Background: an optimization exercise with open tools, aiming at small area, a short achievable clock period and few clock cycles. Do not read the settings as production practice. RTL that was checked went through simulation tests only; none was proved equivalent to the original. The series may have gaps, and a smaller design here may also do less where the tests do not look. For run 3, only the layout was checked, not whether the RTL still works. Power figures rest on the tool's default switching activity, not on a simulated workload.

Run 1, sequential cells grouped by signal name:
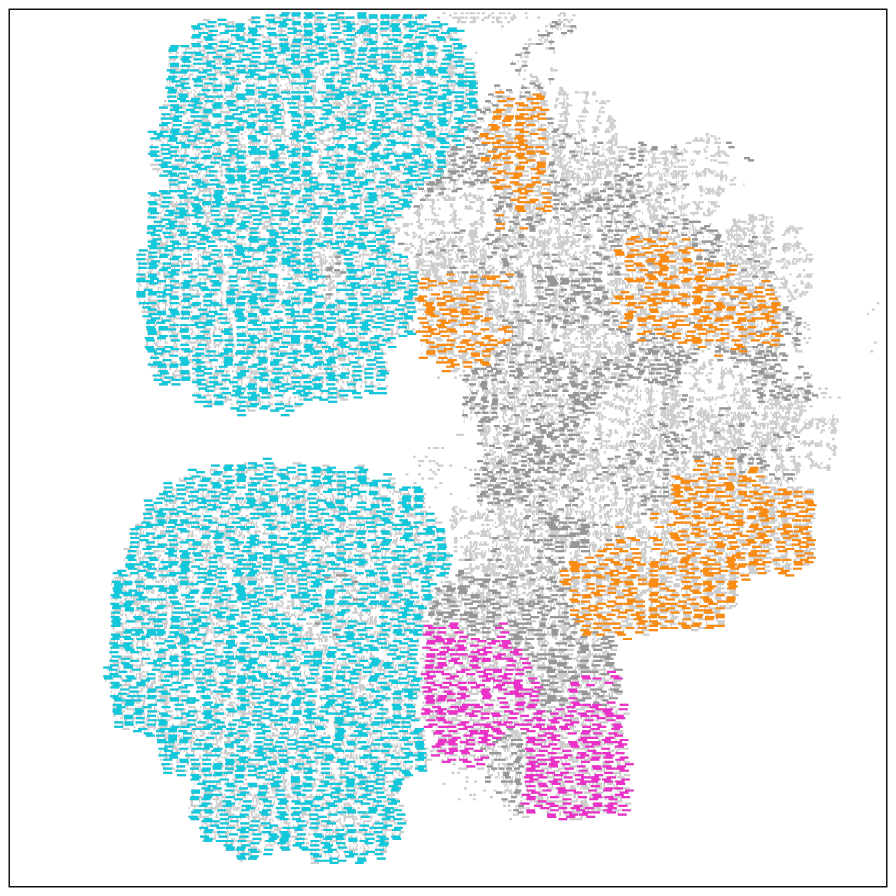
Run 1, clock routing:
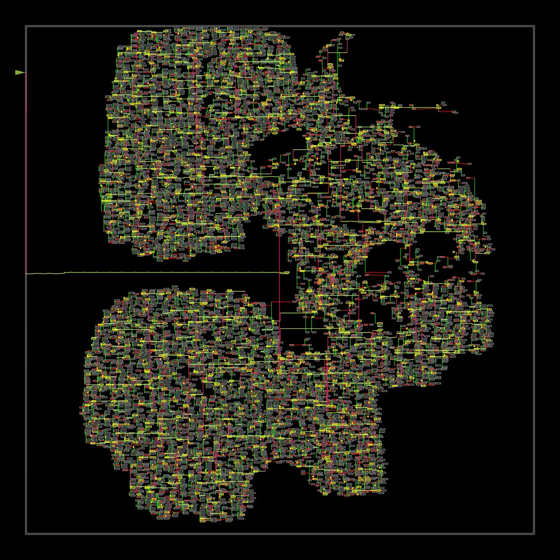
Run 1, M3 wires:
Bar = 200 um.
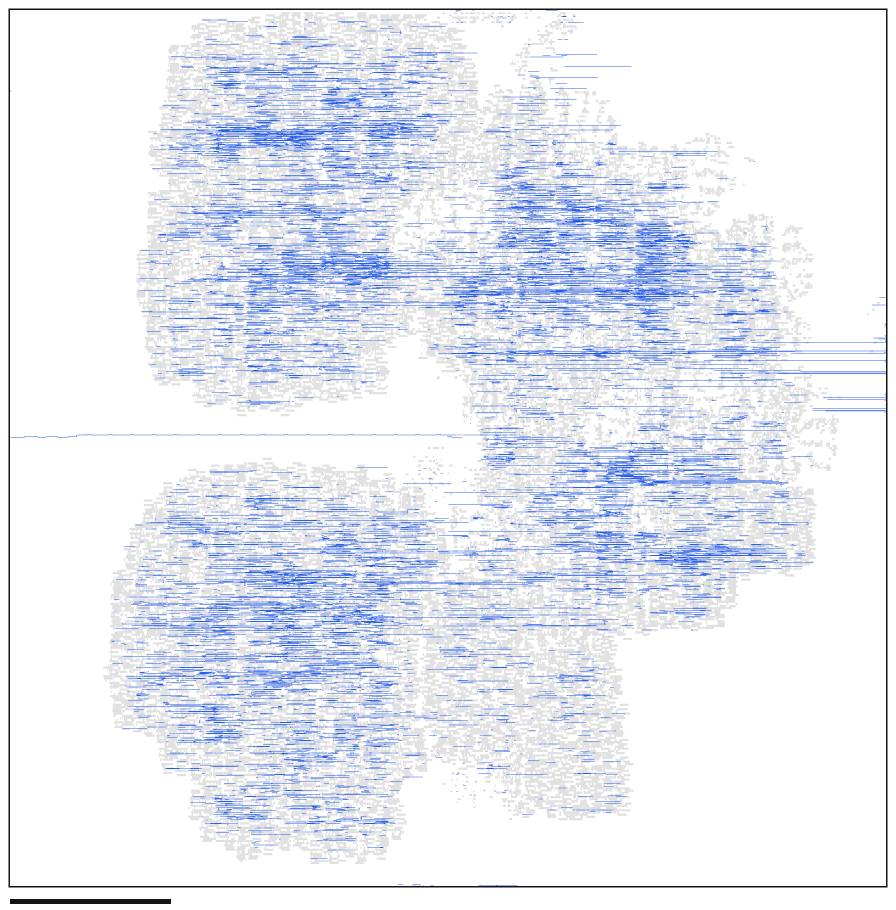
`run.sh`:
```
#!/bin/bash
# synth_recipe.tcl (not shown) runs the flow's synth.tcl, then flattens the netlist and writes it again
# the make line also repeats each setting of config.mk as NAME=value (left out here)
make -C /OpenROAD-flow-scripts/flow DESIGN_CONFIG=/design/flow/config.mk WORK_HOME=/design/flow/orfs CLKGATE_MAP_FILE= SYNTH_SCRIPT=/design/flow/synth_recipe.tcl finish
```
`config.mk`:
```
export PLATFORM = sky130hd
export DESIGN_NAME = gpu
export DESIGN_NICKNAME = gpu
export VERILOG_FILES = /design/flow/design.v
export SDC_FILE = /design/flow/constraint.sdc
export NUM_CORES = 8
export LEC_CHECK = 0
export CAP_MARGIN = 20
export CORE_MARGIN = 2
export CORE_UTILIZATION = 30
export SLEW_MARGIN = 20
```
`constraint.sdc`:
```
create_clock -name core_clock -period 14.0 [get_ports {clk}]
set_input_delay 2.8000 -clock core_clock [delete_from_list [all_inputs] [get_ports {clk}]]
set_output_delay 2.8000 -clock core_clock [all_outputs]
set_load 0.01 [all_outputs]
```
`design.v`:
```
`default_nettype none
`timescale 1ns/1ns
module dcr (
    input wire clk,
    input wire reset,
    input wire device_control_write_enable,
    input wire [7:0] device_control_data,
    output wire [7:0] thread_count
);
    reg [7:0] device_conrol_register;
    assign thread_count = device_conrol_register[7:0];
    always @(posedge clk) begin
        if (reset) begin
            device_conrol_register <= 8'b0;
        end else begin
            if (device_control_write_enable) begin 
                device_conrol_register <= device_control_data;
            end
        end
    end
endmodule
`default_nettype none
`timescale 1ns/1ns
module controller #(
    parameter ADDR_BITS = 8,
    parameter DATA_BITS = 16,
    parameter NUM_CONSUMERS = 4,  
    parameter NUM_CHANNELS = 1,   
    parameter WRITE_ENABLE = 1    
) (
    input wire clk,
    input wire reset,
    input wire [NUM_CONSUMERS-1:0] consumer_read_valid,
    input wire [NUM_CONSUMERS-1:0][ADDR_BITS-1:0] consumer_read_address,
    output reg [NUM_CONSUMERS-1:0] consumer_read_ready,
    output reg [NUM_CONSUMERS-1:0][DATA_BITS-1:0] consumer_read_data,
    input wire [NUM_CONSUMERS-1:0] consumer_write_valid,
    input wire [NUM_CONSUMERS-1:0][ADDR_BITS-1:0] consumer_write_address,
    input wire [NUM_CONSUMERS-1:0][DATA_BITS-1:0] consumer_write_data,
    output reg [NUM_CONSUMERS-1:0] consumer_write_ready,
    output reg [NUM_CHANNELS-1:0] mem_read_valid,
    output reg [NUM_CHANNELS-1:0][ADDR_BITS-1:0] mem_read_address,
    input wire [NUM_CHANNELS-1:0] mem_read_ready,
    input wire [NUM_CHANNELS-1:0][DATA_BITS-1:0] mem_read_data,
    output reg [NUM_CHANNELS-1:0] mem_write_valid,
    output reg [NUM_CHANNELS-1:0][ADDR_BITS-1:0] mem_write_address,
    output reg [NUM_CHANNELS-1:0][DATA_BITS-1:0] mem_write_data,
    input wire [NUM_CHANNELS-1:0] mem_write_ready
);
    localparam IDLE = 3'b000, 
        READ_WAITING = 3'b010, 
        WRITE_WAITING = 3'b011,
        READ_RELAYING = 3'b100,
        WRITE_RELAYING = 3'b101;
    reg [NUM_CHANNELS-1:0][2:0] controller_state;
    reg [NUM_CHANNELS-1:0][$clog2(NUM_CONSUMERS)-1:0] current_consumer;
    reg [NUM_CONSUMERS-1:0] consumer_being_served;
    reg [$clog2(NUM_CONSUMERS):0] selected_consumer [NUM_CHANNELS-1:0];
    integer ch, j;
    always @(*) begin
        for (ch = 0; ch < NUM_CHANNELS; ch = ch + 1) begin
            selected_consumer[ch] = NUM_CONSUMERS;  
            for (j = NUM_CONSUMERS - 1; j >= 0; j = j - 1) begin
                if ((j % NUM_CHANNELS) == ch &&
                    (consumer_read_valid[j] || consumer_write_valid[j]) && !consumer_being_served[j]) begin
                    selected_consumer[ch] = j;
                end
            end
        end
    end
    integer i;
    always @(posedge clk) begin
        if (reset) begin 
            mem_read_valid <= 0;
            mem_read_address <= '0;
            mem_write_valid <= 0;
            mem_write_address <= '0;
            mem_write_data <= '0;
            consumer_read_ready <= 0;
            consumer_read_data <= '0;
            consumer_write_ready <= 0;
            current_consumer <= '0;
            controller_state <= '0;
            consumer_being_served <= 0;
        end else begin 
            for (i = 0; i < NUM_CHANNELS; i = i + 1) begin 
                case (controller_state[i])
                    IDLE: begin
                        if (selected_consumer[i] < NUM_CONSUMERS) begin
                            consumer_being_served[selected_consumer[i][$clog2(NUM_CONSUMERS)-1:0]] <= 1;
                            current_consumer[i] <= selected_consumer[i][$clog2(NUM_CONSUMERS)-1:0];
                            if (consumer_read_valid[selected_consumer[i][$clog2(NUM_CONSUMERS)-1:0]]) begin
                                mem_read_valid[i] <= 1;
                                mem_read_address[i] <= consumer_read_address[selected_consumer[i][$clog2(NUM_CONSUMERS)-1:0]];
                                controller_state[i] <= READ_WAITING;
                            end else begin
                                mem_write_valid[i] <= 1;
                                mem_write_address[i] <= consumer_write_address[selected_consumer[i][$clog2(NUM_CONSUMERS)-1:0]];
                                mem_write_data[i] <= consumer_write_data[selected_consumer[i][$clog2(NUM_CONSUMERS)-1:0]];
                                controller_state[i] <= WRITE_WAITING;
                            end
                        end
                    end
                    READ_WAITING: begin
                        if (mem_read_ready[i]) begin 
                            mem_read_valid[i] <= 0;
                            consumer_read_ready[current_consumer[i]] <= 1;
                            consumer_read_data[current_consumer[i]] <= mem_read_data[i];
                            controller_state[i] <= READ_RELAYING;
                        end
                    end
                    WRITE_WAITING: begin 
                        if (mem_write_ready[i]) begin 
                            mem_write_valid[i] <= 0;
                            consumer_write_ready[current_consumer[i]] <= 1;
                            controller_state[i] <= WRITE_RELAYING;
                        end
                    end
                    READ_RELAYING: begin
                        if (!consumer_read_valid[current_consumer[i]]) begin 
                            consumer_being_served[current_consumer[i]] <= 0;
                            consumer_read_ready[current_consumer[i]] <= 0;
                            controller_state[i] <= IDLE;
                        end
                    end
                    WRITE_RELAYING: begin 
                        if (!consumer_write_valid[current_consumer[i]]) begin 
                            consumer_being_served[current_consumer[i]] <= 0;
                            consumer_write_ready[current_consumer[i]] <= 0;
                            controller_state[i] <= IDLE;
                        end
                    end
                endcase
            end
        end
    end
endmodule
`default_nettype none
`timescale 1ns/1ns
module dispatch #(
    parameter NUM_CORES = 2,
    parameter THREADS_PER_BLOCK = 4
) (
    input wire clk,
    input wire reset,
    input wire start,
    input wire [7:0] thread_count,
    input wire [NUM_CORES-1:0] core_done,
    output reg [NUM_CORES-1:0] core_start,
    output reg [NUM_CORES-1:0] core_reset,
    output reg [NUM_CORES-1:0][7:0] core_block_id,
    output reg [NUM_CORES-1:0][$clog2(THREADS_PER_BLOCK):0] core_thread_count,
    output reg done
);
    wire [7:0] total_blocks;
    assign total_blocks = (thread_count + THREADS_PER_BLOCK - 1) / THREADS_PER_BLOCK;
    reg [7:0] blocks_dispatched;
    reg [7:0] blocks_done;
    reg start_execution;
    integer i;
    reg [7:0] cores_completing;
    always @(*) begin
        cores_completing = 0;
        for (i = 0; i < NUM_CORES; i = i + 1) begin
            if (core_start[i] && core_done[i]) begin
                cores_completing = cores_completing + 1;
            end
        end
    end
    reg [NUM_CORES-1:0] should_dispatch;
    reg [7:0] dispatch_block_id [NUM_CORES-1:0];
    reg [7:0] total_dispatching;
    always @(*) begin
        total_dispatching = 0;
        for (i = 0; i < NUM_CORES; i = i + 1) begin
            should_dispatch[i] = 0;
            dispatch_block_id[i] = 0;
            if (core_reset[i] && !core_start[i] && ((blocks_dispatched + total_dispatching) < total_blocks)) begin
                should_dispatch[i] = 1;
                dispatch_block_id[i] = blocks_dispatched + total_dispatching;
                total_dispatching = total_dispatching + 1;
            end
        end
    end
    always @(posedge clk) begin
        if (reset) begin
            done <= 1'b0;
            blocks_dispatched <= 8'b0;
            blocks_done <= 8'b0;
            start_execution <= 1'b0;
            for (i = 0; i < NUM_CORES; i = i + 1) begin
                core_start[i] <= 1'b0;
                core_reset[i] <= 1'b1;
                core_block_id[i] <= 8'b0;
                core_thread_count[i] <= THREADS_PER_BLOCK;
            end
        end else if (start) begin
            if (!start_execution) begin
                start_execution <= 1'b1;
            end
            blocks_done <= blocks_done + cores_completing;
            blocks_dispatched <= blocks_dispatched + total_dispatching;
            for (i = 0; i < NUM_CORES; i = i + 1) begin
                if (should_dispatch[i]) begin
                    core_reset[i] <= 1'b0;
                    core_start[i] <= 1'b1;
                    core_block_id[i] <= dispatch_block_id[i];
                    if (dispatch_block_id[i] == total_blocks - 1) begin
                        core_thread_count[i] <= thread_count - (dispatch_block_id[i] * THREADS_PER_BLOCK);
                    end else begin
                        core_thread_count[i] <= THREADS_PER_BLOCK;
                    end
                end
                else if (core_start[i] && core_done[i]) begin
                    core_reset[i] <= 1'b1;
                    core_start[i] <= 1'b0;
                end
            end
            if ((blocks_done + cores_completing) >= total_blocks && total_blocks > 0) begin
                done <= 1'b1;
            end
        end
    end
endmodule
`default_nettype none
`timescale 1ns/1ns
module alu (
    input wire clk,
    input wire reset,
    input wire enable,  
    input wire [2:0] core_state,
    input wire [1:0] decoded_alu_arithmetic_mux,
    input wire decoded_alu_output_mux,
    input wire [7:0] rs,
    input wire [7:0] rt,
    output wire [7:0] alu_out
);
    localparam ADD = 2'b00,
        SUB = 2'b01,
        MUL = 2'b10,
        DIV = 2'b11;
    reg [7:0] alu_out_reg;
    assign alu_out = alu_out_reg;
    always @(posedge clk) begin 
        if (reset) begin 
            alu_out_reg <= 8'b0;
        end else if (enable) begin
            if (core_state == 3'b101) begin 
                if (decoded_alu_output_mux == 1) begin 
                    alu_out_reg <= {5'b0, (rs > rt), (rs == rt), (rs < rt)};
                end else begin 
                    case (decoded_alu_arithmetic_mux)
                        ADD: begin 
                            alu_out_reg <= rs + rt;
                        end
                        SUB: begin 
                            alu_out_reg <= rs - rt;
                        end
                        MUL: begin 
                            alu_out_reg <= rs * rt;
                        end
                        DIV: begin 
                            alu_out_reg <= (rt == 8'd0) ? 8'hFF : rs / rt;   
                        end
                    endcase
                end
            end
        end
    end
endmodule
`default_nettype none
`timescale 1ns/1ns
module lsu (
    input wire clk,
    input wire reset,
    input wire enable,  
    input wire [2:0] core_state,
    input wire decoded_mem_read_enable,
    input wire decoded_mem_write_enable,
    input wire [7:0] rs,
    input wire [7:0] rt,
    output reg mem_read_valid,
    output reg [7:0] mem_read_address,
    input wire mem_read_ready,
    input wire [7:0] mem_read_data,
    output reg mem_write_valid,
    output reg [7:0] mem_write_address,
    output reg [7:0] mem_write_data,
    input wire mem_write_ready,
    output reg [1:0] lsu_state,
    output reg [7:0] lsu_out
);
    localparam IDLE = 2'b00, REQUESTING = 2'b01, WAITING = 2'b10, DONE = 2'b11;
    always @(posedge clk) begin
        if (reset) begin
            lsu_state <= IDLE;
            lsu_out <= 0;
            mem_read_valid <= 0;
            mem_read_address <= 0;
            mem_write_valid <= 0;
            mem_write_address <= 0;
            mem_write_data <= 0;
        end else if (enable) begin
            if (decoded_mem_read_enable) begin 
                case (lsu_state)
                    IDLE: begin
                        if (core_state == 3'b011) begin 
                            lsu_state <= REQUESTING;
                        end
                    end
                    REQUESTING: begin 
                        mem_read_valid <= 1;
                        mem_read_address <= rs;
                        lsu_state <= WAITING;
                    end
                    WAITING: begin
                        if (mem_read_ready == 1) begin
                            mem_read_valid <= 0;
                            lsu_out <= mem_read_data;
                            lsu_state <= DONE;
                        end
                    end
                    DONE: begin 
                        if (core_state == 3'b110) begin 
                            lsu_state <= IDLE;
                        end
                    end
                endcase
            end
            if (decoded_mem_write_enable) begin 
                case (lsu_state)
                    IDLE: begin
                        if (core_state == 3'b011) begin 
                            lsu_state <= REQUESTING;
                        end
                    end
                    REQUESTING: begin 
                        mem_write_valid <= 1;
                        mem_write_address <= rs;
                        mem_write_data <= rt;
                        lsu_state <= WAITING;
                    end
                    WAITING: begin
                        if (mem_write_ready) begin
                            mem_write_valid <= 0;
                            lsu_state <= DONE;
                        end
                    end
                    DONE: begin 
                        if (core_state == 3'b110) begin 
                            lsu_state <= IDLE;
                        end
                    end
                endcase
            end
        end
    end
endmodule
`default_nettype none
`timescale 1ns/1ns
module pc #(
    parameter DATA_MEM_DATA_BITS = 8,
    parameter PROGRAM_MEM_ADDR_BITS = 8
) (
    input wire clk,
    input wire reset,
    input wire enable,  
    input wire [2:0] core_state,
    input wire [2:0] decoded_nzp,
    input wire [DATA_MEM_DATA_BITS-1:0] decoded_immediate,
    input wire decoded_nzp_write_enable,
    input wire [1:0] decoded_pc_mux,   
    input wire [DATA_MEM_DATA_BITS-1:0] alu_out,
    input wire [DATA_MEM_DATA_BITS-1:0] rs_value,
    input wire [PROGRAM_MEM_ADDR_BITS-1:0] current_pc,
    output reg [PROGRAM_MEM_ADDR_BITS-1:0] next_pc
);
    reg [2:0] nzp;
    always @(posedge clk) begin
        if (reset) begin
            nzp <= 3'b0;
            next_pc <= 0;
        end else if (enable) begin
            if (core_state == 3'b101) begin 
                case (decoded_pc_mux)
                    2'd0: begin
                        next_pc <= current_pc + 1;
                    end
                    2'd1: begin
                        if ((nzp & decoded_nzp) != 3'b0) begin 
                            next_pc <= decoded_immediate;
                        end else begin 
                            next_pc <= current_pc + 1;
                        end
                    end
                    2'd2: begin
                        next_pc <= rs_value;
                    end
                    default: begin
                        next_pc <= current_pc + 1;
                    end
                endcase
            end   
            if (core_state == 3'b110) begin 
                if (decoded_nzp_write_enable) begin
                    nzp[2] <= alu_out[2];
                    nzp[1] <= alu_out[1];
                    nzp[0] <= alu_out[0];
                end
            end      
        end
    end
endmodule
`default_nettype none
`timescale 1ns/1ns
module registers #(
    parameter THREADS_PER_BLOCK = 4,
    parameter THREAD_ID = 0,
    parameter DATA_BITS = 8
) (
    input wire clk,
    input wire reset,
    input wire enable,  
    input wire [7:0] block_id,
    input wire [2:0] core_state,
    input wire [3:0] decoded_rd_address,
    input wire [3:0] decoded_rs_address,
    input wire [3:0] decoded_rt_address,
    input wire decoded_reg_write_enable,
    input wire [1:0] decoded_reg_input_mux,
    input wire [DATA_BITS-1:0] decoded_immediate,
    input wire [DATA_BITS-1:0] alu_out,
    input wire [DATA_BITS-1:0] lsu_out,
    input wire [DATA_BITS-1:0] smem_out,   
    output reg [7:0] rs,
    output reg [7:0] rt
);
    localparam ARITHMETIC = 2'b00,
        MEMORY = 2'b01,
        CONSTANT = 2'b10,
        SMEM = 2'b11;        
    reg [7:0] registers[15:0];
    always @(posedge clk) begin
        if (reset) begin
            rs <= 0;
            rt <= 0;
            registers[0] <= 8'b0;
            registers[1] <= 8'b0;
            registers[2] <= 8'b0;
            registers[3] <= 8'b0;
            registers[4] <= 8'b0;
            registers[5] <= 8'b0;
            registers[6] <= 8'b0;
            registers[7] <= 8'b0;
            registers[8] <= 8'b0;
            registers[9] <= 8'b0;
            registers[10] <= 8'b0;
            registers[11] <= 8'b0;
            registers[12] <= 8'b0;
            registers[13] <= 8'b0;               
            registers[14] <= THREADS_PER_BLOCK;  
            registers[15] <= THREAD_ID;          
        end else if (enable) begin 
            registers[13] <= block_id;  
            if (core_state == 3'b011) begin 
                rs <= registers[decoded_rs_address];
                rt <= registers[decoded_rt_address];
            end
            if (core_state == 3'b110) begin 
                if (decoded_reg_write_enable && decoded_rd_address < 13) begin
                    case (decoded_reg_input_mux)
                        ARITHMETIC: begin 
                            registers[decoded_rd_address] <= alu_out;
                        end
                        MEMORY: begin 
                            registers[decoded_rd_address] <= lsu_out;
                        end
                        CONSTANT: begin 
                            registers[decoded_rd_address] <= decoded_immediate;
                        end
                        SMEM: begin
                            registers[decoded_rd_address] <= smem_out;
                        end
                    endcase
                end
            end
        end
    end
endmodule
`default_nettype none
`timescale 1ns/1ns
module simt_stack #(
    parameter THREADS_PER_BLOCK = 4,
    parameter STACK_DEPTH = 2,
    parameter PC_BITS = 8
) (
    input  wire clk,
    input  wire reset,
    input  wire push,
    input  wire pop,
    input  wire [PC_BITS-1:0]           push_pc,
    input  wire [THREADS_PER_BLOCK-1:0] push_mask,
    input  wire [PC_BITS-1:0]           push_reconvpc,
    output wire [PC_BITS-1:0]           tos_pc,
    output wire [THREADS_PER_BLOCK-1:0] tos_mask,
    output wire [PC_BITS-1:0]           tos_reconvpc,
    output wire empty,
    output wire full
);
    reg [PC_BITS-1:0]           stack_pc      [STACK_DEPTH-1:0];
    reg [THREADS_PER_BLOCK-1:0] stack_mask    [STACK_DEPTH-1:0];
    reg [PC_BITS-1:0]           stack_reconvpc[STACK_DEPTH-1:0];
    reg [$clog2(STACK_DEPTH):0] sp;
    assign empty = (sp == 0);
    assign full  = (sp == STACK_DEPTH);
    assign tos_pc       = empty ? {PC_BITS{1'b0}}           : stack_pc[sp-1];
    assign tos_mask     = empty ? {THREADS_PER_BLOCK{1'b1}} : stack_mask[sp-1];
    assign tos_reconvpc = empty ? {PC_BITS{1'b1}}           : stack_reconvpc[sp-1];
    integer i;
    always @(posedge clk) begin
        if (reset) begin
            sp <= 0;
            for (i = 0; i < STACK_DEPTH; i = i + 1) begin
                stack_pc[i]       <= 0;
                stack_mask[i]     <= {THREADS_PER_BLOCK{1'b1}};
                stack_reconvpc[i] <= {PC_BITS{1'b1}};
            end
        end else begin
            if (push && !full) begin
                stack_pc[sp]       <= push_pc;
                stack_mask[sp]     <= push_mask;
                stack_reconvpc[sp] <= push_reconvpc;
                sp <= sp + 1;
            end else if (pop && !empty) begin
                sp <= sp - 1;
            end
        end
    end
endmodule
`default_nettype none
`timescale 1ns/1ns
module shared_memory #(
    parameter ADDR_BITS = 8,
    parameter DATA_BITS = 8,
    parameter SIZE = 256,   
    parameter THREADS_PER_BLOCK = 4
) (
    input wire clk,
    input wire reset,
    input wire read_enable,
    input wire [ADDR_BITS-1:0] read_addr,
    output reg [DATA_BITS-1:0] read_data,
    input wire write_enable,
    input wire [ADDR_BITS-1:0] write_addr,
    input wire [DATA_BITS-1:0] write_data
);
    reg [DATA_BITS-1:0] mem [SIZE-1:0];
    integer i;
    always @(posedge clk) begin
        if (reset) begin
            for (i = 0; i < SIZE; i = i + 1) begin
                mem[i] <= 0;
            end
            read_data <= 0;
        end else begin
            if (write_enable) begin
                mem[write_addr] <= write_data;
            end
            if (read_enable) begin
                read_data <= mem[read_addr];
            end
        end
    end
endmodule
`default_nettype none
`timescale 1ns/1ns
module icache #(
    parameter CACHE_LINES = 16,
    parameter ADDR_BITS = 8,
    parameter DATA_BITS = 16
) (
    input  wire clk,
    input  wire reset,
    input  wire                  fetch_valid,
    input  wire [ADDR_BITS-1:0]  fetch_pc,
    output reg                   fetch_ready,
    output reg  [DATA_BITS-1:0]  fetch_instruction,
    output reg                   mem_read_valid,
    output reg  [ADDR_BITS-1:0]  mem_read_address,
    input  wire                  mem_read_ready,
    input  wire [DATA_BITS-1:0]  mem_read_data
);
localparam IDLE  = 2'b00;
localparam CHECK = 2'b01;
localparam FETCH = 2'b10;
reg [1:0] state;
reg [DATA_BITS-1:0] cache_data  [CACHE_LINES-1:0];
reg [3:0]           cache_tag   [CACHE_LINES-1:0];
reg                 cache_valid [CACHE_LINES-1:0];
wire [3:0] index = fetch_pc[3:0];
wire [3:0] tag   = fetch_pc[7:4];
wire hit = cache_valid[index] && (cache_tag[index] == tag);  
integer i;
always @(posedge clk) begin
    if (reset) begin
        state <= IDLE;
        fetch_ready <= 0;
        fetch_instruction <= 0;
        mem_read_valid <= 0;
        mem_read_address <= 0;
        for (i = 0; i < CACHE_LINES; i = i + 1) begin
            cache_valid[i] <= 0;
            cache_tag[i] <= 0;
            cache_data[i] <= 0;
        end
    end else begin
        fetch_ready <= 0;
        case (state)
            IDLE: begin
                if (fetch_valid) begin
                    state <= CHECK;
                end
            end
            CHECK: begin
                if (hit) begin
                    fetch_instruction <= cache_data[index];
                    fetch_ready <= 1;
                    state <= IDLE;
                end else begin
                    mem_read_valid <= 1;
                    mem_read_address <= fetch_pc;
                    state <= FETCH; 
                end
            end
            FETCH: begin
                if (mem_read_ready) begin
                    cache_data[index] <= mem_read_data;
                    cache_tag[index] <= tag;
                    cache_valid[index] <= 1;
                    fetch_instruction <= mem_read_data;
                    fetch_ready <= 1;
                    mem_read_valid <= 0;
                    state <= IDLE;
                end
            end
            default: state <= IDLE;
        endcase
    end
end
endmodule
`default_nettype none
`timescale 1ns/1ns
module fetcher #(
    parameter PROGRAM_MEM_ADDR_BITS = 8,
    parameter PROGRAM_MEM_DATA_BITS = 16
) (
    input wire clk,
    input wire reset,
    input wire [2:0] core_state,
    input wire [7:0] current_pc,
    output wire mem_read_valid,
    output wire [PROGRAM_MEM_ADDR_BITS-1:0] mem_read_address,
    input wire mem_read_ready,
    input wire [PROGRAM_MEM_DATA_BITS-1:0] mem_read_data,
    output reg [2:0] fetcher_state,
    output reg [PROGRAM_MEM_DATA_BITS-1:0] instruction
);
    localparam IDLE     = 3'b000;
    localparam FETCHING = 3'b001;
    localparam FETCHED  = 3'b010;
    reg cache_request;
    wire cache_ready;
    wire [PROGRAM_MEM_DATA_BITS-1:0] cache_instruction;
    icache #(
        .CACHE_LINES(16),
        .ADDR_BITS(PROGRAM_MEM_ADDR_BITS),
        .DATA_BITS(PROGRAM_MEM_DATA_BITS)
    ) icache_inst (
        .clk(clk),
        .reset(reset),
        .fetch_valid(cache_request),
        .fetch_pc(current_pc),
        .fetch_ready(cache_ready),
        .fetch_instruction(cache_instruction),
        .mem_read_valid(mem_read_valid),
        .mem_read_address(mem_read_address),
        .mem_read_ready(mem_read_ready),
        .mem_read_data(mem_read_data)
    );
    always @(posedge clk) begin
        if (reset) begin
            fetcher_state <= IDLE;
            cache_request <= 0;
            instruction <= {PROGRAM_MEM_DATA_BITS{1'b0}};
        end else begin
            case (fetcher_state)
                IDLE: begin
                    if (core_state == 3'b001) begin
                        fetcher_state <= FETCHING;
                        cache_request <= 1;
                    end
                end
                FETCHING: begin
                    cache_request <= 0;   
                    if (cache_ready) begin
                        fetcher_state <= FETCHED;
                        instruction <= cache_instruction;
                    end
                end
                FETCHED: begin
                    if (core_state == 3'b010) begin 
                        fetcher_state <= IDLE;
                    end
                end
                default: fetcher_state <= IDLE;
            endcase
        end
    end
endmodule
`default_nettype none
`timescale 1ns/1ns
module decoder (
    input wire clk,
    input wire reset,
    input wire [2:0] core_state,
    input wire [15:0] instruction,
    output reg [3:0] decoded_rd_address,
    output reg [3:0] decoded_rs_address,
    output reg [3:0] decoded_rt_address,
    output reg [2:0] decoded_nzp,
    output reg [7:0] decoded_immediate,
    output reg decoded_reg_write_enable,            
    output reg decoded_mem_read_enable,             
    output reg decoded_mem_write_enable,            
    output reg decoded_nzp_write_enable,            
    output reg [1:0] decoded_reg_input_mux,         
    output reg [1:0] decoded_alu_arithmetic_mux,    
    output reg decoded_alu_output_mux,              
    output reg [1:0] decoded_pc_mux,                
    output reg decoded_smem_read_enable,            
    output reg decoded_smem_write_enable,           
    output reg decoded_ret,
    output reg decoded_reconv
);
    localparam NOP = 4'b0000,
        BRnzp = 4'b0001,
        CMP = 4'b0010,
        ADD = 4'b0011,
        SUB = 4'b0100,
        MUL = 4'b0101,
        DIV = 4'b0110,
        LDR = 4'b0111,
        STR = 4'b1000,
        CONST = 4'b1001,
        JMP = 4'b1010,
        RECONV = 4'b1011,
        LDS = 4'b1100,       
        STS = 4'b1101,       
        RET = 4'b1111;
    always @(posedge clk) begin 
        if (reset) begin 
            decoded_rd_address <= 0;
            decoded_rs_address <= 0;
            decoded_rt_address <= 0;
            decoded_immediate <= 0;
            decoded_nzp <= 0;
            decoded_reg_write_enable <= 0;
            decoded_mem_read_enable <= 0;
            decoded_mem_write_enable <= 0;
            decoded_nzp_write_enable <= 0;
            decoded_reg_input_mux <= 0;
            decoded_alu_arithmetic_mux <= 0;
            decoded_alu_output_mux <= 0;
            decoded_pc_mux <= 0;
            decoded_smem_read_enable <= 0;
            decoded_smem_write_enable <= 0;
            decoded_ret <= 0;
            decoded_reconv <= 0;
        end else begin 
            if (core_state == 3'b010) begin 
                decoded_rd_address <= instruction[11:8];
                decoded_rs_address <= instruction[7:4];
                decoded_rt_address <= instruction[3:0];
                decoded_immediate <= instruction[7:0];
                decoded_nzp <= instruction[11:9];
                decoded_reg_write_enable <= 0;
                decoded_mem_read_enable <= 0;
                decoded_mem_write_enable <= 0;
                decoded_nzp_write_enable <= 0;
                decoded_reg_input_mux <= 0;
                decoded_alu_arithmetic_mux <= 0;
                decoded_alu_output_mux <= 0;
                decoded_pc_mux <= 0;
                decoded_smem_read_enable <= 0;
                decoded_smem_write_enable <= 0;
                decoded_ret <= 0;
                decoded_reconv <= 0;
                case (instruction[15:12])
                    NOP: begin 
                    end
                    BRnzp: begin 
                        decoded_pc_mux <= 1;
                    end
                    CMP: begin 
                        decoded_alu_output_mux <= 1;
                        decoded_nzp_write_enable <= 1;
                    end
                    ADD: begin 
                        decoded_reg_write_enable <= 1;
                        decoded_reg_input_mux <= 2'b00;
                        decoded_alu_arithmetic_mux <= 2'b00;
                    end
                    SUB: begin 
                        decoded_reg_write_enable <= 1;
                        decoded_reg_input_mux <= 2'b00;
                        decoded_alu_arithmetic_mux <= 2'b01;
                    end
                    MUL: begin 
                        decoded_reg_write_enable <= 1;
                        decoded_reg_input_mux <= 2'b00;
                        decoded_alu_arithmetic_mux <= 2'b10;
                    end
                    DIV: begin 
                        decoded_reg_write_enable <= 1;
                        decoded_reg_input_mux <= 2'b00;
                        decoded_alu_arithmetic_mux <= 2'b11;
                    end
                    LDR: begin 
                        decoded_reg_write_enable <= 1;
                        decoded_reg_input_mux <= 2'b01;
                        decoded_mem_read_enable <= 1;
                    end
                    STR: begin 
                        decoded_mem_write_enable <= 1;
                    end
                    CONST: begin 
                        decoded_reg_write_enable <= 1;
                        decoded_reg_input_mux <= 2'b10;
                    end
                    JMP: begin
                        decoded_pc_mux <= 2;   
                    end
                    RET: begin 
                        decoded_ret <= 1;
                    end
                    RECONV: begin
                        decoded_reconv <= 1;
                    end
                    LDS: begin
                        decoded_reg_write_enable <= 1;
                        decoded_reg_input_mux <= 2'b11;   
                        decoded_smem_read_enable <= 1;
                    end
                    STS: begin
                        decoded_smem_write_enable <= 1;
                    end
                endcase
            end
        end
    end
endmodule
`default_nettype none
`timescale 1ns/1ns
module scheduler #(
    parameter THREADS_PER_BLOCK = 4,
    parameter PROGRAM_MEM_ADDR_BITS = 8
) (
    input wire clk,
    input wire reset,
    input wire start,
    input wire [$clog2(THREADS_PER_BLOCK):0] thread_count,
    input wire decoded_mem_read_enable,
    input wire decoded_mem_write_enable,
    input wire decoded_ret,
    input wire [1:0] decoded_pc_mux,  
    input wire decoded_reconv,        
    input wire [2:0] fetcher_state,
    input wire [THREADS_PER_BLOCK-1:0][1:0] lsu_state,
    output reg [PROGRAM_MEM_ADDR_BITS-1:0] current_pc,
    input wire [THREADS_PER_BLOCK-1:0][PROGRAM_MEM_ADDR_BITS-1:0] next_pc,
    output reg [THREADS_PER_BLOCK-1:0] active_mask,
    output reg [2:0] core_state,
    output reg done
);
    localparam IDLE = 3'b000,     
               FETCH = 3'b001,    
               DECODE = 3'b010,   
               REQUEST = 3'b011,  
               WAIT = 3'b100,     
               EXECUTE = 3'b101,  
               UPDATE = 3'b110,   
               DONE = 3'b111;     
    reg simt_push, simt_pop;
    reg [PROGRAM_MEM_ADDR_BITS-1:0] simt_push_pc;
    reg [THREADS_PER_BLOCK-1:0]     simt_push_mask;
    reg [PROGRAM_MEM_ADDR_BITS-1:0] simt_push_reconvpc;
    wire [PROGRAM_MEM_ADDR_BITS-1:0] simt_tos_pc;
    wire [THREADS_PER_BLOCK-1:0]     simt_tos_mask;
    wire [PROGRAM_MEM_ADDR_BITS-1:0] simt_tos_reconvpc;
    wire simt_empty, simt_full;
    simt_stack #(
        .THREADS_PER_BLOCK(THREADS_PER_BLOCK),
        .STACK_DEPTH(2),
        .PC_BITS(PROGRAM_MEM_ADDR_BITS)
    ) stack (
        .clk(clk),
        .reset(reset),
        .push(simt_push),
        .pop(simt_pop),
        .push_pc(simt_push_pc),
        .push_mask(simt_push_mask),
        .push_reconvpc(simt_push_reconvpc),
        .tos_pc(simt_tos_pc),
        .tos_mask(simt_tos_mask),
        .tos_reconvpc(simt_tos_reconvpc),
        .empty(simt_empty),
        .full(simt_full)
    );
    reg [THREADS_PER_BLOCK-1:0] taken_mask;
    reg [THREADS_PER_BLOCK-1:0] not_taken_mask;
    reg [PROGRAM_MEM_ADDR_BITS-1:0] branch_target;
    reg [PROGRAM_MEM_ADDR_BITS-1:0] fallthrough_pc;
    reg is_divergent;
    integer i;
    reg [THREADS_PER_BLOCK-1:0] live_mask;
    always @(*) begin
        for (i = 0; i < THREADS_PER_BLOCK; i = i + 1) begin
            live_mask[i] = active_mask[i] && (i < thread_count);
        end
    end
    always @(*) begin
        taken_mask = {THREADS_PER_BLOCK{1'b0}};
        not_taken_mask = {THREADS_PER_BLOCK{1'b0}};
        branch_target = next_pc[0];
        fallthrough_pc = current_pc + 1;
        is_divergent = 1'b0;
        for (i = 0; i < THREADS_PER_BLOCK; i = i + 1) begin
            if (live_mask[i]) begin
                if (next_pc[i] != fallthrough_pc) begin
                    taken_mask[i] = 1'b1;
                    branch_target = next_pc[i];   
                end else begin
                    not_taken_mask[i] = 1'b1;
                end
            end
        end
        is_divergent = (taken_mask != 0) && (not_taken_mask != 0);
    end
    always @(posedge clk) begin 
        simt_push <= 1'b0;
        simt_pop <= 1'b0;
        if (reset) begin
            current_pc <= 0;
            core_state <= IDLE;
            done <= 0;
            active_mask <= {THREADS_PER_BLOCK{1'b1}};  
        end else begin 
            case (core_state)
                IDLE: begin
                    if (start) begin 
                        core_state <= FETCH;
                        active_mask <= {THREADS_PER_BLOCK{1'b1}};  
                    end
                end
                FETCH: begin 
                    if (fetcher_state == 3'b010) begin 
                        core_state <= DECODE;
                    end
                end
                DECODE: begin
                    core_state <= REQUEST;
                end
                REQUEST: begin 
                    core_state <= WAIT;
                end
                WAIT: begin
                    reg any_lsu_waiting;
                    any_lsu_waiting = 1'b0;
                    for (i = 0; i < THREADS_PER_BLOCK; i = i + 1) begin
                        if (live_mask[i] && (lsu_state[i] == 2'b01 || lsu_state[i] == 2'b10)) begin
                            any_lsu_waiting = 1'b1;
                        end
                    end
                    if (!any_lsu_waiting) begin
                        core_state <= EXECUTE;
                    end
                end
                EXECUTE: begin
                    core_state <= UPDATE;
                end
                UPDATE: begin 
                    if (decoded_ret) begin 
                        if (simt_empty) begin
                            done <= 1;
                            core_state <= DONE;
                        end else begin
                            simt_pop <= 1'b1;
                            current_pc <= simt_tos_pc;
                            active_mask <= simt_tos_mask;
                            core_state <= FETCH;
                        end
                    end else begin
                        if (decoded_pc_mux == 2'd1 && is_divergent && !simt_full) begin
                            simt_push <= 1'b1;
                            simt_push_pc <= fallthrough_pc;
                            simt_push_mask <= not_taken_mask;
                            simt_push_reconvpc <= (branch_target > fallthrough_pc) ? 
                                                  branch_target + 8'd5 : fallthrough_pc + 8'd5;
                            current_pc <= branch_target;
                            active_mask <= taken_mask;
                            core_state <= FETCH;
                        end
                        else if (decoded_reconv) begin
                            if (!simt_empty) begin
                                simt_pop <= 1'b1;
                                current_pc <= simt_tos_pc;   
                                active_mask <= simt_tos_mask;   
                                core_state <= FETCH;
                            end else begin
                                current_pc <= current_pc + 1;
                                active_mask <= {THREADS_PER_BLOCK{1'b1}};   
                                core_state <= FETCH;
                            end
                        end
                        else begin
                            for (i = 0; i < THREADS_PER_BLOCK; i = i + 1) begin
                                if (live_mask[i]) begin
                                    current_pc <= next_pc[i];
                                end
                            end
                            core_state <= FETCH;
                        end
                    end
                end
                DONE: begin 
                end
            endcase
        end
    end
endmodule
`default_nettype none
`timescale 1ns/1ns
module core #(
    parameter DATA_MEM_ADDR_BITS = 8,
    parameter DATA_MEM_DATA_BITS = 8,
    parameter PROGRAM_MEM_ADDR_BITS = 8,
    parameter PROGRAM_MEM_DATA_BITS = 16,
    parameter THREADS_PER_BLOCK = 4
) (
    input wire clk,
    input wire reset,
    input wire start,
    output wire done,
    input wire [7:0] block_id,
    input wire [$clog2(THREADS_PER_BLOCK):0] thread_count,
    output reg program_mem_read_valid,
    output reg [PROGRAM_MEM_ADDR_BITS-1:0] program_mem_read_address,
    input wire program_mem_read_ready,
    input wire [PROGRAM_MEM_DATA_BITS-1:0] program_mem_read_data,
    output reg [THREADS_PER_BLOCK-1:0] data_mem_read_valid,
    output reg [THREADS_PER_BLOCK-1:0][DATA_MEM_ADDR_BITS-1:0] data_mem_read_address,
    input wire [THREADS_PER_BLOCK-1:0] data_mem_read_ready,
    input wire [THREADS_PER_BLOCK-1:0][DATA_MEM_DATA_BITS-1:0] data_mem_read_data,
    output reg [THREADS_PER_BLOCK-1:0] data_mem_write_valid,
    output reg [THREADS_PER_BLOCK-1:0][DATA_MEM_ADDR_BITS-1:0] data_mem_write_address,
    output reg [THREADS_PER_BLOCK-1:0][DATA_MEM_DATA_BITS-1:0] data_mem_write_data,
    input wire [THREADS_PER_BLOCK-1:0] data_mem_write_ready
);
    reg [2:0] core_state;
    reg [2:0] fetcher_state;
    reg [15:0] instruction;
    reg [7:0] current_pc;
    wire [THREADS_PER_BLOCK-1:0][7:0] next_pc;
    wire [THREADS_PER_BLOCK-1:0][7:0] rs;
    wire [THREADS_PER_BLOCK-1:0][7:0] rt;
    wire [THREADS_PER_BLOCK-1:0][1:0] lsu_state;
    wire [THREADS_PER_BLOCK-1:0][7:0] lsu_out;
    wire [THREADS_PER_BLOCK-1:0][7:0] alu_out;
    wire [THREADS_PER_BLOCK-1:0] active_mask;
    wire [THREADS_PER_BLOCK-1:0] thread_enable;
    genvar j;
    generate
        for (j = 0; j < THREADS_PER_BLOCK; j = j + 1) begin : enable_gen
            assign thread_enable[j] = (j < thread_count) && active_mask[j];
        end
    endgenerate
    wire [3:0] decoded_rd_address;
    wire [3:0] decoded_rs_address;
    wire [3:0] decoded_rt_address;
    wire [2:0] decoded_nzp;
    wire [7:0] decoded_immediate;
    wire decoded_reg_write_enable;            
    wire decoded_mem_read_enable;             
    wire decoded_mem_write_enable;            
    wire decoded_nzp_write_enable;            
    wire [1:0] decoded_reg_input_mux;         
    wire [1:0] decoded_alu_arithmetic_mux;    
    wire decoded_alu_output_mux;              
    wire [1:0] decoded_pc_mux;                
    wire decoded_ret;
    wire decoded_reconv;                       
    wire decoded_smem_read_enable;
    wire decoded_smem_write_enable;
    wire [DATA_MEM_DATA_BITS-1:0] smem_read_data;
    wire smem_active = (decoded_smem_read_enable || decoded_smem_write_enable) && 
                       (core_state == 3'b101 || core_state == 3'b110);   
    wire [DATA_MEM_ADDR_BITS-1:0] smem_addr = smem_active ? rs[0] : 8'b0;
    wire [DATA_MEM_DATA_BITS-1:0] smem_wdata = smem_active ? rt[0] : 8'b0;
    fetcher #(
        .PROGRAM_MEM_ADDR_BITS(PROGRAM_MEM_ADDR_BITS),
        .PROGRAM_MEM_DATA_BITS(PROGRAM_MEM_DATA_BITS)
    ) fetcher_instance (
        .clk(clk),
        .reset(reset),
        .core_state(core_state),
        .current_pc(current_pc),
        .mem_read_valid(program_mem_read_valid),
        .mem_read_address(program_mem_read_address),
        .mem_read_ready(program_mem_read_ready),
        .mem_read_data(program_mem_read_data),
        .fetcher_state(fetcher_state),
        .instruction(instruction) 
    );
    decoder decoder_instance (
        .clk(clk),
        .reset(reset),
        .core_state(core_state),
        .instruction(instruction),
        .decoded_rd_address(decoded_rd_address),
        .decoded_rs_address(decoded_rs_address),
        .decoded_rt_address(decoded_rt_address),
        .decoded_nzp(decoded_nzp),
        .decoded_immediate(decoded_immediate),
        .decoded_reg_write_enable(decoded_reg_write_enable),
        .decoded_mem_read_enable(decoded_mem_read_enable),
        .decoded_mem_write_enable(decoded_mem_write_enable),
        .decoded_nzp_write_enable(decoded_nzp_write_enable),
        .decoded_reg_input_mux(decoded_reg_input_mux),
        .decoded_alu_arithmetic_mux(decoded_alu_arithmetic_mux),
        .decoded_alu_output_mux(decoded_alu_output_mux),
        .decoded_pc_mux(decoded_pc_mux),
        .decoded_smem_read_enable(decoded_smem_read_enable),
        .decoded_smem_write_enable(decoded_smem_write_enable),
        .decoded_ret(decoded_ret),
        .decoded_reconv(decoded_reconv)
    );
    shared_memory #(
        .ADDR_BITS(DATA_MEM_ADDR_BITS),
        .DATA_BITS(DATA_MEM_DATA_BITS),
        .SIZE(256),
        .THREADS_PER_BLOCK(THREADS_PER_BLOCK)
    ) shared_memory_instance (
        .clk(clk),
        .reset(reset),
        .read_enable(decoded_smem_read_enable && core_state == 3'b101),   
        .read_addr(smem_addr),
        .read_data(smem_read_data),
        .write_enable(decoded_smem_write_enable && core_state == 3'b110),  
        .write_addr(smem_addr),
        .write_data(smem_wdata)
    );
    scheduler #(
        .THREADS_PER_BLOCK(THREADS_PER_BLOCK),
        .PROGRAM_MEM_ADDR_BITS(PROGRAM_MEM_ADDR_BITS)
    ) scheduler_instance (
        .clk(clk),
        .reset(reset),
        .start(start),
        .thread_count(thread_count),
        .fetcher_state(fetcher_state),
        .core_state(core_state),
        .decoded_mem_read_enable(decoded_mem_read_enable),
        .decoded_mem_write_enable(decoded_mem_write_enable),
        .decoded_ret(decoded_ret),
        .decoded_pc_mux(decoded_pc_mux),
        .decoded_reconv(decoded_reconv),
        .lsu_state(lsu_state),
        .current_pc(current_pc),
        .next_pc(next_pc),
        .active_mask(active_mask),
        .done(done)
    );
    genvar i;
    generate
        for (i = 0; i < THREADS_PER_BLOCK; i = i + 1) begin : threads
            alu alu_instance (
                .clk(clk),
                .reset(reset),
                .enable(thread_enable[i]),
                .core_state(core_state),
                .decoded_alu_arithmetic_mux(decoded_alu_arithmetic_mux),
                .decoded_alu_output_mux(decoded_alu_output_mux),
                .rs(rs[i]),
                .rt(rt[i]),
                .alu_out(alu_out[i])
            );
            lsu lsu_instance (
                .clk(clk),
                .reset(reset),
                .enable(thread_enable[i]),
                .core_state(core_state),
                .decoded_mem_read_enable(decoded_mem_read_enable),
                .decoded_mem_write_enable(decoded_mem_write_enable),
                .mem_read_valid(data_mem_read_valid[i]),
                .mem_read_address(data_mem_read_address[i]),
                .mem_read_ready(data_mem_read_ready[i]),
                .mem_read_data(data_mem_read_data[i]),
                .mem_write_valid(data_mem_write_valid[i]),
                .mem_write_address(data_mem_write_address[i]),
                .mem_write_data(data_mem_write_data[i]),
                .mem_write_ready(data_mem_write_ready[i]),
                .rs(rs[i]),
                .rt(rt[i]),
                .lsu_state(lsu_state[i]),
                .lsu_out(lsu_out[i])
            );
            registers #(
                .THREADS_PER_BLOCK(THREADS_PER_BLOCK),
                .THREAD_ID(i),
                .DATA_BITS(DATA_MEM_DATA_BITS)
            ) register_instance (
                .clk(clk),
                .reset(reset),
                .enable(thread_enable[i]),
                .block_id(block_id),
                .core_state(core_state),
                .decoded_reg_write_enable(decoded_reg_write_enable),
                .decoded_reg_input_mux(decoded_reg_input_mux),
                .decoded_rd_address(decoded_rd_address),
                .decoded_rs_address(decoded_rs_address),
                .decoded_rt_address(decoded_rt_address),
                .decoded_immediate(decoded_immediate),
                .alu_out(alu_out[i]),
                .lsu_out(lsu_out[i]),
                .smem_out(smem_read_data),   
                .rs(rs[i]),
                .rt(rt[i])
            );
            pc #(
                .DATA_MEM_DATA_BITS(DATA_MEM_DATA_BITS),
                .PROGRAM_MEM_ADDR_BITS(PROGRAM_MEM_ADDR_BITS)
            ) pc_instance (
                .clk(clk),
                .reset(reset),
                .enable(thread_enable[i]),
                .core_state(core_state),
                .decoded_nzp(decoded_nzp),
                .decoded_immediate(decoded_immediate),
                .decoded_nzp_write_enable(decoded_nzp_write_enable),
                .decoded_pc_mux(decoded_pc_mux),
                .alu_out(alu_out[i]),
                .rs_value(rs[i]),
                .current_pc(current_pc),
                .next_pc(next_pc[i])
            );
        end
    endgenerate
endmodule
`default_nettype none
`timescale 1ns/1ns
module gpu #(
    parameter DATA_MEM_ADDR_BITS = 8,         
    parameter DATA_MEM_DATA_BITS = 8,         
    parameter DATA_MEM_NUM_CHANNELS = 4,      
    parameter PROGRAM_MEM_ADDR_BITS = 8,      
    parameter PROGRAM_MEM_DATA_BITS = 16,     
    parameter PROGRAM_MEM_NUM_CHANNELS = 1,   
    parameter NUM_CORES = 2,                  
    parameter THREADS_PER_BLOCK = 4           
) (
    input wire clk,
    input wire reset,
    input wire start,
    output wire done,
    input wire device_control_write_enable,
    input wire [7:0] device_control_data,  
    output wire [PROGRAM_MEM_NUM_CHANNELS-1:0] program_mem_read_valid,
    output wire [PROGRAM_MEM_NUM_CHANNELS*PROGRAM_MEM_ADDR_BITS-1:0] program_mem_read_address,
    input wire [PROGRAM_MEM_NUM_CHANNELS-1:0] program_mem_read_ready,
    input wire [PROGRAM_MEM_NUM_CHANNELS*PROGRAM_MEM_DATA_BITS-1:0] program_mem_read_data,
    output wire [DATA_MEM_NUM_CHANNELS-1:0] data_mem_read_valid,
    output wire [DATA_MEM_NUM_CHANNELS*DATA_MEM_ADDR_BITS-1:0] data_mem_read_address,
    input wire [DATA_MEM_NUM_CHANNELS-1:0] data_mem_read_ready,
    input wire [DATA_MEM_NUM_CHANNELS*DATA_MEM_DATA_BITS-1:0] data_mem_read_data,
    output wire [DATA_MEM_NUM_CHANNELS-1:0] data_mem_write_valid,
    output wire [DATA_MEM_NUM_CHANNELS*DATA_MEM_ADDR_BITS-1:0] data_mem_write_address,
    output wire [DATA_MEM_NUM_CHANNELS*DATA_MEM_DATA_BITS-1:0] data_mem_write_data,
    input wire [DATA_MEM_NUM_CHANNELS-1:0] data_mem_write_ready
);
    wire [7:0] thread_count;
    wire [NUM_CORES-1:0] core_start;
    wire [NUM_CORES-1:0] core_reset;
    wire [NUM_CORES-1:0] core_done_w;
    wire [NUM_CORES-1:0][7:0] core_block_id;
    wire [NUM_CORES-1:0][$clog2(THREADS_PER_BLOCK):0] core_thread_count;
    localparam NUM_LSUS = NUM_CORES * THREADS_PER_BLOCK;
    reg [NUM_LSUS-1:0] lsu_read_valid;
    reg [NUM_LSUS-1:0][DATA_MEM_ADDR_BITS-1:0] lsu_read_address;
    wire [NUM_LSUS-1:0] lsu_read_ready;
    wire [NUM_LSUS-1:0][DATA_MEM_DATA_BITS-1:0] lsu_read_data;
    reg [NUM_LSUS-1:0] lsu_write_valid;
    reg [NUM_LSUS-1:0][DATA_MEM_ADDR_BITS-1:0] lsu_write_address;
    reg [NUM_LSUS-1:0][DATA_MEM_DATA_BITS-1:0] lsu_write_data;
    wire [NUM_LSUS-1:0] lsu_write_ready;
    localparam NUM_FETCHERS = NUM_CORES;
    wire [NUM_FETCHERS-1:0] fetcher_read_valid;
    wire [NUM_FETCHERS-1:0][PROGRAM_MEM_ADDR_BITS-1:0] fetcher_read_address;
    wire [NUM_FETCHERS-1:0] fetcher_read_ready;
    wire [NUM_FETCHERS-1:0][PROGRAM_MEM_DATA_BITS-1:0] fetcher_read_data;
    dcr dcr_instance (
        .clk(clk),
        .reset(reset),
        .device_control_write_enable(device_control_write_enable),
        .device_control_data(device_control_data),
        .thread_count(thread_count)
    );
    controller #(
        .ADDR_BITS(DATA_MEM_ADDR_BITS),
        .DATA_BITS(DATA_MEM_DATA_BITS),
        .NUM_CONSUMERS(NUM_LSUS),
        .NUM_CHANNELS(DATA_MEM_NUM_CHANNELS)
    ) data_memory_controller (
        .clk(clk),
        .reset(reset),
        .consumer_read_valid(lsu_read_valid),
        .consumer_read_address(lsu_read_address),
        .consumer_read_ready(lsu_read_ready),
        .consumer_read_data(lsu_read_data),
        .consumer_write_valid(lsu_write_valid),
        .consumer_write_address(lsu_write_address),
        .consumer_write_data(lsu_write_data),
        .consumer_write_ready(lsu_write_ready),
        .mem_read_valid(data_mem_read_valid),
        .mem_read_address(data_mem_read_address),
        .mem_read_ready(data_mem_read_ready),
        .mem_read_data(data_mem_read_data),
        .mem_write_valid(data_mem_write_valid),
        .mem_write_address(data_mem_write_address),
        .mem_write_data(data_mem_write_data),
        .mem_write_ready(data_mem_write_ready)
    );
    controller #(
        .ADDR_BITS(PROGRAM_MEM_ADDR_BITS),
        .DATA_BITS(PROGRAM_MEM_DATA_BITS),
        .NUM_CONSUMERS(NUM_FETCHERS),
        .NUM_CHANNELS(PROGRAM_MEM_NUM_CHANNELS),
        .WRITE_ENABLE(0)
    ) program_memory_controller (
        .clk(clk),
        .reset(reset),
        .consumer_read_valid(fetcher_read_valid),
        .consumer_read_address(fetcher_read_address),
        .consumer_read_ready(fetcher_read_ready),
        .consumer_read_data(fetcher_read_data),
        .mem_read_valid(program_mem_read_valid),
        .mem_read_address(program_mem_read_address),
        .mem_read_ready(program_mem_read_ready),
        .mem_read_data(program_mem_read_data),
        .consumer_write_valid({NUM_FETCHERS{1'b0}}),
        .consumer_write_address({NUM_FETCHERS*PROGRAM_MEM_ADDR_BITS{1'b0}}),
        .consumer_write_data({NUM_FETCHERS*PROGRAM_MEM_DATA_BITS{1'b0}}),
        .consumer_write_ready(),
        .mem_write_valid(),
        .mem_write_address(),
        .mem_write_data(),
        .mem_write_ready({PROGRAM_MEM_NUM_CHANNELS{1'b0}})
    );
    dispatch #(
        .NUM_CORES(NUM_CORES),
        .THREADS_PER_BLOCK(THREADS_PER_BLOCK)
    ) dispatch_instance (
        .clk(clk),
        .reset(reset),
        .start(start),
        .thread_count(thread_count),
        .core_done(core_done_w),
        .core_start(core_start),
        .core_reset(core_reset),
        .core_block_id(core_block_id),
        .core_thread_count(core_thread_count),
        .done(done)
    );
    wire [NUM_LSUS-1:0] core_lsu_read_valid;
    wire [NUM_LSUS*DATA_MEM_ADDR_BITS-1:0] core_lsu_read_address;
    reg [NUM_LSUS-1:0] core_lsu_read_ready;
    reg [NUM_LSUS*DATA_MEM_DATA_BITS-1:0] core_lsu_read_data;
    wire [NUM_LSUS-1:0] core_lsu_write_valid;
    wire [NUM_LSUS*DATA_MEM_ADDR_BITS-1:0] core_lsu_write_address;
    wire [NUM_LSUS*DATA_MEM_DATA_BITS-1:0] core_lsu_write_data;
    reg [NUM_LSUS-1:0] core_lsu_write_ready;
    genvar i;
    generate
        for (i = 0; i < NUM_CORES; i = i + 1) begin : cores
            genvar j;
            for (j = 0; j < THREADS_PER_BLOCK; j = j + 1) begin
                localparam lsu_index = i * THREADS_PER_BLOCK + j;
                always @(posedge clk) begin 
                    lsu_read_valid[lsu_index] <= core_lsu_read_valid[lsu_index];
                    lsu_read_address[lsu_index] <= core_lsu_read_address[lsu_index*DATA_MEM_ADDR_BITS +: DATA_MEM_ADDR_BITS];
                    lsu_write_valid[lsu_index] <= core_lsu_write_valid[lsu_index];
                    lsu_write_address[lsu_index] <= core_lsu_write_address[lsu_index*DATA_MEM_ADDR_BITS +: DATA_MEM_ADDR_BITS];
                    lsu_write_data[lsu_index] <= core_lsu_write_data[lsu_index*DATA_MEM_DATA_BITS +: DATA_MEM_DATA_BITS];
                    core_lsu_read_ready[lsu_index] <= lsu_read_ready[lsu_index];
                    core_lsu_read_data[lsu_index*DATA_MEM_DATA_BITS +: DATA_MEM_DATA_BITS] <= lsu_read_data[lsu_index];
                    core_lsu_write_ready[lsu_index] <= lsu_write_ready[lsu_index];
                end
            end
            core #(
                .DATA_MEM_ADDR_BITS(DATA_MEM_ADDR_BITS),
                .DATA_MEM_DATA_BITS(DATA_MEM_DATA_BITS),
                .PROGRAM_MEM_ADDR_BITS(PROGRAM_MEM_ADDR_BITS),
                .PROGRAM_MEM_DATA_BITS(PROGRAM_MEM_DATA_BITS),
                .THREADS_PER_BLOCK(THREADS_PER_BLOCK)
            ) core_instance (
                .clk(clk),
                .reset(core_reset[i]),
                .start(core_start[i]),
                .done(core_done_w[i]),
                .block_id(core_block_id[i]),
                .thread_count(core_thread_count[i]),
                .program_mem_read_valid(fetcher_read_valid[i]),
                .program_mem_read_address(fetcher_read_address[i]),
                .program_mem_read_ready(fetcher_read_ready[i]),
                .program_mem_read_data(fetcher_read_data[i]),
                .data_mem_read_valid(core_lsu_read_valid[i*THREADS_PER_BLOCK +: THREADS_PER_BLOCK]),
                .data_mem_read_address(core_lsu_read_address[i*THREADS_PER_BLOCK*DATA_MEM_ADDR_BITS +: THREADS_PER_BLOCK*DATA_MEM_ADDR_BITS]),
                .data_mem_read_ready(core_lsu_read_ready[i*THREADS_PER_BLOCK +: THREADS_PER_BLOCK]),
                .data_mem_read_data(core_lsu_read_data[i*THREADS_PER_BLOCK*DATA_MEM_DATA_BITS +: THREADS_PER_BLOCK*DATA_MEM_DATA_BITS]),
                .data_mem_write_valid(core_lsu_write_valid[i*THREADS_PER_BLOCK +: THREADS_PER_BLOCK]),
                .data_mem_write_address(core_lsu_write_address[i*THREADS_PER_BLOCK*DATA_MEM_ADDR_BITS +: THREADS_PER_BLOCK*DATA_MEM_ADDR_BITS]),
                .data_mem_write_data(core_lsu_write_data[i*THREADS_PER_BLOCK*DATA_MEM_DATA_BITS +: THREADS_PER_BLOCK*DATA_MEM_DATA_BITS]),
                .data_mem_write_ready(core_lsu_write_ready[i*THREADS_PER_BLOCK +: THREADS_PER_BLOCK])
            );
        end
    endgenerate
endmodule
```
==> summary.md, run 1 <==
Of the total power, the share spent switching nets is 25.5%. The post-synthesis simple-gate area fraction works out to 14.4%. Initial antenna violation count: 163. The H-tree was split into 6 levels. The core region is 1170000 um^2.

The largest driver fanout on the critical path was 11; the synthesized netlist cell count was 31.4k. Number of iterations in the first detailed-routing pass: 9. The leakage power of the design was 133 nW; the area overhead of the layout relative to synthesis was 12.7%. The share of flip-flops with an asynchronous set or reset after synthesis works out to 0%. The logs give 0 for the number of max-slew violations in the final report and 5 for the largest buffer count on any clock path. The synthesized netlist devotes 0.944% of its cell area to XOR and XNOR gates. The detailed-route wire length per cell is 27.8 um. The tightest min-delay check is of the flip-flop to flip-flop type.

The largest single stage delay on the critical path is 0.69 ns. The initial utilization of the core area, before any placement, comes to 30.1%. In the synthesized netlist, the cells that appear most often are 7026 x sky130_fd_sc_hd__nor2_1, 5832 x sky130_fd_sc_hd__edfxtp_1, 2817 x sky130_fd_sc_hd__nand2_1, 1991 x sky130_fd_sc_hd__a21oi_1, 1881 x sky130_fd_sc_hd__clkbuf_1. Port buffering added 182 buffers.

Layout cell share with drive strength beyond 1: 10.8%. Based on the critical path, the design can be clocked at up to 78.0 MHz. Counting the fill cells in the layout gives 115k. For the pin with the worst max-slew slack, the measured transition is 1.30 ns. The mean number of vias per cell came out at 5.57. By area, the combinational part of the netlist is dominated by simple AND/OR/NAND/NOR gates. Sequential cells were found to cover 58.0% of the synthesized design area. IR analysis of the VDD net gives a maximum drop of 0.106 mV. In this run, distinct cell masters in the synthesized netlist total 116. For the portion of total power attributed to combinational logic, the log shows 10.2%.

The logs give 13.75 ns for the data arrival time of the critical path and 0 for the total of hold buffers inserted after clock tree synthesis. The total negative setup slack was 0 ns. Routability-driven placement finished with a final weighted congestion of 0.961. The worst hold path depth was 0; the post-layout instance area was 395000 um^2. The first global-routing pass estimated 1840 mm of wire.

The critical path's slowest cell was sky130_fd_sc_hd__or4_1. The register with the most flip-flops in the layout has 4096 of them. The most numerous cell type found on the critical path is sky130_fd_sc_hd__o21a_1.

Among all flip-flop cells after synthesis, the most frequent one is sky130_fd_sc_hd__edfxtp_1. The fraction of the cycle the final worst path needs came out at 91.6%. The worst setup path is captured at a flip-flop. Source-to-sink clock delay at the later pin of the worst-skew pair: 1.13 ns. The run finished with no timing, DRC or antenna violations. Measured against its own limit, the worst slew margin works out to 13.5%. The run gives 21 as the number of synthesis warnings. The clock arrives with 0.120 ns of skew. Cell taking the most area after synthesis: sky130_fd_sc_hd__edfxtp_1.

The floorplan step set the die width to 1.09 mm. For this run, design rule violations remaining after detail routing come to 0. The tools report the kind of start point of the critical path as a flip-flop. Setup violations remaining at the end of the flow were counted as 0. The area of the die was 1180000 um^2. Height of the die: 1.09 mm. Share of the synthesized area in compound gates (AO/OA/AOI/OAI): 10.3%. The logs give 370000 um^2 for the instance area at placement and 0 for the remaining number of nets flagged by the antenna check after routing. 183 I/O pins were placed. More flip-flops sit in one register than any other, and that register is cores.core_instance.shared_memory_instance.mem. After clock tree synthesis, the clock-pin slew on the worst setup and hold paths is 0.07 ns.

The depth of the worst register-to-register path is 57, and the final critical-path required period is 12.82 ns. Entering global routing, the biggest net connects 168 pins. TritonCTS built the clock tree.

Measured against the total synthesized area, the mux share comes to 10.1%. The tree is rooted in a sky130_fd_sc_hd__clkbuf_16. The number of DRC violations after detailed-routing iteration 0 was 34.5k. In this run the power spent charging and discharging nets is 14.1 mW. The clock network fraction of design power is 37.0%.

Data on the critical path is required at its endpoint by 14.92 ns. In this run, synthesis produced a sequential element count of 7241. Sequential cells account for 52.8% of the total power. After synthesis the cells add up to 351000 um^2.

After synthesis, the cell types taking the most area are sky130_fd_sc_hd__edfxtp_1 50%, sky130_fd_sc_hd__dfxtp_1 8.0%, sky130_fd_sc_hd__nor2_1 7.5%, sky130_fd_sc_hd__mux4_2 5.8%, sky130_fd_sc_hd__mux2i_1 3.4%. Final number of hold-violating endpoints: 0. Detailed placement ended at an HPWL of 878 mm. Across every metal layer, demand over resource in global routing totals 21.3%. The number of rows in the core area was 397. The number of nets in the final layout was 31.6k. The number of max-cap violations is 0. Dominant cell by count in the synthesized netlist: sky130_fd_sc_hd__nor2_1. The run gives 0 as the final global-route overflow total. The area share of the largest cell type after synthesis is 49.9%, and the per-instance average area after synthesis is 11.2 um^2. Setup repair after global routing left no endpoint under its margin.

For this design the ratio of total power to cell area is 139 nW/um^2. The kind of critical path is flip-flop to flip-flop. The logs give 250k for the via count of the first global-routing pass and 41.0 mW for the internal power of the cells.

The post-synthesis share of cell area spent on full adders, half adders and majority gates came out at 3.02%. Yosys mapped a number of flops with a built-in enable equal to 5832.
Testbench counts for the RTL of run 1, summed over its fixed seeds: cycles 106,284.
Notes on 'sequential cells grouped by signal name' above:
colour	signal	placed flops
orange	cores.core_instance.threads.register_instance.registers	1024
magenta	cores.core_instance.fetcher_instance.icache_inst.cache_data	512
cyan	cores.core_instance.shared_memory_instance.mem	4096
not coloured	1609

Notes on 'clock routing' above:
number of buffers created by CTS: 760
Num Clock Sinks: 7241
flip-flop and latch count: 7241

Notes on 'M3 wires' above:
main direction	horizontal
longest straight run	302 um
wire length on this layer	134 mm
nets with wire on the layer	3387
via count: 262k
fraction of met3 tracks used by global routing: 4.69%
Detailed Route WL: 1310 mm

==> run 1: through the flow <==
step | setup WS, ns | std cells | hold slack, ns | power [mW] | util [%]
after floorplan | 2.22 | 31500 | 0.323 | 32.7 | -
after detailed placement | 0.769 | 45497 | 0.335 | 35.1 | 31.7
after global placement | 0.738 | 45493 | 0.334 | 34.7 | 31.7
after global routing | 0.00281 | 47025 | 0.284 | 56.7 | 33.9
after CTS | 0.686 | 46865 | 0.284 | 55.1 | 33.8
final | 1.18 | 47107 | 0.305 | 55.1 | 33.9
==> run 1: cells in the final DEF, fill, tap and decap left out, drive strengths merged, types with 181 or more instances in the layout <==
cell type	n
a211oi	635
a21o	204
a21oi	1991
a221oi	325
and2	701
and3	233
buf	744
clkbuf	971
clkdlybuf4s50	181
clkinv	313
dfxtp	1409
diode	228
edfxtp	5832
ha	664
inv	459
mux2	263
mux2i	1184
mux4	908
nand2	2818
nand3	186
nor2	7030
nor3	481
o21a	192
o21ai	895
o221ai	187
xnor2	214
==> run 1: per-layer routing <==
metal  GRT usage [%]  up-vias  part of all wire [%]  routed length (um)
met1            26.8   131318                    37              489000
met5               0        -                 0.032                 422
met2            33.2    15250                    45              591000
met4            13.4       66                   7.3               95000
li1                -   112591                     -                   -
met3            4.69     3219                    10              134000
==> run 1: critical path, delay by kind of cell (launching register included) <==
kind	cells	cell delay, ns
AO/OA/AOI/OAI	40	7.97
adder cells (fa/ha/maj)	7	2.18
AND/OR/NAND/NOR	7	1.37
buffers and inverters	2	0.39
flip-flops	1	0.38
multiplexers	1	0.36
==> run 1: cell families (layout without fill, tap and decap cells) <==
logic type               after synthesis  count (layout)
XOR/XNOR                             349             349
AND/OR/NAND/NOR                    12088           12088
adder cells (fa/ha/maj)              779             779
buffers and inverters               2931            2749
flip-flops                          7241            7241
AO/OA/AOI/OAI                       5629            5629
other                                  2             356
multiplexers                        2355            2355
==> run 1: path summary, 6_finish.rpt <==
check / start / to / slack [ns]
setup reg to reg: flip-flop / flip-flop / 1.18
hold / removal: flip-flop / lsu_write_address[39] / 0.31
hold reg to reg: flip-flop / lsu_write_address[39] / 0.31
setup / recovery: flip-flop / flip-flop / 1.18
==> run 1: area by class of cell <==
type / count / area [um^2] / share of cell area (%)
timing repair buffer: 927 / 7840 / 1.98
clock buffer: 969 / 20500 / 5.19
inverter: 454 / 1740 / 0.440
sequential: 7241 / 203000 / 51.5
clock inverter: 399 / 3870 / 0.979
tap: 15561 / 19500 / 4.93
antenna: 228 / 571 / 0.144
multi-input combinational: 21328 / 138000 / 34.9
==> run 1: timing repair <==
action / CTS / global route
resized for setup: 0 / 4
buffers inserted: 0 / 6
setup endpoints to repair: 0 / 3
==> run 1: power groups by stage <==
| stage | Sequential (mW) | Combinational (mW) | Clock (mW) |
|---|---|---|---|
| after CTS | 29.1 | 5.56 | 20.5 |
| after global placement | 29.3 | 5.45 | 0 |
| after floorplan | 29.0 | 3.70 | 0 |
| final | 29.1 | 5.61 | 20.4 |
| after global routing | 29.4 | 5.94 | 21.3 |
| after detailed placement | 29.5 | 5.54 | 0 |
Run 1, wiring by layer:
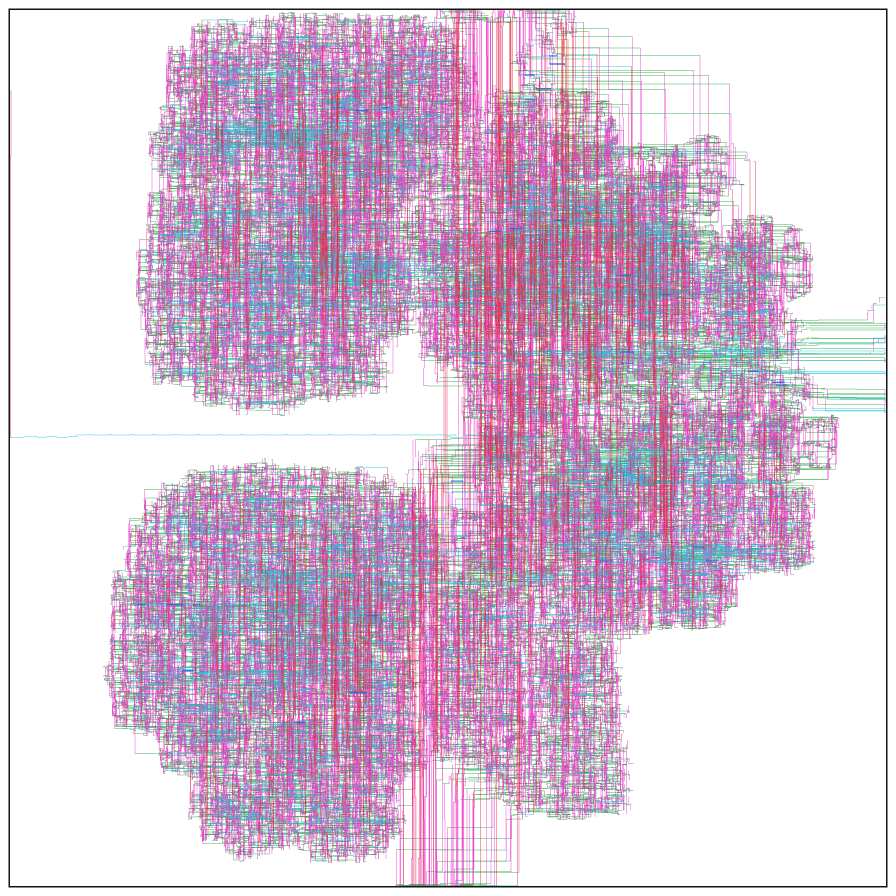

## Run 2: files that changed since run 1, shown whole
==> design.v <==
`default_nettype none
`timescale 1ns/1ns
module dcr (
    input wire clk,
    input wire reset,
    input wire device_control_write_enable,
    input wire [7:0] device_control_data,
    output reg [7:0] thread_count
);
    always @(posedge clk) begin
        if (reset) begin
            thread_count <= 8'b0;
        end else if (device_control_write_enable) begin
            thread_count <= device_control_data;
        end
    end
endmodule
`default_nettype none
`timescale 1ns/1ns
`default_nettype none
`timescale 1ns/1ns
`default_nettype none
`timescale 1ns/1ns
module alu #(
    parameter DIV_STEPS = 2
) (
    input  wire       clk,
    input  wire       div_first,    
    input  wire [7:0] a,
    input  wire [7:0] b,
    output wire [7:0] sum,
    output wire [7:0] diff,
    output wire [7:0] prod,
    output wire [2:0] nzp,          
    output wire [7:0] quot          
);
    assign sum  = a + b;
    assign diff = a - b;
    assign prod = a * b;
    assign nzp  = {a > b, a == b, a < b};
    reg [7:0] r_q, q_q;
    reg [7:0] r_n, q_n;
    reg [8:0] t;
    integer k;
    always @(*) begin
        r_n = div_first ? 8'd0 : r_q;
        q_n = div_first ? a : q_q;
        for (k = 0; k < DIV_STEPS; k = k + 1) begin
            t = {r_n, q_n[7]};
            if (t >= {1'b0, b}) begin
                r_n = t[7:0] - b;
                q_n = {q_n[6:0], 1'b1};
            end else begin
                r_n = t[7:0];
                q_n = {q_n[6:0], 1'b0};
            end
        end
    end
    assign quot = q_n;
    always @(posedge clk) begin
        r_q <= r_n;
        q_q <= q_n;
    end
endmodule
`default_nettype none
`timescale 1ns/1ns
module lsu (
    input  wire       clk,
    input  wire       reset,
    input  wire       issue_read,
    input  wire       issue_write,
    input  wire [7:0] addr,
    input  wire [7:0] wdata,
    output reg        mem_read_valid,
    output reg  [7:0] mem_read_address,
    input  wire       mem_read_ready,
    input  wire [7:0] mem_read_data,
    output reg        mem_write_valid,
    output reg  [7:0] mem_write_address,
    output reg  [7:0] mem_write_data,
    input  wire       mem_write_ready,
    output reg  [7:0] read_data
);
    always @(posedge clk) begin
        if (reset) begin
            mem_read_valid  <= 1'b0;
            mem_write_valid <= 1'b0;
        end else begin
            if (issue_read) begin
                mem_read_valid   <= 1'b1;
                mem_read_address <= addr;
            end else if (mem_read_ready) begin
                mem_read_valid <= 1'b0;
            end
            if (issue_write) begin
                mem_write_valid   <= 1'b1;
                mem_write_address <= addr;
                mem_write_data    <= wdata;
            end else if (mem_write_ready) begin
                mem_write_valid <= 1'b0;
            end
        end
        if (mem_read_valid && mem_read_ready) read_data <= mem_read_data;
    end
endmodule
`default_nettype none
`timescale 1ns/1ns
`default_nettype none
`timescale 1ns/1ns
module registers #(
    parameter THREAD_ID = 0
) (
    input  wire       clk,
    input  wire       clear,
    input  wire       we,
    input  wire [3:0] wa,
    input  wire [7:0] wd,
    input  wire [7:0] block_id,
    input  wire [3:0] ra1,
    input  wire [3:0] ra2,
    output wire [7:0] rd1,
    output wire [7:0] rd2
);
    reg [12:0][7:0] r;
    localparam [7:0] TID = THREAD_ID;
    wire [15:0][7:0] view = {TID, 8'd4, block_id, r};
    assign rd1 = view[ra1];
    assign rd2 = view[ra2];
    genvar i;
    generate
        for (i = 0; i < 13; i = i + 1) begin : regs
            always @(posedge clk) begin
                if (clear || (we && wa == i)) r[i] <= clear ? 8'd0 : wd;
            end
        end
    endgenerate
endmodule
`default_nettype none
`timescale 1ns/1ns
module simt_stack (
    input  wire       clk,
    input  wire       clear,
    input  wire       push,
    input  wire       pop,
    input  wire [7:0] push_pc,
    input  wire [3:0] push_mask,
    output wire [7:0] tos_pc,
    output wire [3:0] tos_mask,
    output wire       empty,
    output wire       full
);
    reg [1:0] sp;
    reg [7:0] pc0, pc1;
    reg [3:0] m0, m1;
    assign empty    = (sp == 2'd0);
    assign full     = sp[1];
    assign tos_pc   = sp[1] ? pc1 : pc0;
    assign tos_mask = sp[1] ? m1 : m0;
    always @(posedge clk) begin
        if (clear) begin
            sp <= 2'd0;
        end else if (push) begin
            if (sp[0]) begin pc1 <= push_pc; m1 <= push_mask; end
            else       begin pc0 <= push_pc; m0 <= push_mask; end
            sp <= sp + 2'd1;
        end else if (pop) begin
            sp <= sp - 2'd1;
        end
    end
endmodule
`default_nettype none
`timescale 1ns/1ns
module shared_memory (
    input  wire       clk,
    input  wire       clear,
    input  wire       we,
    input  wire [7:0] addr,
    input  wire [7:0] wd,
    output wire [7:0] rd
);
    reg [255:0][7:0] m;
    assign rd = m[addr];
    genvar i;
    generate
        for (i = 0; i < 256; i = i + 1) begin : bytes
            always @(posedge clk) begin
                if (clear || (we && addr == i)) m[i] <= clear ? 8'd0 : wd;
            end
        end
    endgenerate
endmodule
`default_nettype none
`timescale 1ns/1ns
module icache #(
    parameter CL = 7,
    parameter PD = 2
) (
    input  wire        clk,
    input  wire        reset,
    input  wire        enable,        
    input  wire [7:0]  fpc,           
    output wire        hit,
    output wire [15:0] word,
    output reg         pm_valid,
    output reg  [7:0]  pm_addr,
    input  wire        pm_ready,
    input  wire [15:0] pm_data
);
    localparam C = 1 << CL;
    reg [C-1:0][15:0]   data;
    reg [C-1:0][7-CL:0] tag;
    reg [C-1:0]         valid;
    reg [15:0] fb_data;
    reg [7:0]  fb_addr;
    reg        fb_v;
    reg        fb_new;
    reg [7:0]  pf;
    wire [CL-1:0] idx = fpc[CL-1:0];
    wire hit_c = valid[idx] && (tag[idx] == fpc[7:CL]);
    wire hit_b = fb_v && (fb_addr == fpc);
    assign hit  = hit_c || hit_b;
    assign word = hit_b ? fb_data : data[idx];
    wire inflight = pm_valid && (pm_addr == fpc);
    wire demand   = enable && !hit && !inflight;
    wire [CL-1:0] pidx = pf[CL-1:0];
    wire pf_have = (valid[pidx] && (tag[pidx] == pf[7:CL])) || (fb_v && (fb_addr == pf)) ||
                   (pm_valid && (pm_addr == pf));
    wire [7:0] pdist = pf - fpc;
    wire pf_in  = (pdist != 8'd0) && (pdist <= PD);
    wire pf_rst = (pdist == 8'd0) || (pdist > 8'd16);
    wire free   = !pm_valid || pm_ready;
    always @(posedge clk) begin
        if (reset) begin
            pm_valid <= 1'b0;
            valid    <= '0;
            fb_v     <= 1'b0;
            fb_new   <= 1'b0;
            pf       <= 8'd1;
        end else begin
            if (fb_new) begin
                data[fb_addr[CL-1:0]]  <= fb_data;
                tag[fb_addr[CL-1:0]]   <= fb_addr[7:CL];
                valid[fb_addr[CL-1:0]] <= 1'b1;
            end
            fb_new <= 1'b0;
            if (pm_valid && pm_ready) begin
                fb_data <= pm_data;
                fb_addr <= pm_addr;
                fb_v    <= 1'b1;
                fb_new  <= 1'b1;
            end
            if (free && demand) begin
                pm_valid <= 1'b1;
                pm_addr  <= fpc;
                pf       <= fpc + 8'd1;
            end else if (enable && pf_rst) begin
                if (free) pm_valid <= 1'b0;
                pf <= fpc + 8'd1;
            end else if (enable && pf_in && !pf_have) begin
                if (free) begin
                    pm_valid <= 1'b1;
                    pm_addr  <= pf;
                    pf       <= pf + 8'd1;
                end
            end else begin
                if (free) pm_valid <= 1'b0;
                if (enable && pf_in && pf_have) pf <= pf + 8'd1;
            end
        end
    end
endmodule
`default_nettype none
`timescale 1ns/1ns
`default_nettype none
`timescale 1ns/1ns
module decoder (
    input  wire [15:0] instruction,
    output wire        is_br,
    output wire        is_cmp,
    output wire        is_div,
    output wire        is_ldr,
    output wire        is_str,
    output wire        is_jmp,
    output wire        is_reconv,
    output wire        is_lds,
    output wire        is_sts,
    output wire        is_ret,
    output wire        reg_write,    
    output wire [2:0]  res_sel       
);
    wire [3:0] op = instruction[15:12];
    assign is_br     = (op == 4'b0001);
    assign is_cmp    = (op == 4'b0010);
    assign is_div    = (op == 4'b0110);
    assign is_ldr    = (op == 4'b0111);
    assign is_str    = (op == 4'b1000);
    assign is_jmp    = (op == 4'b1010);
    assign is_reconv = (op == 4'b1011);
    assign is_lds    = (op == 4'b1100);
    assign is_sts    = (op == 4'b1101);
    assign is_ret    = (op == 4'b1111);
    wire writes = (op == 4'b0011) || (op == 4'b0100) || (op == 4'b0101) || (op == 4'b0110) ||
                  (op == 4'b0111) || (op == 4'b1001) || (op == 4'b1100);
    assign reg_write = writes && (instruction[11:8] < 4'd13);
    assign res_sel = (op == 4'b0011) ? 3'd0 :
                     (op == 4'b0100) ? 3'd1 :
                     (op == 4'b0101) ? 3'd2 :
                     (op == 4'b0110) ? 3'd3 :
                     (op == 4'b0111) ? 3'd4 :
                     (op == 4'b1001) ? 3'd5 : 3'd6;
endmodule
`default_nettype none
`timescale 1ns/1ns
`default_nettype none
`timescale 1ns/1ns
module core #(
    parameter CACHE_LINES_LOG2 = 7,
    parameter DIV_STEPS = 2
) (
    input  wire        clk,
    input  wire        reset,
    input  wire        start,
    input  wire [7:0]  thread_count,
    output reg         done,
    output wire        pm_valid,
    output wire [7:0]  pm_addr,
    input  wire        pm_ready,
    input  wire [15:0] pm_data,
    output wire [3:0]  rd_valid,
    output wire [31:0] rd_addr,
    input  wire [3:0]  rd_ready,
    input  wire [31:0] rd_data,
    output wire [3:0]  wr_valid,
    output wire [31:0] wr_addr,
    output wire [31:0] wr_data,
    input  wire [3:0]  wr_ready
);
    localparam DIV_CYCLES = 8 / DIV_STEPS;
    reg        launched;    
    reg        running;     
    reg        finishing;   
    reg [7:0]  bid;         
    reg [3:0]  present;     
    reg [3:0]  mask;        
    reg [3:0][2:0] nzp;
    reg [7:0]  fpc;
    reg        d_valid;
    reg [15:0] d_ir;
    reg [7:0]  d_pc;
    reg        e_valid;
    reg [7:0]  e_pc;
    reg [3:0]  e_rd;
    reg [7:0]  e_imm;
    reg        e_br, e_cmp, e_div, e_ldr, e_str, e_jmp, e_reconv, e_lds, e_sts, e_ret, e_wen;
    reg [2:0]  e_sel;
    reg [3:0][7:0] e_a;
    reg [3:0][7:0] e_b;
    reg        e_busy;      
    reg [2:0]  e_cnt;       
    reg [7:0]  t0_rs, t0_rt;    
    wire        f_hit;
    wire [15:0] f_word;
    icache #(.CL(CACHE_LINES_LOG2), .PD(2)) icache_instance (
        .clk(clk),
        .reset(reset),
        .enable(running),
        .fpc(fpc),
        .hit(f_hit),
        .word(f_word),
        .pm_valid(pm_valid),
        .pm_addr(pm_addr),
        .pm_ready(pm_ready),
        .pm_data(pm_data)
    );
    wire d_br, d_cmp, d_div, d_ldr, d_str, d_jmp, d_reconv, d_lds, d_sts, d_ret, d_wen;
    wire [2:0] d_sel;
    decoder decoder_instance (
        .instruction(d_ir),
        .is_br(d_br), .is_cmp(d_cmp), .is_div(d_div), .is_ldr(d_ldr), .is_str(d_str),
        .is_jmp(d_jmp), .is_reconv(d_reconv), .is_lds(d_lds), .is_sts(d_sts), .is_ret(d_ret),
        .reg_write(d_wen), .res_sel(d_sel)
    );
    wire [3:0] d_rs = d_ir[7:4];
    wire [3:0] d_rt = d_ir[3:0];
    wire [3:0] live = mask & present;
    wire [1:0] h = live[3] ? 2'd3 : live[2] ? 2'd2 : live[1] ? 2'd1 : 2'd0;
    wire [7:0] pc1 = e_pc + 8'd1;
    wire [3:0][7:0] sum, diff, prod, quot, ldv;
    wire [3:0][2:0] cmp;
    wire [7:0] smem_rd;
    reg  [3:0][7:0] res;
    wire s_empty, s_full;
    wire [7:0] tos_pc;
    wire [3:0] tos_mask;
    wire wr_busy = |wr_valid;
    wire rd_busy = |rd_valid;
    reg e_stall;
    always @(*) begin
        e_stall = 1'b0;
        if (e_ldr)      e_stall = !e_busy || rd_busy;
        else if (e_str) e_stall = wr_busy;
        else if (e_div) e_stall = (e_cnt != 3'(DIV_CYCLES - 1));
    end
    wire e_fire = e_valid && !e_stall;
    wire issue_rd = e_valid && e_ldr && !e_busy && !wr_busy;
    wire issue_wr = e_fire && e_str;
    reg [3:0] cond;
    integer t;
    always @(*) begin
        for (t = 0; t < 4; t = t + 1) cond[t] = |(nzp[t] & e_rd[3:1]);
    end
    wire brt = (e_imm != pc1);
    wire [3:0] taken = live & cond & {4{brt}};
    wire [3:0] ntaken = live & ~(cond & {4{brt}});
    wire divergent = (|taken) && (|ntaken);
    reg [7:0] npc;
    reg       s_push, s_pop, blk_end, set_mask;
    reg [3:0] new_mask;
    always @(*) begin
        npc = pc1;
        s_push = 1'b0;
        s_pop = 1'b0;
        blk_end = 1'b0;
        set_mask = 1'b0;
        new_mask = 4'hF;
        if (e_br) begin
            if (divergent && !s_full) begin
                s_push = 1'b1;
                npc = e_imm;
                set_mask = 1'b1;
                new_mask = taken;
            end else if (cond[h]) begin
                npc = e_imm;
            end
        end else if (e_jmp) begin
            npc = e_a[h];
        end else if (e_reconv || e_ret) begin
            if (!s_empty) begin
                s_pop = 1'b1;
                npc = tos_pc;
                set_mask = 1'b1;
                new_mask = tos_mask;
            end else if (e_ret) begin
                blk_end = 1'b1;
            end else begin
                set_mask = 1'b1;
                new_mask = 4'hF;
            end
        end
    end
    wire redirect = e_fire && (blk_end || (npc != pc1));
    wire       launch   = start && !launched && (thread_count != 8'd0);
    wire [7:0] nbid     = launch ? 8'd0 : bid + 8'd1;
    reg  [3:0] npresent;
    always @(*) begin
        for (t = 0; t < 4; t = t + 1) npresent[t] = ({nbid, 2'b00} + 10'(t)) < {2'b00, thread_count};
    end
    wire next_blk  = e_fire && blk_end && npresent[0];
    wire blk_start = launch || next_blk;
    simt_stack stack_instance (
        .clk(clk),
        .clear(blk_start),
        .push(e_fire && s_push),
        .pop(e_fire && s_pop),
        .push_pc(pc1),
        .push_mask(ntaken),
        .tos_pc(tos_pc),
        .tos_mask(tos_mask),
        .empty(s_empty),
        .full(s_full)
    );
    wire [7:0] sm_addr = live[0] ? e_a[0] : t0_rs;
    wire [7:0] sm_wd   = live[0] ? e_b[0] : t0_rt;
    shared_memory shared_memory_instance (
        .clk(clk),
        .clear(blk_start),
        .we(e_fire && e_sts),
        .addr(sm_addr),
        .wd(sm_wd),
        .rd(smem_rd)
    );
    wire d_adv = running && d_valid && (!e_valid || e_fire) && !redirect;
    wire f_adv = running && f_hit && (!d_valid || d_adv) && !redirect;
    genvar i;
    generate
        for (i = 0; i < 4; i = i + 1) begin : lanes
            wire [7:0] rf1, rf2;
            registers #(.THREAD_ID(i)) register_instance (
                .clk(clk),
                .clear(blk_start),
                .we(e_fire && e_wen && live[i]),
                .wa(e_rd),
                .wd(res[i]),
                .block_id(bid),
                .ra1(d_rs),
                .ra2(d_rt),
                .rd1(rf1),
                .rd2(rf2)
            );
            alu #(.DIV_STEPS(DIV_STEPS)) alu_instance (
                .clk(clk),
                .div_first(e_cnt == 3'd0),
                .a(e_a[i]),
                .b(e_b[i]),
                .sum(sum[i]),
                .diff(diff[i]),
                .prod(prod[i]),
                .nzp(cmp[i]),
                .quot(quot[i])
            );
            lsu lsu_instance (
                .clk(clk),
                .reset(reset),
                .issue_read(issue_rd && live[i]),
                .issue_write(issue_wr && live[i]),
                .addr(e_a[i]),
                .wdata(e_b[i]),
                .mem_read_valid(rd_valid[i]),
                .mem_read_address(rd_addr[i*8 +: 8]),
                .mem_read_ready(rd_ready[i]),
                .mem_read_data(rd_data[i*8 +: 8]),
                .mem_write_valid(wr_valid[i]),
                .mem_write_address(wr_addr[i*8 +: 8]),
                .mem_write_data(wr_data[i*8 +: 8]),
                .mem_write_ready(wr_ready[i]),
                .read_data(ldv[i])
            );
            always @(*) begin
                case (e_sel)
                    3'd0: res[i] = sum[i];
                    3'd1: res[i] = diff[i];
                    3'd2: res[i] = prod[i];
                    3'd3: res[i] = quot[i];
                    3'd4: res[i] = ldv[i];
                    3'd5: res[i] = e_imm;
                    default: res[i] = smem_rd;
                endcase
            end
            wire byp1 = e_valid && e_wen && live[i] && (e_rd == d_rs);
            wire byp2 = e_valid && e_wen && live[i] && (e_rd == d_rt);
            always @(posedge clk) begin
                if (d_adv) begin
                    e_a[i] <= byp1 ? res[i] : rf1;
                    e_b[i] <= byp2 ? res[i] : rf2;
                end
                if (blk_start) nzp[i] <= 3'b000;
                else if (e_fire && e_cmp && live[i]) nzp[i] <= cmp[i];
            end
        end
    endgenerate
    always @(posedge clk) begin
        if (reset) begin
            launched  <= 1'b0;
            running   <= 1'b0;
            finishing <= 1'b0;
            done      <= 1'b0;
            d_valid   <= 1'b0;
            e_valid   <= 1'b0;
            e_busy    <= 1'b0;
            e_cnt     <= 3'd0;
            fpc       <= 8'd0;
            bid       <= 8'd0;
            present   <= 4'd0;
            mask      <= 4'hF;
        end else begin
            if (launch) launched <= 1'b1;
            if (finishing && !wr_busy) done <= 1'b1;
            if (issue_rd) e_busy <= 1'b1;
            if (e_valid && e_div && !e_fire) e_cnt <= e_cnt + 3'd1;
            if (e_fire) begin
                e_busy <= 1'b0;
                e_cnt  <= 3'd0;
                if (set_mask) mask <= new_mask;
                if (live[0]) begin
                    t0_rs <= e_a[0];
                    t0_rt <= e_b[0];
                end
            end
            if (d_adv) begin
                e_valid  <= 1'b1;
                e_pc     <= d_pc;
                e_rd     <= d_ir[11:8];
                e_imm    <= d_ir[7:0];
                e_br     <= d_br;
                e_cmp    <= d_cmp;
                e_div    <= d_div;
                e_ldr    <= d_ldr;
                e_str    <= d_str;
                e_jmp    <= d_jmp;
                e_reconv <= d_reconv;
                e_lds    <= d_lds;
                e_sts    <= d_sts;
                e_ret    <= d_ret;
                e_wen    <= d_wen;
                e_sel    <= d_sel;
            end else if (e_fire) begin
                e_valid <= 1'b0;
            end
            if (f_adv) begin
                d_valid <= 1'b1;
                d_ir    <= f_word;
                d_pc    <= fpc;
                fpc     <= fpc + 8'd1;
            end else if (d_adv || redirect) begin
                d_valid <= 1'b0;
            end
            if (redirect) begin
                fpc     <= npc;
                e_valid <= 1'b0;
            end
            if (e_fire && blk_end && !npresent[0]) begin
                running   <= 1'b0;
                finishing <= 1'b1;
            end
            if (blk_start) begin
                running <= 1'b1;
                bid     <= nbid;
                present <= npresent;
                mask    <= 4'hF;
                fpc     <= 8'd0;
                d_valid <= 1'b0;
                e_valid <= 1'b0;
                t0_rs   <= 8'd0;
                t0_rt   <= 8'd0;
            end
        end
    end
endmodule
`default_nettype none
`timescale 1ns/1ns
module gpu #(
    parameter DATA_MEM_ADDR_BITS = 8,
    parameter DATA_MEM_DATA_BITS = 8,
    parameter DATA_MEM_NUM_CHANNELS = 4,
    parameter PROGRAM_MEM_ADDR_BITS = 8,
    parameter PROGRAM_MEM_DATA_BITS = 16,
    parameter PROGRAM_MEM_NUM_CHANNELS = 1,
    parameter NUM_CORES = 2,
    parameter THREADS_PER_BLOCK = 4
) (
    input wire clk,
    input wire reset,
    input wire start,
    output wire done,
    input wire device_control_write_enable,
    input wire [7:0] device_control_data,  
    output wire [PROGRAM_MEM_NUM_CHANNELS-1:0] program_mem_read_valid,
    output wire [PROGRAM_MEM_NUM_CHANNELS*PROGRAM_MEM_ADDR_BITS-1:0] program_mem_read_address,
    input wire [PROGRAM_MEM_NUM_CHANNELS-1:0] program_mem_read_ready,
    input wire [PROGRAM_MEM_NUM_CHANNELS*PROGRAM_MEM_DATA_BITS-1:0] program_mem_read_data,
    output wire [DATA_MEM_NUM_CHANNELS-1:0] data_mem_read_valid,
    output wire [DATA_MEM_NUM_CHANNELS*DATA_MEM_ADDR_BITS-1:0] data_mem_read_address,
    input wire [DATA_MEM_NUM_CHANNELS-1:0] data_mem_read_ready,
    input wire [DATA_MEM_NUM_CHANNELS*DATA_MEM_DATA_BITS-1:0] data_mem_read_data,
    output wire [DATA_MEM_NUM_CHANNELS-1:0] data_mem_write_valid,
    output wire [DATA_MEM_NUM_CHANNELS*DATA_MEM_ADDR_BITS-1:0] data_mem_write_address,
    output wire [DATA_MEM_NUM_CHANNELS*DATA_MEM_DATA_BITS-1:0] data_mem_write_data,
    input wire [DATA_MEM_NUM_CHANNELS-1:0] data_mem_write_ready
);
    wire [7:0] thread_count;
    dcr dcr_instance (
        .clk(clk),
        .reset(reset),
        .device_control_write_enable(device_control_write_enable),
        .device_control_data(device_control_data),
        .thread_count(thread_count)
    );
    core core_instance (
        .clk(clk),
        .reset(reset),
        .start(start),
        .thread_count(thread_count),
        .done(done),
        .pm_valid(program_mem_read_valid[0]),
        .pm_addr(program_mem_read_address[7:0]),
        .pm_ready(program_mem_read_ready[0]),
        .pm_data(program_mem_read_data[15:0]),
        .rd_valid(data_mem_read_valid),
        .rd_addr(data_mem_read_address),
        .rd_ready(data_mem_read_ready),
        .rd_data(data_mem_read_data),
        .wr_valid(data_mem_write_valid),
        .wr_addr(data_mem_write_address),
        .wr_data(data_mem_write_data),
        .wr_ready(data_mem_write_ready)
    );
endmodule
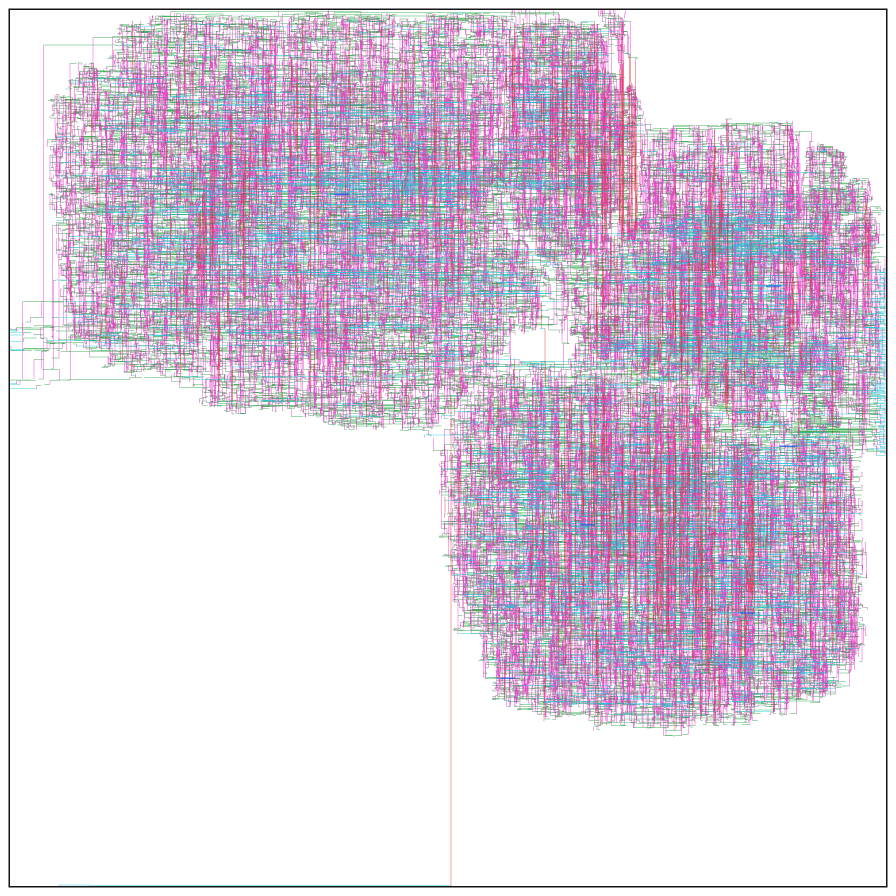
Run 2: wiring by layer
colour	layer	wire length
cyan	metal 3	89.3 mm
magenta	metal 2	360 mm
red	metal 4	36.2 mm
green	metal 1	323 mm
blue	metal 5	112 um
routed length per instance: 29.6 um
Detailed Route WL: 808 mm
GRT Total Usage: 18.6%
via count: 154k

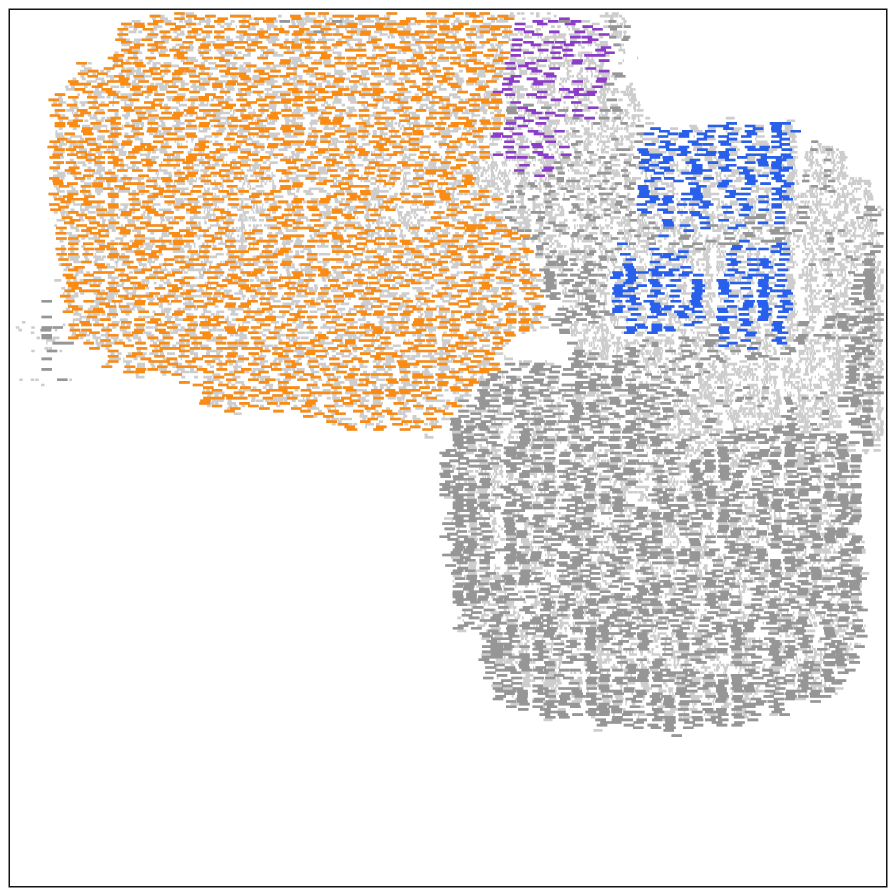
Run 2: sequential cells grouped by signal name
colour	signal	placed flops
purple	core_instance.icache_instance.tag	128
blue	core_instance.lanes.register_instance.r	416
orange	core_instance.icache_instance.data	2048
not coloured	2636

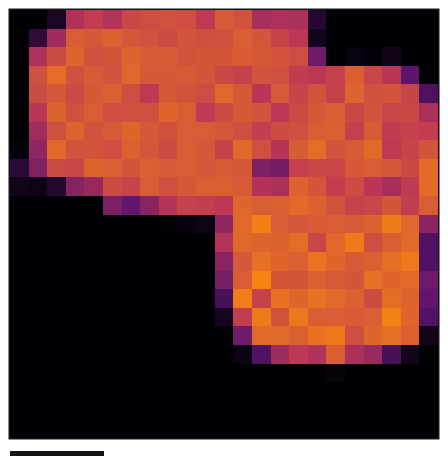
Run 2: placement density heat map
Bar = 200 um. The die is cut into 23 by 23 equal tiles; black is low, pale yellow is high, 0 to 100% covered.
nearly empty tiles	40%
mean over tiles	32%
emptiest ninth of the die	south-west
fullest tile	73%

==> run 2 against run 1 <==
  * Combinational power fell by 39%
  * Core utilization rose by 0.23 points
  * Critical path depth fell by 46
  * Via count fell by 41%
  * Wire length fell by 38%
  * Still clean on timing, DRC and antenna
  * Cell count fell by 42%
  * Hold slack improved by 0.11 ns
  * Register-to-register slack improved by 5.3 ns
  * Non-clock buffer count fell by 208
==> summary.md, run 2 <==
The met1 usage is 25.7% (was 26.8%). Cell taking the most area after synthesis: sky130_fd_sc_hd__edfxtp_1 (unchanged). The number of iterations in the first detailed-routing pass is 10 (was 9).

The root cell of the clock tree was sky130_fd_sc_hd__clkbuf_16 (unchanged). For the cell area after technology mapping, the log shows 247000 um^2 (was 351000 um^2). The worst slew slack as a fraction of its limit came out at 15.2% (was 13.5%).

The flow ran to the end and the layout has no timing, DRC or antenna violations. The data required time of the worst path was 14.72 ns (was 14.92 ns). The tools report the met3 track demand over resource in global routing as 4.41% (was 4.69%). Dominant cell by count in the synthesized netlist: sky130_fd_sc_hd__edfxtp_1 (was sky130_fd_sc_hd__nor2_1). The fraction of the cycle the final worst path needs works out to 53.9% (was 91.6%). The count of buffers inserted at the top-level ports works out to 182 (unchanged). The post-layout instance area was 280000 um^2 (was 395000 um^2); the initial standard-cell utilization of the core was 30.1% (about the same). The number of flops mapped to enable cells by yosys was 4961 (was 5832). The switching share of power was 25.3% (was 25.5%); the total of flip-flops plus latches after synthesis was 5228 (was 7241). The share of flip-flops with an asynchronous set or reset after synthesis is 0% (unchanged). The H-tree depth was 6 (unchanged). The tools report the first-pass GRT wire length as 1130 mm (was 1840 mm).

The final weighted congestion of routability-driven global placement is 0.900 (was 0.961), and the number of max-cap violations is 0 (unchanged). The net switching power figure came out at 9.29 mW (was 14.1 mW). The source-to-sink clock delay at the later pin of the worst-skew pair was 1.15 ns (was 1.13 ns); the critical path buffer and inverter count was 2 (unchanged).

Highest-count cells in the layout ignoring fill and taps: 4961 x sky130_fd_sc_hd__edfxtp_1, 1912 x sky130_fd_sc_hd__mux2_2, 1470 x sky130_fd_sc_hd__nand2_1 (was 6956 x sky130_fd_sc_hd__nor2_1, 5832 x sky130_fd_sc_hd__edfxtp_1, 2796 x sky130_fd_sc_hd__nand2_1). The number of buffers inserted by post-CTS setup repair is 0 (unchanged). The number of rows in the core area is 333 (was 397). The worst register-to-register path ends at core_instance.lanes[0].register_instance.r[23]. The most common cell after layout, fill and taps aside was sky130_fd_sc_hd__edfxtp_1 (was sky130_fd_sc_hd__nor2_1). The area of the core region was 821000 um^2 (was 1170000 um^2); the pin count of the biggest net entering global routing was 185 (was 168).

The depth of the worst register-to-register path is 11 (was 57). The logs give 0 (unchanged) for the total of hold buffers inserted after clock tree synthesis and 183 (unchanged) for the number of placed I/O pins. The cell class contributing the biggest share of worst-path delay was simple AND/OR/NAND/NOR gates (was compound AO/OA/AOI/OAI gates). The maximum clock frequency was 132 MHz (was 78.0 MHz). The run gives 63 (was 163) as the initial antenna violation count. The portion of total power attributed to combinational logic is 9.3% (was 10.2%), and the post-DP HPWL is 497 mm (was 878 mm). The reg-to-reg startpoint is core_instance.mask[0]. For the placed cell count, the log shows 26.3k (was 45.5k). The layout cell share with drive strength beyond 1 came out at 28.0% (was 10.8%). The instance area at placement was 262000 um^2 (was 370000 um^2); the clock sink total was 5228 (was 7241). The clock network fraction of design power came out at 39.9% (was 37.0%).

The tools report the least setup slack across all paths after layout as 6.45 ns (was 1.18 ns). The mean number of vias per cell was 5.64 (was 5.57). The relative contribution of sequential cells to total power is 50.8% (was 52.8%).

The number of DRC violations after detailed-routing iteration 0 came out at 22.2k (was 34.5k). The number of filler cells placed in the layout is 78.4k (was 115k), and the largest buffer count on any clock path is 4 (was 5). The end of the worst hold path was core_instance.e_pc[2] (was lsu_write_address[39]). The run gives 0 (unchanged) as the final global-route overflow total.

Dominant synthesized flop cell: sky130_fd_sc_hd__edfxtp_1 (unchanged). The worst-case register-to-register setup slack was 6.45 ns (was 1.18 ns). The area share of the largest cell type after synthesis works out to 60.4% (was 49.9%). Setup repair after global routing left no endpoint under its margin. In this run the worst setup path begins at core_instance.mask[0].

The kind of critical path is flip-flop to flip-flop (unchanged). For the post-placement worst setup slack, the log shows 5.33 ns (was 0.769 ns). The total negative setup slack was 0 ns (unchanged); the worst hold path depth was 0 (unchanged). The tools report the number of nets in the final layout as 16.3k (was 31.6k).

The die width is 911 um (was 1.09 mm), and the clock edge transition at the registers on the reported setup and hold paths is 0.06 ns (was 0.07 ns). For the fraction of the core area covered by cells at the end of the flow, the log shows 34.1% (was 33.9%). The logs give 27.3k (was 47.1k) for the count of placed standard cells in the final layout, fillers left out and 0.0859 ns (was 0.120 ns) for the post-route clock skew.
Testbench counts for the RTL of run 2, summed over its fixed seeds: cycles 27,060.
run 2: cell families (layout without fill, tap and decap cells):
kind of cell | after synthesis | after routing | synth area share [%]
xor+xnor | 215 | 215 | 0.775
flops | 5228 | 5228 | 62.6
mux | 3546 | 3546 | 21.3
compound gates | 2362 | 2362 | 6.17
fa+ha+maj | 279 | 279 | 1.61
simple gates | 2835 | 2835 | 5.11
other cells | 0 | 22 | 0
buf+inv | 1455 | 1942 | 2.46
run 2: layout make-up:
class	instances	area [um^2]	area share, %
tap	10887	13600	4.87
multi-input combinational	9237	87100	31.1
timing repair buffer	719	6310	2.26
clock inverter	299	2740	0.977
antenna	22	55.1	0.0197
inverter	213	811	0.290
sequential	5228	154000	55.1
clock buffer	711	14900	5.34
run 2: through the flow:
step	power (mW)	hold WS [ns]
after floorplan	20.9	0.400
after global placement	22.3	0.405
after detailed placement	22.3	0.405
after CTS	36.8	0.418
after global routing	37.7	0.427
final	36.7	0.411
run 2: worst register-to-register path, delay by kind of cell (launching register included):
family / cells / cell delay, ns
simple gates: 5 / 2.67
compound gates: 2 / 1.51
buf+inv: 2 / 1.45
mux: 2 / 0.82
flops: 1 / 0.73
run 2: how the worst max path moves through the flow:
stage	endpoint	slack, ns	cells after the start
after floorplan	core_instance.shared_memory_instance.m[1006]	0.68	12
final	core_instance.lanes[0].register_instance.r[23]	6.45	11
after global placement	core_instance.shared_memory_instance.m[736]	5.25	14
after CTS	core_instance.shared_memory_instance.m[1344]	6.52	14
after detailed placement	core_instance.shared_memory_instance.m[736]	5.33	14
after global routing	core_instance.lanes[0].register_instance.r[15]	6.29	12
run 2: power by group through the flow:
stage / sequential, mW / combinational [mW] / clock [mW]
finish: 18.7 / 3.40 / 14.7
global route: 18.7 / 3.54 / 15.4
CTS: 18.7 / 3.33 / 14.8
detailed placement: 19.0 / 3.33 / 0
global placement: 19.0 / 3.29 / 0
floorplan: 18.9 / 2.01 / 0
run 2: layer usage:
layer  wire length, um  share of wire, %
met1            323000                40
met2            360000                45
met3             89300                11
met4             36200               4.5
met5               112             0.014
Run 2, M3 wires:
Bar = 200 um.
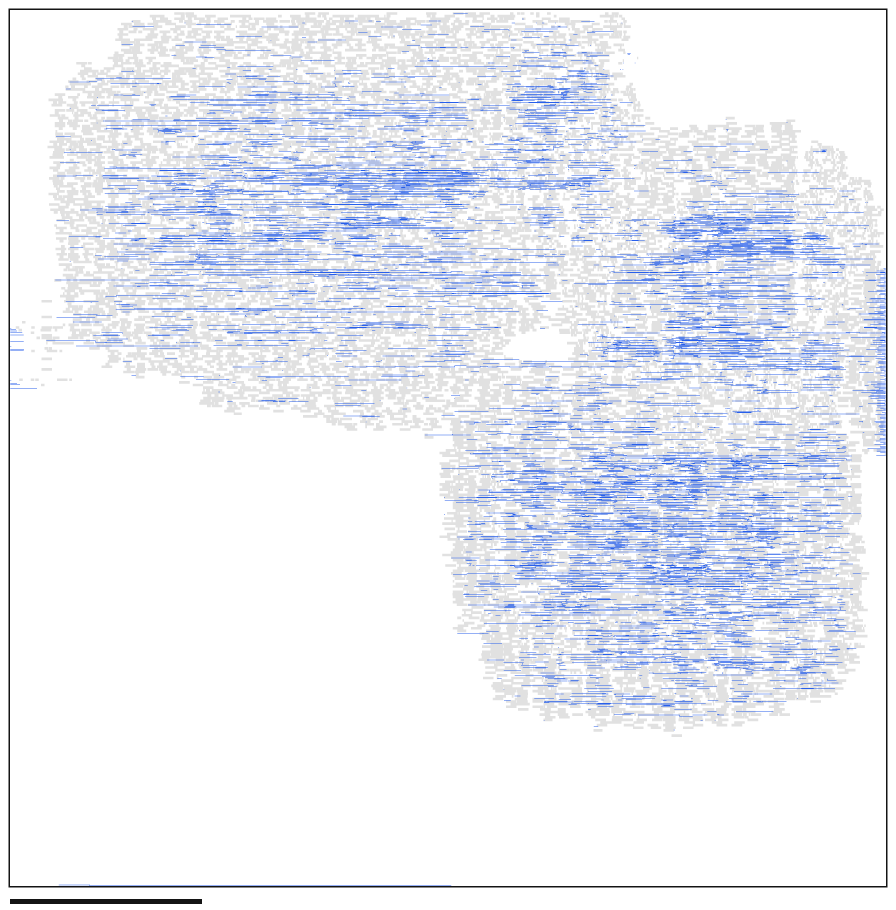

==> run 3: changes to the inputs <==
--- a/design.v
+++ b/design.v
@@ -193,7 +193,8 @@
 `timescale 1ns/1ns
 module icache #(
     parameter CL = 7,
-    parameter PD = 2
+    parameter PD = 2,
+    parameter NOREPLACE = 1
 ) (
     input  wire        clk,
     input  wire        reset,
@@ -237,7 +238,7 @@
             fb_new   <= 1'b0;
             pf       <= 8'd1;
         end else begin
-            if (fb_new) begin
+            if (fb_new && !(NOREPLACE && valid[fb_addr[CL-1:0]])) begin
                 data[fb_addr[CL-1:0]]  <= fb_data;
                 tag[fb_addr[CL-1:0]]   <= fb_addr[7:CL];
                 valid[fb_addr[CL-1:0]] <= 1'b1;
@@ -314,7 +315,7 @@
 `default_nettype none
 `timescale 1ns/1ns
 module core #(
-    parameter CACHE_LINES_LOG2 = 7,
+    parameter CACHE_LINES_LOG2 = 6,
     parameter DIV_STEPS = 2
 ) (
     input  wire        clk,
@@ -357,6 +358,11 @@
     reg [3:0][7:0] e_b;
     reg        e_busy;      
     reg [2:0]  e_cnt;       
+    reg        e_fwa, e_fwb;    
+    reg [3:0]  w_we;            
+    reg [3:0]  w_rd;
+    reg [3:0][7:0] w_res;
+    reg        clr;             
     reg [7:0]  t0_rs, t0_rt;    
     wire        f_hit;
     wire [15:0] f_word;
@@ -382,6 +388,14 @@
     );
     wire [3:0] d_rs = d_ir[7:4];
     wire [3:0] d_rt = d_ir[3:0];
+    reg [3:0][7:0] a, b;        
+    integer l;
+    always @(*) begin
+        for (l = 0; l < 4; l = l + 1) begin
+            a[l] = (e_fwa && w_we[l]) ? w_res[l] : e_a[l];
+            b[l] = (e_fwb && w_we[l]) ? w_res[l] : e_b[l];
+        end
+    end
     wire [3:0] live = mask & present;
     wire [1:0] h = live[3] ? 2'd3 : live[2] ? 2'd2 : live[1] ? 2'd1 : 2'd0;
     wire [7:0] pc1 = e_pc + 8'd1;
@@ -433,7 +447,7 @@
                 npc = e_imm;
             end
         end else if (e_jmp) begin
-            npc = e_a[h];
+            npc = a[h];
         end else if (e_reconv || e_ret) begin
             if (!s_empty) begin
                 s_pop = 1'b1;
@@ -449,17 +463,20 @@
         end
     end
     wire redirect = e_fire && (blk_end || (npc != pc1));
-    wire       launch   = start && !launched && (thread_count != 8'd0);
-    wire [7:0] nbid     = launch ? 8'd0 : bid + 8'd1;
-    reg  [3:0] npresent;
+    wire       launch = start && !launched && (thread_count != 8'd0);
+    wire [7:0] bid1   = bid + 8'd1;
+    reg  [3:0] p0, pn;          
     always @(*) begin
-        for (t = 0; t < 4; t = t + 1) npresent[t] = ({nbid, 2'b00} + 10'(t)) < {2'b00, thread_count};
+        for (t = 0; t < 4; t = t + 1) begin
+            p0[t] = (8'(t) < thread_count);
+            pn[t] = ({bid1, 2'b00} + 10'(t)) < {2'b00, thread_count};
+        end
     end
-    wire next_blk  = e_fire && blk_end && npresent[0];
+    wire next_blk  = e_fire && blk_end && pn[0];
     wire blk_start = launch || next_blk;
     simt_stack stack_instance (
         .clk(clk),
-        .clear(blk_start),
+        .clear(clr),
         .push(e_fire && s_push),
         .pop(e_fire && s_pop),
         .push_pc(pc1),
@@ -469,11 +486,11 @@
         .empty(s_empty),
         .full(s_full)
     );
-    wire [7:0] sm_addr = live[0] ? e_a[0] : t0_rs;
-    wire [7:0] sm_wd   = live[0] ? e_b[0] : t0_rt;
+    wire [7:0] sm_addr = live[0] ? a[0] : t0_rs;
+    wire [7:0] sm_wd   = live[0] ? b[0] : t0_rt;
     shared_memory shared_memory_instance (
         .clk(clk),
-        .clear(blk_start),
+        .clear(clr),
         .we(e_fire && e_sts),
         .addr(sm_addr),
         .wd(sm_wd),
@@ -487,10 +504,10 @@
             wire [7:0] rf1, rf2;
             registers #(.THREAD_ID(i)) register_instance (
                 .clk(clk),
-                .clear(blk_start),
-                .we(e_fire && e_wen && live[i]),
-                .wa(e_rd),
-                .wd(res[i]),
+                .clear(clr),
+                .we(w_we[i]),
+                .wa(w_rd),
+                .wd(w_res[i]),
                 .block_id(bid),
                 .ra1(d_rs),
                 .ra2(d_rt),
@@ -500,8 +517,8 @@
             alu #(.DIV_STEPS(DIV_STEPS)) alu_instance (
                 .clk(clk),
                 .div_first(e_cnt == 3'd0),
-                .a(e_a[i]),
-                .b(e_b[i]),
+                .a(a[i]),
+                .b(b[i]),
                 .sum(sum[i]),
                 .diff(diff[i]),
                 .prod(prod[i]),
@@ -513,8 +530,8 @@
                 .reset(reset),
                 .issue_read(issue_rd && live[i]),
                 .issue_write(issue_wr && live[i]),
-                .addr(e_a[i]),
-                .wdata(e_b[i]),
+                .addr(a[i]),
+                .wdata(b[i]),
                 .mem_read_valid(rd_valid[i]),
                 .mem_read_address(rd_addr[i*8 +: 8]),
                 .mem_read_ready(rd_ready[i]),
@@ -536,15 +553,19 @@
                     default: res[i] = smem_rd;
                 endcase
             end
-            wire byp1 = e_valid && e_wen && live[i] && (e_rd == d_rs);
-            wire byp2 = e_valid && e_wen && live[i] && (e_rd == d_rt);
+            wire bw1 = w_we[i] && (w_rd == d_rs);
+            wire bw2 = w_we[i] && (w_rd == d_rt);
             always @(posedge clk) begin
                 if (d_adv) begin
-                    e_a[i] <= byp1 ? res[i] : rf1;
-                    e_b[i] <= byp2 ? res[i] : rf2;
+                    e_a[i] <= bw1 ? w_res[i] : rf1;
+                    e_b[i] <= bw2 ? w_res[i] : rf2;
+                end else begin
+                    e_a[i] <= a[i];
+                    e_b[i] <= b[i];
                 end
-                if (blk_start) nzp[i] <= 3'b000;
+                if (clr) nzp[i] <= 3'b000;
                 else if (e_fire && e_cmp && live[i]) nzp[i] <= cmp[i];
+                w_res[i] <= res[i];
             end
         end
     endgenerate
@@ -562,7 +583,16 @@
             bid       <= 8'd0;
             present   <= 4'd0;
             mask      <= 4'hF;
+            w_we      <= 4'd0;
+            clr       <= 1'b0;
+            e_fwa     <= 1'b0;
+            e_fwb     <= 1'b0;
         end else begin
+            clr  <= blk_start;
+            w_we <= (e_fire && e_wen) ? live : 4'd0;
+            w_rd <= e_rd;
+            e_fwa <= d_adv && e_valid && e_wen && (e_rd == d_rs);
+            e_fwb <= d_adv && e_valid && e_wen && (e_rd == d_rt);
             if (launch) launched <= 1'b1;
             if (finishing && !wr_busy) done <= 1'b1;
             if (issue_rd) e_busy <= 1'b1;
@@ -608,14 +638,14 @@
                 fpc     <= npc;
                 e_valid <= 1'b0;
             end
-            if (e_fire && blk_end && !npresent[0]) begin
+            if (e_fire && blk_end && !pn[0]) begin
                 running   <= 1'b0;
                 finishing <= 1'b1;
             end
             if (blk_start) begin
                 running <= 1'b1;
-                bid     <= nbid;
-                present <= npresent;
+                bid     <= launch ? 8'd0 : bid1;
+                present <= launch ? p0 : pn;
                 mask    <= 4'hF;
                 fpc     <= 8'd0;
                 d_valid <= 1'b0;
==> flow/run.sh (new file) <==
#!/bin/bash
# Standard layout, unchanged; each tool's output is kept in standard.log
bash standard.sh > standard.log 2>&1
==> standard.sh (new file) <==
#!/bin/bash
# synth_recipe.tcl (not shown) runs the flow's synth.tcl, then flattens the netlist and writes it again
# the make line also repeats each setting of config.mk as NAME=value (left out here)
make -C /OpenROAD-flow-scripts/flow DESIGN_CONFIG=/design/flow/config.mk WORK_HOME=/design/flow/orfs CLKGATE_MAP_FILE= SYNTH_SCRIPT=/design/flow/synth_recipe.tcl "${@:-finish}"
removed: run.sh
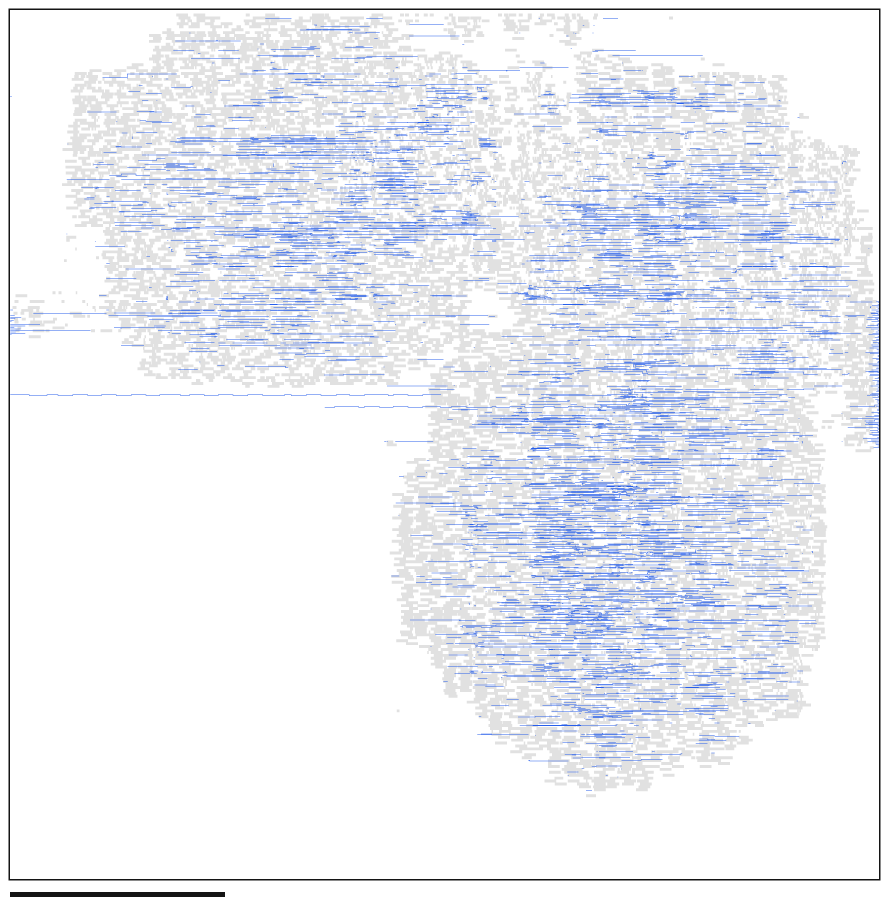
Run 3: M3 wires
Bar = 200 um.
longest straight run	199 um
share of all routed wire	9.8%
nets with wire on the layer	1588
wire length on this layer	62.0 mm

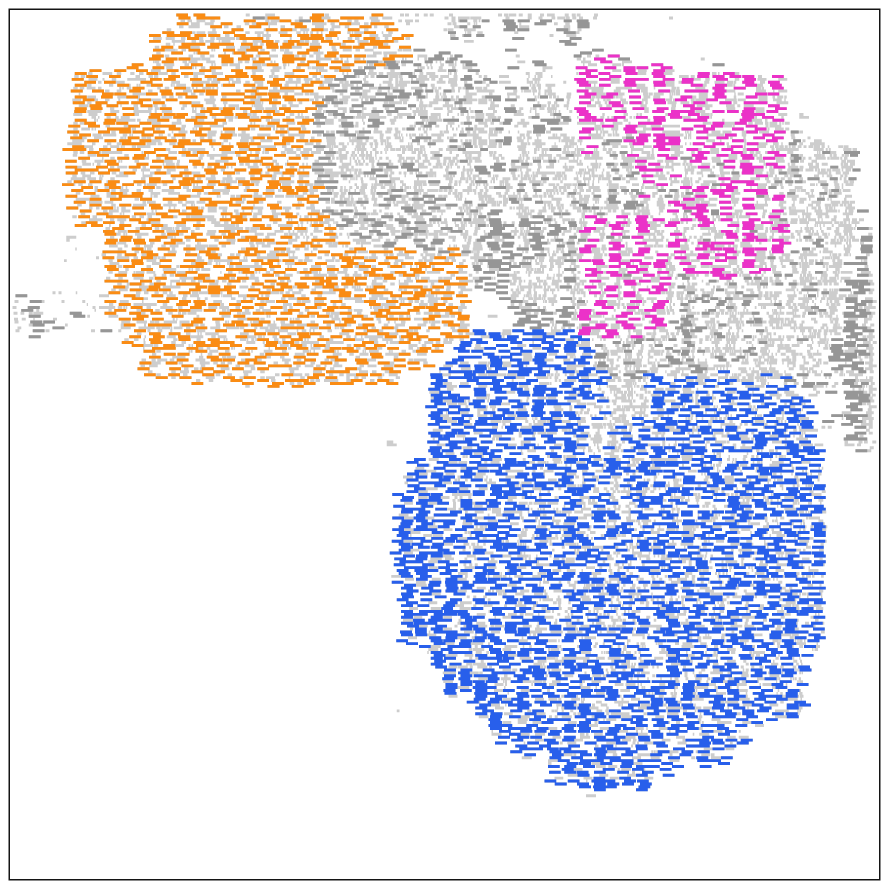
Run 3: sequential cells grouped by signal name
colour	signal	placed flops
magenta	core_instance.lanes.register_instance.r	416
blue	core_instance.shared_memory_instance.m	2048
orange	core_instance.icache_instance.data	1024
not coloured	695
area used by sequential logic in the layout: 123000 um^2
sequential cell area share: 55.5%
core occupancy in the finished layout: 34.2%

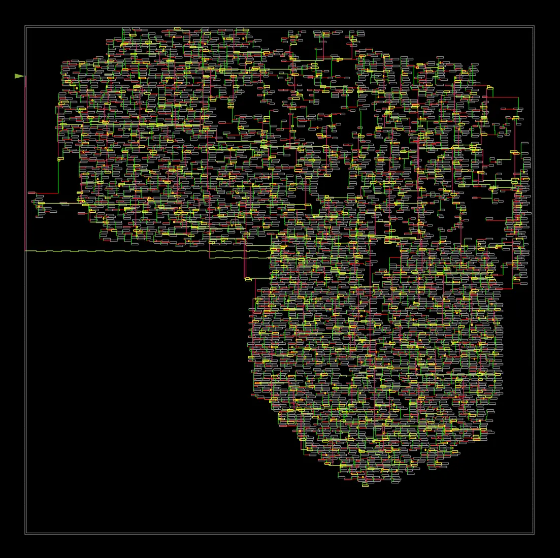
Run 3: clock routing
worst setup skew after layout: 0.192 ns
clkbuf count: 531

==> run 3 against run 2 <==
  * Design area is 21% lower
  * Core utilization is 0.14 points higher
  * Die area fell by 21%
  * Clock power shrank 22%
  * Register-to-register slack better by 0.84 ns
  * Area after synthesis decreased by 21%
  * Critical path depth up 11
  * Total power decreased by 20%
  * Global-route usage fell by 0.081 points
  * Non-clock buffer count decreased by 150
  * Synthesized cell count fell by 20%
  * Critical path type unchanged
  * Largest cell class unchanged
  * Largest power group unchanged
==> summary.md, run 3 <==
The count of placed standard cells in the final layout, fillers left out is 21.8k (was 27.3k), and the number of remaining DRC errors is 0 (unchanged). The global-route usage over all layers was 18.5% (was 18.6%). Number of rows in the core area: 295 (was 333).

Highest-count cells in the layout ignoring fill and taps: 3877 x sky130_fd_sc_hd__edfxtp_1, 1208 x sky130_fd_sc_hd__nand2_1, 1008 x sky130_fd_sc_hd__mux2_2 (was 4961 x sky130_fd_sc_hd__edfxtp_1, 1912 x sky130_fd_sc_hd__mux2_2, 1470 x sky130_fd_sc_hd__nand2_1). List of most frequent post-synthesis cells: 3877 x sky130_fd_sc_hd__edfxtp_1, 1220 x sky130_fd_sc_hd__nand2_1, 1008 x sky130_fd_sc_hd__mux2_2, 933 x sky130_fd_sc_hd__mux4_2, 630 x sky130_fd_sc_hd__clkbuf_1 (was 4961 x sky130_fd_sc_hd__edfxtp_1, 1913 x sky130_fd_sc_hd__mux2_2, 1476 x sky130_fd_sc_hd__nand2_1, 1171 x sky130_fd_sc_hd__mux4_2, 905 x sky130_fd_sc_hd__o21ai_0). The tools report the number of nets in the final layout as 13.1k (was 16.3k). The number of failing setup endpoints in the final timing report was 0 (unchanged); the per-instance average area after synthesis was 15.3 um^2 (was 15.5 um^2). Cell class contributing the biggest share of worst-path delay: compound AO/OA/AOI/OAI gates (was simple AND/OR/NAND/NOR gates). The data required time of the worst path is 14.87 ns (was 14.72 ns), and the post-synthesis share of cell area spent on xor and xnor gates is 1.04% (was 0.775%). Count of unique library cells instantiated by Yosys: 82 (was 101). Dominant cell by count in the synthesized netlist: sky130_fd_sc_hd__edfxtp_1 (unchanged). The run finished with no timing, DRC or antenna violations. The largest buffer count on any clock path is 4 (unchanged). The initial standard-cell utilization of the core is 30.1% (about the same), and the mux share of post-synthesis cell area is 19.1% (was 21.3%).

Top post-synthesis cells by area: sky130_fd_sc_hd__edfxtp_1 60%, sky130_fd_sc_hd__mux4_2 11%, sky130_fd_sc_hd__mux2_2 5.8%, sky130_fd_sc_hd__dfxtp_1 3.2%, sky130_fd_sc_hd__mux2i_1 2.4% (was sky130_fd_sc_hd__edfxtp_1 60%, sky130_fd_sc_hd__mux4_2 11%, sky130_fd_sc_hd__mux2_2 8.7%, sky130_fd_sc_hd__nand2_1 2.2%, sky130_fd_sc_hd__dfxtp_1 2.2%). The logs give 654000 um^2 (was 830000 um^2) for the area of the die and 17.1k (was 22.2k) for the number of DRC violations after detailed-routing iteration 0. The critical path's slowest cell was sky130_fd_sc_hd__a222oi_1 (was sky130_fd_sc_hd__a21oi_1). The tools report the total of hold buffers inserted after clock tree synthesis as 0 (unchanged).

The worst vdd rail ir drop came out at 0.127 mV (was 0.138 mV). The run gives 432 (was 562) as the number of buffers added by the clock tree synthesis step. The die width was 808 um (was 911 um); the number of iterations in the first detailed-routing pass was 7 (was 10). The logs give 1.09 ns (was 1.15 ns) for the source-to-sink clock delay at the later pin of the worst-skew pair and 183 (unchanged) for the number of placed I/O pins.

The first-pass GRT wire length is 892 mm (was 1130 mm), and the post-placement worst setup slack is 7.47 ns (was 5.33 ns). The clock sink total is 4183 (was 5228). The total of flip-flops plus latches after synthesis works out to 4183 (was 5228).

The worst min-delay path category is flip-flop to flip-flop (unchanged). The cell area after technology mapping was 194000 um^2 (was 247000 um^2); the critical path buffer and inverter count was 1 (was 2). The post-DP HPWL is 400 mm (was 497 mm). TritonCTS built the clock tree. The count of buffers inserted at the top-level ports is 182 (unchanged). The tools report the pin count of the biggest net entering global routing as 205 (was 185).

Cell taking the most area after synthesis: sky130_fd_sc_hd__edfxtp_1 (unchanged). The tools report the final weighted congestion of routability-driven global placement as 0.891 (was 0.900). The post-synthesis share of cell area spent on full adders, half adders and majority gates was 2.05% (was 1.61%). The aggregate routed wire length is 633 mm (was 808 mm), and the area share of the largest cell type after synthesis is 60.0% (was 60.4%). The final number of hold-violating endpoints came out at 0 (unchanged). The maximum clock frequency came out at 149 MHz (was 132 MHz). The H-tree depth was 5 (was 6); the worst slew slack as a fraction of its limit was 10.1% (was 15.2%). For the least setup slack across all paths after layout, the log shows 7.29 ns (was 6.45 ns). Root cell of the clock tree: sky130_fd_sc_hd__clkbuf_16 (unchanged). The tools report the number of max-slew violations in the final report as 0 (unchanged). The run gives 11 (unchanged) as the number of synthesis warnings. The most common cell after layout, fill and taps aside was sky130_fd_sc_hd__edfxtp_1 (unchanged).
run 3: cell count changes after synthesis, sizes merged, moves of 59 or more:
cell / previous run / this run
a21o: 61 / 358
a32oi: 143 / 80
and2: 135 / 72
and3: 103 / 41
buf: 459 / 280
clkbuf: 783 / 630
edfxtp: 4961 / 3877
mux2: 1914 / 1008
mux4: 1173 / 933
nand2: 1478 / 1220
nand3: 297 / 356
o21ai: 913 / 481
o2bb2ai: 110 / 30
run 3: per-stage QoR:
stage	power (mW)	utilization [%]	setup TNS [ns]	instance area [um^2]
after floorplan	17.0	-	-269.60	194000
after global placement	18.1	32.1	0	207000
after detailed placement	18.1	32.1	0	207000
after CTS	29.5	34.2	0	221000
after global routing	30.1	34.2	0	221000
final	29.4	34.2	0	221000
run 3: path summary, 6_finish.rpt:
path,from,end,slack (ns),cells past startpoint
setup / recovery,core_instance.w_we[3],core_instance.w_res[24],7.29,22
hold / removal,core_instance.d_pc[1],core_instance.e_pc[1],0.42,0
setup reg to reg,core_instance.w_we[3],core_instance.w_res[24],7.29,22
hold reg to reg,core_instance.d_pc[1],core_instance.e_pc[1],0.42,0
run 3: power breakdown:
| group | leakage, nW | switching [mW] | internal, mW |
|---|---|---|---|
| registers | 38.5 | 0.261 | 14.6 |
| logic | 30.5 | 2.09 | 0.993 |
| clock network | 6.70 | 5.12 | 6.33 |
| total | 75.6 | 7.47 | 21.9 |
run 3: cells by family after synthesis:
family,Yosys count
buffers and inverters,1152
adder cells (fa/ha/maj),279
AO/OA/AOI/OAI,1896
multiplexers,2407
AND/OR/NAND/NOR,2554
flip-flops,4183
XOR/XNOR,230
run 3: per-layer routing:
metal | global-route usage [%] | wire length, um | share of wire, % | up-vias
met4 | 7.24 | 28700 | 4.5 | 14
met2 | 28.4 | 282000 | 45 | 6583
li1 | - | - | - | 50110
met5 | 0 | 124 | 0.020 | -
met3 | 3.47 | 62000 | 9.8 | 1215
met1 | 26.1 | 260000 | 41 | 63196
run 3: area by class of cell:
class	instances	area (um^2)
sequential	4183	123000
antenna	17	42.5
inverter	242	913
clock inverter	269	2500
fill	61818	424000
clock buffer	531	11300
timing repair buffer	569	5060
tap	8613	10800
multi-input combinational	7366	67700
Run 3, wiring by layer:
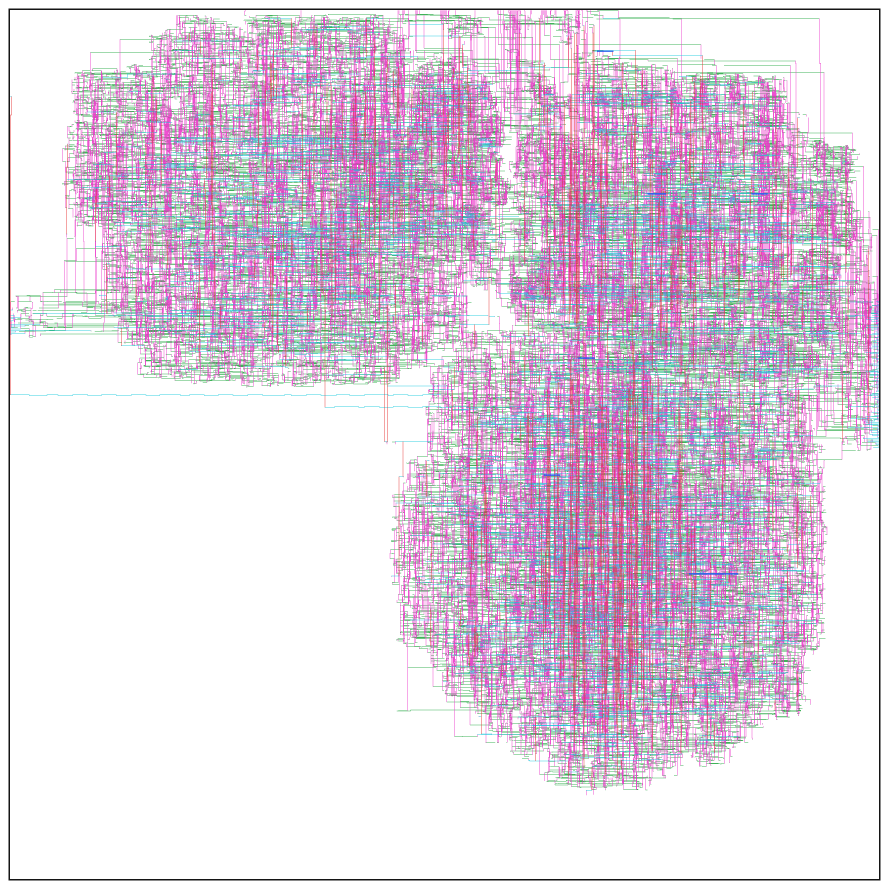

==> run 4: changes to the inputs <==
--- a/design.v
+++ b/design.v
@@ -337,6 +337,8 @@
     input  wire [3:0]  wr_ready
 );
     localparam DIV_CYCLES = 8 / DIV_STEPS;
+    reg rst;
+    always @(posedge clk) rst <= reset;
     reg        launched;    
     reg        running;     
     reg        finishing;   
@@ -350,6 +352,7 @@
     reg [7:0]  d_pc;
     reg        e_valid;
     reg [7:0]  e_pc;
+    reg [7:0]  e_next;      
     reg [3:0]  e_rd;
     reg [7:0]  e_imm;
     reg        e_br, e_cmp, e_div, e_ldr, e_str, e_jmp, e_reconv, e_lds, e_sts, e_ret, e_wen;
@@ -358,6 +361,7 @@
     reg [3:0][7:0] e_b;
     reg        e_busy;      
     reg [2:0]  e_cnt;       
+    reg        e_first;     
     reg        e_fwa, e_fwb;    
     reg [3:0]  w_we;            
     reg [3:0]  w_rd;
@@ -368,7 +372,7 @@
     wire [15:0] f_word;
     icache #(.CL(CACHE_LINES_LOG2), .PD(2)) icache_instance (
         .clk(clk),
-        .reset(reset),
+        .reset(rst),
         .enable(running),
         .fpc(fpc),
         .hit(f_hit),
@@ -407,11 +411,11 @@
     wire [7:0] tos_pc;
     wire [3:0] tos_mask;
     wire wr_busy = |wr_valid;
-    wire rd_busy = |rd_valid;
+    wire rd_wait = |(rd_valid & ~rd_ready);
     reg e_stall;
     always @(*) begin
         e_stall = 1'b0;
-        if (e_ldr)      e_stall = !e_busy || rd_busy;
+        if (e_ldr)      e_stall = !e_busy || rd_wait;
         else if (e_str) e_stall = wr_busy;
         else if (e_div) e_stall = (e_cnt != 3'(DIV_CYCLES - 1));
     end
@@ -462,7 +466,7 @@
             end
         end
     end
-    wire redirect = e_fire && (blk_end || (npc != pc1));
+    wire redirect = e_fire && (blk_end || (npc != e_next));
     wire       launch = start && !launched && (thread_count != 8'd0);
     wire [7:0] bid1   = bid + 8'd1;
     reg  [3:0] p0, pn;          
@@ -497,7 +501,45 @@
         .rd(smem_rd)
     );
     wire d_adv = running && d_valid && (!e_valid || e_fire) && !redirect;
-    wire f_adv = running && f_hit && (!d_valid || d_adv) && !redirect;
+    wire f_adv = running && f_hit && (!d_valid || d_adv) && !redirect && !d_redirect;
+    wire [3:0] live_next = (e_valid && e_reconv && s_empty) ? present : live;
+    wire e_writes_rs = e_valid && e_wen && (e_rd == d_rs);
+    wire e_slow = (e_sel == 3'd2) || (e_sel == 3'd3) || (e_sel == 3'd6);
+    wire early_rd = d_adv && d_ldr && !wr_busy && !(e_valid && e_str) && !(e_writes_rs && e_slow);
+    wire [1:0] hn = live_next[3] ? 2'd3 : live_next[2] ? 2'd2 : live_next[1] ? 2'd1 : 2'd0;
+    wire [7:0] d_pc1 = d_pc + 8'd1;
+    reg  [3:0] d_cond;
+    reg  [3:0][7:0] d_av;       
+    always @(*) begin
+        for (t = 0; t < 4; t = t + 1) begin
+            d_cond[t] = |(((e_valid && e_cmp && live[t]) ? cmp[t] : nzp[t]) & d_ir[11:9]);
+        end
+    end
+    wire d_brt = (d_ir[7:0] != d_pc1);
+    wire [3:0] d_taken  = live_next & d_cond & {4{d_brt}};
+    wire [3:0] d_ntaken = live_next & ~(d_cond & {4{d_brt}});
+    wire d_div_br = (|d_taken) && (|d_ntaken) && !s_full;
+    reg       d_pred;           
+    reg [7:0] d_npc;
+    always @(*) begin
+        d_pred = 1'b0;
+        d_npc  = d_ir[7:0];
+        if (d_br) begin
+            d_pred = d_div_br || (d_cond[hn] && d_brt);
+        end else if (d_jmp) begin
+            if (e_writes_rs) begin
+                d_npc  = e_imm;
+                d_pred = (e_sel == 3'd5) && live[hn];
+            end else begin
+                d_npc  = d_av[hn];
+                d_pred = 1'b1;
+            end
+        end else if (d_reconv || d_ret) begin
+            d_npc  = tos_pc;
+            d_pred = !s_empty;
+        end
+    end
+    wire d_redirect = d_adv && d_pred && (d_npc != d_pc1);
     genvar i;
     generate
         for (i = 0; i < 4; i = i + 1) begin : lanes
@@ -516,7 +558,7 @@
             );
             alu #(.DIV_STEPS(DIV_STEPS)) alu_instance (
                 .clk(clk),
-                .div_first(e_cnt == 3'd0),
+                .div_first(e_first),
                 .a(a[i]),
                 .b(b[i]),
                 .sum(sum[i]),
@@ -525,12 +567,13 @@
                 .nzp(cmp[i]),
                 .quot(quot[i])
             );
+            wire [7:0] d_a = (e_writes_rs && live[i]) ? res[i] : d_av[i];
             lsu lsu_instance (
                 .clk(clk),
-                .reset(reset),
-                .issue_read(issue_rd && live[i]),
+                .reset(rst),
+                .issue_read((issue_rd && live[i]) || (early_rd && live_next[i])),
                 .issue_write(issue_wr && live[i]),
-                .addr(a[i]),
+                .addr(early_rd ? d_a : a[i]),
                 .wdata(b[i]),
                 .mem_read_valid(rd_valid[i]),
                 .mem_read_address(rd_addr[i*8 +: 8]),
@@ -548,13 +591,14 @@
                     3'd1: res[i] = diff[i];
                     3'd2: res[i] = prod[i];
                     3'd3: res[i] = quot[i];
-                    3'd4: res[i] = ldv[i];
+                    3'd4: res[i] = rd_valid[i] ? rd_data[i*8 +: 8] : ldv[i];
                     3'd5: res[i] = e_imm;
                     default: res[i] = smem_rd;
                 endcase
             end
             wire bw1 = w_we[i] && (w_rd == d_rs);
             wire bw2 = w_we[i] && (w_rd == d_rt);
+            always @(*) d_av[i] = bw1 ? w_res[i] : rf1;
             always @(posedge clk) begin
                 if (d_adv) begin
                     e_a[i] <= bw1 ? w_res[i] : rf1;
@@ -570,7 +614,7 @@
         end
     endgenerate
     always @(posedge clk) begin
-        if (reset) begin
+        if (rst) begin
             launched  <= 1'b0;
             running   <= 1'b0;
             finishing <= 1'b0;
@@ -587,7 +631,9 @@
             clr       <= 1'b0;
             e_fwa     <= 1'b0;
             e_fwb     <= 1'b0;
+            e_first   <= 1'b0;
         end else begin
+            e_first <= d_adv;
             clr  <= blk_start;
             w_we <= (e_fire && e_wen) ? live : 4'd0;
             w_rd <= e_rd;
@@ -607,8 +653,10 @@
                 end
             end
             if (d_adv) begin
+                e_busy   <= early_rd;
                 e_valid  <= 1'b1;
                 e_pc     <= d_pc;
+                e_next   <= d_redirect ? d_npc : d_pc1;
                 e_rd     <= d_ir[11:8];
                 e_imm    <= d_ir[7:0];
                 e_br     <= d_br;
@@ -634,6 +682,7 @@
             end else if (d_adv || redirect) begin
                 d_valid <= 1'b0;
             end
+            if (d_redirect) fpc <= d_npc;
             if (redirect) begin
                 fpc     <= npc;
                 e_valid <= 1'b0;
==> flow/run.sh (replaced) <==
#!/bin/bash
set -euo pipefail
bash standard.sh synth > synth.log 2>&1
bash standard.sh SETUP_SLACK_MARGIN=9.5 finish > layout.log 2>&1
--- a/config.mk
+++ b/config.mk
@@ -7,5 +7,5 @@
 export LEC_CHECK = 0
 export CAP_MARGIN = 20
 export CORE_MARGIN = 2
-export CORE_UTILIZATION = 30
+export CORE_UTILIZATION = 40
 export SLEW_MARGIN = 20
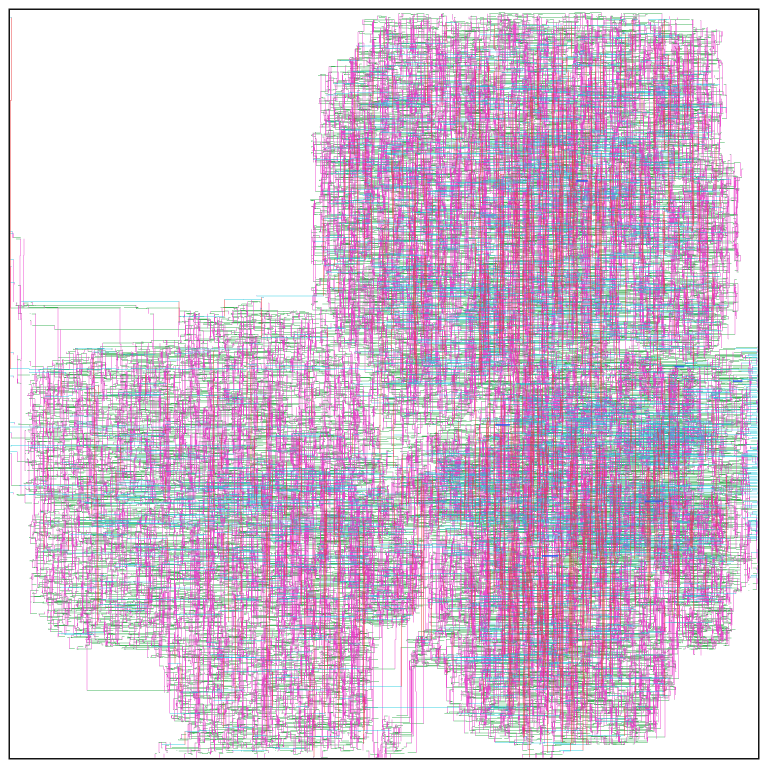
Run 4: wiring by layer
colour	layer	wire length
magenta	metal 2	289 mm
blue	metal 5	64.9 um
cyan	metal 3	66.3 mm
green	metal 1	259 mm
red	metal 4	34.5 mm

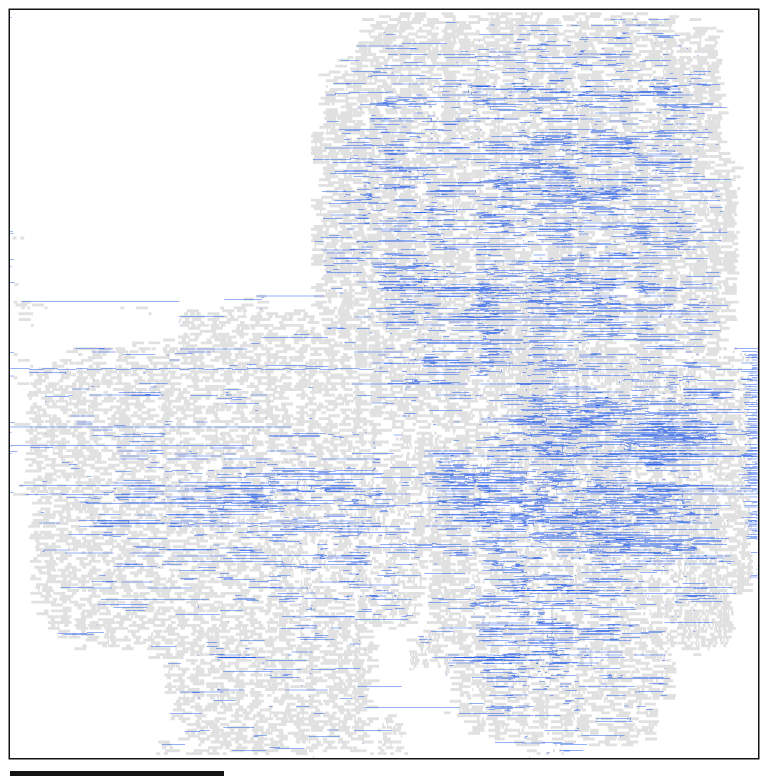
Run 4: M3 wires
Bar = 200 um.
main direction	horizontal
wire length on this layer	66.3 mm
longest straight run	262 um
nets with wire on the layer	1889

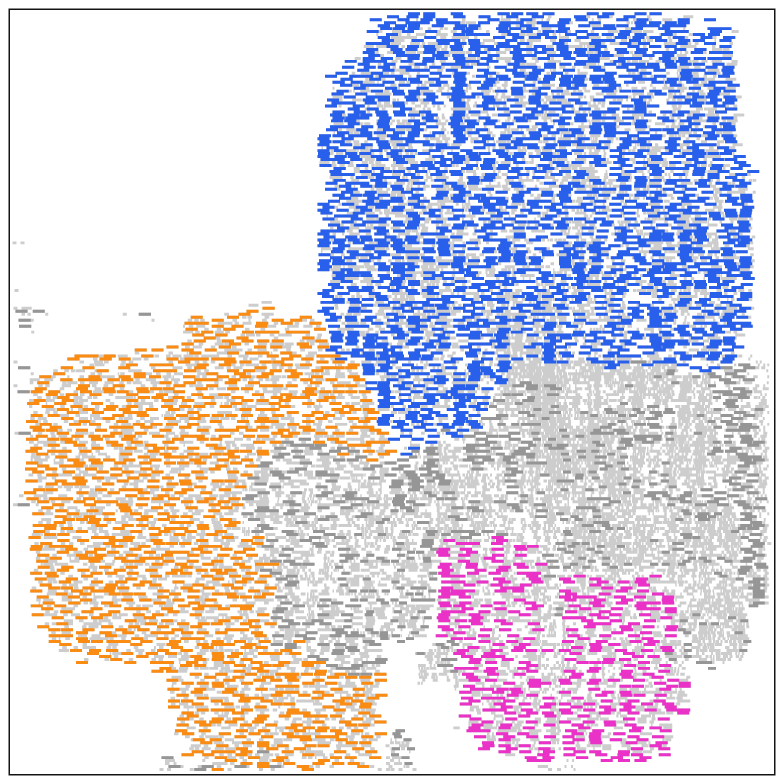
Run 4: sequential cells grouped by signal name
colour	signal	placed flops
magenta	core_instance.lanes.register_instance.r	416
orange	core_instance.icache_instance.data	1024
blue	core_instance.shared_memory_instance.m	2048
not coloured	705
core occupancy in the finished layout: 48.3%
sequential cell area share: 52.9%

==> run 4 against run 3 <==
  * Critical path type unchanged
  * Fmax increased by 22%
  * Wire length increased by 2.7%
  * Die area decreased by 25%
  * Largest power group unchanged
  * First-iteration DRC count increased by 3.0%
  * Flip-flop and latch count increased by 10
  * Non-clock buffer count increased by 656
  * Sequential share of layout area decreased by 2.6 points
  * Clock skew decreased by 0.076 ns
==> summary.md, run 4 <==
The pin count of the biggest net entering global routing was 184 (was 205); the largest buffer count on any clock path was 4 (unchanged). The tools report the number of rows in the core area as 255 (was 295). The logs give 369 mm (was 400 mm) for the post-DP HPWL and 38.6% (was 28.4%) for the global-route track usage on met2.

TritonCTS built the clock tree. For the number of placed I/O pins, the log shows 183 (unchanged). The logs give 40.1% (was 30.1%) for the initial standard-cell utilization of the core and 0.112 mV (was 0.127 mV) for the worst vdd rail ir drop. For the final number of hold-violating endpoints, the log shows 0 (unchanged). The remaining number of nets flagged by the antenna check after routing is 0 (unchanged), and the aggregate routed wire length is 650 mm (was 633 mm). Highest-utilization routing layer at the global route stage: met2 (unchanged).

The register bank with the most flops was core_instance.shared_memory_instance.m (unchanged). Share of flip-flops with an asynchronous set or reset after synthesis: 0% (unchanged). The post-layout instance area came out at 232000 um^2 (was 221000 um^2).

The data arrival time of the critical path is 6.26 ns (was 7.58 ns), and the maximum clock frequency is 182 MHz (was 149 MHz). The detailed-route wire length per cell is 32.5 um (was 29.0 um). The met1 usage came out at 35.4% (was 26.1%). The tools report the part of the Yosys area used for sequential elements as 63.7% (was 63.1%). The logs give 12.5k (was 12.7k) for the synthesized netlist cell count and 17.6k (was 17.1k) for the number of DRC violations after detailed-routing iteration 0.

The instance area at placement is 203000 um^2 (was 207000 um^2). The tools report the reg-to-reg startpoint as core_instance.e_fwa (was core_instance.w_we[3]). Capturing element type of the critical path: a flip-flop (unchanged).

The mean number of vias per cell is 6.27 (was 5.56). The post-route clock skew was 0.115 ns (was 0.192 ns). The run finished with no timing, DRC or antenna violations. The final critical-path required period is 5.48 ns (was 6.71 ns).

The logs give 26 (was 27) for the initial antenna violation count and 25.4% (was 18.5%) for the global-route usage over all layers. Transition time at the pin with the least slew margin: 1.26 ns (was 1.35 ns). The total of flip-flops plus latches after synthesis was 4193 (was 4183). The area of the core region was 481000 um^2 (was 645000 um^2). Top post-synthesis cells by area: sky130_fd_sc_hd__edfxtp_1 60%, sky130_fd_sc_hd__mux4_2 7.4%, sky130_fd_sc_hd__mux2_2 7.3%, sky130_fd_sc_hd__dfxtp_1 3.2%, sky130_fd_sc_hd__a221oi_1 2.1% (was sky130_fd_sc_hd__edfxtp_1 60%, sky130_fd_sc_hd__mux4_2 11%, sky130_fd_sc_hd__mux2_2 5.8%, sky130_fd_sc_hd__dfxtp_1 3.2%, sky130_fd_sc_hd__mux2i_1 2.4%).

The run gives 77.4 nW (was 75.6 nW) as the leakage power of the design. The fraction of the cycle the final worst path needs was 39.2% (was 47.9%). The number of flops mapped to enable cells by yosys works out to 3885 (was 3877).

The layout cell share with drive strength beyond 1 was 35.5% (was 23.6%); the worst hold path depth was 2 (was 0). The total vias in the final route came out at 125k (was 121k). Number of failing setup endpoints in the final timing report: 0 (unchanged). Number of buffers added by the clock tree synthesis step: 440 (was 432). Highest-count cells in the layout ignoring fill and taps: 3885 x sky130_fd_sc_hd__edfxtp_1, 1234 x sky130_fd_sc_hd__mux2_2, 651 x sky130_fd_sc_hd__buf_4 (was 3877 x sky130_fd_sc_hd__edfxtp_1, 1208 x sky130_fd_sc_hd__nand2_1, 1008 x sky130_fd_sc_hd__mux2_2). The worst min-delay path category was flip-flop to flip-flop (unchanged).

The logs give 0.469 ns (was 0.419 ns) for the worst-case hold slack and 0.950 (was 0.891) for the final weighted congestion of routability-driven global placement. The area of the die came out at 488000 um^2 (was 654000 um^2). The run gives 5.07% (was 3.47%) as the met3 track demand over resource in global routing.

The number of remaining DRC errors was 0 (unchanged). The number of filler cells placed in the layout is 40.6k (was 61.8k). The cell area power density was 131 nW/um^2 (was 133 nW/um^2); the count of unique library cells instantiated by Yosys was 85 (was 82). The per-instance average area after synthesis was 15.4 um^2 (was 15.3 um^2). The largest driver fanout on the critical path came out at 5 (was 17). The tools report the data required time of the worst path as 14.78 ns (was 14.87 ns).

The first-pass GRT wire length is 909 mm (was 892 mm). H-tree depth: 5 (unchanged). Kind of critical path: flip-flop to flip-flop (unchanged). The number of synthesis warnings is 11 (unchanged).

The tools report the cell area after technology mapping as 193000 um^2 (was 194000 um^2). Setup repair after global routing could not meet its margin everywhere. End of the worst hold path: core_instance.lanes[3].alu_instance.q_q[7] (was core_instance.e_pc[1]).

The clock sink total came out at 4193 (was 4183). The dominant cell by count in the synthesized netlist was sky130_fd_sc_hd__edfxtp_1 (unchanged). The most common cell after layout, fill and taps aside is sky130_fd_sc_hd__edfxtp_1 (unchanged). The dominant synthesized flop cell was sky130_fd_sc_hd__edfxtp_1 (unchanged). The critical hold path startpoint was core_instance.lanes[3].alu_instance.q_q[5] (was core_instance.d_pc[1]).

The area share of the largest cell type after synthesis is 60.5% (was 60.0%), and the number of max-cap violations is 0 (unchanged). The via count of the first global-routing pass was 120k (was 116k). The clock edge transition at the registers on the reported setup and hold paths is 0.07 ns (was 0.06 ns), and the number of iterations in the first detailed-routing pass is 9 (was 7). The worst slew slack as a fraction of its limit is 15.1% (was 10.1%). The die width is 698 um (was 808 um). The area overhead of the layout relative to synthesis is 20.5% (was 13.8%). List of most frequent post-synthesis cells: 3885 x sky130_fd_sc_hd__edfxtp_1, 1256 x sky130_fd_sc_hd__mux2_2, 734 x sky130_fd_sc_hd__clkbuf_1, 630 x sky130_fd_sc_hd__mux4_2, 529 x sky130_fd_sc_hd__nor2_1 (was 3877 x sky130_fd_sc_hd__edfxtp_1, 1220 x sky130_fd_sc_hd__nand2_1, 1008 x sky130_fd_sc_hd__mux2_2, 933 x sky130_fd_sc_hd__mux4_2, 630 x sky130_fd_sc_hd__clkbuf_1). The height of the die works out to 698 um (was 808 um). The number of nets in the final layout is 13.5k (was 13.1k). The worst-case register-to-register setup slack was 8.52 ns (was 7.29 ns); the number of max-slew violations in the final report was 0 (unchanged).

The count of buffers inserted at the top-level ports was 182 (unchanged). The tools report the final total power as 30.4 mW (was 29.4 mW). The depth of the worst register-to-register path is 20 (was 22). The root cell of the clock tree is sky130_fd_sc_hd__clkbuf_16 (unchanged). Final global-route overflow total: 0 (unchanged).

The tools report the kind of start point of the critical path as a flip-flop (unchanged). The cell taking the most area after synthesis is sky130_fd_sc_hd__edfxtp_1 (unchanged). The flip-flop count of the largest register after layout came out at 2048 (unchanged).

The run gives 1.06 ns (was 1.09 ns) as the source-to-sink clock delay at the later pin of the worst-skew pair.
Testbench counts for the RTL of run 4, summed over its fixed seeds: cycles 28,465.
## run 4: how the worst max path moves through the flow
stage / cells after the start / slack [ns] / endpoint / start
2_1_floorplan: 7 / -5.65 / core_instance.icache_instance.data[0] / core_instance.icache_instance.fb_addr[0]
3_3_place_gp: 14 / 6.07 / flip-flop / core_instance.e_fwa
3_5_place_dp: 14 / 6.37 / flip-flop / core_instance.e_fwa
4_1_cts: 20 / 8.77 / flip-flop / core_instance.e_fwa
5_1_grt: 31 / 8.47 / flip-flop / core_instance.e_fwa
6_report: 20 / 8.52 / flip-flop / core_instance.e_fwa
## run 4: critical path, cell delays in order, from the launching register on
cell,delay (ns)
sky130_fd_sc_hd__dfxtp_4,0.36
sky130_fd_sc_hd__buf_12,0.13
sky130_fd_sc_hd__buf_12,0.13
sky130_fd_sc_hd__buf_12,0.13
sky130_fd_sc_hd__buf_16,0.13
sky130_fd_sc_hd__buf_4,0.14
sky130_fd_sc_hd__and3_4,0.16
sky130_fd_sc_hd__a21oi_4,0.12
sky130_fd_sc_hd__buf_6,0.16
sky130_fd_sc_hd__inv_4,0.05
sky130_fd_sc_hd__ha_4,0.16
sky130_fd_sc_hd__fa_1,0.44
sky130_fd_sc_hd__ha_1,0.30
sky130_fd_sc_hd__fa_1,0.49
sky130_fd_sc_hd__fa_1,0.54
sky130_fd_sc_hd__ha_4,0.22
sky130_fd_sc_hd__xnor2_1,0.12
sky130_fd_sc_hd__a222oi_1,0.85
sky130_fd_sc_hd__o211ai_1,0.24
sky130_fd_sc_hd__mux2i_1,0.19
sky130_fd_sc_hd__a31oi_1,0.14
## run 4: cell families after synthesis
family,count (synthesis),synth area share (%)
muxes,2226,16.5
adders and majority gates,279,2.06
and+or+nand+nor,1482,3.55
AOI/OAI and AO/OA,2835,10.6
DFF,4193,63.7
buffers and inverters,1243,2.49
xor gates and xnor gates,252,1.16
## run 4: power by group
group | internal, mW | total [mW] | switching, mW
combinational | 1.41 | 3.80 | 2.39
clock | 6.37 | 11.5 | 5.11
sequential | 14.7 | 15.1 | 0.427
## run 4: metal layers
metal / routed length (um) / vias to the layer above / part of all wire (%)
met5: 64 / - / 0.0099
met4: 34500 / 12 / 5.3
met3: 66300 / 1449 / 10
met2: 289000 / 7305 / 45
met1: 259000 / 64786 / 40
li1: - / 51820 / -
## run 4: repair_timing
item	CTS	global route
pin swaps	260	223
cloned	72	26
buffers inserted	440	144
resized for setup	2075	444
hold buffers	0	0
setup endpoints to repair	3793	2680
## run 4: layout make-up
class / count / area, um^2 / share of cell area (%)
Inverter: 248 / 998 / 0.430
Multi-Input combinational cell: 7090 / 72800 / 31.3
Antenna cell: 14 / 35.0 / 0.0151
Clock buffer: 547 / 11600 / 4.98
Timing Repair Buffer: 1225 / 13700 / 5.90
Clock inverter: 261 / 2270 / 0.976
Sequential cell: 4193 / 123000 / 52.9
Tap cell: 6425 / 8040 / 3.46
## run 4: per-stage QoR
| step | setup TNS [ns] | utilization, % | std cells | setup slack, ns |
|---|---|---|---|---|
| after global placement | 0 | 42.1 | 18494 | 6.07 |
| after detailed placement | 0 | 42.1 | 18496 | 6.37 |
| after global routing | 0 | 48.3 | 19991 | 8.47 |
| final | 0 | 48.3 | 20003 | 8.52 |
| after CTS | 0 | 47.5 | 19816 | 8.77 |
| after floorplan | -6505.87 | - | 12510 | -5.65 |
Run 4, clock routing:
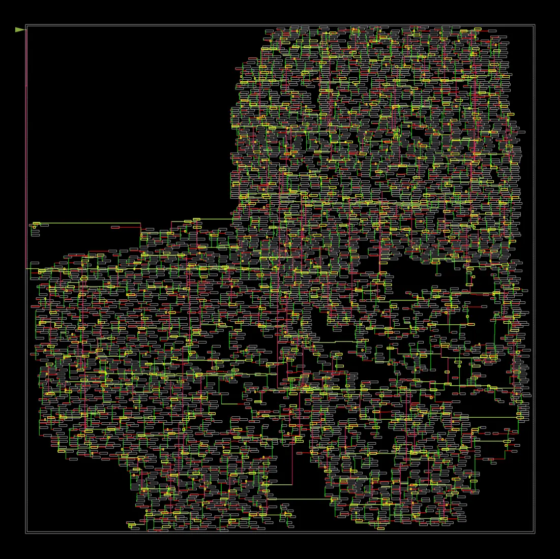

## Run 5: files that changed since run 4, shown whole
==> design.v <==
`default_nettype none
`timescale 1ns/1ns
module dcr (
    input wire clk,
    input wire reset,
    input wire device_control_write_enable,
    input wire [7:0] device_control_data,
    output reg [7:0] thread_count
);
    always @(posedge clk) begin
        if (reset) begin
            thread_count <= 8'b0;
        end else if (device_control_write_enable) begin
            thread_count <= device_control_data;
        end
    end
endmodule
`default_nettype none
`timescale 1ns/1ns
`default_nettype none
`timescale 1ns/1ns
`default_nettype none
`timescale 1ns/1ns
module alu (
    input  wire       clk,
    input  wire [1:0] div_cycle,    
    input  wire [7:0] a,
    input  wire [7:0] b,
    input  wire [7:0] da,           
    input  wire [7:0] db,
    input  wire [9:0] b3,           
    input  wire [8:0] zf,           
    output wire [7:0] sum,
    output wire [7:0] diff,
    output wire [7:0] prod,
    output wire [2:0] nzp,          
    output wire [7:0] quot          
);
    assign sum  = a + b;
    assign diff = a - b;
    assign prod = a * b;
    assign nzp  = {a > b, a == b, a < b};
    wire [9:0] b2 = {1'b0, db, 1'b0};
    reg [5:0] r_q;         
    reg [7:0] q_q;         
    reg [1:0] t1, r1, d1;
    reg [3:0] t2, r2;
    reg [1:0] d2;
    always @(*) begin
        t1 = da[7:6];
        if (zf[2] && t1 >= b3[1:0])      begin r1 = t1 - b3[1:0];  d1 = 2'd3; end
        else if (zf[1] && t1 >= b2[1:0]) begin r1 = t1 - b2[1:0];  d1 = 2'd2; end
        else if (zf[0] && t1 >= db[1:0]) begin r1 = t1 - db[1:0];  d1 = 2'd1; end
        else                             begin r1 = t1;            d1 = 2'd0; end
        t2 = {r1, da[5:4]};
        if (zf[5] && t2 >= b3[3:0])      begin r2 = t2 - b3[3:0];  d2 = 2'd3; end
        else if (zf[4] && t2 >= b2[3:0]) begin r2 = t2 - b2[3:0];  d2 = 2'd2; end
        else if (zf[3] && t2 >= db[3:0]) begin r2 = t2 - db[3:0];  d2 = 2'd1; end
        else                             begin r2 = t2;            d2 = 2'd0; end
    end
    reg [5:0] t3, r3;
    reg [1:0] d3;
    always @(*) begin
        t3 = {r_q[3:0], q_q[7:6]};
        if (zf[8] && t3 >= b3[5:0])      begin r3 = t3 - b3[5:0];  d3 = 2'd3; end
        else if (zf[7] && t3 >= b2[5:0]) begin r3 = t3 - b2[5:0];  d3 = 2'd2; end
        else if (zf[6] && t3 >= db[5:0]) begin r3 = t3 - db[5:0];  d3 = 2'd1; end
        else                             begin r3 = t3;            d3 = 2'd0; end
    end
    wire [9:0] t4 = {2'b00, r_q, q_q[7:6]};
    wire [1:0] d4 = (t4 >= b3) ? 2'd3 : (t4 >= b2) ? 2'd2 : (t4 >= {2'b00, db}) ? 2'd1 : 2'd0;
    assign quot = {q_q[5:0], d4};
    always @(posedge clk) begin
        if (div_cycle == 2'd0) begin
            r_q <= {2'b00, r2};
            q_q <= {da[3:0], d1, d2};
        end else begin
            r_q <= r3;
            q_q <= {q_q[5:0], d3};
        end
    end
endmodule
`default_nettype none
`timescale 1ns/1ns
module lsu (
    input  wire       clk,
    input  wire       reset,
    input  wire       issue_read,
    input  wire       issue_write,
    input  wire [7:0] addr,
    input  wire [7:0] wdata,
    output reg        mem_read_valid,
    output reg  [7:0] mem_read_address,
    input  wire       mem_read_ready,
    input  wire [7:0] mem_read_data,
    output reg        mem_write_valid,
    output reg  [7:0] mem_write_address,
    output reg  [7:0] mem_write_data,
    input  wire       mem_write_ready,
    output reg  [7:0] read_data
);
    always @(posedge clk) begin
        if (reset) begin
            mem_read_valid  <= 1'b0;
            mem_write_valid <= 1'b0;
        end else begin
            if (issue_read) begin
                mem_read_valid   <= 1'b1;
                mem_read_address <= addr;
            end else if (mem_read_ready) begin
                mem_read_valid <= 1'b0;
            end
            if (issue_write) begin
                mem_write_valid   <= 1'b1;
                mem_write_address <= addr;
                mem_write_data    <= wdata;
            end else if (mem_write_ready) begin
                mem_write_valid <= 1'b0;
            end
        end
        if (mem_read_valid && mem_read_ready) read_data <= mem_read_data;
    end
endmodule
`default_nettype none
`timescale 1ns/1ns
`default_nettype none
`timescale 1ns/1ns
module registers #(
    parameter THREAD_ID = 0
) (
    input  wire       clk,
    input  wire       clear,
    input  wire       we,
    input  wire [3:0] wa,
    input  wire [7:0] wd,
    input  wire [7:0] block_id,
    input  wire [3:0] ra1,
    input  wire [3:0] ra2,
    output wire [7:0] rd1,
    output wire [7:0] rd2
);
    reg [12:0][7:0] r;
    localparam [7:0] TID = THREAD_ID;
    wire [15:0][7:0] view = {TID, 8'd4, block_id, r};
    assign rd1 = view[ra1];
    assign rd2 = view[ra2];
    genvar i;
    generate
        for (i = 0; i < 13; i = i + 1) begin : regs
            always @(posedge clk) begin
                if (clear || (we && wa == i)) r[i] <= clear ? 8'd0 : wd;
            end
        end
    endgenerate
endmodule
`default_nettype none
`timescale 1ns/1ns
module simt_stack (
    input  wire       clk,
    input  wire       clear,
    input  wire       push,
    input  wire       pop,
    input  wire [7:0] push_pc,
    input  wire [3:0] push_mask,
    output wire [7:0] tos_pc,
    output wire [3:0] tos_mask,
    output wire       empty,
    output wire       full
);
    reg [1:0] sp;
    reg [7:0] pc0, pc1;
    reg [3:0] m0, m1;
    assign empty    = (sp == 2'd0);
    assign full     = sp[1];
    assign tos_pc   = sp[1] ? pc1 : pc0;
    assign tos_mask = sp[1] ? m1 : m0;
    always @(posedge clk) begin
        if (clear) begin
            sp <= 2'd0;
        end else if (push) begin
            if (sp[0]) begin pc1 <= push_pc; m1 <= push_mask; end
            else       begin pc0 <= push_pc; m0 <= push_mask; end
            sp <= sp + 2'd1;
        end else if (pop) begin
            sp <= sp - 2'd1;
        end
    end
endmodule
`default_nettype none
`timescale 1ns/1ns
module shared_memory (
    input  wire       clk,
    input  wire       clear,
    input  wire       we,
    input  wire [7:0] addr,
    input  wire [7:0] wd,
    output wire [7:0] rd
);
    reg [255:0][7:0] m;
    assign rd = m[addr];
    genvar i;
    generate
        for (i = 0; i < 256; i = i + 1) begin : bytes
            always @(posedge clk) begin
                if (clear || (we && addr == i)) m[i] <= clear ? 8'd0 : wd;
            end
        end
    endgenerate
endmodule
`default_nettype none
`timescale 1ns/1ns
module icache #(
    parameter CL = 7,
    parameter N = 64,
    parameter PD = 2
) (
    input  wire        clk,
    input  wire        reset,
    input  wire        enable,        
    input  wire [7:0]  fpc,           
    output wire        hit,
    output wire [15:0] word,
    output reg         pm_valid,
    output reg  [7:0]  pm_addr,
    input  wire        pm_ready,
    input  wire [15:0] pm_data
);
    localparam C = N;
    reg [C-1:0][15:0] data;
    reg [C-1:0]       valid;
    reg [15:0] fb_data;
    reg [7:0]  fb_addr;
    reg        fb_v;
    reg        fb_new;
    reg [7:0]  pf;
    wire [CL-1:0] idx = fpc[CL-1:0];
    wire hit_c = valid[idx] && (fpc < C);
    wire hit_b = fb_v && (fb_addr == fpc);
    assign hit  = hit_c || hit_b;
    assign word = hit_b ? fb_data : data[idx];
    wire inflight = pm_valid && (pm_addr == fpc);
    wire demand   = enable && !hit && !inflight;
    wire [CL-1:0] pidx = pf[CL-1:0];
    wire pf_have = (valid[pidx] && (pf < C)) || (fb_v && (fb_addr == pf)) ||
                   (pm_valid && (pm_addr == pf));
    wire [7:0] pdist = pf - fpc;
    wire pf_in  = (pdist != 8'd0) && (pdist <= PD);
    wire pf_rst = (pdist == 8'd0) || (pdist > 8'd16);
    wire free   = !pm_valid || pm_ready;
    wire fill = fb_new && (fb_addr < C);
    genvar g;
    generate
        for (g = 0; g < C; g = g + 1) begin : lines
            always @(posedge clk) begin
                if (fill && (fb_addr[CL-1:0] == g)) data[g] <= fb_data;
            end
        end
    endgenerate
    always @(posedge clk) begin
        if (reset) begin
            pm_valid <= 1'b0;
            valid    <= '0;
            fb_v     <= 1'b0;
            fb_new   <= 1'b0;
            pf       <= 8'd1;
        end else begin
            if (fill) valid[fb_addr[CL-1:0]] <= 1'b1;
            fb_new <= 1'b0;
            if (pm_valid && pm_ready) begin
                fb_data <= pm_data;
                fb_addr <= pm_addr;
                fb_v    <= 1'b1;
                fb_new  <= 1'b1;
            end
            if (free && demand) begin
                pm_valid <= 1'b1;
                pm_addr  <= fpc;
                pf       <= fpc + 8'd1;
            end else if (enable && pf_rst) begin
                if (free) pm_valid <= 1'b0;
                pf <= fpc + 8'd1;
            end else if (enable && pf_in && !pf_have) begin
                if (free) begin
                    pm_valid <= 1'b1;
                    pm_addr  <= pf;
                    pf       <= pf + 8'd1;
                end
            end else begin
                if (free) pm_valid <= 1'b0;
                if (enable && pf_in && pf_have) pf <= pf + 8'd1;
            end
        end
    end
endmodule
`default_nettype none
`timescale 1ns/1ns
`default_nettype none
`timescale 1ns/1ns
module decoder (
    input  wire [15:0] instruction,
    output wire        is_br,
    output wire        is_cmp,
    output wire        is_div,
    output wire        is_ldr,
    output wire        is_str,
    output wire        is_jmp,
    output wire        is_reconv,
    output wire        is_lds,
    output wire        is_sts,
    output wire        is_ret,
    output wire        reg_write,    
    output wire [2:0]  res_sel       
);
    wire [3:0] op = instruction[15:12];
    assign is_br     = (op == 4'b0001);
    assign is_cmp    = (op == 4'b0010);
    assign is_div    = (op == 4'b0110);
    assign is_ldr    = (op == 4'b0111);
    assign is_str    = (op == 4'b1000);
    assign is_jmp    = (op == 4'b1010);
    assign is_reconv = (op == 4'b1011);
    assign is_lds    = (op == 4'b1100);
    assign is_sts    = (op == 4'b1101);
    assign is_ret    = (op == 4'b1111);
    wire writes = (op == 4'b0011) || (op == 4'b0100) || (op == 4'b0101) || (op == 4'b0110) ||
                  (op == 4'b0111) || (op == 4'b1001) || (op == 4'b1100);
    assign reg_write = writes && (instruction[11:8] < 4'd13);
    assign res_sel = (op == 4'b0011) ? 3'd0 :
                     (op == 4'b0100) ? 3'd1 :
                     (op == 4'b0101) ? 3'd2 :
                     (op == 4'b0110) ? 3'd3 :
                     (op == 4'b0111) ? 3'd4 :
                     (op == 4'b1001) ? 3'd5 : 3'd6;
endmodule
`default_nettype none
`timescale 1ns/1ns
`default_nettype none
`timescale 1ns/1ns
module core #(
    parameter ICACHE_WORDS = 96
) (
    input  wire        clk,
    input  wire        reset,
    input  wire        start,
    input  wire [7:0]  thread_count,
    output reg         done,
    output wire        pm_valid,
    output wire [7:0]  pm_addr,
    input  wire        pm_ready,
    input  wire [15:0] pm_data,
    output wire [3:0]  rd_valid,
    output wire [31:0] rd_addr,
    input  wire [3:0]  rd_ready,
    input  wire [31:0] rd_data,
    output wire [3:0]  wr_valid,
    output wire [31:0] wr_addr,
    output wire [31:0] wr_data,
    input  wire [3:0]  wr_ready
);
    reg rst;
    always @(posedge clk) rst <= reset;
    reg        launched;    
    reg        running;     
    reg        finishing;   
    reg [7:0]  bid;         
    reg [3:0]  present;     
    reg [3:0]  mask;        
    reg [3:0][2:0] nzp;
    reg [7:0]  fpc;
    reg        d_valid;
    reg [15:0] d_ir;
    reg [7:0]  d_pc;
    reg        e_valid;
    reg [7:0]  e_pc;
    reg [7:0]  e_next;      
    reg [3:0]  e_rd, e_rsf, e_rtf;
    reg [7:0]  e_imm;
    reg        e_br, e_cmp, e_div, e_ldr, e_str, e_jmp, e_reconv, e_lds, e_sts, e_ret, e_wen;
    reg [2:0]  e_sel;
    reg [3:0][7:0] e_a;
    reg [3:0][7:0] e_b;
    reg        e_busy;      
    reg [1:0]  e_cnt;       
    reg [3:0][9:0] e_b3;    
    reg [3:0][8:0] e_zf;    
    reg [5:0]  e_oh;        
    reg [3:0][2:0] e_cf;    
    reg        e_cfok;      
    reg        e_fwa, e_fwb;    
    reg [3:0]  w_we;            
    reg [3:0]  w_rd;
    reg [3:0][7:0] w_res;
    reg        pl_valid;        
    reg        pl_wr;           
    reg [3:0]  pl_rd;
    reg [3:0]  pl_we;
    reg        clr;             
    reg [7:0]  t0_rs, t0_rt;    
    integer t;
    function automatic [8:0] zflags(input [7:0] x);
        zflags = {x < 8'd22, x < 8'd32, x < 8'd64, x < 8'd6, x < 8'd8, x < 8'd16,
                  x < 8'd2, x < 8'd2, x < 8'd4};
    endfunction
    wire        f_hit;
    wire [15:0] f_word;
    icache #(.CL($clog2(ICACHE_WORDS)), .N(ICACHE_WORDS), .PD(2)) icache_instance (
        .clk(clk),
        .reset(rst),
        .enable(running),
        .fpc(fpc),
        .hit(f_hit),
        .word(f_word),
        .pm_valid(pm_valid),
        .pm_addr(pm_addr),
        .pm_ready(pm_ready),
        .pm_data(pm_data)
    );
    wire d_br, d_cmp, d_div, d_ldr, d_str, d_jmp, d_reconv, d_lds, d_sts, d_ret, d_wen;
    wire [2:0] d_sel;
    decoder decoder_instance (
        .instruction(d_ir),
        .is_br(d_br), .is_cmp(d_cmp), .is_div(d_div), .is_ldr(d_ldr), .is_str(d_str),
        .is_jmp(d_jmp), .is_reconv(d_reconv), .is_lds(d_lds), .is_sts(d_sts), .is_ret(d_ret),
        .reg_write(d_wen), .res_sel(d_sel)
    );
    wire [3:0] d_rs = d_ir[7:4];
    wire [3:0] d_rt = d_ir[3:0];
    reg [3:0][7:0] a, b;        
    always @(*) begin
        for (t = 0; t < 4; t = t + 1) begin
            a[t] = (e_fwa && w_we[t]) ? w_res[t] : e_a[t];
            b[t] = (e_fwb && w_we[t]) ? w_res[t] : e_b[t];
        end
    end
    wire [3:0] live = mask & present;
    wire [1:0] h = live[3] ? 2'd3 : live[2] ? 2'd2 : live[1] ? 2'd1 : 2'd0;
    wire [7:0] pc1 = e_pc + 8'd1;
    wire [3:0][7:0] sum, diff, prod, quot, ldv;
    wire [3:0][2:0] cmp;
    wire [7:0] smem_rd;
    reg  [3:0][7:0] res;
    reg  [3:0][7:0] ld_res;
    wire s_empty, s_full;
    wire [7:0] tos_pc;
    wire [3:0] tos_mask;
    wire wr_busy = |wr_valid;
    wire sb_hit  = pl_valid && pl_wr &&
                   ((e_rsf == pl_rd) || (e_rtf == pl_rd) || (e_wen && (e_rd == pl_rd)));
    wire e_act = e_valid && !sb_hit;
    wire div_go = e_act && e_div && (e_cnt == 2'd0) && !e_fwa && !e_fwb;
    reg e_ok;
    always @(*) begin
        e_ok = 1'b1;
        if (e_ldr)      e_ok = e_busy || (!wr_busy && !pl_valid);
        else if (e_str) e_ok = !wr_busy && !pl_valid;
        else if (e_div) e_ok = (e_cnt == 2'd2);
        else if (e_ret) e_ok = !pl_valid;
    end
    wire e_fire   = e_act && e_ok;
    wire e_wb     = e_fire && e_wen && !e_ldr;
    wire pl_done  = pl_valid && !(|rd_valid) && !e_wb;
    wire issue_rd = e_act && e_ldr && !e_busy && !wr_busy && !pl_valid;
    wire issue_wr = e_fire && e_str;
    reg [3:0] cond;
    always @(*) begin
        for (t = 0; t < 4; t = t + 1) cond[t] = |(nzp[t] & e_rd[3:1]);
    end
    wire brt = (e_imm != pc1);
    wire [3:0] taken = live & cond & {4{brt}};
    wire [3:0] ntaken = live & ~(cond & {4{brt}});
    wire divergent = (|taken) && (|ntaken);
    reg [7:0] npc;
    reg       s_push, s_pop, blk_end, set_mask;
    reg [3:0] new_mask;
    always @(*) begin
        npc = pc1;
        s_push = 1'b0;
        s_pop = 1'b0;
        blk_end = 1'b0;
        set_mask = 1'b0;
        new_mask = 4'hF;
        if (e_br) begin
            if (divergent && !s_full) begin
                s_push = 1'b1;
                npc = e_imm;
                set_mask = 1'b1;
                new_mask = taken;
            end else if (cond[h]) begin
                npc = e_imm;
            end
        end else if (e_jmp) begin
            npc = a[h];
        end else if (e_reconv || e_ret) begin
            if (!s_empty) begin
                s_pop = 1'b1;
                npc = tos_pc;
                set_mask = 1'b1;
                new_mask = tos_mask;
            end else if (e_ret) begin
                blk_end = 1'b1;
            end else begin
                set_mask = 1'b1;
                new_mask = 4'hF;
            end
        end
    end
    wire redirect = e_fire && (blk_end || (npc != e_next));
    wire       launch = start && !launched && (thread_count != 8'd0);
    wire [7:0] bid1   = bid + 8'd1;
    reg  [3:0] p0, pn;          
    always @(*) begin
        for (t = 0; t < 4; t = t + 1) begin
            p0[t] = (8'(t) < thread_count);
            pn[t] = ({bid1, 2'b00} + 10'(t)) < {2'b00, thread_count};
        end
    end
    wire next_blk  = e_fire && blk_end && pn[0];
    wire blk_start = launch || next_blk;
    simt_stack stack_instance (
        .clk(clk),
        .clear(clr),
        .push(e_fire && s_push),
        .pop(e_fire && s_pop),
        .push_pc(pc1),
        .push_mask(ntaken),
        .tos_pc(tos_pc),
        .tos_mask(tos_mask),
        .empty(s_empty),
        .full(s_full)
    );
    wire [7:0] sm_addr = live[0] ? a[0] : t0_rs;
    wire [7:0] sm_wd   = live[0] ? b[0] : t0_rt;
    shared_memory shared_memory_instance (
        .clk(clk),
        .clear(clr),
        .we(e_fire && e_sts),
        .addr(sm_addr),
        .wd(sm_wd),
        .rd(smem_rd)
    );
    wire d_adv = running && d_valid && (!e_valid || e_fire) && !redirect;
    wire f_adv = running && f_hit && (!d_valid || d_adv) && !redirect && !d_redirect;
    wire       nw_valid = pl_done ? pl_wr : e_wb;
    wire [3:0] nw_rd    = pl_done ? pl_rd : e_rd;
    wire [3:0] live_next = (e_valid && e_reconv && s_empty) ? present : live;
    wire d_rs_pend = (pl_valid && pl_wr && (pl_rd == d_rs)) || (e_valid && e_ldr && e_wen && (e_rd == d_rs));
    wire e_writes_rs = e_valid && e_wen && !e_ldr && (e_rd == d_rs);
    wire e_slow = (e_sel == 3'd2) || (e_sel == 3'd3) || (e_sel == 3'd6);
    wire early_rd = d_adv && d_ldr && !wr_busy && !pl_valid && !(e_valid && (e_str || e_ldr)) &&
                    !d_rs_pend && !(e_writes_rs && e_slow);
    wire [1:0] hn = live_next[3] ? 2'd3 : live_next[2] ? 2'd2 : live_next[1] ? 2'd1 : 2'd0;
    wire [7:0] d_pc1 = d_pc + 8'd1;
    reg  [3:0] d_cond;
    reg  [3:0][7:0] d_av;       
    always @(*) begin
        for (t = 0; t < 4; t = t + 1) begin
            d_cond[t] = |(((e_valid && e_cmp && live[t]) ? e_cf[t] : nzp[t]) & d_ir[11:9]);
        end
    end
    wire d_brt = (d_ir[7:0] != d_pc1);
    wire [3:0] d_taken  = live_next & d_cond & {4{d_brt}};
    wire [3:0] d_ntaken = live_next & ~(d_cond & {4{d_brt}});
    wire d_div_br = (|d_taken) && (|d_ntaken) && !s_full;
    reg       d_pred;           
    reg [7:0] d_npc;
    always @(*) begin
        d_pred = 1'b0;
        d_npc  = d_ir[7:0];
        if (d_br) begin
            d_pred = (d_div_br || (d_cond[hn] && d_brt)) && !(e_valid && e_cmp && !e_cfok);
        end else if (d_jmp) begin
            if (e_writes_rs) begin
                d_npc  = e_imm;
                d_pred = (e_sel == 3'd5) && live[hn];
            end else begin
                d_npc  = d_av[hn];
                d_pred = !d_rs_pend;
            end
        end else if (d_reconv || d_ret) begin
            d_npc  = tos_pc;
            d_pred = !s_empty;
        end
    end
    wire d_redirect = d_adv && d_pred && (d_npc != d_pc1);
    genvar i;
    generate
        for (i = 0; i < 4; i = i + 1) begin : lanes
            wire [7:0] rf1, rf2;
            registers #(.THREAD_ID(i)) register_instance (
                .clk(clk),
                .clear(clr),
                .we(w_we[i]),
                .wa(w_rd),
                .wd(w_res[i]),
                .block_id(bid),
                .ra1(d_rs),
                .ra2(d_rt),
                .rd1(rf1),
                .rd2(rf2)
            );
            alu alu_instance (
                .clk(clk),
                .div_cycle(e_cnt),
                .b3(e_b3[i]),
                .zf(e_zf[i]),
                .a(a[i]),
                .b(b[i]),
                .da(e_a[i]),
                .db(e_b[i]),
                .sum(sum[i]),
                .diff(diff[i]),
                .prod(prod[i]),
                .nzp(cmp[i]),
                .quot(quot[i])
            );
            wire [7:0] res_fast = (e_sel == 3'd0) ? sum[i] :
                                  (e_sel == 3'd1) ? diff[i] : e_imm;
            wire [7:0] d_a = (e_writes_rs && live[i]) ? res_fast : d_av[i];
            lsu lsu_instance (
                .clk(clk),
                .reset(rst),
                .issue_read((issue_rd && live[i]) || (early_rd && live_next[i])),
                .issue_write(issue_wr && live[i]),
                .addr(early_rd ? d_a : a[i]),
                .wdata(b[i]),
                .mem_read_valid(rd_valid[i]),
                .mem_read_address(rd_addr[i*8 +: 8]),
                .mem_read_ready(rd_ready[i]),
                .mem_read_data(rd_data[i*8 +: 8]),
                .mem_write_valid(wr_valid[i]),
                .mem_write_address(wr_addr[i*8 +: 8]),
                .mem_write_data(wr_data[i*8 +: 8]),
                .mem_write_ready(wr_ready[i]),
                .read_data(ldv[i])
            );
            always @(*) begin
                res[i] = ({8{e_oh[0]}} & sum[i]) | ({8{e_oh[1]}} & diff[i]) |
                         ({8{e_oh[2]}} & prod[i]) | ({8{e_oh[3]}} & quot[i]) |
                         ({8{e_oh[4]}} & e_imm) | ({8{e_oh[5]}} & smem_rd);
                ld_res[i] = ldv[i];
            end
            wire bw1 = w_we[i] && (w_rd == d_rs);
            wire bw2 = w_we[i] && (w_rd == d_rt);
            always @(*) d_av[i] = bw1 ? w_res[i] : rf1;
            wire [7:0] d_bv = bw2 ? w_res[i] : rf2;
            always @(posedge clk) begin
                if (d_adv) begin
                    e_cf[i] <= {d_av[i] > d_bv, d_av[i] == d_bv, d_av[i] < d_bv};
                    e_a[i] <= d_av[i];
                    e_b[i] <= d_bv;
                    e_b3[i] <= {2'b00, d_bv} + {1'b0, d_bv, 1'b0};
                    e_zf[i] <= zflags(d_bv);
                end else begin
                    e_a[i] <= a[i];
                    e_b[i] <= b[i];
                    e_b3[i] <= {2'b00, b[i]} + {1'b0, b[i], 1'b0};
                    e_zf[i] <= zflags(b[i]);
                end
                if (clr) nzp[i] <= 3'b000;
                else if (e_fire && e_cmp && live[i]) nzp[i] <= cmp[i];
                w_res[i] <= pl_done ? ld_res[i] : res[i];
            end
        end
    endgenerate
    always @(posedge clk) begin
        if (rst) begin
            launched  <= 1'b0;
            running   <= 1'b0;
            finishing <= 1'b0;
            done      <= 1'b0;
            d_valid   <= 1'b0;
            e_valid   <= 1'b0;
            e_busy    <= 1'b0;
            e_cnt     <= 2'd0;
            fpc       <= 8'd0;
            bid       <= 8'd0;
            present   <= 4'd0;
            mask      <= 4'hF;
            w_we      <= 4'd0;
            clr       <= 1'b0;
            e_fwa     <= 1'b0;
            e_fwb     <= 1'b0;
            pl_valid  <= 1'b0;
        end else begin
            clr  <= blk_start;
            w_we <= pl_done ? pl_we : e_wb ? live : 4'd0;
            w_rd <= nw_rd;
            if (d_adv) begin
                e_fwa <= nw_valid && (nw_rd == d_rs);
                e_fwb <= nw_valid && (nw_rd == d_rt);
            end else begin
                e_fwa <= nw_valid && (nw_rd == e_rsf);
                e_fwb <= nw_valid && (nw_rd == e_rtf);
            end
            if (launch) launched <= 1'b1;
            if (finishing && !wr_busy) done <= 1'b1;
            if (pl_done) pl_valid <= 1'b0;
            if (e_fire && e_ldr) begin
                pl_valid <= 1'b1;
                pl_wr    <= e_wen;
                pl_rd    <= e_rd;
                pl_we    <= e_wen ? live : 4'd0;
            end
            if (issue_rd) e_busy <= 1'b1;
            if (div_go || (e_cnt == 2'd1)) e_cnt <= e_cnt + 2'd1;
            if (e_fire) begin
                e_busy <= 1'b0;
                e_cnt  <= 2'd0;
                if (set_mask) mask <= new_mask;
                if (live[0]) begin
                    t0_rs <= a[0];
                    t0_rt <= b[0];
                end
            end
            if (d_adv) begin
                e_busy   <= early_rd;
                e_valid  <= 1'b1;
                e_pc     <= d_pc;
                e_next   <= d_redirect ? d_npc : d_pc1;
                e_rd     <= d_ir[11:8];
                e_rsf    <= d_rs;
                e_rtf    <= d_rt;
                e_imm    <= d_ir[7:0];
                e_br     <= d_br;
                e_cmp    <= d_cmp;
                e_div    <= d_div;
                e_ldr    <= d_ldr;
                e_str    <= d_str;
                e_jmp    <= d_jmp;
                e_reconv <= d_reconv;
                e_lds    <= d_lds;
                e_sts    <= d_sts;
                e_ret    <= d_ret;
                e_wen    <= d_wen;
                e_sel    <= d_sel;
                e_oh     <= {d_sel == 3'd6, d_sel == 3'd5, d_sel == 3'd3, d_sel == 3'd2,
                             d_sel == 3'd1, d_sel == 3'd0};
                e_cfok   <= !(e_valid && e_wen && ((e_rd == d_rs) || (e_rd == d_rt))) &&
                            !(pl_valid && pl_wr && ((pl_rd == d_rs) || (pl_rd == d_rt)));
            end else if (e_fire) begin
                e_valid <= 1'b0;
            end
            if (f_adv) begin
                d_valid <= 1'b1;
                d_ir    <= f_word;
                d_pc    <= fpc;
                fpc     <= fpc + 8'd1;
            end else if (d_adv || redirect) begin
                d_valid <= 1'b0;
            end
            if (d_redirect) fpc <= d_npc;
            if (redirect) begin
                fpc     <= npc;
                e_valid <= 1'b0;
            end
            if (e_fire && blk_end && !pn[0]) begin
                running   <= 1'b0;
                finishing <= 1'b1;
            end
            if (blk_start) begin
                running <= 1'b1;
                bid     <= launch ? 8'd0 : bid1;
                present <= launch ? p0 : pn;
                mask    <= 4'hF;
                fpc     <= 8'd0;
                d_valid <= 1'b0;
                e_valid <= 1'b0;
                t0_rs   <= 8'd0;
                t0_rt   <= 8'd0;
            end
        end
    end
endmodule
`default_nettype none
`timescale 1ns/1ns
module gpu #(
    parameter DATA_MEM_ADDR_BITS = 8,
    parameter DATA_MEM_DATA_BITS = 8,
    parameter DATA_MEM_NUM_CHANNELS = 4,
    parameter PROGRAM_MEM_ADDR_BITS = 8,
    parameter PROGRAM_MEM_DATA_BITS = 16,
    parameter PROGRAM_MEM_NUM_CHANNELS = 1,
    parameter NUM_CORES = 2,
    parameter THREADS_PER_BLOCK = 4
) (
    input wire clk,
    input wire reset,
    input wire start,
    output wire done,
    input wire device_control_write_enable,
    input wire [7:0] device_control_data,  
    output wire [PROGRAM_MEM_NUM_CHANNELS-1:0] program_mem_read_valid,
    output wire [PROGRAM_MEM_NUM_CHANNELS*PROGRAM_MEM_ADDR_BITS-1:0] program_mem_read_address,
    input wire [PROGRAM_MEM_NUM_CHANNELS-1:0] program_mem_read_ready,
    input wire [PROGRAM_MEM_NUM_CHANNELS*PROGRAM_MEM_DATA_BITS-1:0] program_mem_read_data,
    output wire [DATA_MEM_NUM_CHANNELS-1:0] data_mem_read_valid,
    output wire [DATA_MEM_NUM_CHANNELS*DATA_MEM_ADDR_BITS-1:0] data_mem_read_address,
    input wire [DATA_MEM_NUM_CHANNELS-1:0] data_mem_read_ready,
    input wire [DATA_MEM_NUM_CHANNELS*DATA_MEM_DATA_BITS-1:0] data_mem_read_data,
    output wire [DATA_MEM_NUM_CHANNELS-1:0] data_mem_write_valid,
    output wire [DATA_MEM_NUM_CHANNELS*DATA_MEM_ADDR_BITS-1:0] data_mem_write_address,
    output wire [DATA_MEM_NUM_CHANNELS*DATA_MEM_DATA_BITS-1:0] data_mem_write_data,
    input wire [DATA_MEM_NUM_CHANNELS-1:0] data_mem_write_ready
);
    wire [7:0] thread_count;
    dcr dcr_instance (
        .clk(clk),
        .reset(reset),
        .device_control_write_enable(device_control_write_enable),
        .device_control_data(device_control_data),
        .thread_count(thread_count)
    );
    core core_instance (
        .clk(clk),
        .reset(reset),
        .start(start),
        .thread_count(thread_count),
        .done(done),
        .pm_valid(program_mem_read_valid[0]),
        .pm_addr(program_mem_read_address[7:0]),
        .pm_ready(program_mem_read_ready[0]),
        .pm_data(program_mem_read_data[15:0]),
        .rd_valid(data_mem_read_valid),
        .rd_addr(data_mem_read_address),
        .rd_ready(data_mem_read_ready),
        .rd_data(data_mem_read_data),
        .wr_valid(data_mem_write_valid),
        .wr_addr(data_mem_write_address),
        .wr_data(data_mem_write_data),
        .wr_ready(data_mem_write_ready)
    );
endmodule
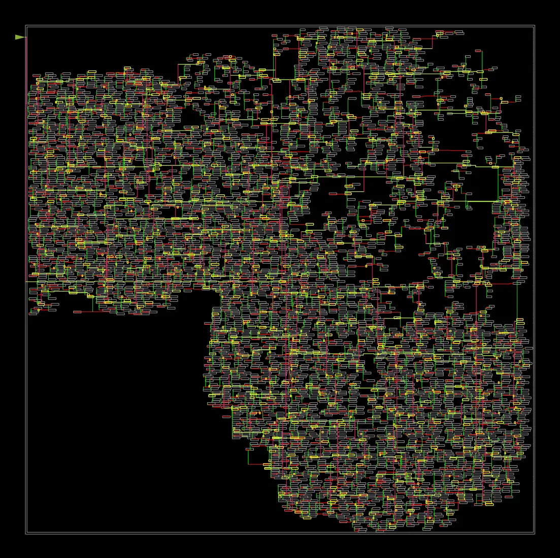
Run 5: clock routing
worst setup skew after layout: 0.162 ns
power drawn by the clock network: 12.8 mW
flip-flop and latch count: 4696
number of buffers created by CTS: 485

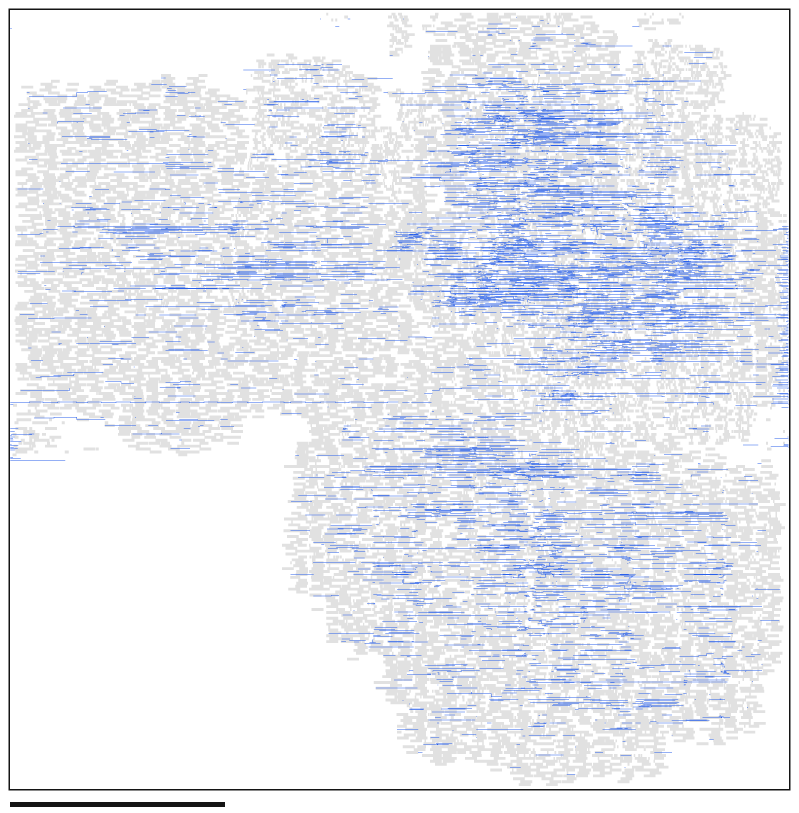
Run 5: M3 wires
Bar = 200 um.
wire length on this layer	61.2 mm
share of all routed wire	9.5%
main direction	horizontal
via count: 126k
fraction of met3 tracks used by global routing: 4.62%
Detailed Route WL: 648 mm

==> run 5 against run 4 <==
  * Hold slack lost 0.012 ns
  * Setup slack better by 0.82 ns
  * Sequential power is 9% higher
  * Area after synthesis grew 8.1%
  * Combinational power decreased by 2%
  * Sequential share of layout area increased by 2.8 points
  * Die area grew 8.1%
  * Critical path type unchanged
  * Largest cell class unchanged
  * Highest routed layer unchanged
==> summary.md, run 5 <==
The area of the die is 527000 um^2 (was 488000 um^2), and the number of placed I/O pins is 183 (unchanged). The number of DRC violations after detailed-routing iteration 0 is 16.0k (was 17.6k), and the worst-case hold slack is 0.456 ns (was 0.469 ns). The post-synthesis share of cell area spent on xor and xnor gates was 1.51% (was 1.16%); the pin count of the biggest net entering global routing was 257 (was 184).

The share of flip-flops with an asynchronous set or reset after synthesis came out at 0% (unchanged). The number of rows in the core area was 265 (was 255). The tools report the synthesized netlist cell count as 13.0k (was 12.5k). The total of hold buffers inserted after clock tree synthesis is 0 (unchanged), and the largest buffer count on any clock path is 4 (unchanged). Final global-route overflow total: 0 (unchanged).

Clock sink total: 4696 (was 4193). The area overhead of the layout relative to synthesis is 18.0% (was 20.5%), and the initial standard-cell utilization of the core is 40.1% (about the same). The most common cell after layout, fill and taps aside is sky130_fd_sc_hd__edfxtp_1 (unchanged). The total of flip-flops plus latches after synthesis was 4696 (was 4193).

The final critical-path required period is 4.66 ns (was 5.48 ns), and the number of max-slew violations in the final report is 0 (unchanged). The height of the die is 726 um (was 698 um), and the final number of hold-violating endpoints is 0 (unchanged). Kind of critical path: flip-flop to flip-flop (unchanged).

The die width works out to 726 um (was 698 um). Dominant cell by count in the synthesized netlist: sky130_fd_sc_hd__edfxtp_1 (unchanged). The source-to-sink clock delay at the later pin of the worst-skew pair is 1.07 ns (was 1.06 ns).

Part of the Yosys area used for sequential elements: 65.7% (was 63.7%). For the global-route usage over all layers, the log shows 23.6% (was 25.4%). The dominant synthesized flop cell was sky130_fd_sc_hd__edfxtp_1 (unchanged). List of most frequent post-synthesis cells: 4297 x sky130_fd_sc_hd__edfxtp_1, 1245 x sky130_fd_sc_hd__mux4_2, 1044 x sky130_fd_sc_hd__nand2_1, 856 x sky130_fd_sc_hd__nor2_1, 604 x sky130_fd_sc_hd__a21oi_1 (was 3885 x sky130_fd_sc_hd__edfxtp_1, 1256 x sky130_fd_sc_hd__mux2_2, 734 x sky130_fd_sc_hd__clkbuf_1, 630 x sky130_fd_sc_hd__mux4_2, 529 x sky130_fd_sc_hd__nor2_1). Top post-synthesis cells by area: sky130_fd_sc_hd__edfxtp_1 62%, sky130_fd_sc_hd__mux4_2 13%, sky130_fd_sc_hd__dfxtp_1 3.8%, sky130_fd_sc_hd__ha_1 2.7%, sky130_fd_sc_hd__nand2_1 1.9% (was sky130_fd_sc_hd__edfxtp_1 60%, sky130_fd_sc_hd__mux4_2 7.4%, sky130_fd_sc_hd__mux2_2 7.3%, sky130_fd_sc_hd__dfxtp_1 3.2%, sky130_fd_sc_hd__a221oi_1 2.1%). Remaining number of nets flagged by the antenna check after routing: 0 (unchanged). The detailed-route wire length per cell works out to 30.6 um (was 32.5 um).

The post-DP HPWL is 383 mm (was 369 mm). The tools report the leakage power of the design as 85.5 nW (was 77.4 nW). The clock edge transition at the registers on the reported setup and hold paths is 0.07 ns (about the same), and the number of max-cap violations is 0 (unchanged). The tools report the kind of start point of the critical path as a flip-flop (unchanged). The tools report the final weighted congestion of routability-driven global placement as 0.955 (was 0.950). The register bank with the most flops is core_instance.shared_memory_instance.m (unchanged). The capturing element type of the critical path was a flip-flop (unchanged).

For the maximum clock frequency, the log shows 214 MHz (was 182 MHz). The cell taking the most area after synthesis was sky130_fd_sc_hd__edfxtp_1 (unchanged). The root cell of the clock tree is sky130_fd_sc_hd__clkbuf_16 (unchanged). The area share of the largest cell type after synthesis was 61.9% (was 60.5%); the data arrival time of the critical path was 5.56 ns (was 6.26 ns). The number of iterations in the first detailed-routing pass came out at 8 (was 9).

The worst min-delay path category is flip-flop to flip-flop (unchanged). The number of nets in the final layout was 14.5k (was 13.5k). The total negative setup slack came out at 0 ns (unchanged). The share of the synthesized area in compound gates (AO/OA/AOI/OAI) was 6.25% (was 10.6%). The tools report the number of filler cells placed in the layout as 43.9k (was 40.6k). For the first-pass GRT wire length, the log shows 909 mm (about the same). Post-synthesis share of cell area spent on full adders, half adders and majority gates: 3.66% (was 2.06%). The mean number of vias per cell was 5.94 (was 6.27).

The transition time at the pin with the least slew margin is 1.16 ns (was 1.26 ns), and the worst slew slack as a fraction of its limit is 22.6% (was 15.1%). TritonCTS built the clock tree. The cell area after technology mapping is 209000 um^2 (was 193000 um^2), and the fraction of the cycle the final worst path needs is 33.3% (was 39.2%).

Post-synthesis simple-gate area fraction: 5.55% (was 3.55%). For the area of the core region, the log shows 520000 um^2 (was 481000 um^2). Setup repair after global routing could not meet its margin everywhere. The via count of the first global-routing pass was 122k (was 120k). The logs give 11 (unchanged) for the number of synthesis warnings and 0.122 mV (was 0.112 mV) for the worst vdd rail ir drop.

Highest-count cells in the layout ignoring fill and taps: 4297 x sky130_fd_sc_hd__edfxtp_1, 1245 x sky130_fd_sc_hd__mux4_2, 1022 x sky130_fd_sc_hd__nand2_1 (was 3885 x sky130_fd_sc_hd__edfxtp_1, 1234 x sky130_fd_sc_hd__mux2_2, 651 x sky130_fd_sc_hd__buf_4). Mux share of post-synthesis cell area: 15.1% (was 16.5%). The number of flops mapped to enable cells by yosys is 4297 (was 3885), and the initial antenna violation count is 24 (was 26). The per-instance average area after synthesis came out at 16.0 um^2 (was 15.4 um^2). The run finished with no timing, DRC or antenna violations. The H-tree depth was 5 (unchanged); the number of failing setup endpoints in the final timing report was 0 (unchanged). The largest driver fanout on the critical path was 6 (was 5); the layout cell share with drive strength beyond 1 was 25.4% (was 35.5%). The combinational family with the most area after synthesis was multiplexers (unchanged). The run gives 94 (was 85) as the count of unique library cells instantiated by Yosys. The number of remaining DRC errors came out at 0 (unchanged).

The flip-flop count of the largest register after layout works out to 2048 (unchanged). The cell area power density was 134 nW/um^2 (was 131 nW/um^2). The count of buffers inserted at the top-level ports came out at 182 (unchanged). The data required time of the worst path was 14.90 ns (was 14.78 ns).
Testbench counts for the RTL of run 5, summed over its fixed seeds: cycles 24,217.
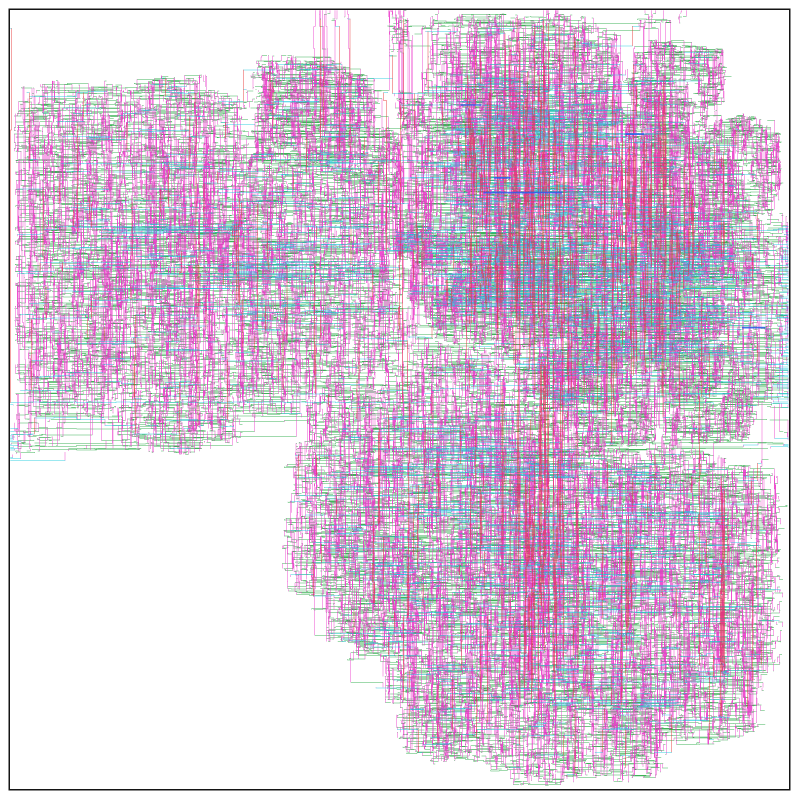
Run 5: wiring by layer
colour	layer	wire length
green	metal 1	261 mm
red	metal 4	30.6 mm
cyan	metal 3	61.2 mm
magenta	metal 2	296 mm
blue	metal 5	139 um

## run 5: worst paths after layout
kind | cells after the start | from | endpoint | slack [ns]
max | 23 | core_instance.e_fwa | core_instance.w_res[31] | 9.34
min | 1 | flip-flop | flip-flop | 0.46
max reg2reg | 23 | core_instance.e_fwa | core_instance.w_res[31] | 9.34
min reg2reg | 1 | flip-flop | flip-flop | 0.46
## run 5: kinds of logic (layout without fill, tap and decap cells)
kind of cell	count (synthesis)	in the layout
flops	4696	4696
fa+ha+maj	551	551
buf+inv	1180	2391
other cells	0	17
simple gates	2666	2673
compound gates	2010	2011
mux	1578	1578
xor+xnor	356	356
## run 5: metrics by stage
stage / total power [mW] / instance area (um^2) / std cells / util [%] / setup WS (ns)
after floorplan: 18.7 / 209000 / 13037 / - / 7.78
final: 33.0 / 246000 / 21215 / 47.3 / 9.34
after global placement: 19.9 / 220000 / 19750 / 42.2 / 6.58
after global routing: 33.9 / 246000 / 21201 / 47.3 / 9.14
after detailed placement: 20.0 / 220000 / 19757 / 42.3 / 6.51
after CTS: 33.0 / 242000 / 20965 / 46.5 / 9.35
## run 5: final cells by class
type	count	area, um^2	area share, %
Timing Repair Buffer	1084	12500	5.10
Multi-Input combinational cell	7169	70400	28.6
Tap cell	6942	8690	3.53
Clock buffer	605	12700	5.18
Inverter	401	1610	0.655
Antenna cell	17	42.5	0.0173
Sequential cell	4696	137000	55.7
Timing Repair inverter	2	32.5	0.0132
Clock inverter	299	2870	1.17
## run 5: report_power, final
group	switching (mW)	internal, mW
Combinational	2.37	1.35
Clock	5.58	7.22
Sequential	0.259	16.2
## run 5: routing by layer
layer / vias to the layer above / track usage (%) / wire length, um
met4: 10 / 9.19 / 30600
met2: 6664 / 36.7 / 296000
met5: - / 0 / 138
li1: 52645 / - / -
met1: 65217 / 33.0 / 261000
met3: 1477 / 4.62 / 61200
## run 5: critical path, stage by stage (launching register included)
cell	delay, ns
sky130_fd_sc_hd__dfxtp_4	0.36
sky130_fd_sc_hd__buf_12	0.13
sky130_fd_sc_hd__buf_4	0.14
sky130_fd_sc_hd__nand2_8	0.12
sky130_fd_sc_hd__mux2i_4	0.32
sky130_fd_sc_hd__inv_2	0.09
sky130_fd_sc_hd__ha_4	0.18
sky130_fd_sc_hd__fa_1	0.37
sky130_fd_sc_hd__inv_2	0.07
sky130_fd_sc_hd__fa_1	0.41
sky130_fd_sc_hd__inv_1	0.07
sky130_fd_sc_hd__ha_1	0.22
sky130_fd_sc_hd__inv_1	0.08
sky130_fd_sc_hd__fa_1	0.43
sky130_fd_sc_hd__inv_1	0.10
sky130_fd_sc_hd__ha_4	0.21
sky130_fd_sc_hd__a21o_1	0.19
sky130_fd_sc_hd__a21oi_4	0.14
sky130_fd_sc_hd__xnor2_2	0.10
sky130_fd_sc_hd__xnor2_2	0.15
sky130_fd_sc_hd__xnor2_1	0.20
sky130_fd_sc_hd__xnor2_1	0.12
sky130_fd_sc_hd__a22oi_1	0.20
sky130_fd_sc_hd__a31oi_1	0.11
## run 5: repair_timing
action	CTS	global route
pin swaps	102	125
resized for setup	948	350
buffers inserted	235	192
endpoints found under the setup margin	3059	2120
gates cloned	69	32
Run 5, sequential cells grouped by signal name:
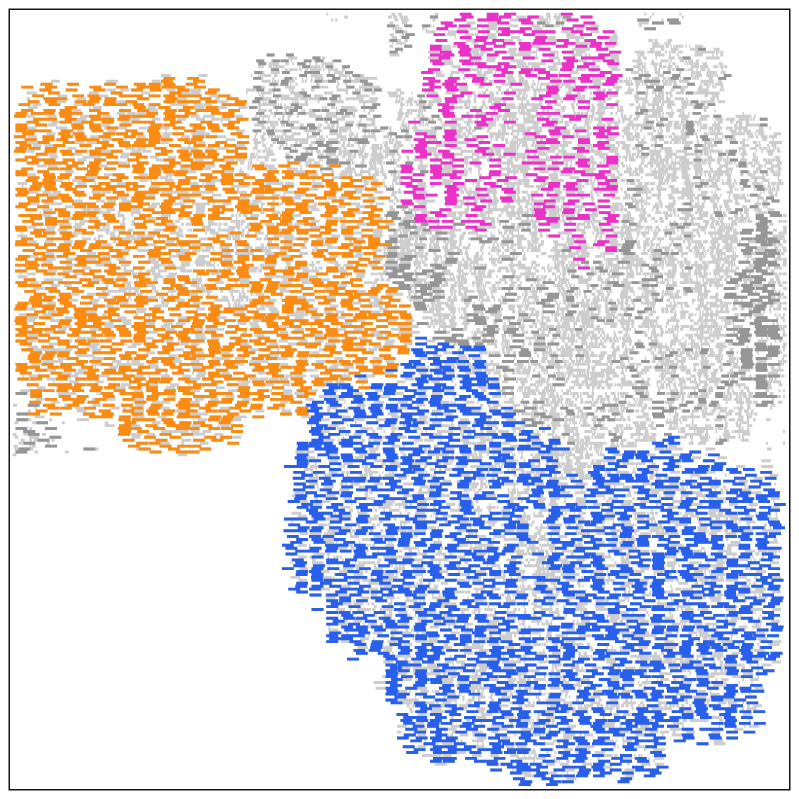

==> run 6: changes to the inputs <==
--- a/design.v
+++ b/design.v
@@ -396,6 +396,7 @@
     reg [3:0]  pl_we;
     reg        clr;             
     reg [7:0]  t0_rs, t0_rt;    
+    reg [7:0]  e_sma, e_smd;    
     integer t;
     function automatic [8:0] zflags(input [7:0] x);
         zflags = {x < 8'd22, x < 8'd32, x < 8'd64, x < 8'd6, x < 8'd8, x < 8'd16,
@@ -455,6 +456,7 @@
         else if (e_str) e_ok = !wr_busy && !pl_valid;
         else if (e_div) e_ok = (e_cnt == 2'd2);
         else if (e_ret) e_ok = !pl_valid;
+        else if (e_lds || e_sts) e_ok = !sm_wait;
     end
     wire e_fire   = e_act && e_ok;
     wire e_wb     = e_fire && e_wen && !e_ldr;
@@ -528,8 +530,9 @@
         .empty(s_empty),
         .full(s_full)
     );
-    wire [7:0] sm_addr = live[0] ? a[0] : t0_rs;
-    wire [7:0] sm_wd   = live[0] ? b[0] : t0_rt;
+    wire [7:0] sm_addr = e_sma;
+    wire [7:0] sm_wd   = e_smd;
+    wire sm_wait = (e_fwa || e_fwb) && w_we[0];
     shared_memory shared_memory_instance (
         .clk(clk),
         .clear(clr),
@@ -552,6 +555,7 @@
     wire [7:0] d_pc1 = d_pc + 8'd1;
     reg  [3:0] d_cond;
     reg  [3:0][7:0] d_av;       
+    reg  [7:0] d_bv0;           
     always @(*) begin
         for (t = 0; t < 4; t = t + 1) begin
             d_cond[t] = |(((e_valid && e_cmp && live[t]) ? e_cf[t] : nzp[t]) & d_ir[11:9]);
@@ -581,7 +585,7 @@
             d_pred = !s_empty;
         end
     end
-    wire d_redirect = d_adv && d_pred && (d_npc != d_pc1);
+    wire d_redirect = d_adv && d_pred;
     genvar i;
     generate
         for (i = 0; i < 4; i = i + 1) begin : lanes
@@ -643,6 +647,9 @@
             wire bw2 = w_we[i] && (w_rd == d_rt);
             always @(*) d_av[i] = bw1 ? w_res[i] : rf1;
             wire [7:0] d_bv = bw2 ? w_res[i] : rf2;
+            if (i == 0) begin : t0
+                always @(*) d_bv0 = d_bv;
+            end
             always @(posedge clk) begin
                 if (d_adv) begin
                     e_cf[i] <= {d_av[i] > d_bv, d_av[i] == d_bv, d_av[i] < d_bv};
@@ -713,6 +720,13 @@
                 end
             end
             if (d_adv) begin
+                e_sma <= live_next[0] ? d_av[0] : (e_fire && live[0]) ? a[0] : t0_rs;
+                e_smd <= live_next[0] ? d_bv0   : (e_fire && live[0]) ? b[0] : t0_rt;
+            end else begin
+                e_sma <= live[0] ? a[0] : t0_rs;
+                e_smd <= live[0] ? b[0] : t0_rt;
+            end
+            if (d_adv) begin
                 e_busy   <= early_rd;
                 e_valid  <= 1'b1;
                 e_pc     <= d_pc;
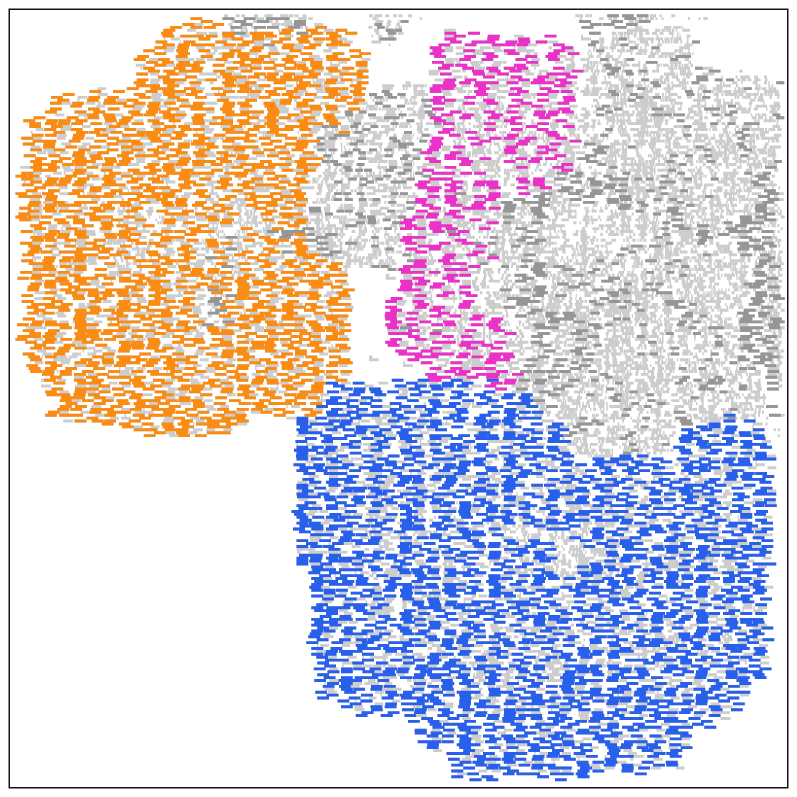
Run 6: sequential cells grouped by signal name
colour	signal	placed flops
blue	core_instance.shared_memory_instance.m	2048
magenta	core_instance.lanes.register_instance.r	416
orange	core_instance.icache_instance.data	1536
sequential cell area share: 56.5%
P_seq: 16.3 mW

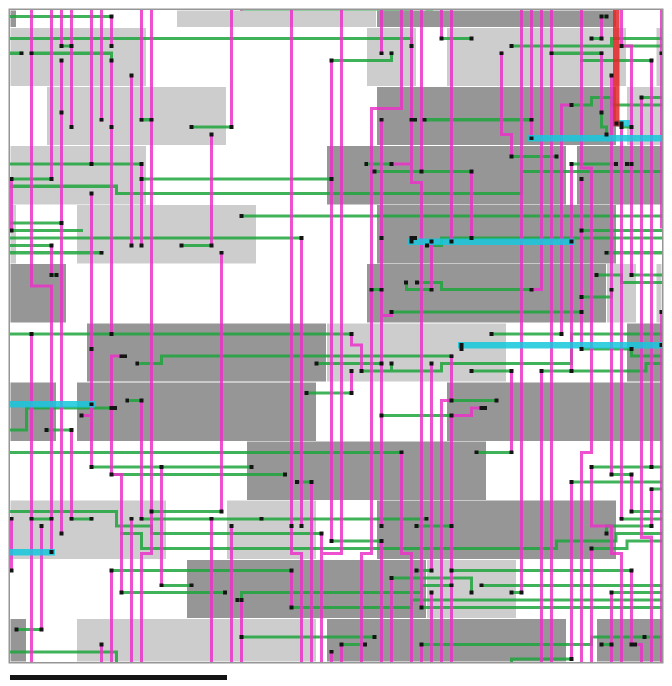
Run 6: close-up of the layout
Bar = 10 um. Window x 347 to 377, y 202 to 232 um. Cells in grey, sequential cells in the stronger grey; small squares are vias.
colour	layer
green	metal 1
magenta	metal 2
cyan	metal 3
red	metal 4
netlist names of flops here include	core_instance.shared_memory_instance.m (11)
cells with their middle in the window	23
sequential cells in the window	11
most frequent	edfxtp_1 (11), mux4_2 (6), o21bai_2 (2)

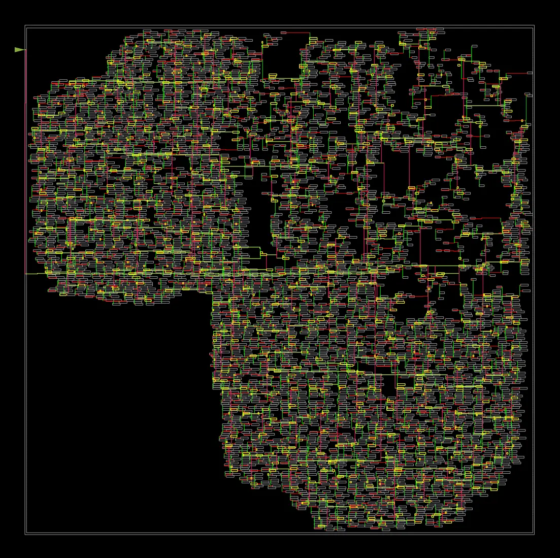
Run 6: clock routing
number of buffers created by CTS: 484
clkbuf count: 604
flip-flop and latch count: 4713
Num Clock Sinks: 4713
worst setup skew after layout: 0.136 ns

==> run 6 against run 5 <==
  * Still clean on timing, DRC and antenna
  * Total power is 3.4% lower
  * Register-to-register slack about the same
  * Fmax shrank 0.26%
  * Hold slack worse by 0.0069 ns
  * Sequential share of layout area is 0.78 points higher
  * Sequential power hardly changed
  * Synthesized cell count down 6.7%
  * Setup slack worse by 0.012 ns
  * Wire length down 6.1%
  * Design area down 1.0%
  * Critical path type unchanged
==> summary.md, run 6 <==
The register bank with the most flops is core_instance.shared_memory_instance.m (unchanged). The count of unique library cells instantiated by Yosys was 95 (was 94); the number of synthesis warnings was 11 (unchanged). The tools report the number of remaining DRC errors as 0 (unchanged). The share of the synthesized area in compound gates (AO/OA/AOI/OAI) works out to 5.67% (was 6.25%).

The most common cell after layout, fill and taps aside was sky130_fd_sc_hd__edfxtp_1 (unchanged). The global-route usage over all layers came out at 22.4% (was 23.6%). The total of hold buffers inserted after clock tree synthesis was 0 (unchanged); the largest driver fanout on the critical path was 6 (unchanged). The kind of start point of the critical path was a flip-flop (unchanged). Data required time of the worst path: 14.75 ns (was 14.90 ns).

The tools report the remaining number of nets flagged by the antenna check after routing as 0 (unchanged). The total negative setup slack came out at 0 ns (unchanged). The capturing element type of the critical path is a flip-flop (unchanged).

The post-placement worst setup slack is 7.39 ns (was 6.51 ns). The critical path buffer and inverter count came out at 3 (was 7). The run finished with no timing, DRC or antenna violations. The per-instance average area after synthesis is 17.1 um^2 (was 16.0 um^2). The post-synthesis simple-gate area fraction was 4.04% (was 5.55%). The run gives 183 (unchanged) as the number of placed I/O pins. The height of the die is 725 um (was 726 um).

The critical path's slowest cell was sky130_fd_sc_hd__or4_4 (was sky130_fd_sc_hd__fa_1). Setup repair after global routing could not meet its margin everywhere. The worst slew slack as a fraction of its limit is 14.4% (was 22.6%). The fraction of the cycle the final worst path needs was 33.4% (was 33.3%).

The logs give 66.2% (was 65.7%) for the part of the Yosys area used for sequential elements and 371 mm (was 383 mm) for the post-DP HPWL. The number of max-slew violations in the final report was 0 (unchanged). For the maximum clock frequency, the log shows 214 MHz (about the same). The number of failing setup endpoints in the final timing report is 0 (unchanged), and the area overhead of the layout relative to synthesis is 17.2% (was 18.0%).

The number of rows in the core area is 264 (was 265), and the total vias in the final route is 118k (was 126k). The cell area after technology mapping was 208000 um^2 (was 209000 um^2); the layout cell share with drive strength beyond 1 was 28.1% (was 25.4%). The dominant cell by count in the synthesized netlist is sky130_fd_sc_hd__edfxtp_1 (unchanged).

The total of flip-flops plus latches after synthesis is 4713 (was 4696), and the post-synthesis share of cell area spent on xor and xnor gates is 1.53% (was 1.51%). List of most frequent post-synthesis cells: 4314 x sky130_fd_sc_hd__edfxtp_1, 1421 x sky130_fd_sc_hd__mux4_2, 880 x sky130_fd_sc_hd__nor2_1, 617 x sky130_fd_sc_hd__a21oi_1, 522 x sky130_fd_sc_hd__clkbuf_1 (was 4297 x sky130_fd_sc_hd__edfxtp_1, 1245 x sky130_fd_sc_hd__mux4_2, 1044 x sky130_fd_sc_hd__nand2_1, 856 x sky130_fd_sc_hd__nor2_1, 604 x sky130_fd_sc_hd__a21oi_1). The transition time at the pin with the least slew margin was 1.28 ns (was 1.16 ns).

The cell area power density came out at 131 nW/um^2 (was 134 nW/um^2). The number of flops mapped to enable cells by yosys is 4314 (was 4297). Critical path's largest stage delay: 0.60 ns (was 0.43 ns). The most numerous cell type found on the critical path is sky130_fd_sc_hd__buf_12.

Detailed-route wire length per cell: 30.2 um (was 30.6 um). The worst min-delay path category is flip-flop to flip-flop (unchanged). The number of max-cap violations was 0 (unchanged).

The run gives 609 mm (was 648 mm) as the aggregate routed wire length. The number of filler cells placed in the layout came out at 43.6k (was 43.9k). Highest-count cells in the layout ignoring fill and taps: 4314 x sky130_fd_sc_hd__edfxtp_1, 1421 x sky130_fd_sc_hd__mux4_2, 785 x sky130_fd_sc_hd__nor2_1 (was 4297 x sky130_fd_sc_hd__edfxtp_1, 1245 x sky130_fd_sc_hd__mux4_2, 1022 x sky130_fd_sc_hd__nand2_1).

The least setup slack across all paths after layout was 9.32 ns (was 9.34 ns); the number of DRC violations after detailed-routing iteration 0 was 14.2k (was 16.0k). Number of iterations in the first detailed-routing pass: 7 (was 8). The kind of critical path is flip-flop to flip-flop (unchanged).
Testbench counts for the RTL of run 6, summed over its fixed seeds: cycles 24,298.
[run 6: changes by cell type in the layout (fill, tap and decap cells not counted), moves of 21 or more]
cell                       previous run  this run
sky130_fd_sc_hd__nand2_1           1022       428
sky130_fd_sc_hd__a21o_1             392       150
sky130_fd_sc_hd__nand3_1            283        77
sky130_fd_sc_hd__mux4_2            1245      1421
sky130_fd_sc_hd__o21bai_2             1       153
sky130_fd_sc_hd__buf_4              590       461
sky130_fd_sc_hd__o21bai_4             0        99
sky130_fd_sc_hd__nor2_1             725       785
sky130_fd_sc_hd__o21ai_0            264       208
sky130_fd_sc_hd__mux2i_1            208       183
sky130_fd_sc_hd__o22ai_1             33         8
sky130_fd_sc_hd__buf_16              62        38
sky130_fd_sc_hd__and3_1              48        25
sky130_fd_sc_hd__nor2_2              90        69
[run 6: final cells by class]
type	instances	area (um^2)	area share [%]
flip-flops and latches	4713	138000	56.5
clock inverters	295	3000	1.23
diodes	12	30.0	0.0123
well taps	6916	8650	3.55
clock buffers	604	12700	5.20
inverters	407	1590	0.653
repair buffers	870	9500	3.90
multi-input cells	6345	70400	28.9
repair inverters	3	43.8	0.0180
[run 6: metal layers]
layer,vias to the layer above,wire length (um),global-route usage (%)
met1,61803,253000,32.0
met3,1113,53300,3.95
met5,-,58,0
met2,5672,279000,34.9
li1,49665,-,-
met4,6,23800,7.17
[run 6: stage by stage]
| step | std cells | utilization, % | instance area (um^2) |
|---|---|---|---|
| after floorplan | 12167 | - | 208000 |
| after global placement | 18902 | 42.3 | 219000 |
| after detailed placement | 18904 | 42.4 | 219000 |
| after CTS | 19990 | 46.4 | 240000 |
| after global routing | 20155 | 47.1 | 243000 |
| final | 20165 | 47.1 | 244000 |
[run 6: path summary, 6_finish.rpt]
path | start | end | slack, ns | cells past startpoint
setup reg to reg | core_instance.e_pc[0] | flip-flop | 9.32 | 16
hold / removal | core_instance.icache_instance.fb_data[5] | core_instance.icache_instance.data[1381] | 0.45 | 0
hold reg to reg | core_instance.icache_instance.fb_data[5] | core_instance.icache_instance.data[1381] | 0.45 | 0
setup / recovery | core_instance.e_pc[0] | flip-flop | 9.32 | 16
[run 6: cells by family (layout without fill, tap and decap cells)]
logic type      count (synthesis)  after routing
compound gates               1817           1818
xor+xnor                      356            356
fa+ha+maj                     551            551
buf+inv                      1116           2179
flops                        4713           4713
mux                          1713           1713
other cells                     0             12
simple gates                 1901           1907
[run 6: worst reg2reg max path: stages (launching register included)]
cell,delay (ns)
sky130_fd_sc_hd__edfxtp_1,0.48
sky130_fd_sc_hd__ha_4,0.33
sky130_fd_sc_hd__xor2_1,0.15
sky130_fd_sc_hd__nor2_1,0.05
sky130_fd_sc_hd__and4_1,0.19
sky130_fd_sc_hd__and4_4,0.19
sky130_fd_sc_hd__o21a_4,0.23
sky130_fd_sc_hd__or4_4,0.60
sky130_fd_sc_hd__mux2_4,0.34
sky130_fd_sc_hd__o21a_1,0.20
sky130_fd_sc_hd__nor4b_4,0.32
sky130_fd_sc_hd__a41oi_2,0.21
sky130_fd_sc_hd__or3_4,0.47
sky130_fd_sc_hd__buf_12,0.16
sky130_fd_sc_hd__a211oi_4,0.23
sky130_fd_sc_hd__buf_6,0.16
sky130_fd_sc_hd__buf_12,0.12
[run 6: power breakdown]
group	internal, mW	switching, mW
clock network	7.20	5.59
logic	1.08	1.72
registers	16.1	0.212
total	24.3	7.52
[run 6: repair_timing]
action | CTS | global route
setup endpoints to repair | 2607 | 1748
cloned | 43 | 22
pin swaps | 33 | 88
hold endpoints to repair | 0 | 0
resized for setup | 1123 | 369
setup buffers | 144 | 134
Run 6, M3 wires:
Bar = 200 um.
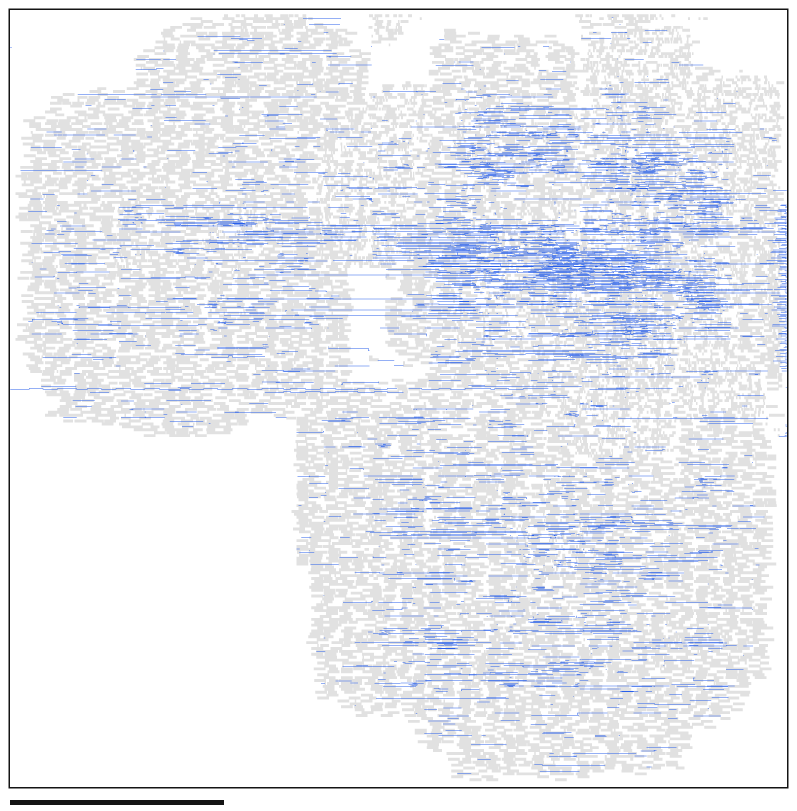

==> run 7: changes to the inputs <==
--- a/design.v
+++ b/design.v
@@ -23,7 +23,6 @@
 `timescale 1ns/1ns
 module alu (
     input  wire       clk,
-    input  wire [1:0] div_cycle,    
     input  wire [7:0] a,
     input  wire [7:0] b,
     input  wire [7:0] da,           
@@ -41,7 +40,7 @@
     assign prod = a * b;
     assign nzp  = {a > b, a == b, a < b};
     wire [9:0] b2 = {1'b0, db, 1'b0};
-    reg [5:0] r_q;         
+    reg [3:0] r_q;         
     reg [7:0] q_q;         
     reg [1:0] t1, r1, d1;
     reg [3:0] t2, r2;
@@ -61,23 +60,18 @@
     reg [5:0] t3, r3;
     reg [1:0] d3;
     always @(*) begin
-        t3 = {r_q[3:0], q_q[7:6]};
+        t3 = {r_q, q_q[7:6]};
         if (zf[8] && t3 >= b3[5:0])      begin r3 = t3 - b3[5:0];  d3 = 2'd3; end
         else if (zf[7] && t3 >= b2[5:0]) begin r3 = t3 - b2[5:0];  d3 = 2'd2; end
         else if (zf[6] && t3 >= db[5:0]) begin r3 = t3 - db[5:0];  d3 = 2'd1; end
         else                             begin r3 = t3;            d3 = 2'd0; end
     end
-    wire [9:0] t4 = {2'b00, r_q, q_q[7:6]};
+    wire [9:0] t4 = {2'b00, r3, q_q[5:4]};
     wire [1:0] d4 = (t4 >= b3) ? 2'd3 : (t4 >= b2) ? 2'd2 : (t4 >= {2'b00, db}) ? 2'd1 : 2'd0;
-    assign quot = {q_q[5:0], d4};
+    assign quot = {q_q[3:0], d3, d4};
     always @(posedge clk) begin
-        if (div_cycle == 2'd0) begin
-            r_q <= {2'b00, r2};
-            q_q <= {da[3:0], d1, d2};
-        end else begin
-            r_q <= r3;
-            q_q <= {q_q[5:0], d3};
-        end
+        r_q <= r2;
+        q_q <= {da[3:0], d1, d2};
     end
 endmodule
 `default_nettype none
@@ -454,7 +448,7 @@
         e_ok = 1'b1;
         if (e_ldr)      e_ok = e_busy || (!wr_busy && !pl_valid);
         else if (e_str) e_ok = !wr_busy && !pl_valid;
-        else if (e_div) e_ok = (e_cnt == 2'd2);
+        else if (e_div) e_ok = (e_cnt == 2'd1);
         else if (e_ret) e_ok = !pl_valid;
         else if (e_lds || e_sts) e_ok = !sm_wait;
     end
@@ -604,7 +598,6 @@
             );
             alu alu_instance (
                 .clk(clk),
-                .div_cycle(e_cnt),
                 .b3(e_b3[i]),
                 .zf(e_zf[i]),
                 .a(a[i]),
@@ -709,7 +702,7 @@
                 pl_we    <= e_wen ? live : 4'd0;
             end
             if (issue_rd) e_busy <= 1'b1;
-            if (div_go || (e_cnt == 2'd1)) e_cnt <= e_cnt + 2'd1;
+            if (div_go) e_cnt <= 2'd1;
             if (e_fire) begin
                 e_busy <= 1'b0;
                 e_cnt  <= 2'd0;
--- a/config.mk
+++ b/config.mk
@@ -8,4 +8,6 @@
 export CAP_MARGIN = 20
 export CORE_MARGIN = 2
 export CORE_UTILIZATION = 40
+export CTS_CLUSTER_DIAMETER = 100
+export CTS_CLUSTER_SIZE = 20
 export SLEW_MARGIN = 20
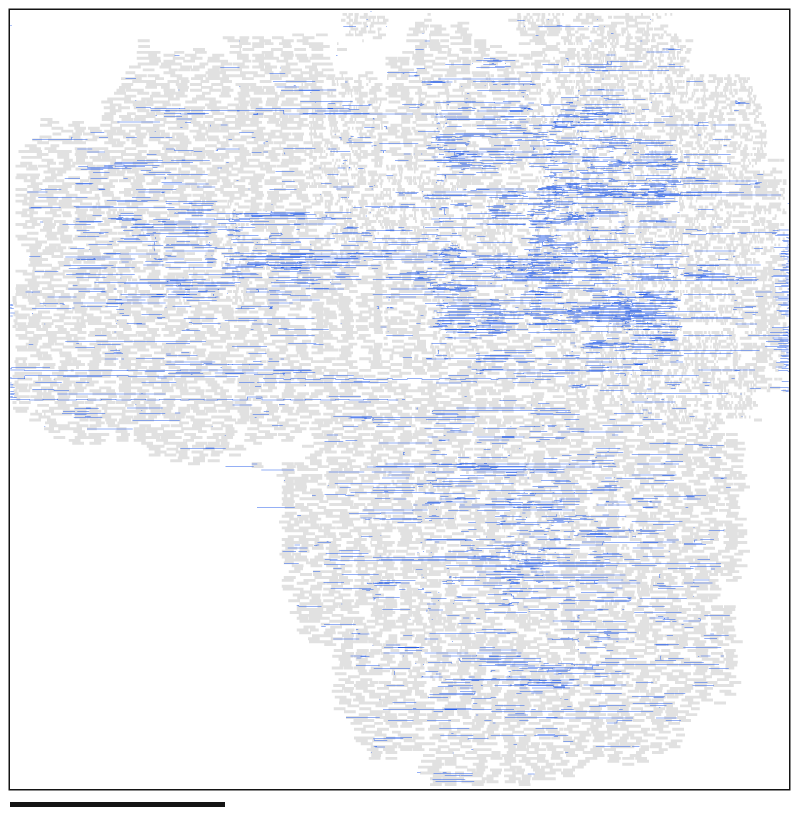
Run 7: M3 wires
Bar = 200 um.
nets with wire on the layer	1446
longest straight run	199 um
main direction	horizontal
share of all routed wire	8.3%
wire length on this layer	50.5 mm

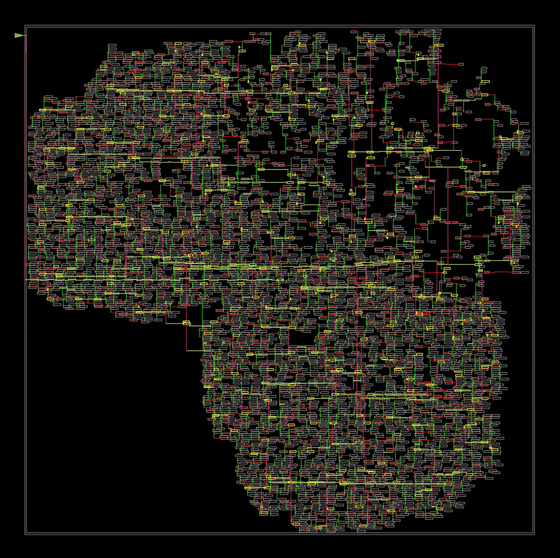
Run 7: clock routing
number of buffers created by CTS: 279
flip-flop and latch count: 4704
clkbuf count: 342
power drawn by the clock network: 8.54 mW
Num Clock Sinks: 4704

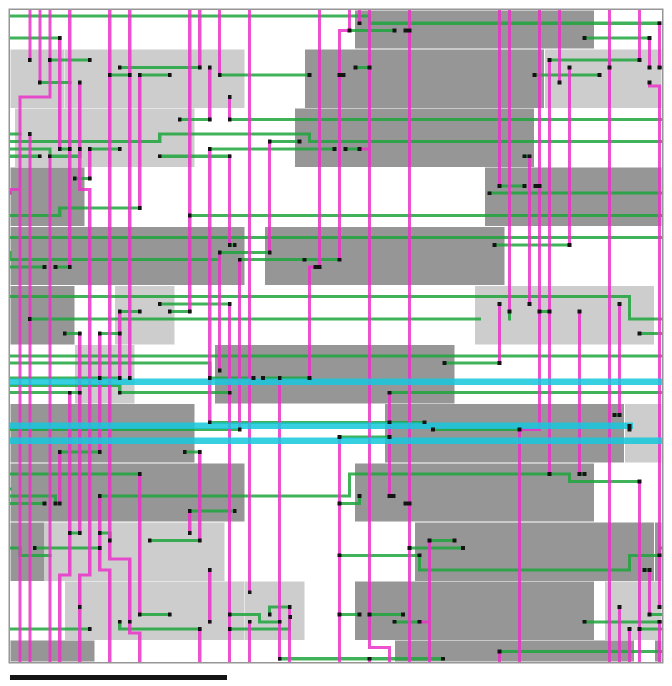
Run 7: close-up of the layout
Bar = 10 um. Window x 348 to 378, y 203 to 233 um. Cells in grey, sequential cells in the stronger grey; small squares are vias.
colour	layer
cyan	metal 3
magenta	metal 2
green	metal 1
sequential cells in the window	13
most frequent	edfxtp_1 (13), mux4_2 (6), a21o_1 (2)
netlist names of flops here include	core_instance.shared_memory_instance.m (13)
cells with their middle in the window	22

==> run 7 against run 6 <==
  * First-iteration DRC count increased by 2.3%
  * Area after synthesis increased by 0.41%
  * Design area decreased by 3.9%
  * Cell count decreased by 2.4%
  * Setup slack got worse by 0.057 ns
  * Non-clock buffer count decreased by 21
  * Clock power decreased by 33%
  * Largest power group unchanged
==> summary.md, run 7 <==
The internal power of the cells is 20.6 mW (was 24.3 mW), and the final critical-path required period is 4.73 ns (was 4.68 ns). The maximum clock frequency was 211 MHz (was 214 MHz). The count of buffers inserted at the top-level ports was 182 (unchanged). The tools report the net switching power figure as 6.40 mW (was 7.52 mW). The final global-route overflow total came out at 0 (unchanged).

The most common cell after layout, fill and taps aside is sky130_fd_sc_hd__edfxtp_1 (unchanged). The tools report the aggregate routed wire length as 608 mm (was 609 mm). The post-route clock skew came out at 0.115 ns (was 0.136 ns). The number of max-cap violations is 0 (unchanged). The height of the die was 726 um (was 725 um); the initial standard-cell utilization of the core was 40.1% (was 40.2%).

The clock edge transition at the registers on the reported setup and hold paths was 0.09 ns (was 0.06 ns). The area of the die is 527000 um^2 (was 525000 um^2), and the final weighted congestion of routability-driven global placement is 0.935 (was 0.945). The largest driver fanout on the critical path was 26 (was 6). The run finished with no timing, DRC or antenna violations. The logs give 0 (unchanged) for the total of hold buffers inserted after clock tree synthesis and 374 mm (was 371 mm) for the post-DP HPWL. The final number of hold-violating endpoints is 0 (unchanged), and the flip-flop count of the largest register after layout is 2048 (unchanged).

Capturing element type of the critical path: a flip-flop (unchanged). The cell area after technology mapping is 209000 um^2 (was 208000 um^2). The die width is 726 um (was 725 um). For the relative contribution of sequential cells to total power, the log shows 59.7% (was 51.1%). Root cell of the clock tree: sky130_fd_sc_hd__clkbuf_16 (unchanged).

The global-route track usage on met2 came out at 34.9% (about the same). The kind of start point of the critical path was a flip-flop (unchanged). The initial antenna violation count was 18 (was 21). The logs give 17.1% (was 14.4%) for the worst slew slack as a fraction of its limit and 31.6% (was 40.2%) for the clock network fraction of design power. The number of filler cells placed in the layout is 44.6k (was 43.6k), and the mean number of vias per cell is 5.95 (was 5.86).

The number of placed I/O pins was 183 (unchanged); the total of flip-flops plus latches after synthesis was 4704 (was 4713). The first-pass GRT wire length came out at 858 mm (was 861 mm). Highest-utilization routing layer at the global route stage: met2 (unchanged). The remaining number of nets flagged by the antenna check after routing came out at 0 (unchanged). The number of iterations in the first detailed-routing pass is 9 (was 7), and the least setup slack across all paths after layout is 9.27 ns (was 9.32 ns).

The leakage power of the design is 79.0 nW (was 82.0 nW), and the fraction of the cycle the final worst path needs is 33.8% (was 33.4%). The source-to-sink clock delay at the later pin of the worst-skew pair is 1.01 ns (was 1.09 ns). The run gives 117k (was 118k) as the total vias in the final route.
Testbench counts for the RTL of run 7, summed over its fixed seeds: cycles 23,706.
[run 7: cell count changes after synthesis, sizes merged, moves of 43 or more]
cell    change
a21o      +243
o21bai    -174
o21ai      +54
nor2      -136
ha         +61
nand2      -49
inv        +43
[run 7: critical path, stage by stage (launching register included)]
cell and delay, ns:
sky130_fd_sc_hd__edfxtp_1 0.35, sky130_fd_sc_hd__buf_4 0.44, sky130_fd_sc_hd__buf_6 0.54, sky130_fd_sc_hd__nand3b_1 0.13, sky130_fd_sc_hd__buf_4 0.27, sky130_fd_sc_hd__a21oi_1 0.15, sky130_fd_sc_hd__a21oi_1 0.06, sky130_fd_sc_hd__o211ai_1 0.20
sky130_fd_sc_hd__o21ai_0 0.15, sky130_fd_sc_hd__buf_4 0.20, sky130_fd_sc_hd__o21ai_0 0.58, sky130_fd_sc_hd__a31oi_1 0.31, sky130_fd_sc_hd__a21oi_1 0.30, sky130_fd_sc_hd__nand2_1 0.11, sky130_fd_sc_hd__a21oi_1 0.42, sky130_fd_sc_hd__o21ai_0 0.13
sky130_fd_sc_hd__a21boi_0 0.25
[run 7: layer usage]
metal	vias up	wire length (um)	share of wire (%)
met5	-	49	0.0081
met4	8	23400	3.9
met3	979	50500	8.3
met2	5261	280000	46
met1	61745	254000	42
li1	49086	-	-
[run 7: what timing repair did]
| action | 4_1_cts | 5_1_grt |
|---|---|---|
| resized for setup | 716 | 172 |
| buffers inserted | 155 | 75 |
| pin swaps | 65 | 91 |
| endpoints found under the setup margin | 1269 | 229 |
| cloned | 38 | 9 |
[run 7: area by class of cell]
type	count	area, um^2	area share (%)
clock buffers	342	7330	3.13
repair buffers	849	8980	3.84
clock inverters	41	647	0.276
diodes	10	25.0	0.0107
flip-flops and latches	4704	137000	58.7
inverters	446	1750	0.747
well taps	6942	8690	3.71
multi-input cells	6337	69100	29.5
[run 7: cell families after synthesis]
kind of cell | count (synthesis) | share of synthesized area (%)
adders and majority gates | 612 | 4.02
muxes | 1717 | 16.7
xor gates and xnor gates | 360 | 1.52
DFF | 4704 | 65.8
buffers and inverters | 1157 | 2.16
AOI/OAI and AO/OA | 1952 | 6.09
and+or+nand+nor | 1693 | 3.64
[run 7: stage by stage]
stage / util [%] / total power [mW] / hold slack (ns) / cells
detailed placement: 42.3 / 18.7 / 0.388 / 18997
global placement: 42.3 / 18.7 / 0.399 / 18995
CTS: 44.7 / 27.2 / 0.398 / 19573
floorplan: - / 17.8 / 0.325 / 12195
finish: 45.0 / 27.0 / 0.392 / 19671
global route: 45.0 / 27.8 / 0.390 / 19662
[run 7: final timing paths]
check	from	to	slack [ns]	cells past startpoint
worst max-delay path	core_instance.d_ir[7]	core_instance.fpc[0]	9.27	16
worst min-delay path	core_instance.e_a[16]	core_instance.lanes[2].alu_instance.q_q[4]	0.39	0
worst max register to register	core_instance.d_ir[7]	core_instance.fpc[0]	9.27	16
worst min register to register	core_instance.e_a[16]	core_instance.lanes[2].alu_instance.q_q[4]	0.39	0
[run 7: power groups by stage]
stage	registers, mW	clock network (mW)	logic, mW
after global placement	16.4	0	2.21
after global routing	16.2	9.14	2.50
after detailed placement	16.5	0	2.22
final	16.1	8.54	2.37
after CTS	16.1	8.69	2.36
after floorplan	16.4	0	1.36
Run 7, sequential cells grouped by signal name:
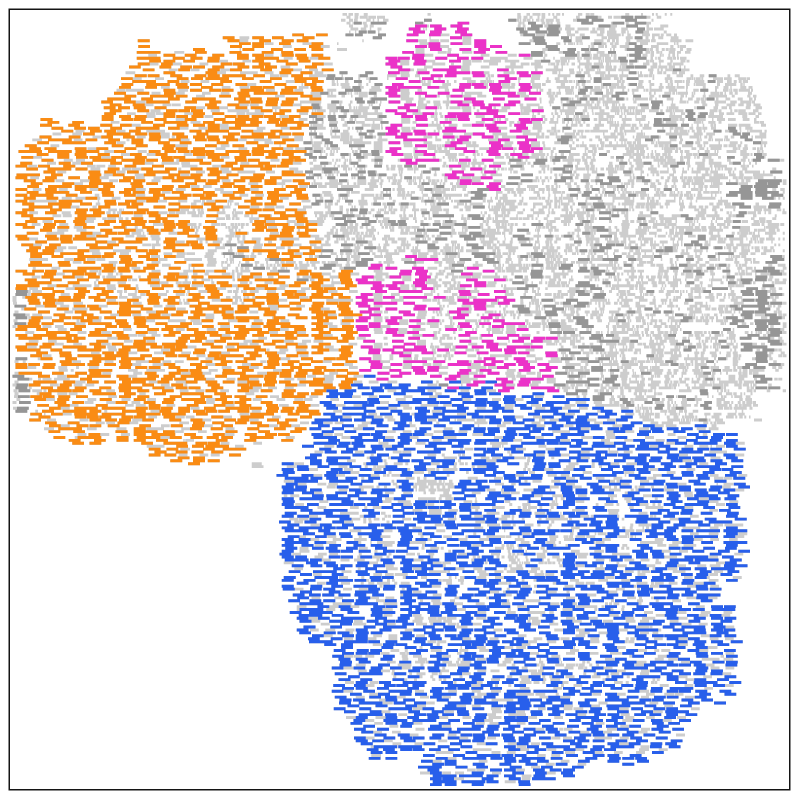

==> run 8: changes to the inputs <==
--- a/design.v
+++ b/design.v
@@ -37,7 +37,7 @@
 );
     assign sum  = a + b;
     assign diff = a - b;
-    assign prod = a * b;
+    assign prod = da * db;          
     assign nzp  = {a > b, a == b, a < b};
     wire [9:0] b2 = {1'b0, db, 1'b0};
     reg [3:0] r_q;         
@@ -81,7 +81,8 @@
     input  wire       reset,
     input  wire       issue_read,
     input  wire       issue_write,
-    input  wire [7:0] addr,
+    input  wire [7:0] raddr,
+    input  wire [7:0] waddr,
     input  wire [7:0] wdata,
     output reg        mem_read_valid,
     output reg  [7:0] mem_read_address,
@@ -100,13 +101,13 @@
         end else begin
             if (issue_read) begin
                 mem_read_valid   <= 1'b1;
-                mem_read_address <= addr;
+                mem_read_address <= raddr;
             end else if (mem_read_ready) begin
                 mem_read_valid <= 1'b0;
             end
             if (issue_write) begin
                 mem_write_valid   <= 1'b1;
-                mem_write_address <= addr;
+                mem_write_address <= waddr;
                 mem_write_data    <= wdata;
             end else if (mem_write_ready) begin
                 mem_write_valid <= 1'b0;
@@ -367,6 +368,7 @@
     reg        e_valid;
     reg [7:0]  e_pc;
     reg [7:0]  e_next;      
+    reg        e_bpred;     
     reg [3:0]  e_rd, e_rsf, e_rtf;
     reg [7:0]  e_imm;
     reg        e_br, e_cmp, e_div, e_ldr, e_str, e_jmp, e_reconv, e_lds, e_sts, e_ret, e_wen;
@@ -451,10 +453,11 @@
         else if (e_div) e_ok = (e_cnt == 2'd1);
         else if (e_ret) e_ok = !pl_valid;
         else if (e_lds || e_sts) e_ok = !sm_wait;
+        else if (e_oh[2]) e_ok = !e_fwa && !e_fwb;    
     end
     wire e_fire   = e_act && e_ok;
     wire e_wb     = e_fire && e_wen && !e_ldr;
-    wire pl_done  = pl_valid && !(|rd_valid) && !e_wb;
+    wire pl_done  = pl_valid && !(|(rd_valid & ~rd_ready)) && !e_wb;
     wire issue_rd = e_act && e_ldr && !e_busy && !wr_busy && !pl_valid;
     wire issue_wr = e_fire && e_str;
     reg [3:0] cond;
@@ -500,7 +503,7 @@
             end
         end
     end
-    wire redirect = e_fire && (blk_end || (npc != e_next));
+    wire redirect = e_fire && (blk_end ? !(e_bpred && pn[0]) : (npc != e_next));
     wire       launch = start && !launched && (thread_count != 8'd0);
     wire [7:0] bid1   = bid + 8'd1;
     reg  [3:0] p0, pn;          
@@ -535,7 +538,7 @@
         .wd(sm_wd),
         .rd(smem_rd)
     );
-    wire d_adv = running && d_valid && (!e_valid || e_fire) && !redirect;
+    wire d_adv = running && d_valid && (!e_valid || e_fire) && !redirect && !(e_fire && blk_end);
     wire f_adv = running && f_hit && (!d_valid || d_adv) && !redirect && !d_redirect;
     wire       nw_valid = pl_done ? pl_wr : e_wb;
     wire [3:0] nw_rd    = pl_done ? pl_rd : e_rd;
@@ -575,11 +578,11 @@
                 d_pred = !d_rs_pend;
             end
         end else if (d_reconv || d_ret) begin
-            d_npc  = tos_pc;
-            d_pred = !s_empty;
+            d_npc  = s_empty ? 8'd0 : tos_pc;
+            d_pred = !s_empty || d_ret;
         end
     end
-    wire d_redirect = d_adv && d_pred;
+    wire d_redirect = d_adv && d_pred && !clr;
     genvar i;
     generate
         for (i = 0; i < 4; i = i + 1) begin : lanes
@@ -618,7 +621,8 @@
                 .reset(rst),
                 .issue_read((issue_rd && live[i]) || (early_rd && live_next[i])),
                 .issue_write(issue_wr && live[i]),
-                .addr(early_rd ? d_a : a[i]),
+                .raddr((e_valid && e_ldr && !e_busy) ? a[i] : d_a),
+                .waddr(a[i]),
                 .wdata(b[i]),
                 .mem_read_valid(rd_valid[i]),
                 .mem_read_address(rd_addr[i*8 +: 8]),
@@ -634,12 +638,13 @@
                 res[i] = ({8{e_oh[0]}} & sum[i]) | ({8{e_oh[1]}} & diff[i]) |
                          ({8{e_oh[2]}} & prod[i]) | ({8{e_oh[3]}} & quot[i]) |
                          ({8{e_oh[4]}} & e_imm) | ({8{e_oh[5]}} & smem_rd);
-                ld_res[i] = ldv[i];
+                ld_res[i] = rd_valid[i] ? rd_data[i*8 +: 8] : ldv[i];
             end
             wire bw1 = w_we[i] && (w_rd == d_rs);
             wire bw2 = w_we[i] && (w_rd == d_rt);
-            always @(*) d_av[i] = bw1 ? w_res[i] : rf1;
-            wire [7:0] d_bv = bw2 ? w_res[i] : rf2;
+            always @(*) d_av[i] = (clr && d_rs < 4'd13) ? 8'd0 : bw1 ? w_res[i] : rf1;
+            wire [7:0] d_bv = (clr && d_rt < 4'd13) ? 8'd0 : bw2 ? w_res[i] : rf2;
+            wire [7:0] nb = d_adv ? d_bv : b[i];    
             if (i == 0) begin : t0
                 always @(*) d_bv0 = d_bv;
             end
@@ -647,15 +652,12 @@
                 if (d_adv) begin
                     e_cf[i] <= {d_av[i] > d_bv, d_av[i] == d_bv, d_av[i] < d_bv};
                     e_a[i] <= d_av[i];
-                    e_b[i] <= d_bv;
-                    e_b3[i] <= {2'b00, d_bv} + {1'b0, d_bv, 1'b0};
-                    e_zf[i] <= zflags(d_bv);
                 end else begin
                     e_a[i] <= a[i];
-                    e_b[i] <= b[i];
-                    e_b3[i] <= {2'b00, b[i]} + {1'b0, b[i], 1'b0};
-                    e_zf[i] <= zflags(b[i]);
                 end
+                e_b[i]  <= nb;
+                e_b3[i] <= d_adv ? {2'b00, d_bv} + {1'b0, d_bv, 1'b0} : {2'b00, b[i]} + {1'b0, b[i], 1'b0};
+                e_zf[i] <= d_adv ? zflags(d_bv) : zflags(b[i]);
                 if (clr) nzp[i] <= 3'b000;
                 else if (e_fire && e_cmp && live[i]) nzp[i] <= cmp[i];
                 w_res[i] <= pl_done ? ld_res[i] : res[i];
@@ -724,6 +726,7 @@
                 e_valid  <= 1'b1;
                 e_pc     <= d_pc;
                 e_next   <= d_redirect ? d_npc : d_pc1;
+                e_bpred  <= d_redirect && d_ret && s_empty;
                 e_rd     <= d_ir[11:8];
                 e_rsf    <= d_rs;
                 e_rtf    <= d_rt;
@@ -769,8 +772,10 @@
                 bid     <= launch ? 8'd0 : bid1;
                 present <= launch ? p0 : pn;
                 mask    <= 4'hF;
-                fpc     <= 8'd0;
-                d_valid <= 1'b0;
+                if (launch || !e_bpred) begin
+                    fpc     <= 8'd0;
+                    d_valid <= 1'b0;
+                end
                 e_valid <= 1'b0;
                 t0_rs   <= 8'd0;
                 t0_rt   <= 8'd0;
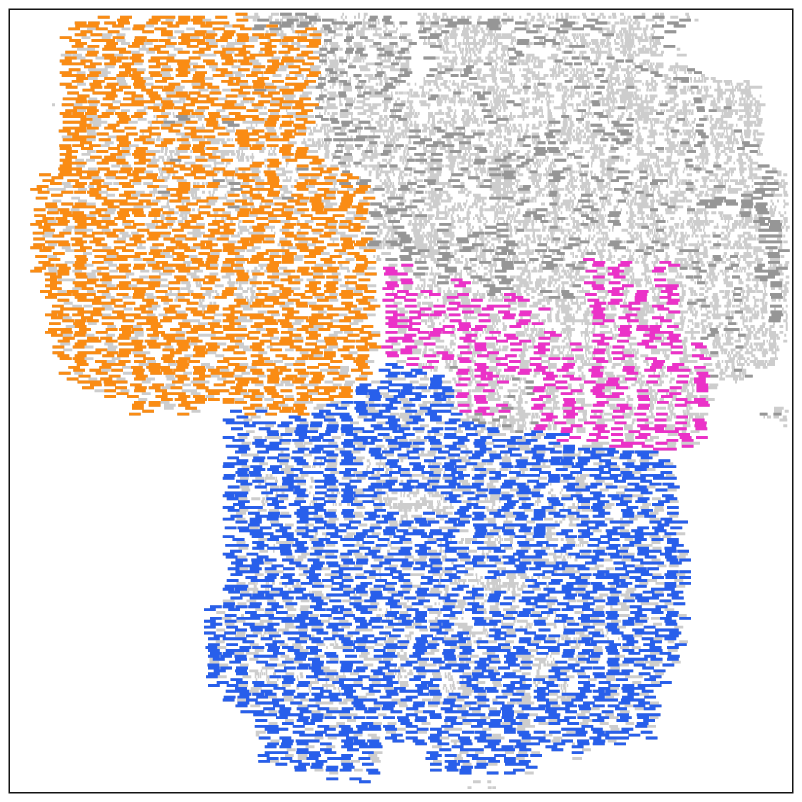
Run 8: sequential cells grouped by signal name
colour	signal	placed flops
orange	core_instance.icache_instance.data	1536
blue	core_instance.shared_memory_instance.m	2048
magenta	core_instance.lanes.register_instance.r	416
not coloured	705
sequential cell area share: 58.5%
area used by sequential logic in the layout: 138000 um^2

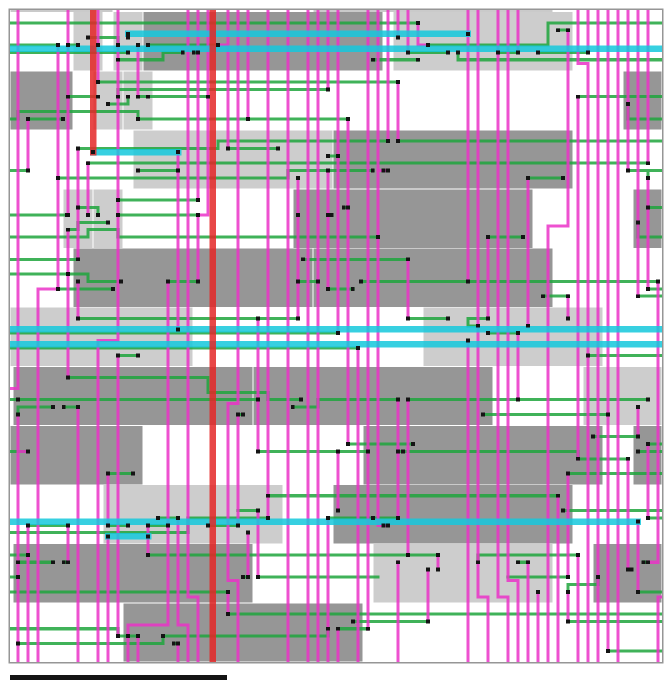
Run 8: close-up of the layout
Bar = 10 um. Window x 349 to 379, y 204 to 234 um. Cells in grey, sequential cells in the stronger grey; small squares are vias.
colour	layer
red	metal 4
magenta	metal 2
cyan	metal 3
green	metal 1
netlist names of flops here include	core_instance.shared_memory_instance.m (12)
most frequent	edfxtp_1 (12), nand2_1 (6), mux4_2 (4)
cells with their middle in the window	24
sequential cells in the window	12

==> run 8 against run 7 <==
  * First-iteration DRC count grew 0.36%
  * Hold slack gained 0.074 ns
  * Total power grew 12%
  * Critical path depth is the same
  * Critical path type unchanged
  * Register-to-register slack gained 0.08 ns
  * Critical endpoint is now core_instance.e_sma[0]
  * Combinational power grew 120%
  * Sequential share of layout area shrank 0.22 points
  * Global-route usage grew 0.15 points
  * Clock power is essentially flat
  * Fmax grew 1.7%
  * Sequential power grew 3%
==> summary.md, run 8 <==
Highest-count cells in the layout ignoring fill and taps: 4315 x sky130_fd_sc_hd__edfxtp_1, 1374 x sky130_fd_sc_hd__mux4_2, 1189 x sky130_fd_sc_hd__nand2_1 (was 4314 x sky130_fd_sc_hd__edfxtp_1, 1413 x sky130_fd_sc_hd__mux4_2, 661 x sky130_fd_sc_hd__nor2_1). List of most frequent post-synthesis cells: 4315 x sky130_fd_sc_hd__edfxtp_1, 1374 x sky130_fd_sc_hd__mux4_2, 1220 x sky130_fd_sc_hd__nand2_1, 682 x sky130_fd_sc_hd__nor2_1, 542 x sky130_fd_sc_hd__a21oi_1 (was 4314 x sky130_fd_sc_hd__edfxtp_1, 1413 x sky130_fd_sc_hd__mux4_2, 745 x sky130_fd_sc_hd__nor2_1, 581 x sky130_fd_sc_hd__a21oi_1, 515 x sky130_fd_sc_hd__ha_1). The final critical-path required period was 4.65 ns (was 4.73 ns); the via count of the first global-routing pass was 115k (was 114k).

The largest driver fanout on the critical path is 27 (was 26). The count of unique library cells instantiated by Yosys came out at 102 (was 93). The cell area power density is 129 nW/um^2 (was 116 nW/um^2), and the H-tree depth is 5 (unchanged). The per-instance average area after synthesis was 16.5 um^2 (was 17.1 um^2); the layout cell share with drive strength beyond 1 was 22.3% (was 23.5%). The register bank with the most flops is core_instance.shared_memory_instance.m (unchanged).

The total of hold buffers inserted after clock tree synthesis is 0 (unchanged). Final number of hold-violating endpoints: 0 (unchanged). The total of flip-flops plus latches after synthesis is 4705 (was 4704). The number of nets in the final layout was 13.8k (was 13.3k). The tools report the number of iterations in the first detailed-routing pass as 9 (unchanged). The tools report the final global-route overflow total as 0 (unchanged).

The area overhead of the layout relative to synthesis works out to 11.8% (was 12.1%). The logs give 0.113 mV (was 0.103 mV) for the worst vdd rail ir drop and 867 mm (was 858 mm) for the first-pass GRT wire length. The cell area after technology mapping was 210000 um^2 (was 209000 um^2).

The number of placed I/O pins came out at 183 (unchanged). Kind of start point of the critical path: a flip-flop (unchanged). The dominant cell by count in the synthesized netlist was sky130_fd_sc_hd__edfxtp_1 (unchanged). The aggregate routed wire length is 620 mm (was 608 mm), and the data arrival time of the critical path is 5.35 ns (was 5.63 ns).

The run finished with no timing, DRC or antenna violations. Number of flops mapped to enable cells by yosys: 4315 (was 4314). The cell taking the most area after synthesis was sky130_fd_sc_hd__edfxtp_1 (unchanged). For the initial standard-cell utilization of the core, the log shows 40.1% (about the same). The startpoint of the worst setup timing path is core_instance.stack_instance.sp[1] (was core_instance.d_ir[7]).

The detailed-route wire length per cell was 30.7 um (was 30.9 um). Top post-synthesis cells by area: sky130_fd_sc_hd__edfxtp_1 62%, sky130_fd_sc_hd__mux4_2 15%, sky130_fd_sc_hd__dfxtp_1 3.7%, sky130_fd_sc_hd__ha_1 3.2%, sky130_fd_sc_hd__nand2_1 2.2% (was sky130_fd_sc_hd__edfxtp_1 62%, sky130_fd_sc_hd__mux4_2 15%, sky130_fd_sc_hd__dfxtp_1 3.7%, sky130_fd_sc_hd__ha_1 3.1%, sky130_fd_sc_hd__a21o_1 1.4%). For the worst slew slack as a fraction of its limit, the log shows 10.0% (was 17.1%). The total vias in the final route came out at 119k (was 117k). The area of the die was 531000 um^2 (was 527000 um^2); the number of max-cap violations was 0 (unchanged). The area of the core region was 524000 um^2 (was 520000 um^2); the final weighted congestion of routability-driven global placement was 0.956 (was 0.935). The remaining number of nets flagged by the antenna check after routing is 0 (unchanged), and the transition time at the pin with the least slew margin is 1.35 ns (was 1.23 ns).

For the largest buffer count on any clock path, the log shows 4 (unchanged). The total negative setup slack was 0 ns (unchanged); the maximum clock frequency was 215 MHz (was 211 MHz). Synthesized netlist cell count: 12.8k (was 12.2k). Worst min-delay path category: flip-flop to flip-flop (unchanged). The tools report the part of the Yosys area used for sequential elements as 65.4% (was 65.8%). The capturing element type of the critical path was a flip-flop (unchanged).

The reg-to-reg startpoint was core_instance.stack_instance.sp[1] (was core_instance.d_ir[7]). The global-route usage over all layers is 22.5% (was 22.4%), and the die width is 729 um (was 726 um). The clock edge transition at the registers on the reported setup and hold paths was 0.09 ns (about the same); the fraction of the core area covered by cells at the end of the flow was 44.8% (was 45.0%). The logs give 4705 (was 4704) for the clock sink total and 30.2 mW (was 27.0 mW) for the final total power. Setup repair after global routing could not meet its margin everywhere.

The post-DP HPWL was 385 mm (was 374 mm). The height of the die was 729 um (was 726 um). TritonCTS built the clock tree. Number of DRC violations after detailed-routing iteration 0: 14.6k (was 14.5k). The number of rows in the core area was 266 (was 265).

The tools report the critical hold path startpoint as core_instance.e_cnt[0] (was core_instance.e_a[16]). The number of remaining DRC errors is 0 (unchanged), and the number of synthesis warnings is 11 (unchanged). Dominant synthesized flop cell: sky130_fd_sc_hd__edfxtp_1 (unchanged). The leakage power of the design is 79.2 nW (was 79.0 nW), and the number of buffers added by the clock tree synthesis step is 279 (unchanged). Number of failing setup endpoints in the final timing report: 0 (unchanged). The worst-case hold slack is 0.467 ns (was 0.392 ns). The flip-flop count of the largest register after layout was 2048 (unchanged); the mean number of vias per cell was 5.91 (was 5.95). The area share of the largest cell type after synthesis is 61.6% (was 62.1%). The most common cell after layout, fill and taps aside is sky130_fd_sc_hd__edfxtp_1 (unchanged).
Testbench counts for the RTL of run 8, summed over its fixed seeds: cycles 23,099.
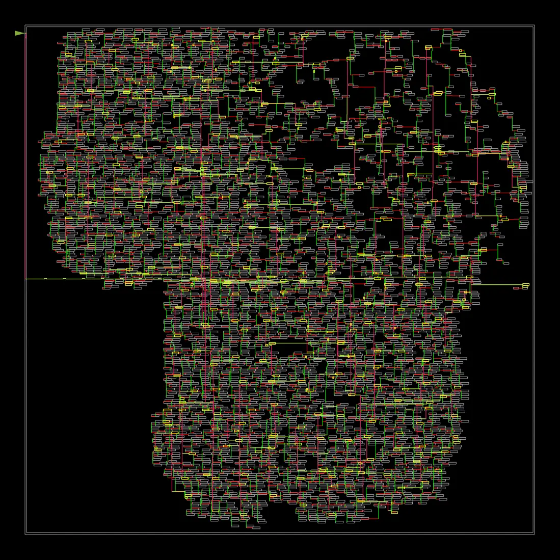
Run 8: clock routing
clkbuf count: 337
power drawn by the clock network: 8.51 mW
clock insertion delay at the later pin of the skew report: 1.00 ns

-- run 8: cells by family (layout without fill, tap and decap cells) --
logic type               after synthesis  in the layout  share of synthesized area (%)
AND/OR/NAND/NOR                     2477           2478                           5.07
multiplexers                        1813           1813                           16.9
other                                  0             15                              0
flip-flops                          4705           4705                           65.4
XOR/XNOR                             371            371                           1.58
adder cells (fa/ha/maj)              636            636                           4.13
AO/OA/AOI/OAI                       1627           1627                           4.84
buffers and inverters               1135           1565                           2.15
-- run 8: cell type report --
type	count	area, um^2
fillers	45233	289000
flip-flops and latches	4705	138000
multi-input cells	6925	70400
well taps	6968	8720
repair buffers	762	8700
clock buffers	337	7390
inverters	424	1670
clock inverters	39	514
diodes	15	37.5
repair inverters	3	26.3
-- run 8: final timing paths --
path | cells after the start | end | slack (ns)
max | 16 | core_instance.e_sma[0] | 9.35
min reg2reg | 2 | core_instance.e_cnt[0] | 0.47
max reg2reg | 16 | core_instance.e_sma[0] | 9.35
min | 2 | core_instance.e_cnt[0] | 0.47
-- run 8: per-stage QoR --
step	cells	cell area, um^2	worst slack, ns
after floorplan	12764	210000	8.66
after global placement	19510	221000	7.47
after detailed placement	19513	221000	7.47
after CTS	20038	232000	9.35
after global routing	20164	235000	9.35
final	20178	235000	9.35
-- run 8: what timing repair did --
action,in CTS,in global routing
gates resized for setup,747,254
gates cloned,40,23
hold endpoints to repair,0,0
pin swaps,49,68
endpoints found under the setup margin,2565,720
setup buffers,109,90
-- run 8: critical path: stages, from the launching register on --
cell and delay, ns:
sky130_fd_sc_hd__dfxtp_1 0.38, sky130_fd_sc_hd__buf_4 0.36, sky130_fd_sc_hd__nor2_2 0.17, sky130_fd_sc_hd__nor2_4 0.27, sky130_fd_sc_hd__nor2_1 0.07, sky130_fd_sc_hd__a211oi_1 0.66
sky130_fd_sc_hd__a31oi_1 0.27, sky130_fd_sc_hd__o21ai_0 0.29, sky130_fd_sc_hd__o2bb2ai_2 0.19, sky130_fd_sc_hd__xnor2_1 0.17, sky130_fd_sc_hd__nand4_1 0.18, sky130_fd_sc_hd__o31a_4 0.42
sky130_fd_sc_hd__buf_16 0.17, sky130_fd_sc_hd__clkinv_16 0.08, sky130_fd_sc_hd__nor2_4 0.06, sky130_fd_sc_hd__buf_12 0.16, sky130_fd_sc_hd__a221oi_4 0.45
-- run 8: power by group --
part           internal, mW  switching [mW]  leakage, nW
clock network          3.84            4.67         3.85
logic                  2.02            3.15         32.7
registers              16.2           0.355         42.7
total                  22.1            8.17         79.2
-- run 8: routing by layer --
layer | up-vias | global-route usage (%) | wire length (um)
met5 | - | 0 | 69
met4 | 10 | 8.56 | 28000
met3 | 999 | 3.31 | 50700
met2 | 5391 | 35.5 | 286000
met1 | 62399 | 31.9 | 255000
li1 | 50358 | - | -
Run 8, wiring by layer:
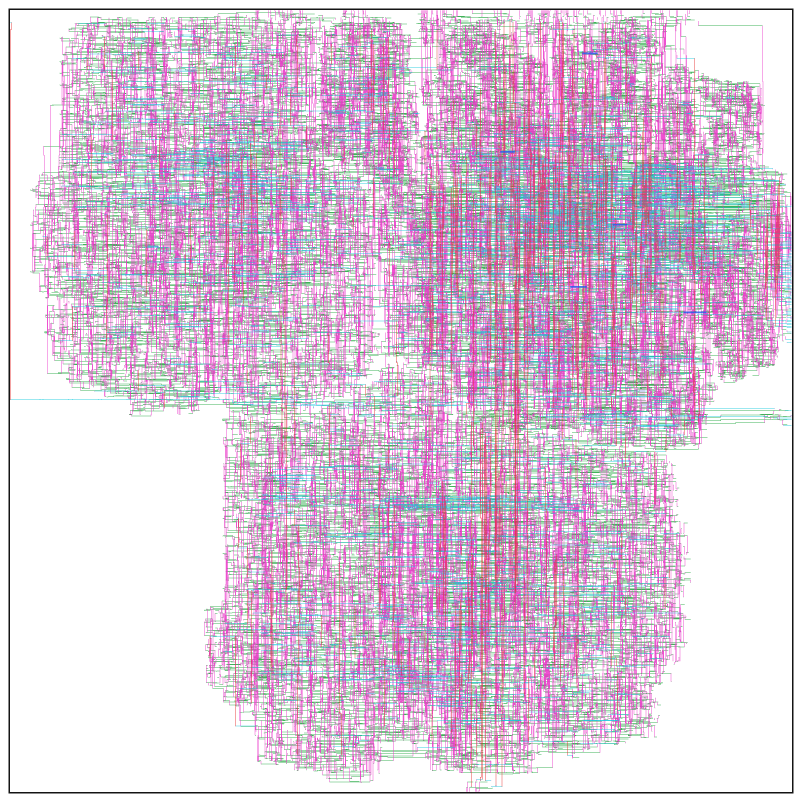

==> run 9: changes to the inputs <==
--- a/design.v
+++ b/design.v
@@ -94,21 +94,30 @@
     input  wire       mem_write_ready,
     output reg  [7:0] read_data
 );
+    reg  [7:0] ra_hn, wa_hn, wd_hn;
+    wire [7:0] ra_n = issue_read  ? raddr : ~ra_hn;
+    wire [7:0] wa_n = issue_write ? waddr : ~wa_hn;
+    wire [7:0] wd_n = issue_write ? wdata : ~wd_hn;
+    always @(posedge clk) begin
+        ra_hn <= ~ra_n;
+        wa_hn <= ~wa_n;
+        wd_hn <= ~wd_n;
+        mem_read_address  <= ra_n;
+        mem_write_address <= wa_n;
+        mem_write_data    <= wd_n;
+    end
     always @(posedge clk) begin
         if (reset) begin
             mem_read_valid  <= 1'b0;
             mem_write_valid <= 1'b0;
         end else begin
             if (issue_read) begin
-                mem_read_valid   <= 1'b1;
-                mem_read_address <= raddr;
+                mem_read_valid <= 1'b1;
             end else if (mem_read_ready) begin
                 mem_read_valid <= 1'b0;
             end
             if (issue_write) begin
-                mem_write_valid   <= 1'b1;
-                mem_write_address <= waddr;
-                mem_write_data    <= wdata;
+                mem_write_valid <= 1'b1;
             end else if (mem_write_ready) begin
                 mem_write_valid <= 1'b0;
             end
@@ -187,17 +196,18 @@
     input  wire       clk,
     input  wire       clear,
     input  wire       we,
-    input  wire [7:0] addr,
+    input  wire [7:0] waddr,
     input  wire [7:0] wd,
-    output wire [7:0] rd
+    input  wire [7:0] raddr,
+    output reg  [7:0] rd
 );
     reg [255:0][7:0] m;
-    assign rd = m[addr];
+    always @(posedge clk) rd <= m[raddr];
     genvar i;
     generate
         for (i = 0; i < 256; i = i + 1) begin : bytes
             always @(posedge clk) begin
-                if (clear || (we && addr == i)) m[i] <= clear ? 8'd0 : wd;
+                if (clear || (we && waddr == i)) m[i] <= clear ? 8'd0 : wd;
             end
         end
     endgenerate
@@ -251,6 +261,34 @@
             end
         end
     endgenerate
+    reg       req;              
+    reg [7:0] req_addr;
+    reg [7:0] pf_n;
+    always @(*) begin
+        req = 1'b0;
+        req_addr = pf;
+        pf_n = pf;
+        if (demand) begin
+            req = 1'b1;
+            req_addr = fpc;
+            pf_n = fpc + 8'd1;
+        end else if (enable && pf_rst) begin
+            pf_n = fpc + 8'd1;
+        end else if (enable && pf_in && !pf_have) begin
+            req = 1'b1;
+            req_addr = pf;
+            pf_n = pf + 8'd1;
+        end else if (enable && pf_in && pf_have) begin
+            pf_n = pf + 8'd1;
+        end
+    end
+    wire issue = free && req;
+    reg  [7:0] pa_hn;
+    wire [7:0] pa_n = issue ? req_addr : ~pa_hn;
+    always @(posedge clk) begin
+        pa_hn   <= ~pa_n;
+        pm_addr <= pa_n;
+    end
     always @(posedge clk) begin
         if (reset) begin
             pm_valid <= 1'b0;
@@ -267,23 +305,8 @@
                 fb_v    <= 1'b1;
                 fb_new  <= 1'b1;
             end
-            if (free && demand) begin
-                pm_valid <= 1'b1;
-                pm_addr  <= fpc;
-                pf       <= fpc + 8'd1;
-            end else if (enable && pf_rst) begin
-                if (free) pm_valid <= 1'b0;
-                pf <= fpc + 8'd1;
-            end else if (enable && pf_in && !pf_have) begin
-                if (free) begin
-                    pm_valid <= 1'b1;
-                    pm_addr  <= pf;
-                    pf       <= pf + 8'd1;
-                end
-            end else begin
-                if (free) pm_valid <= 1'b0;
-                if (enable && pf_in && pf_have) pf <= pf + 8'd1;
-            end
+            if (free) pm_valid <= req;
+            if (!(req && !free && !demand)) pf <= pf_n;
         end
     end
 endmodule
@@ -366,7 +389,8 @@
     reg [15:0] d_ir;
     reg [7:0]  d_pc;
     reg        e_valid;
-    reg [7:0]  e_pc;
+    reg [7:0]  e_pc1;       
+    reg        e_brt;       
     reg [7:0]  e_next;      
     reg        e_bpred;     
     reg [3:0]  e_rd, e_rsf, e_rtf;
@@ -377,6 +401,8 @@
     reg [3:0][7:0] e_b;
     reg        e_busy;      
     reg [1:0]  e_cnt;       
+    reg        sts_pend;    
+    reg [7:0]  sts_a, sts_d;
     reg [3:0][9:0] e_b3;    
     reg [3:0][8:0] e_zf;    
     reg [5:0]  e_oh;        
@@ -431,7 +457,7 @@
     end
     wire [3:0] live = mask & present;
     wire [1:0] h = live[3] ? 2'd3 : live[2] ? 2'd2 : live[1] ? 2'd1 : 2'd0;
-    wire [7:0] pc1 = e_pc + 8'd1;
+    wire [7:0] pc1 = e_pc1;
     wire [3:0][7:0] sum, diff, prod, quot, ldv;
     wire [3:0][2:0] cmp;
     wire [7:0] smem_rd;
@@ -440,11 +466,12 @@
     wire s_empty, s_full;
     wire [7:0] tos_pc;
     wire [3:0] tos_mask;
-    wire wr_busy = |wr_valid;
+    reg  wr_busy;
     wire sb_hit  = pl_valid && pl_wr &&
                    ((e_rsf == pl_rd) || (e_rtf == pl_rd) || (e_wen && (e_rd == pl_rd)));
     wire e_act = e_valid && !sb_hit;
     wire div_go = e_act && e_div && (e_cnt == 2'd0) && !e_fwa && !e_fwb;
+    wire lds_go = e_act && e_lds && (e_cnt == 2'd0) && !sm_wait && !sts_pend;
     reg e_ok;
     always @(*) begin
         e_ok = 1'b1;
@@ -452,7 +479,8 @@
         else if (e_str) e_ok = !wr_busy && !pl_valid;
         else if (e_div) e_ok = (e_cnt == 2'd1);
         else if (e_ret) e_ok = !pl_valid;
-        else if (e_lds || e_sts) e_ok = !sm_wait;
+        else if (e_lds) e_ok = (e_cnt == 2'd1);
+        else if (e_sts) e_ok = !sm_wait;
         else if (e_oh[2]) e_ok = !e_fwa && !e_fwb;    
     end
     wire e_fire   = e_act && e_ok;
@@ -464,7 +492,7 @@
     always @(*) begin
         for (t = 0; t < 4; t = t + 1) cond[t] = |(nzp[t] & e_rd[3:1]);
     end
-    wire brt = (e_imm != pc1);
+    wire brt = e_brt;
     wire [3:0] taken = live & cond & {4{brt}};
     wire [3:0] ntaken = live & ~(cond & {4{brt}});
     wire divergent = (|taken) && (|ntaken);
@@ -533,9 +561,10 @@
     shared_memory shared_memory_instance (
         .clk(clk),
         .clear(clr),
-        .we(e_fire && e_sts),
-        .addr(sm_addr),
-        .wd(sm_wd),
+        .we(sts_pend),
+        .waddr(sts_a),
+        .wd(sts_d),
+        .raddr(sm_addr),
         .rd(smem_rd)
     );
     wire d_adv = running && d_valid && (!e_valid || e_fire) && !redirect && !(e_fire && blk_end);
@@ -545,7 +574,7 @@
     wire [3:0] live_next = (e_valid && e_reconv && s_empty) ? present : live;
     wire d_rs_pend = (pl_valid && pl_wr && (pl_rd == d_rs)) || (e_valid && e_ldr && e_wen && (e_rd == d_rs));
     wire e_writes_rs = e_valid && e_wen && !e_ldr && (e_rd == d_rs);
-    wire e_slow = (e_sel == 3'd2) || (e_sel == 3'd3) || (e_sel == 3'd6);
+    wire e_slow = !e_oh[4];
     wire early_rd = d_adv && d_ldr && !wr_busy && !pl_valid && !(e_valid && (e_str || e_ldr)) &&
                     !d_rs_pend && !(e_writes_rs && e_slow);
     wire [1:0] hn = live_next[3] ? 2'd3 : live_next[2] ? 2'd2 : live_next[1] ? 2'd1 : 2'd0;
@@ -613,9 +642,7 @@
                 .nzp(cmp[i]),
                 .quot(quot[i])
             );
-            wire [7:0] res_fast = (e_sel == 3'd0) ? sum[i] :
-                                  (e_sel == 3'd1) ? diff[i] : e_imm;
-            wire [7:0] d_a = (e_writes_rs && live[i]) ? res_fast : d_av[i];
+            wire [7:0] d_a = (e_writes_rs && live[i]) ? e_imm : d_av[i];
             lsu lsu_instance (
                 .clk(clk),
                 .reset(rst),
@@ -674,6 +701,8 @@
             e_valid   <= 1'b0;
             e_busy    <= 1'b0;
             e_cnt     <= 2'd0;
+            sts_pend  <= 1'b0;
+            wr_busy   <= 1'b0;
             fpc       <= 8'd0;
             bid       <= 8'd0;
             present   <= 4'd0;
@@ -704,7 +733,11 @@
                 pl_we    <= e_wen ? live : 4'd0;
             end
             if (issue_rd) e_busy <= 1'b1;
-            if (div_go) e_cnt <= 2'd1;
+            if (div_go || lds_go) e_cnt <= 2'd1;
+            sts_pend <= e_fire && e_sts;
+            wr_busy  <= (issue_wr && (|live)) || (|(wr_valid & ~wr_ready));
+            sts_a    <= sm_addr;
+            sts_d    <= sm_wd;
             if (e_fire) begin
                 e_busy <= 1'b0;
                 e_cnt  <= 2'd0;
@@ -724,7 +757,8 @@
             if (d_adv) begin
                 e_busy   <= early_rd;
                 e_valid  <= 1'b1;
-                e_pc     <= d_pc;
+                e_pc1    <= d_pc1;
+                e_brt    <= d_brt;
                 e_next   <= d_redirect ? d_npc : d_pc1;
                 e_bpred  <= d_redirect && d_ret && s_empty;
                 e_rd     <= d_ir[11:8];
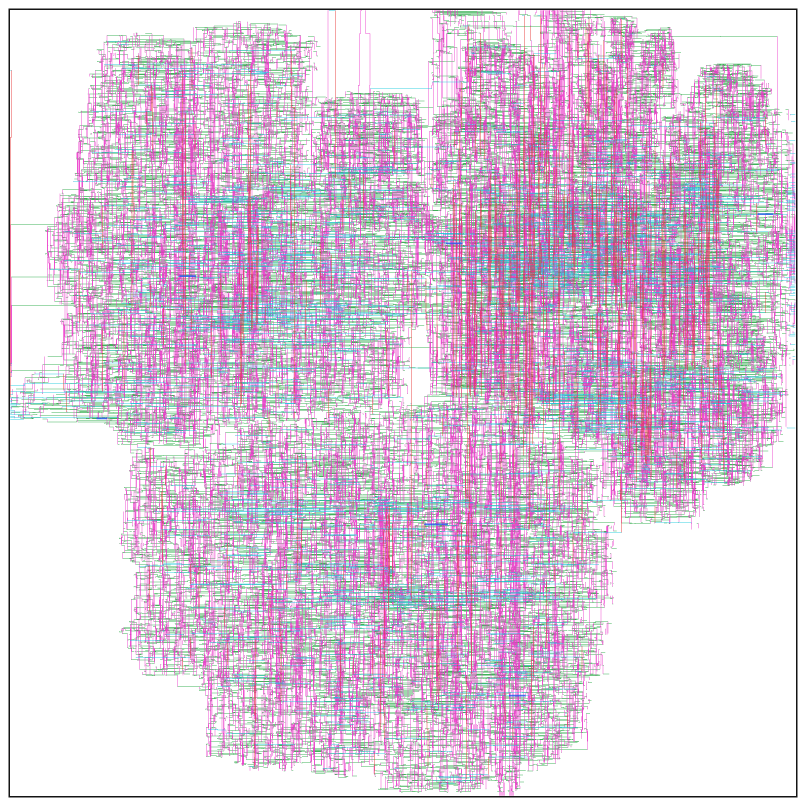
Run 9: wiring by layer
colour	layer	wire length
green	metal 1	254 mm
red	metal 4	24.7 mm
cyan	metal 3	47.3 mm
blue	metal 5	82.8 um
magenta	metal 2	276 mm

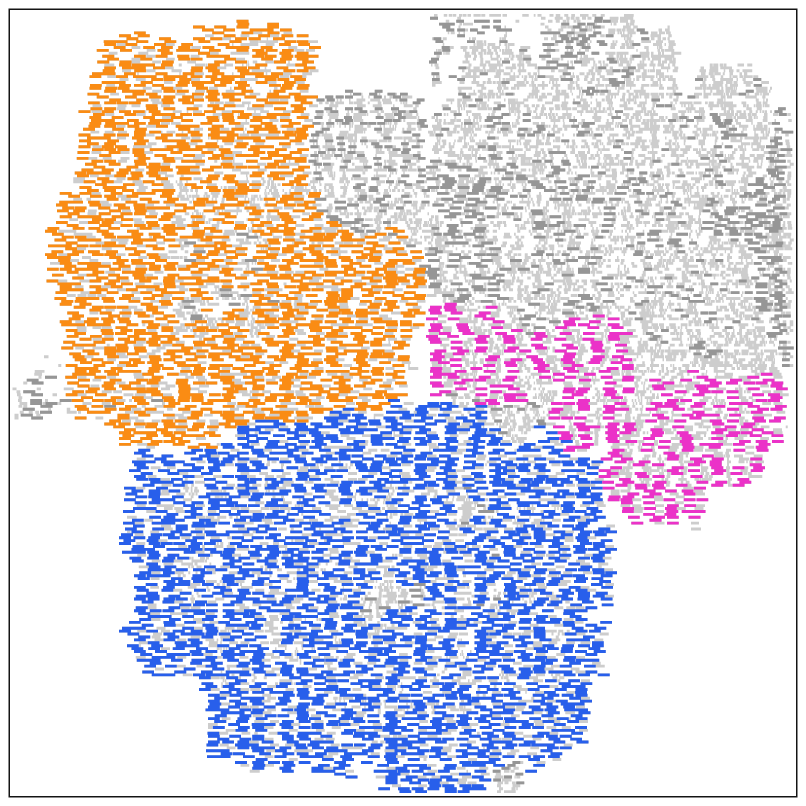
Run 9: sequential cells grouped by signal name
colour	signal	placed flops
orange	core_instance.icache_instance.data	1536
magenta	core_instance.lanes.register_instance.r	416
blue	core_instance.shared_memory_instance.m	2048
not coloured	836
sequential cell area share: 59.3%
core occupancy in the finished layout: 44.5%

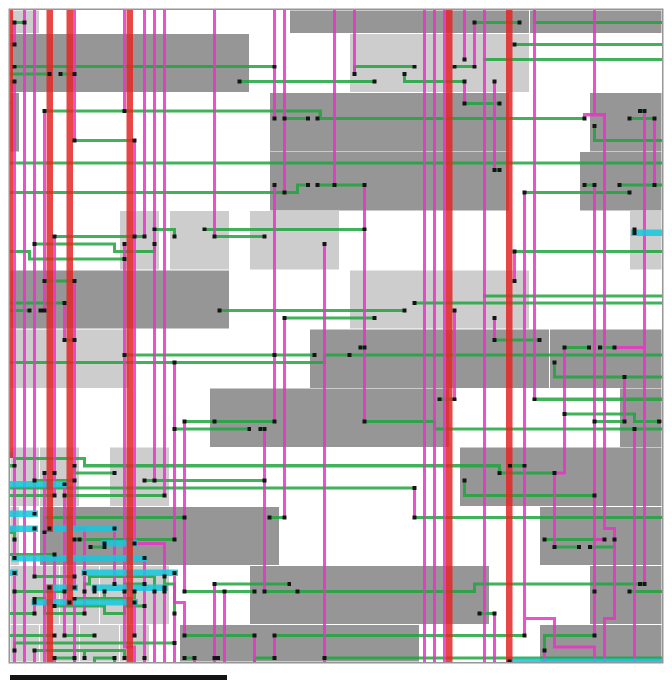
Run 9: close-up of the layout
Bar = 10 um. Window x 351 to 381, y 205 to 235 um. Cells in grey, sequential cells in the stronger grey; small squares are vias.
colour	layer
red	metal 4
green	metal 1
cyan	metal 3
magenta	metal 2
cells with their middle in the window	27
sequential cells in the window	12
netlist names of flops here include	core_instance.shared_memory_instance.m (12)
most frequent	edfxtp_1 (12), nand3_1 (4), buf_4 (3)

==> run 9 against run 8 <==
  * Still clean
  * Cell count rose by 0.57%
  * Area after synthesis rose by 1.0%
  * First-iteration DRC count fell by 4.3%
  * Sequential power barely moved
  * Count of clock-buffer cells in the layout rose by 37
  * Wire length fell by 3.0%
  * Largest cell class unchanged
  * Highest routed layer unchanged
==> summary.md, run 9 <==
The cell area after technology mapping is 212000 um^2 (was 210000 um^2), and the worst hold path depth is 1 (was 2). The run finished with no timing, DRC or antenna violations. The depth of the worst register-to-register path came out at 13 (was 16). The run gives 11 (unchanged) as the number of synthesis warnings. The worst min-delay path category was flip-flop to flip-flop (unchanged).

The total of flip-flops plus latches after synthesis came out at 4836 (was 4705). The run gives 84 (was 102) as the count of unique library cells instantiated by Yosys. The critical path's slowest cell was sky130_fd_sc_hd__o221ai_1 (was sky130_fd_sc_hd__a211oi_1).

The logs give 12.8k (about the same) for the synthesized netlist cell count and 4 (unchanged) for the largest buffer count on any clock path. The kind of critical path is flip-flop to flip-flop (unchanged). For the least setup slack across all paths after layout, the log shows 9.44 ns (was 9.35 ns). Met1 usage: 31.2% (was 31.9%). The critical path's largest stage delay is 0.74 ns (was 0.66 ns), and the area of the die is 537000 um^2 (was 531000 um^2). The largest driver fanout on the critical path is 8 (was 27).

The final total power was 27.5 mW (was 30.2 mW). The per-instance average area after synthesis was 16.5 um^2 (about the same). The maximum clock frequency was 219 MHz (was 215 MHz); the count of buffers inserted at the top-level ports was 182 (unchanged). The global-route usage over all layers came out at 21.8% (was 22.5%).

The run gives 601 mm (was 620 mm) as the aggregate routed wire length. The worst slew slack as a fraction of its limit is 24.3% (was 10.0%). The tools report the pin count of the biggest net entering global routing as 216 (was 256).
Testbench counts for the RTL of run 9, summed over its fixed seeds: cycles 23,232.
-- run 9: what timing repair did --
item                                    in CTS  in global routing
pin swaps                                   16                 24
setup buffers                               55                 57
resized for setup                          595                173
hold buffers                                 0                  0
endpoints found under the setup margin     565                290
gates cloned                                 9                  6
-- run 9: where the power goes --
| part | total [mW] | switching [mW] | internal (mW) |
|---|---|---|---|
| clock network | 8.74 | 4.79 | 3.95 |
| registers | 16.5 | 0.242 | 16.3 |
| logic | 2.25 | 1.41 | 0.840 |
| total | 27.5 | 6.44 | 21.1 |
-- run 9: kinds of logic (layout without fill, tap and decap cells) --
logic type               Yosys count  in the layout  synth area share [%]
XOR/XNOR                         346            346                  1.43
AO/OA/AOI/OAI                   1746           1748                  5.18
AND/OR/NAND/NOR                 2283           2283                  4.74
multiplexers                    1794           1794                  16.7
other                              0             13                     0
adder cells (fa/ha/maj)          635            635                  4.08
buffers and inverters           1203           1644                  2.19
flip-flops                      4836           4836                  65.7
-- run 9: final timing paths --
check,slack [ns],endpoint
max reg2reg,9.44,core_instance.e_sma[0]
min reg2reg,0.38,flip-flop
max,9.44,core_instance.e_sma[0]
min,0.38,flip-flop
-- run 9: layout make-up --
| type | instances | area, um^2 | area share, % |
|---|---|---|---|
| clock buffer | 374 | 7730 | 3.29 |
| sequential | 4836 | 140000 | 59.3 |
| timing repair buffer | 752 | 7280 | 3.10 |
| clock inverter | 33 | 445 | 0.189 |
| tap | 6994 | 8750 | 3.72 |
| multi-input combinational | 6806 | 69500 | 29.6 |
| inverter | 485 | 1880 | 0.800 |
| antenna | 13 | 32.5 | 0.0138 |
-- run 9: critical path, delay by kind of cell, from the launching register on --
kind / cells / cell delay, ns
AO/OA/AOI/OAI: 6 / 2.23
AND/OR/NAND/NOR: 3 / 0.64
XOR/XNOR: 1 / 0.19
buffers and inverters: 3 / 0.55
flip-flops: 1 / 0.55

[what the ideal ports hide]
No port has a modelled driver above. Below, the same layouts with a new extraction and two added sets of constraints. Step 1 assumes that a clkbuf_16 drives the clock port and a buf_2 every other input. Step 2 also shifts input and output timing later by t, the mid clock arrival at the registers, as if the neighbouring blocks saw the same clock. Three values: no drivers, after step 1, after step 2; two values: the first two.
run | shift t [ns] | setup WS [ns]
run 1 | 1.194 | 1.177 / 1.177 / 1.177
run 2 | 1.230 | 6.452 / 6.452 / 5.401
run 3 | 1.098 | 7.288 / 7.288 / 7.288
run 4 | 1.114 | 8.519 / 8.519 / 8.475
run 5 | 1.115 | 9.337 / 9.299 / 8.460
run 6 | 1.109 | 9.325 / 9.322 / 8.509
run 7 | 1.067 | 9.267 / 9.267 / 8.678
run 8 | 1.055 | 9.346 / 9.281 / 8.556
run 9 | 1.098 | 9.444 / 9.444 / 8.497
After both steps every run listed still meets setup and hold.
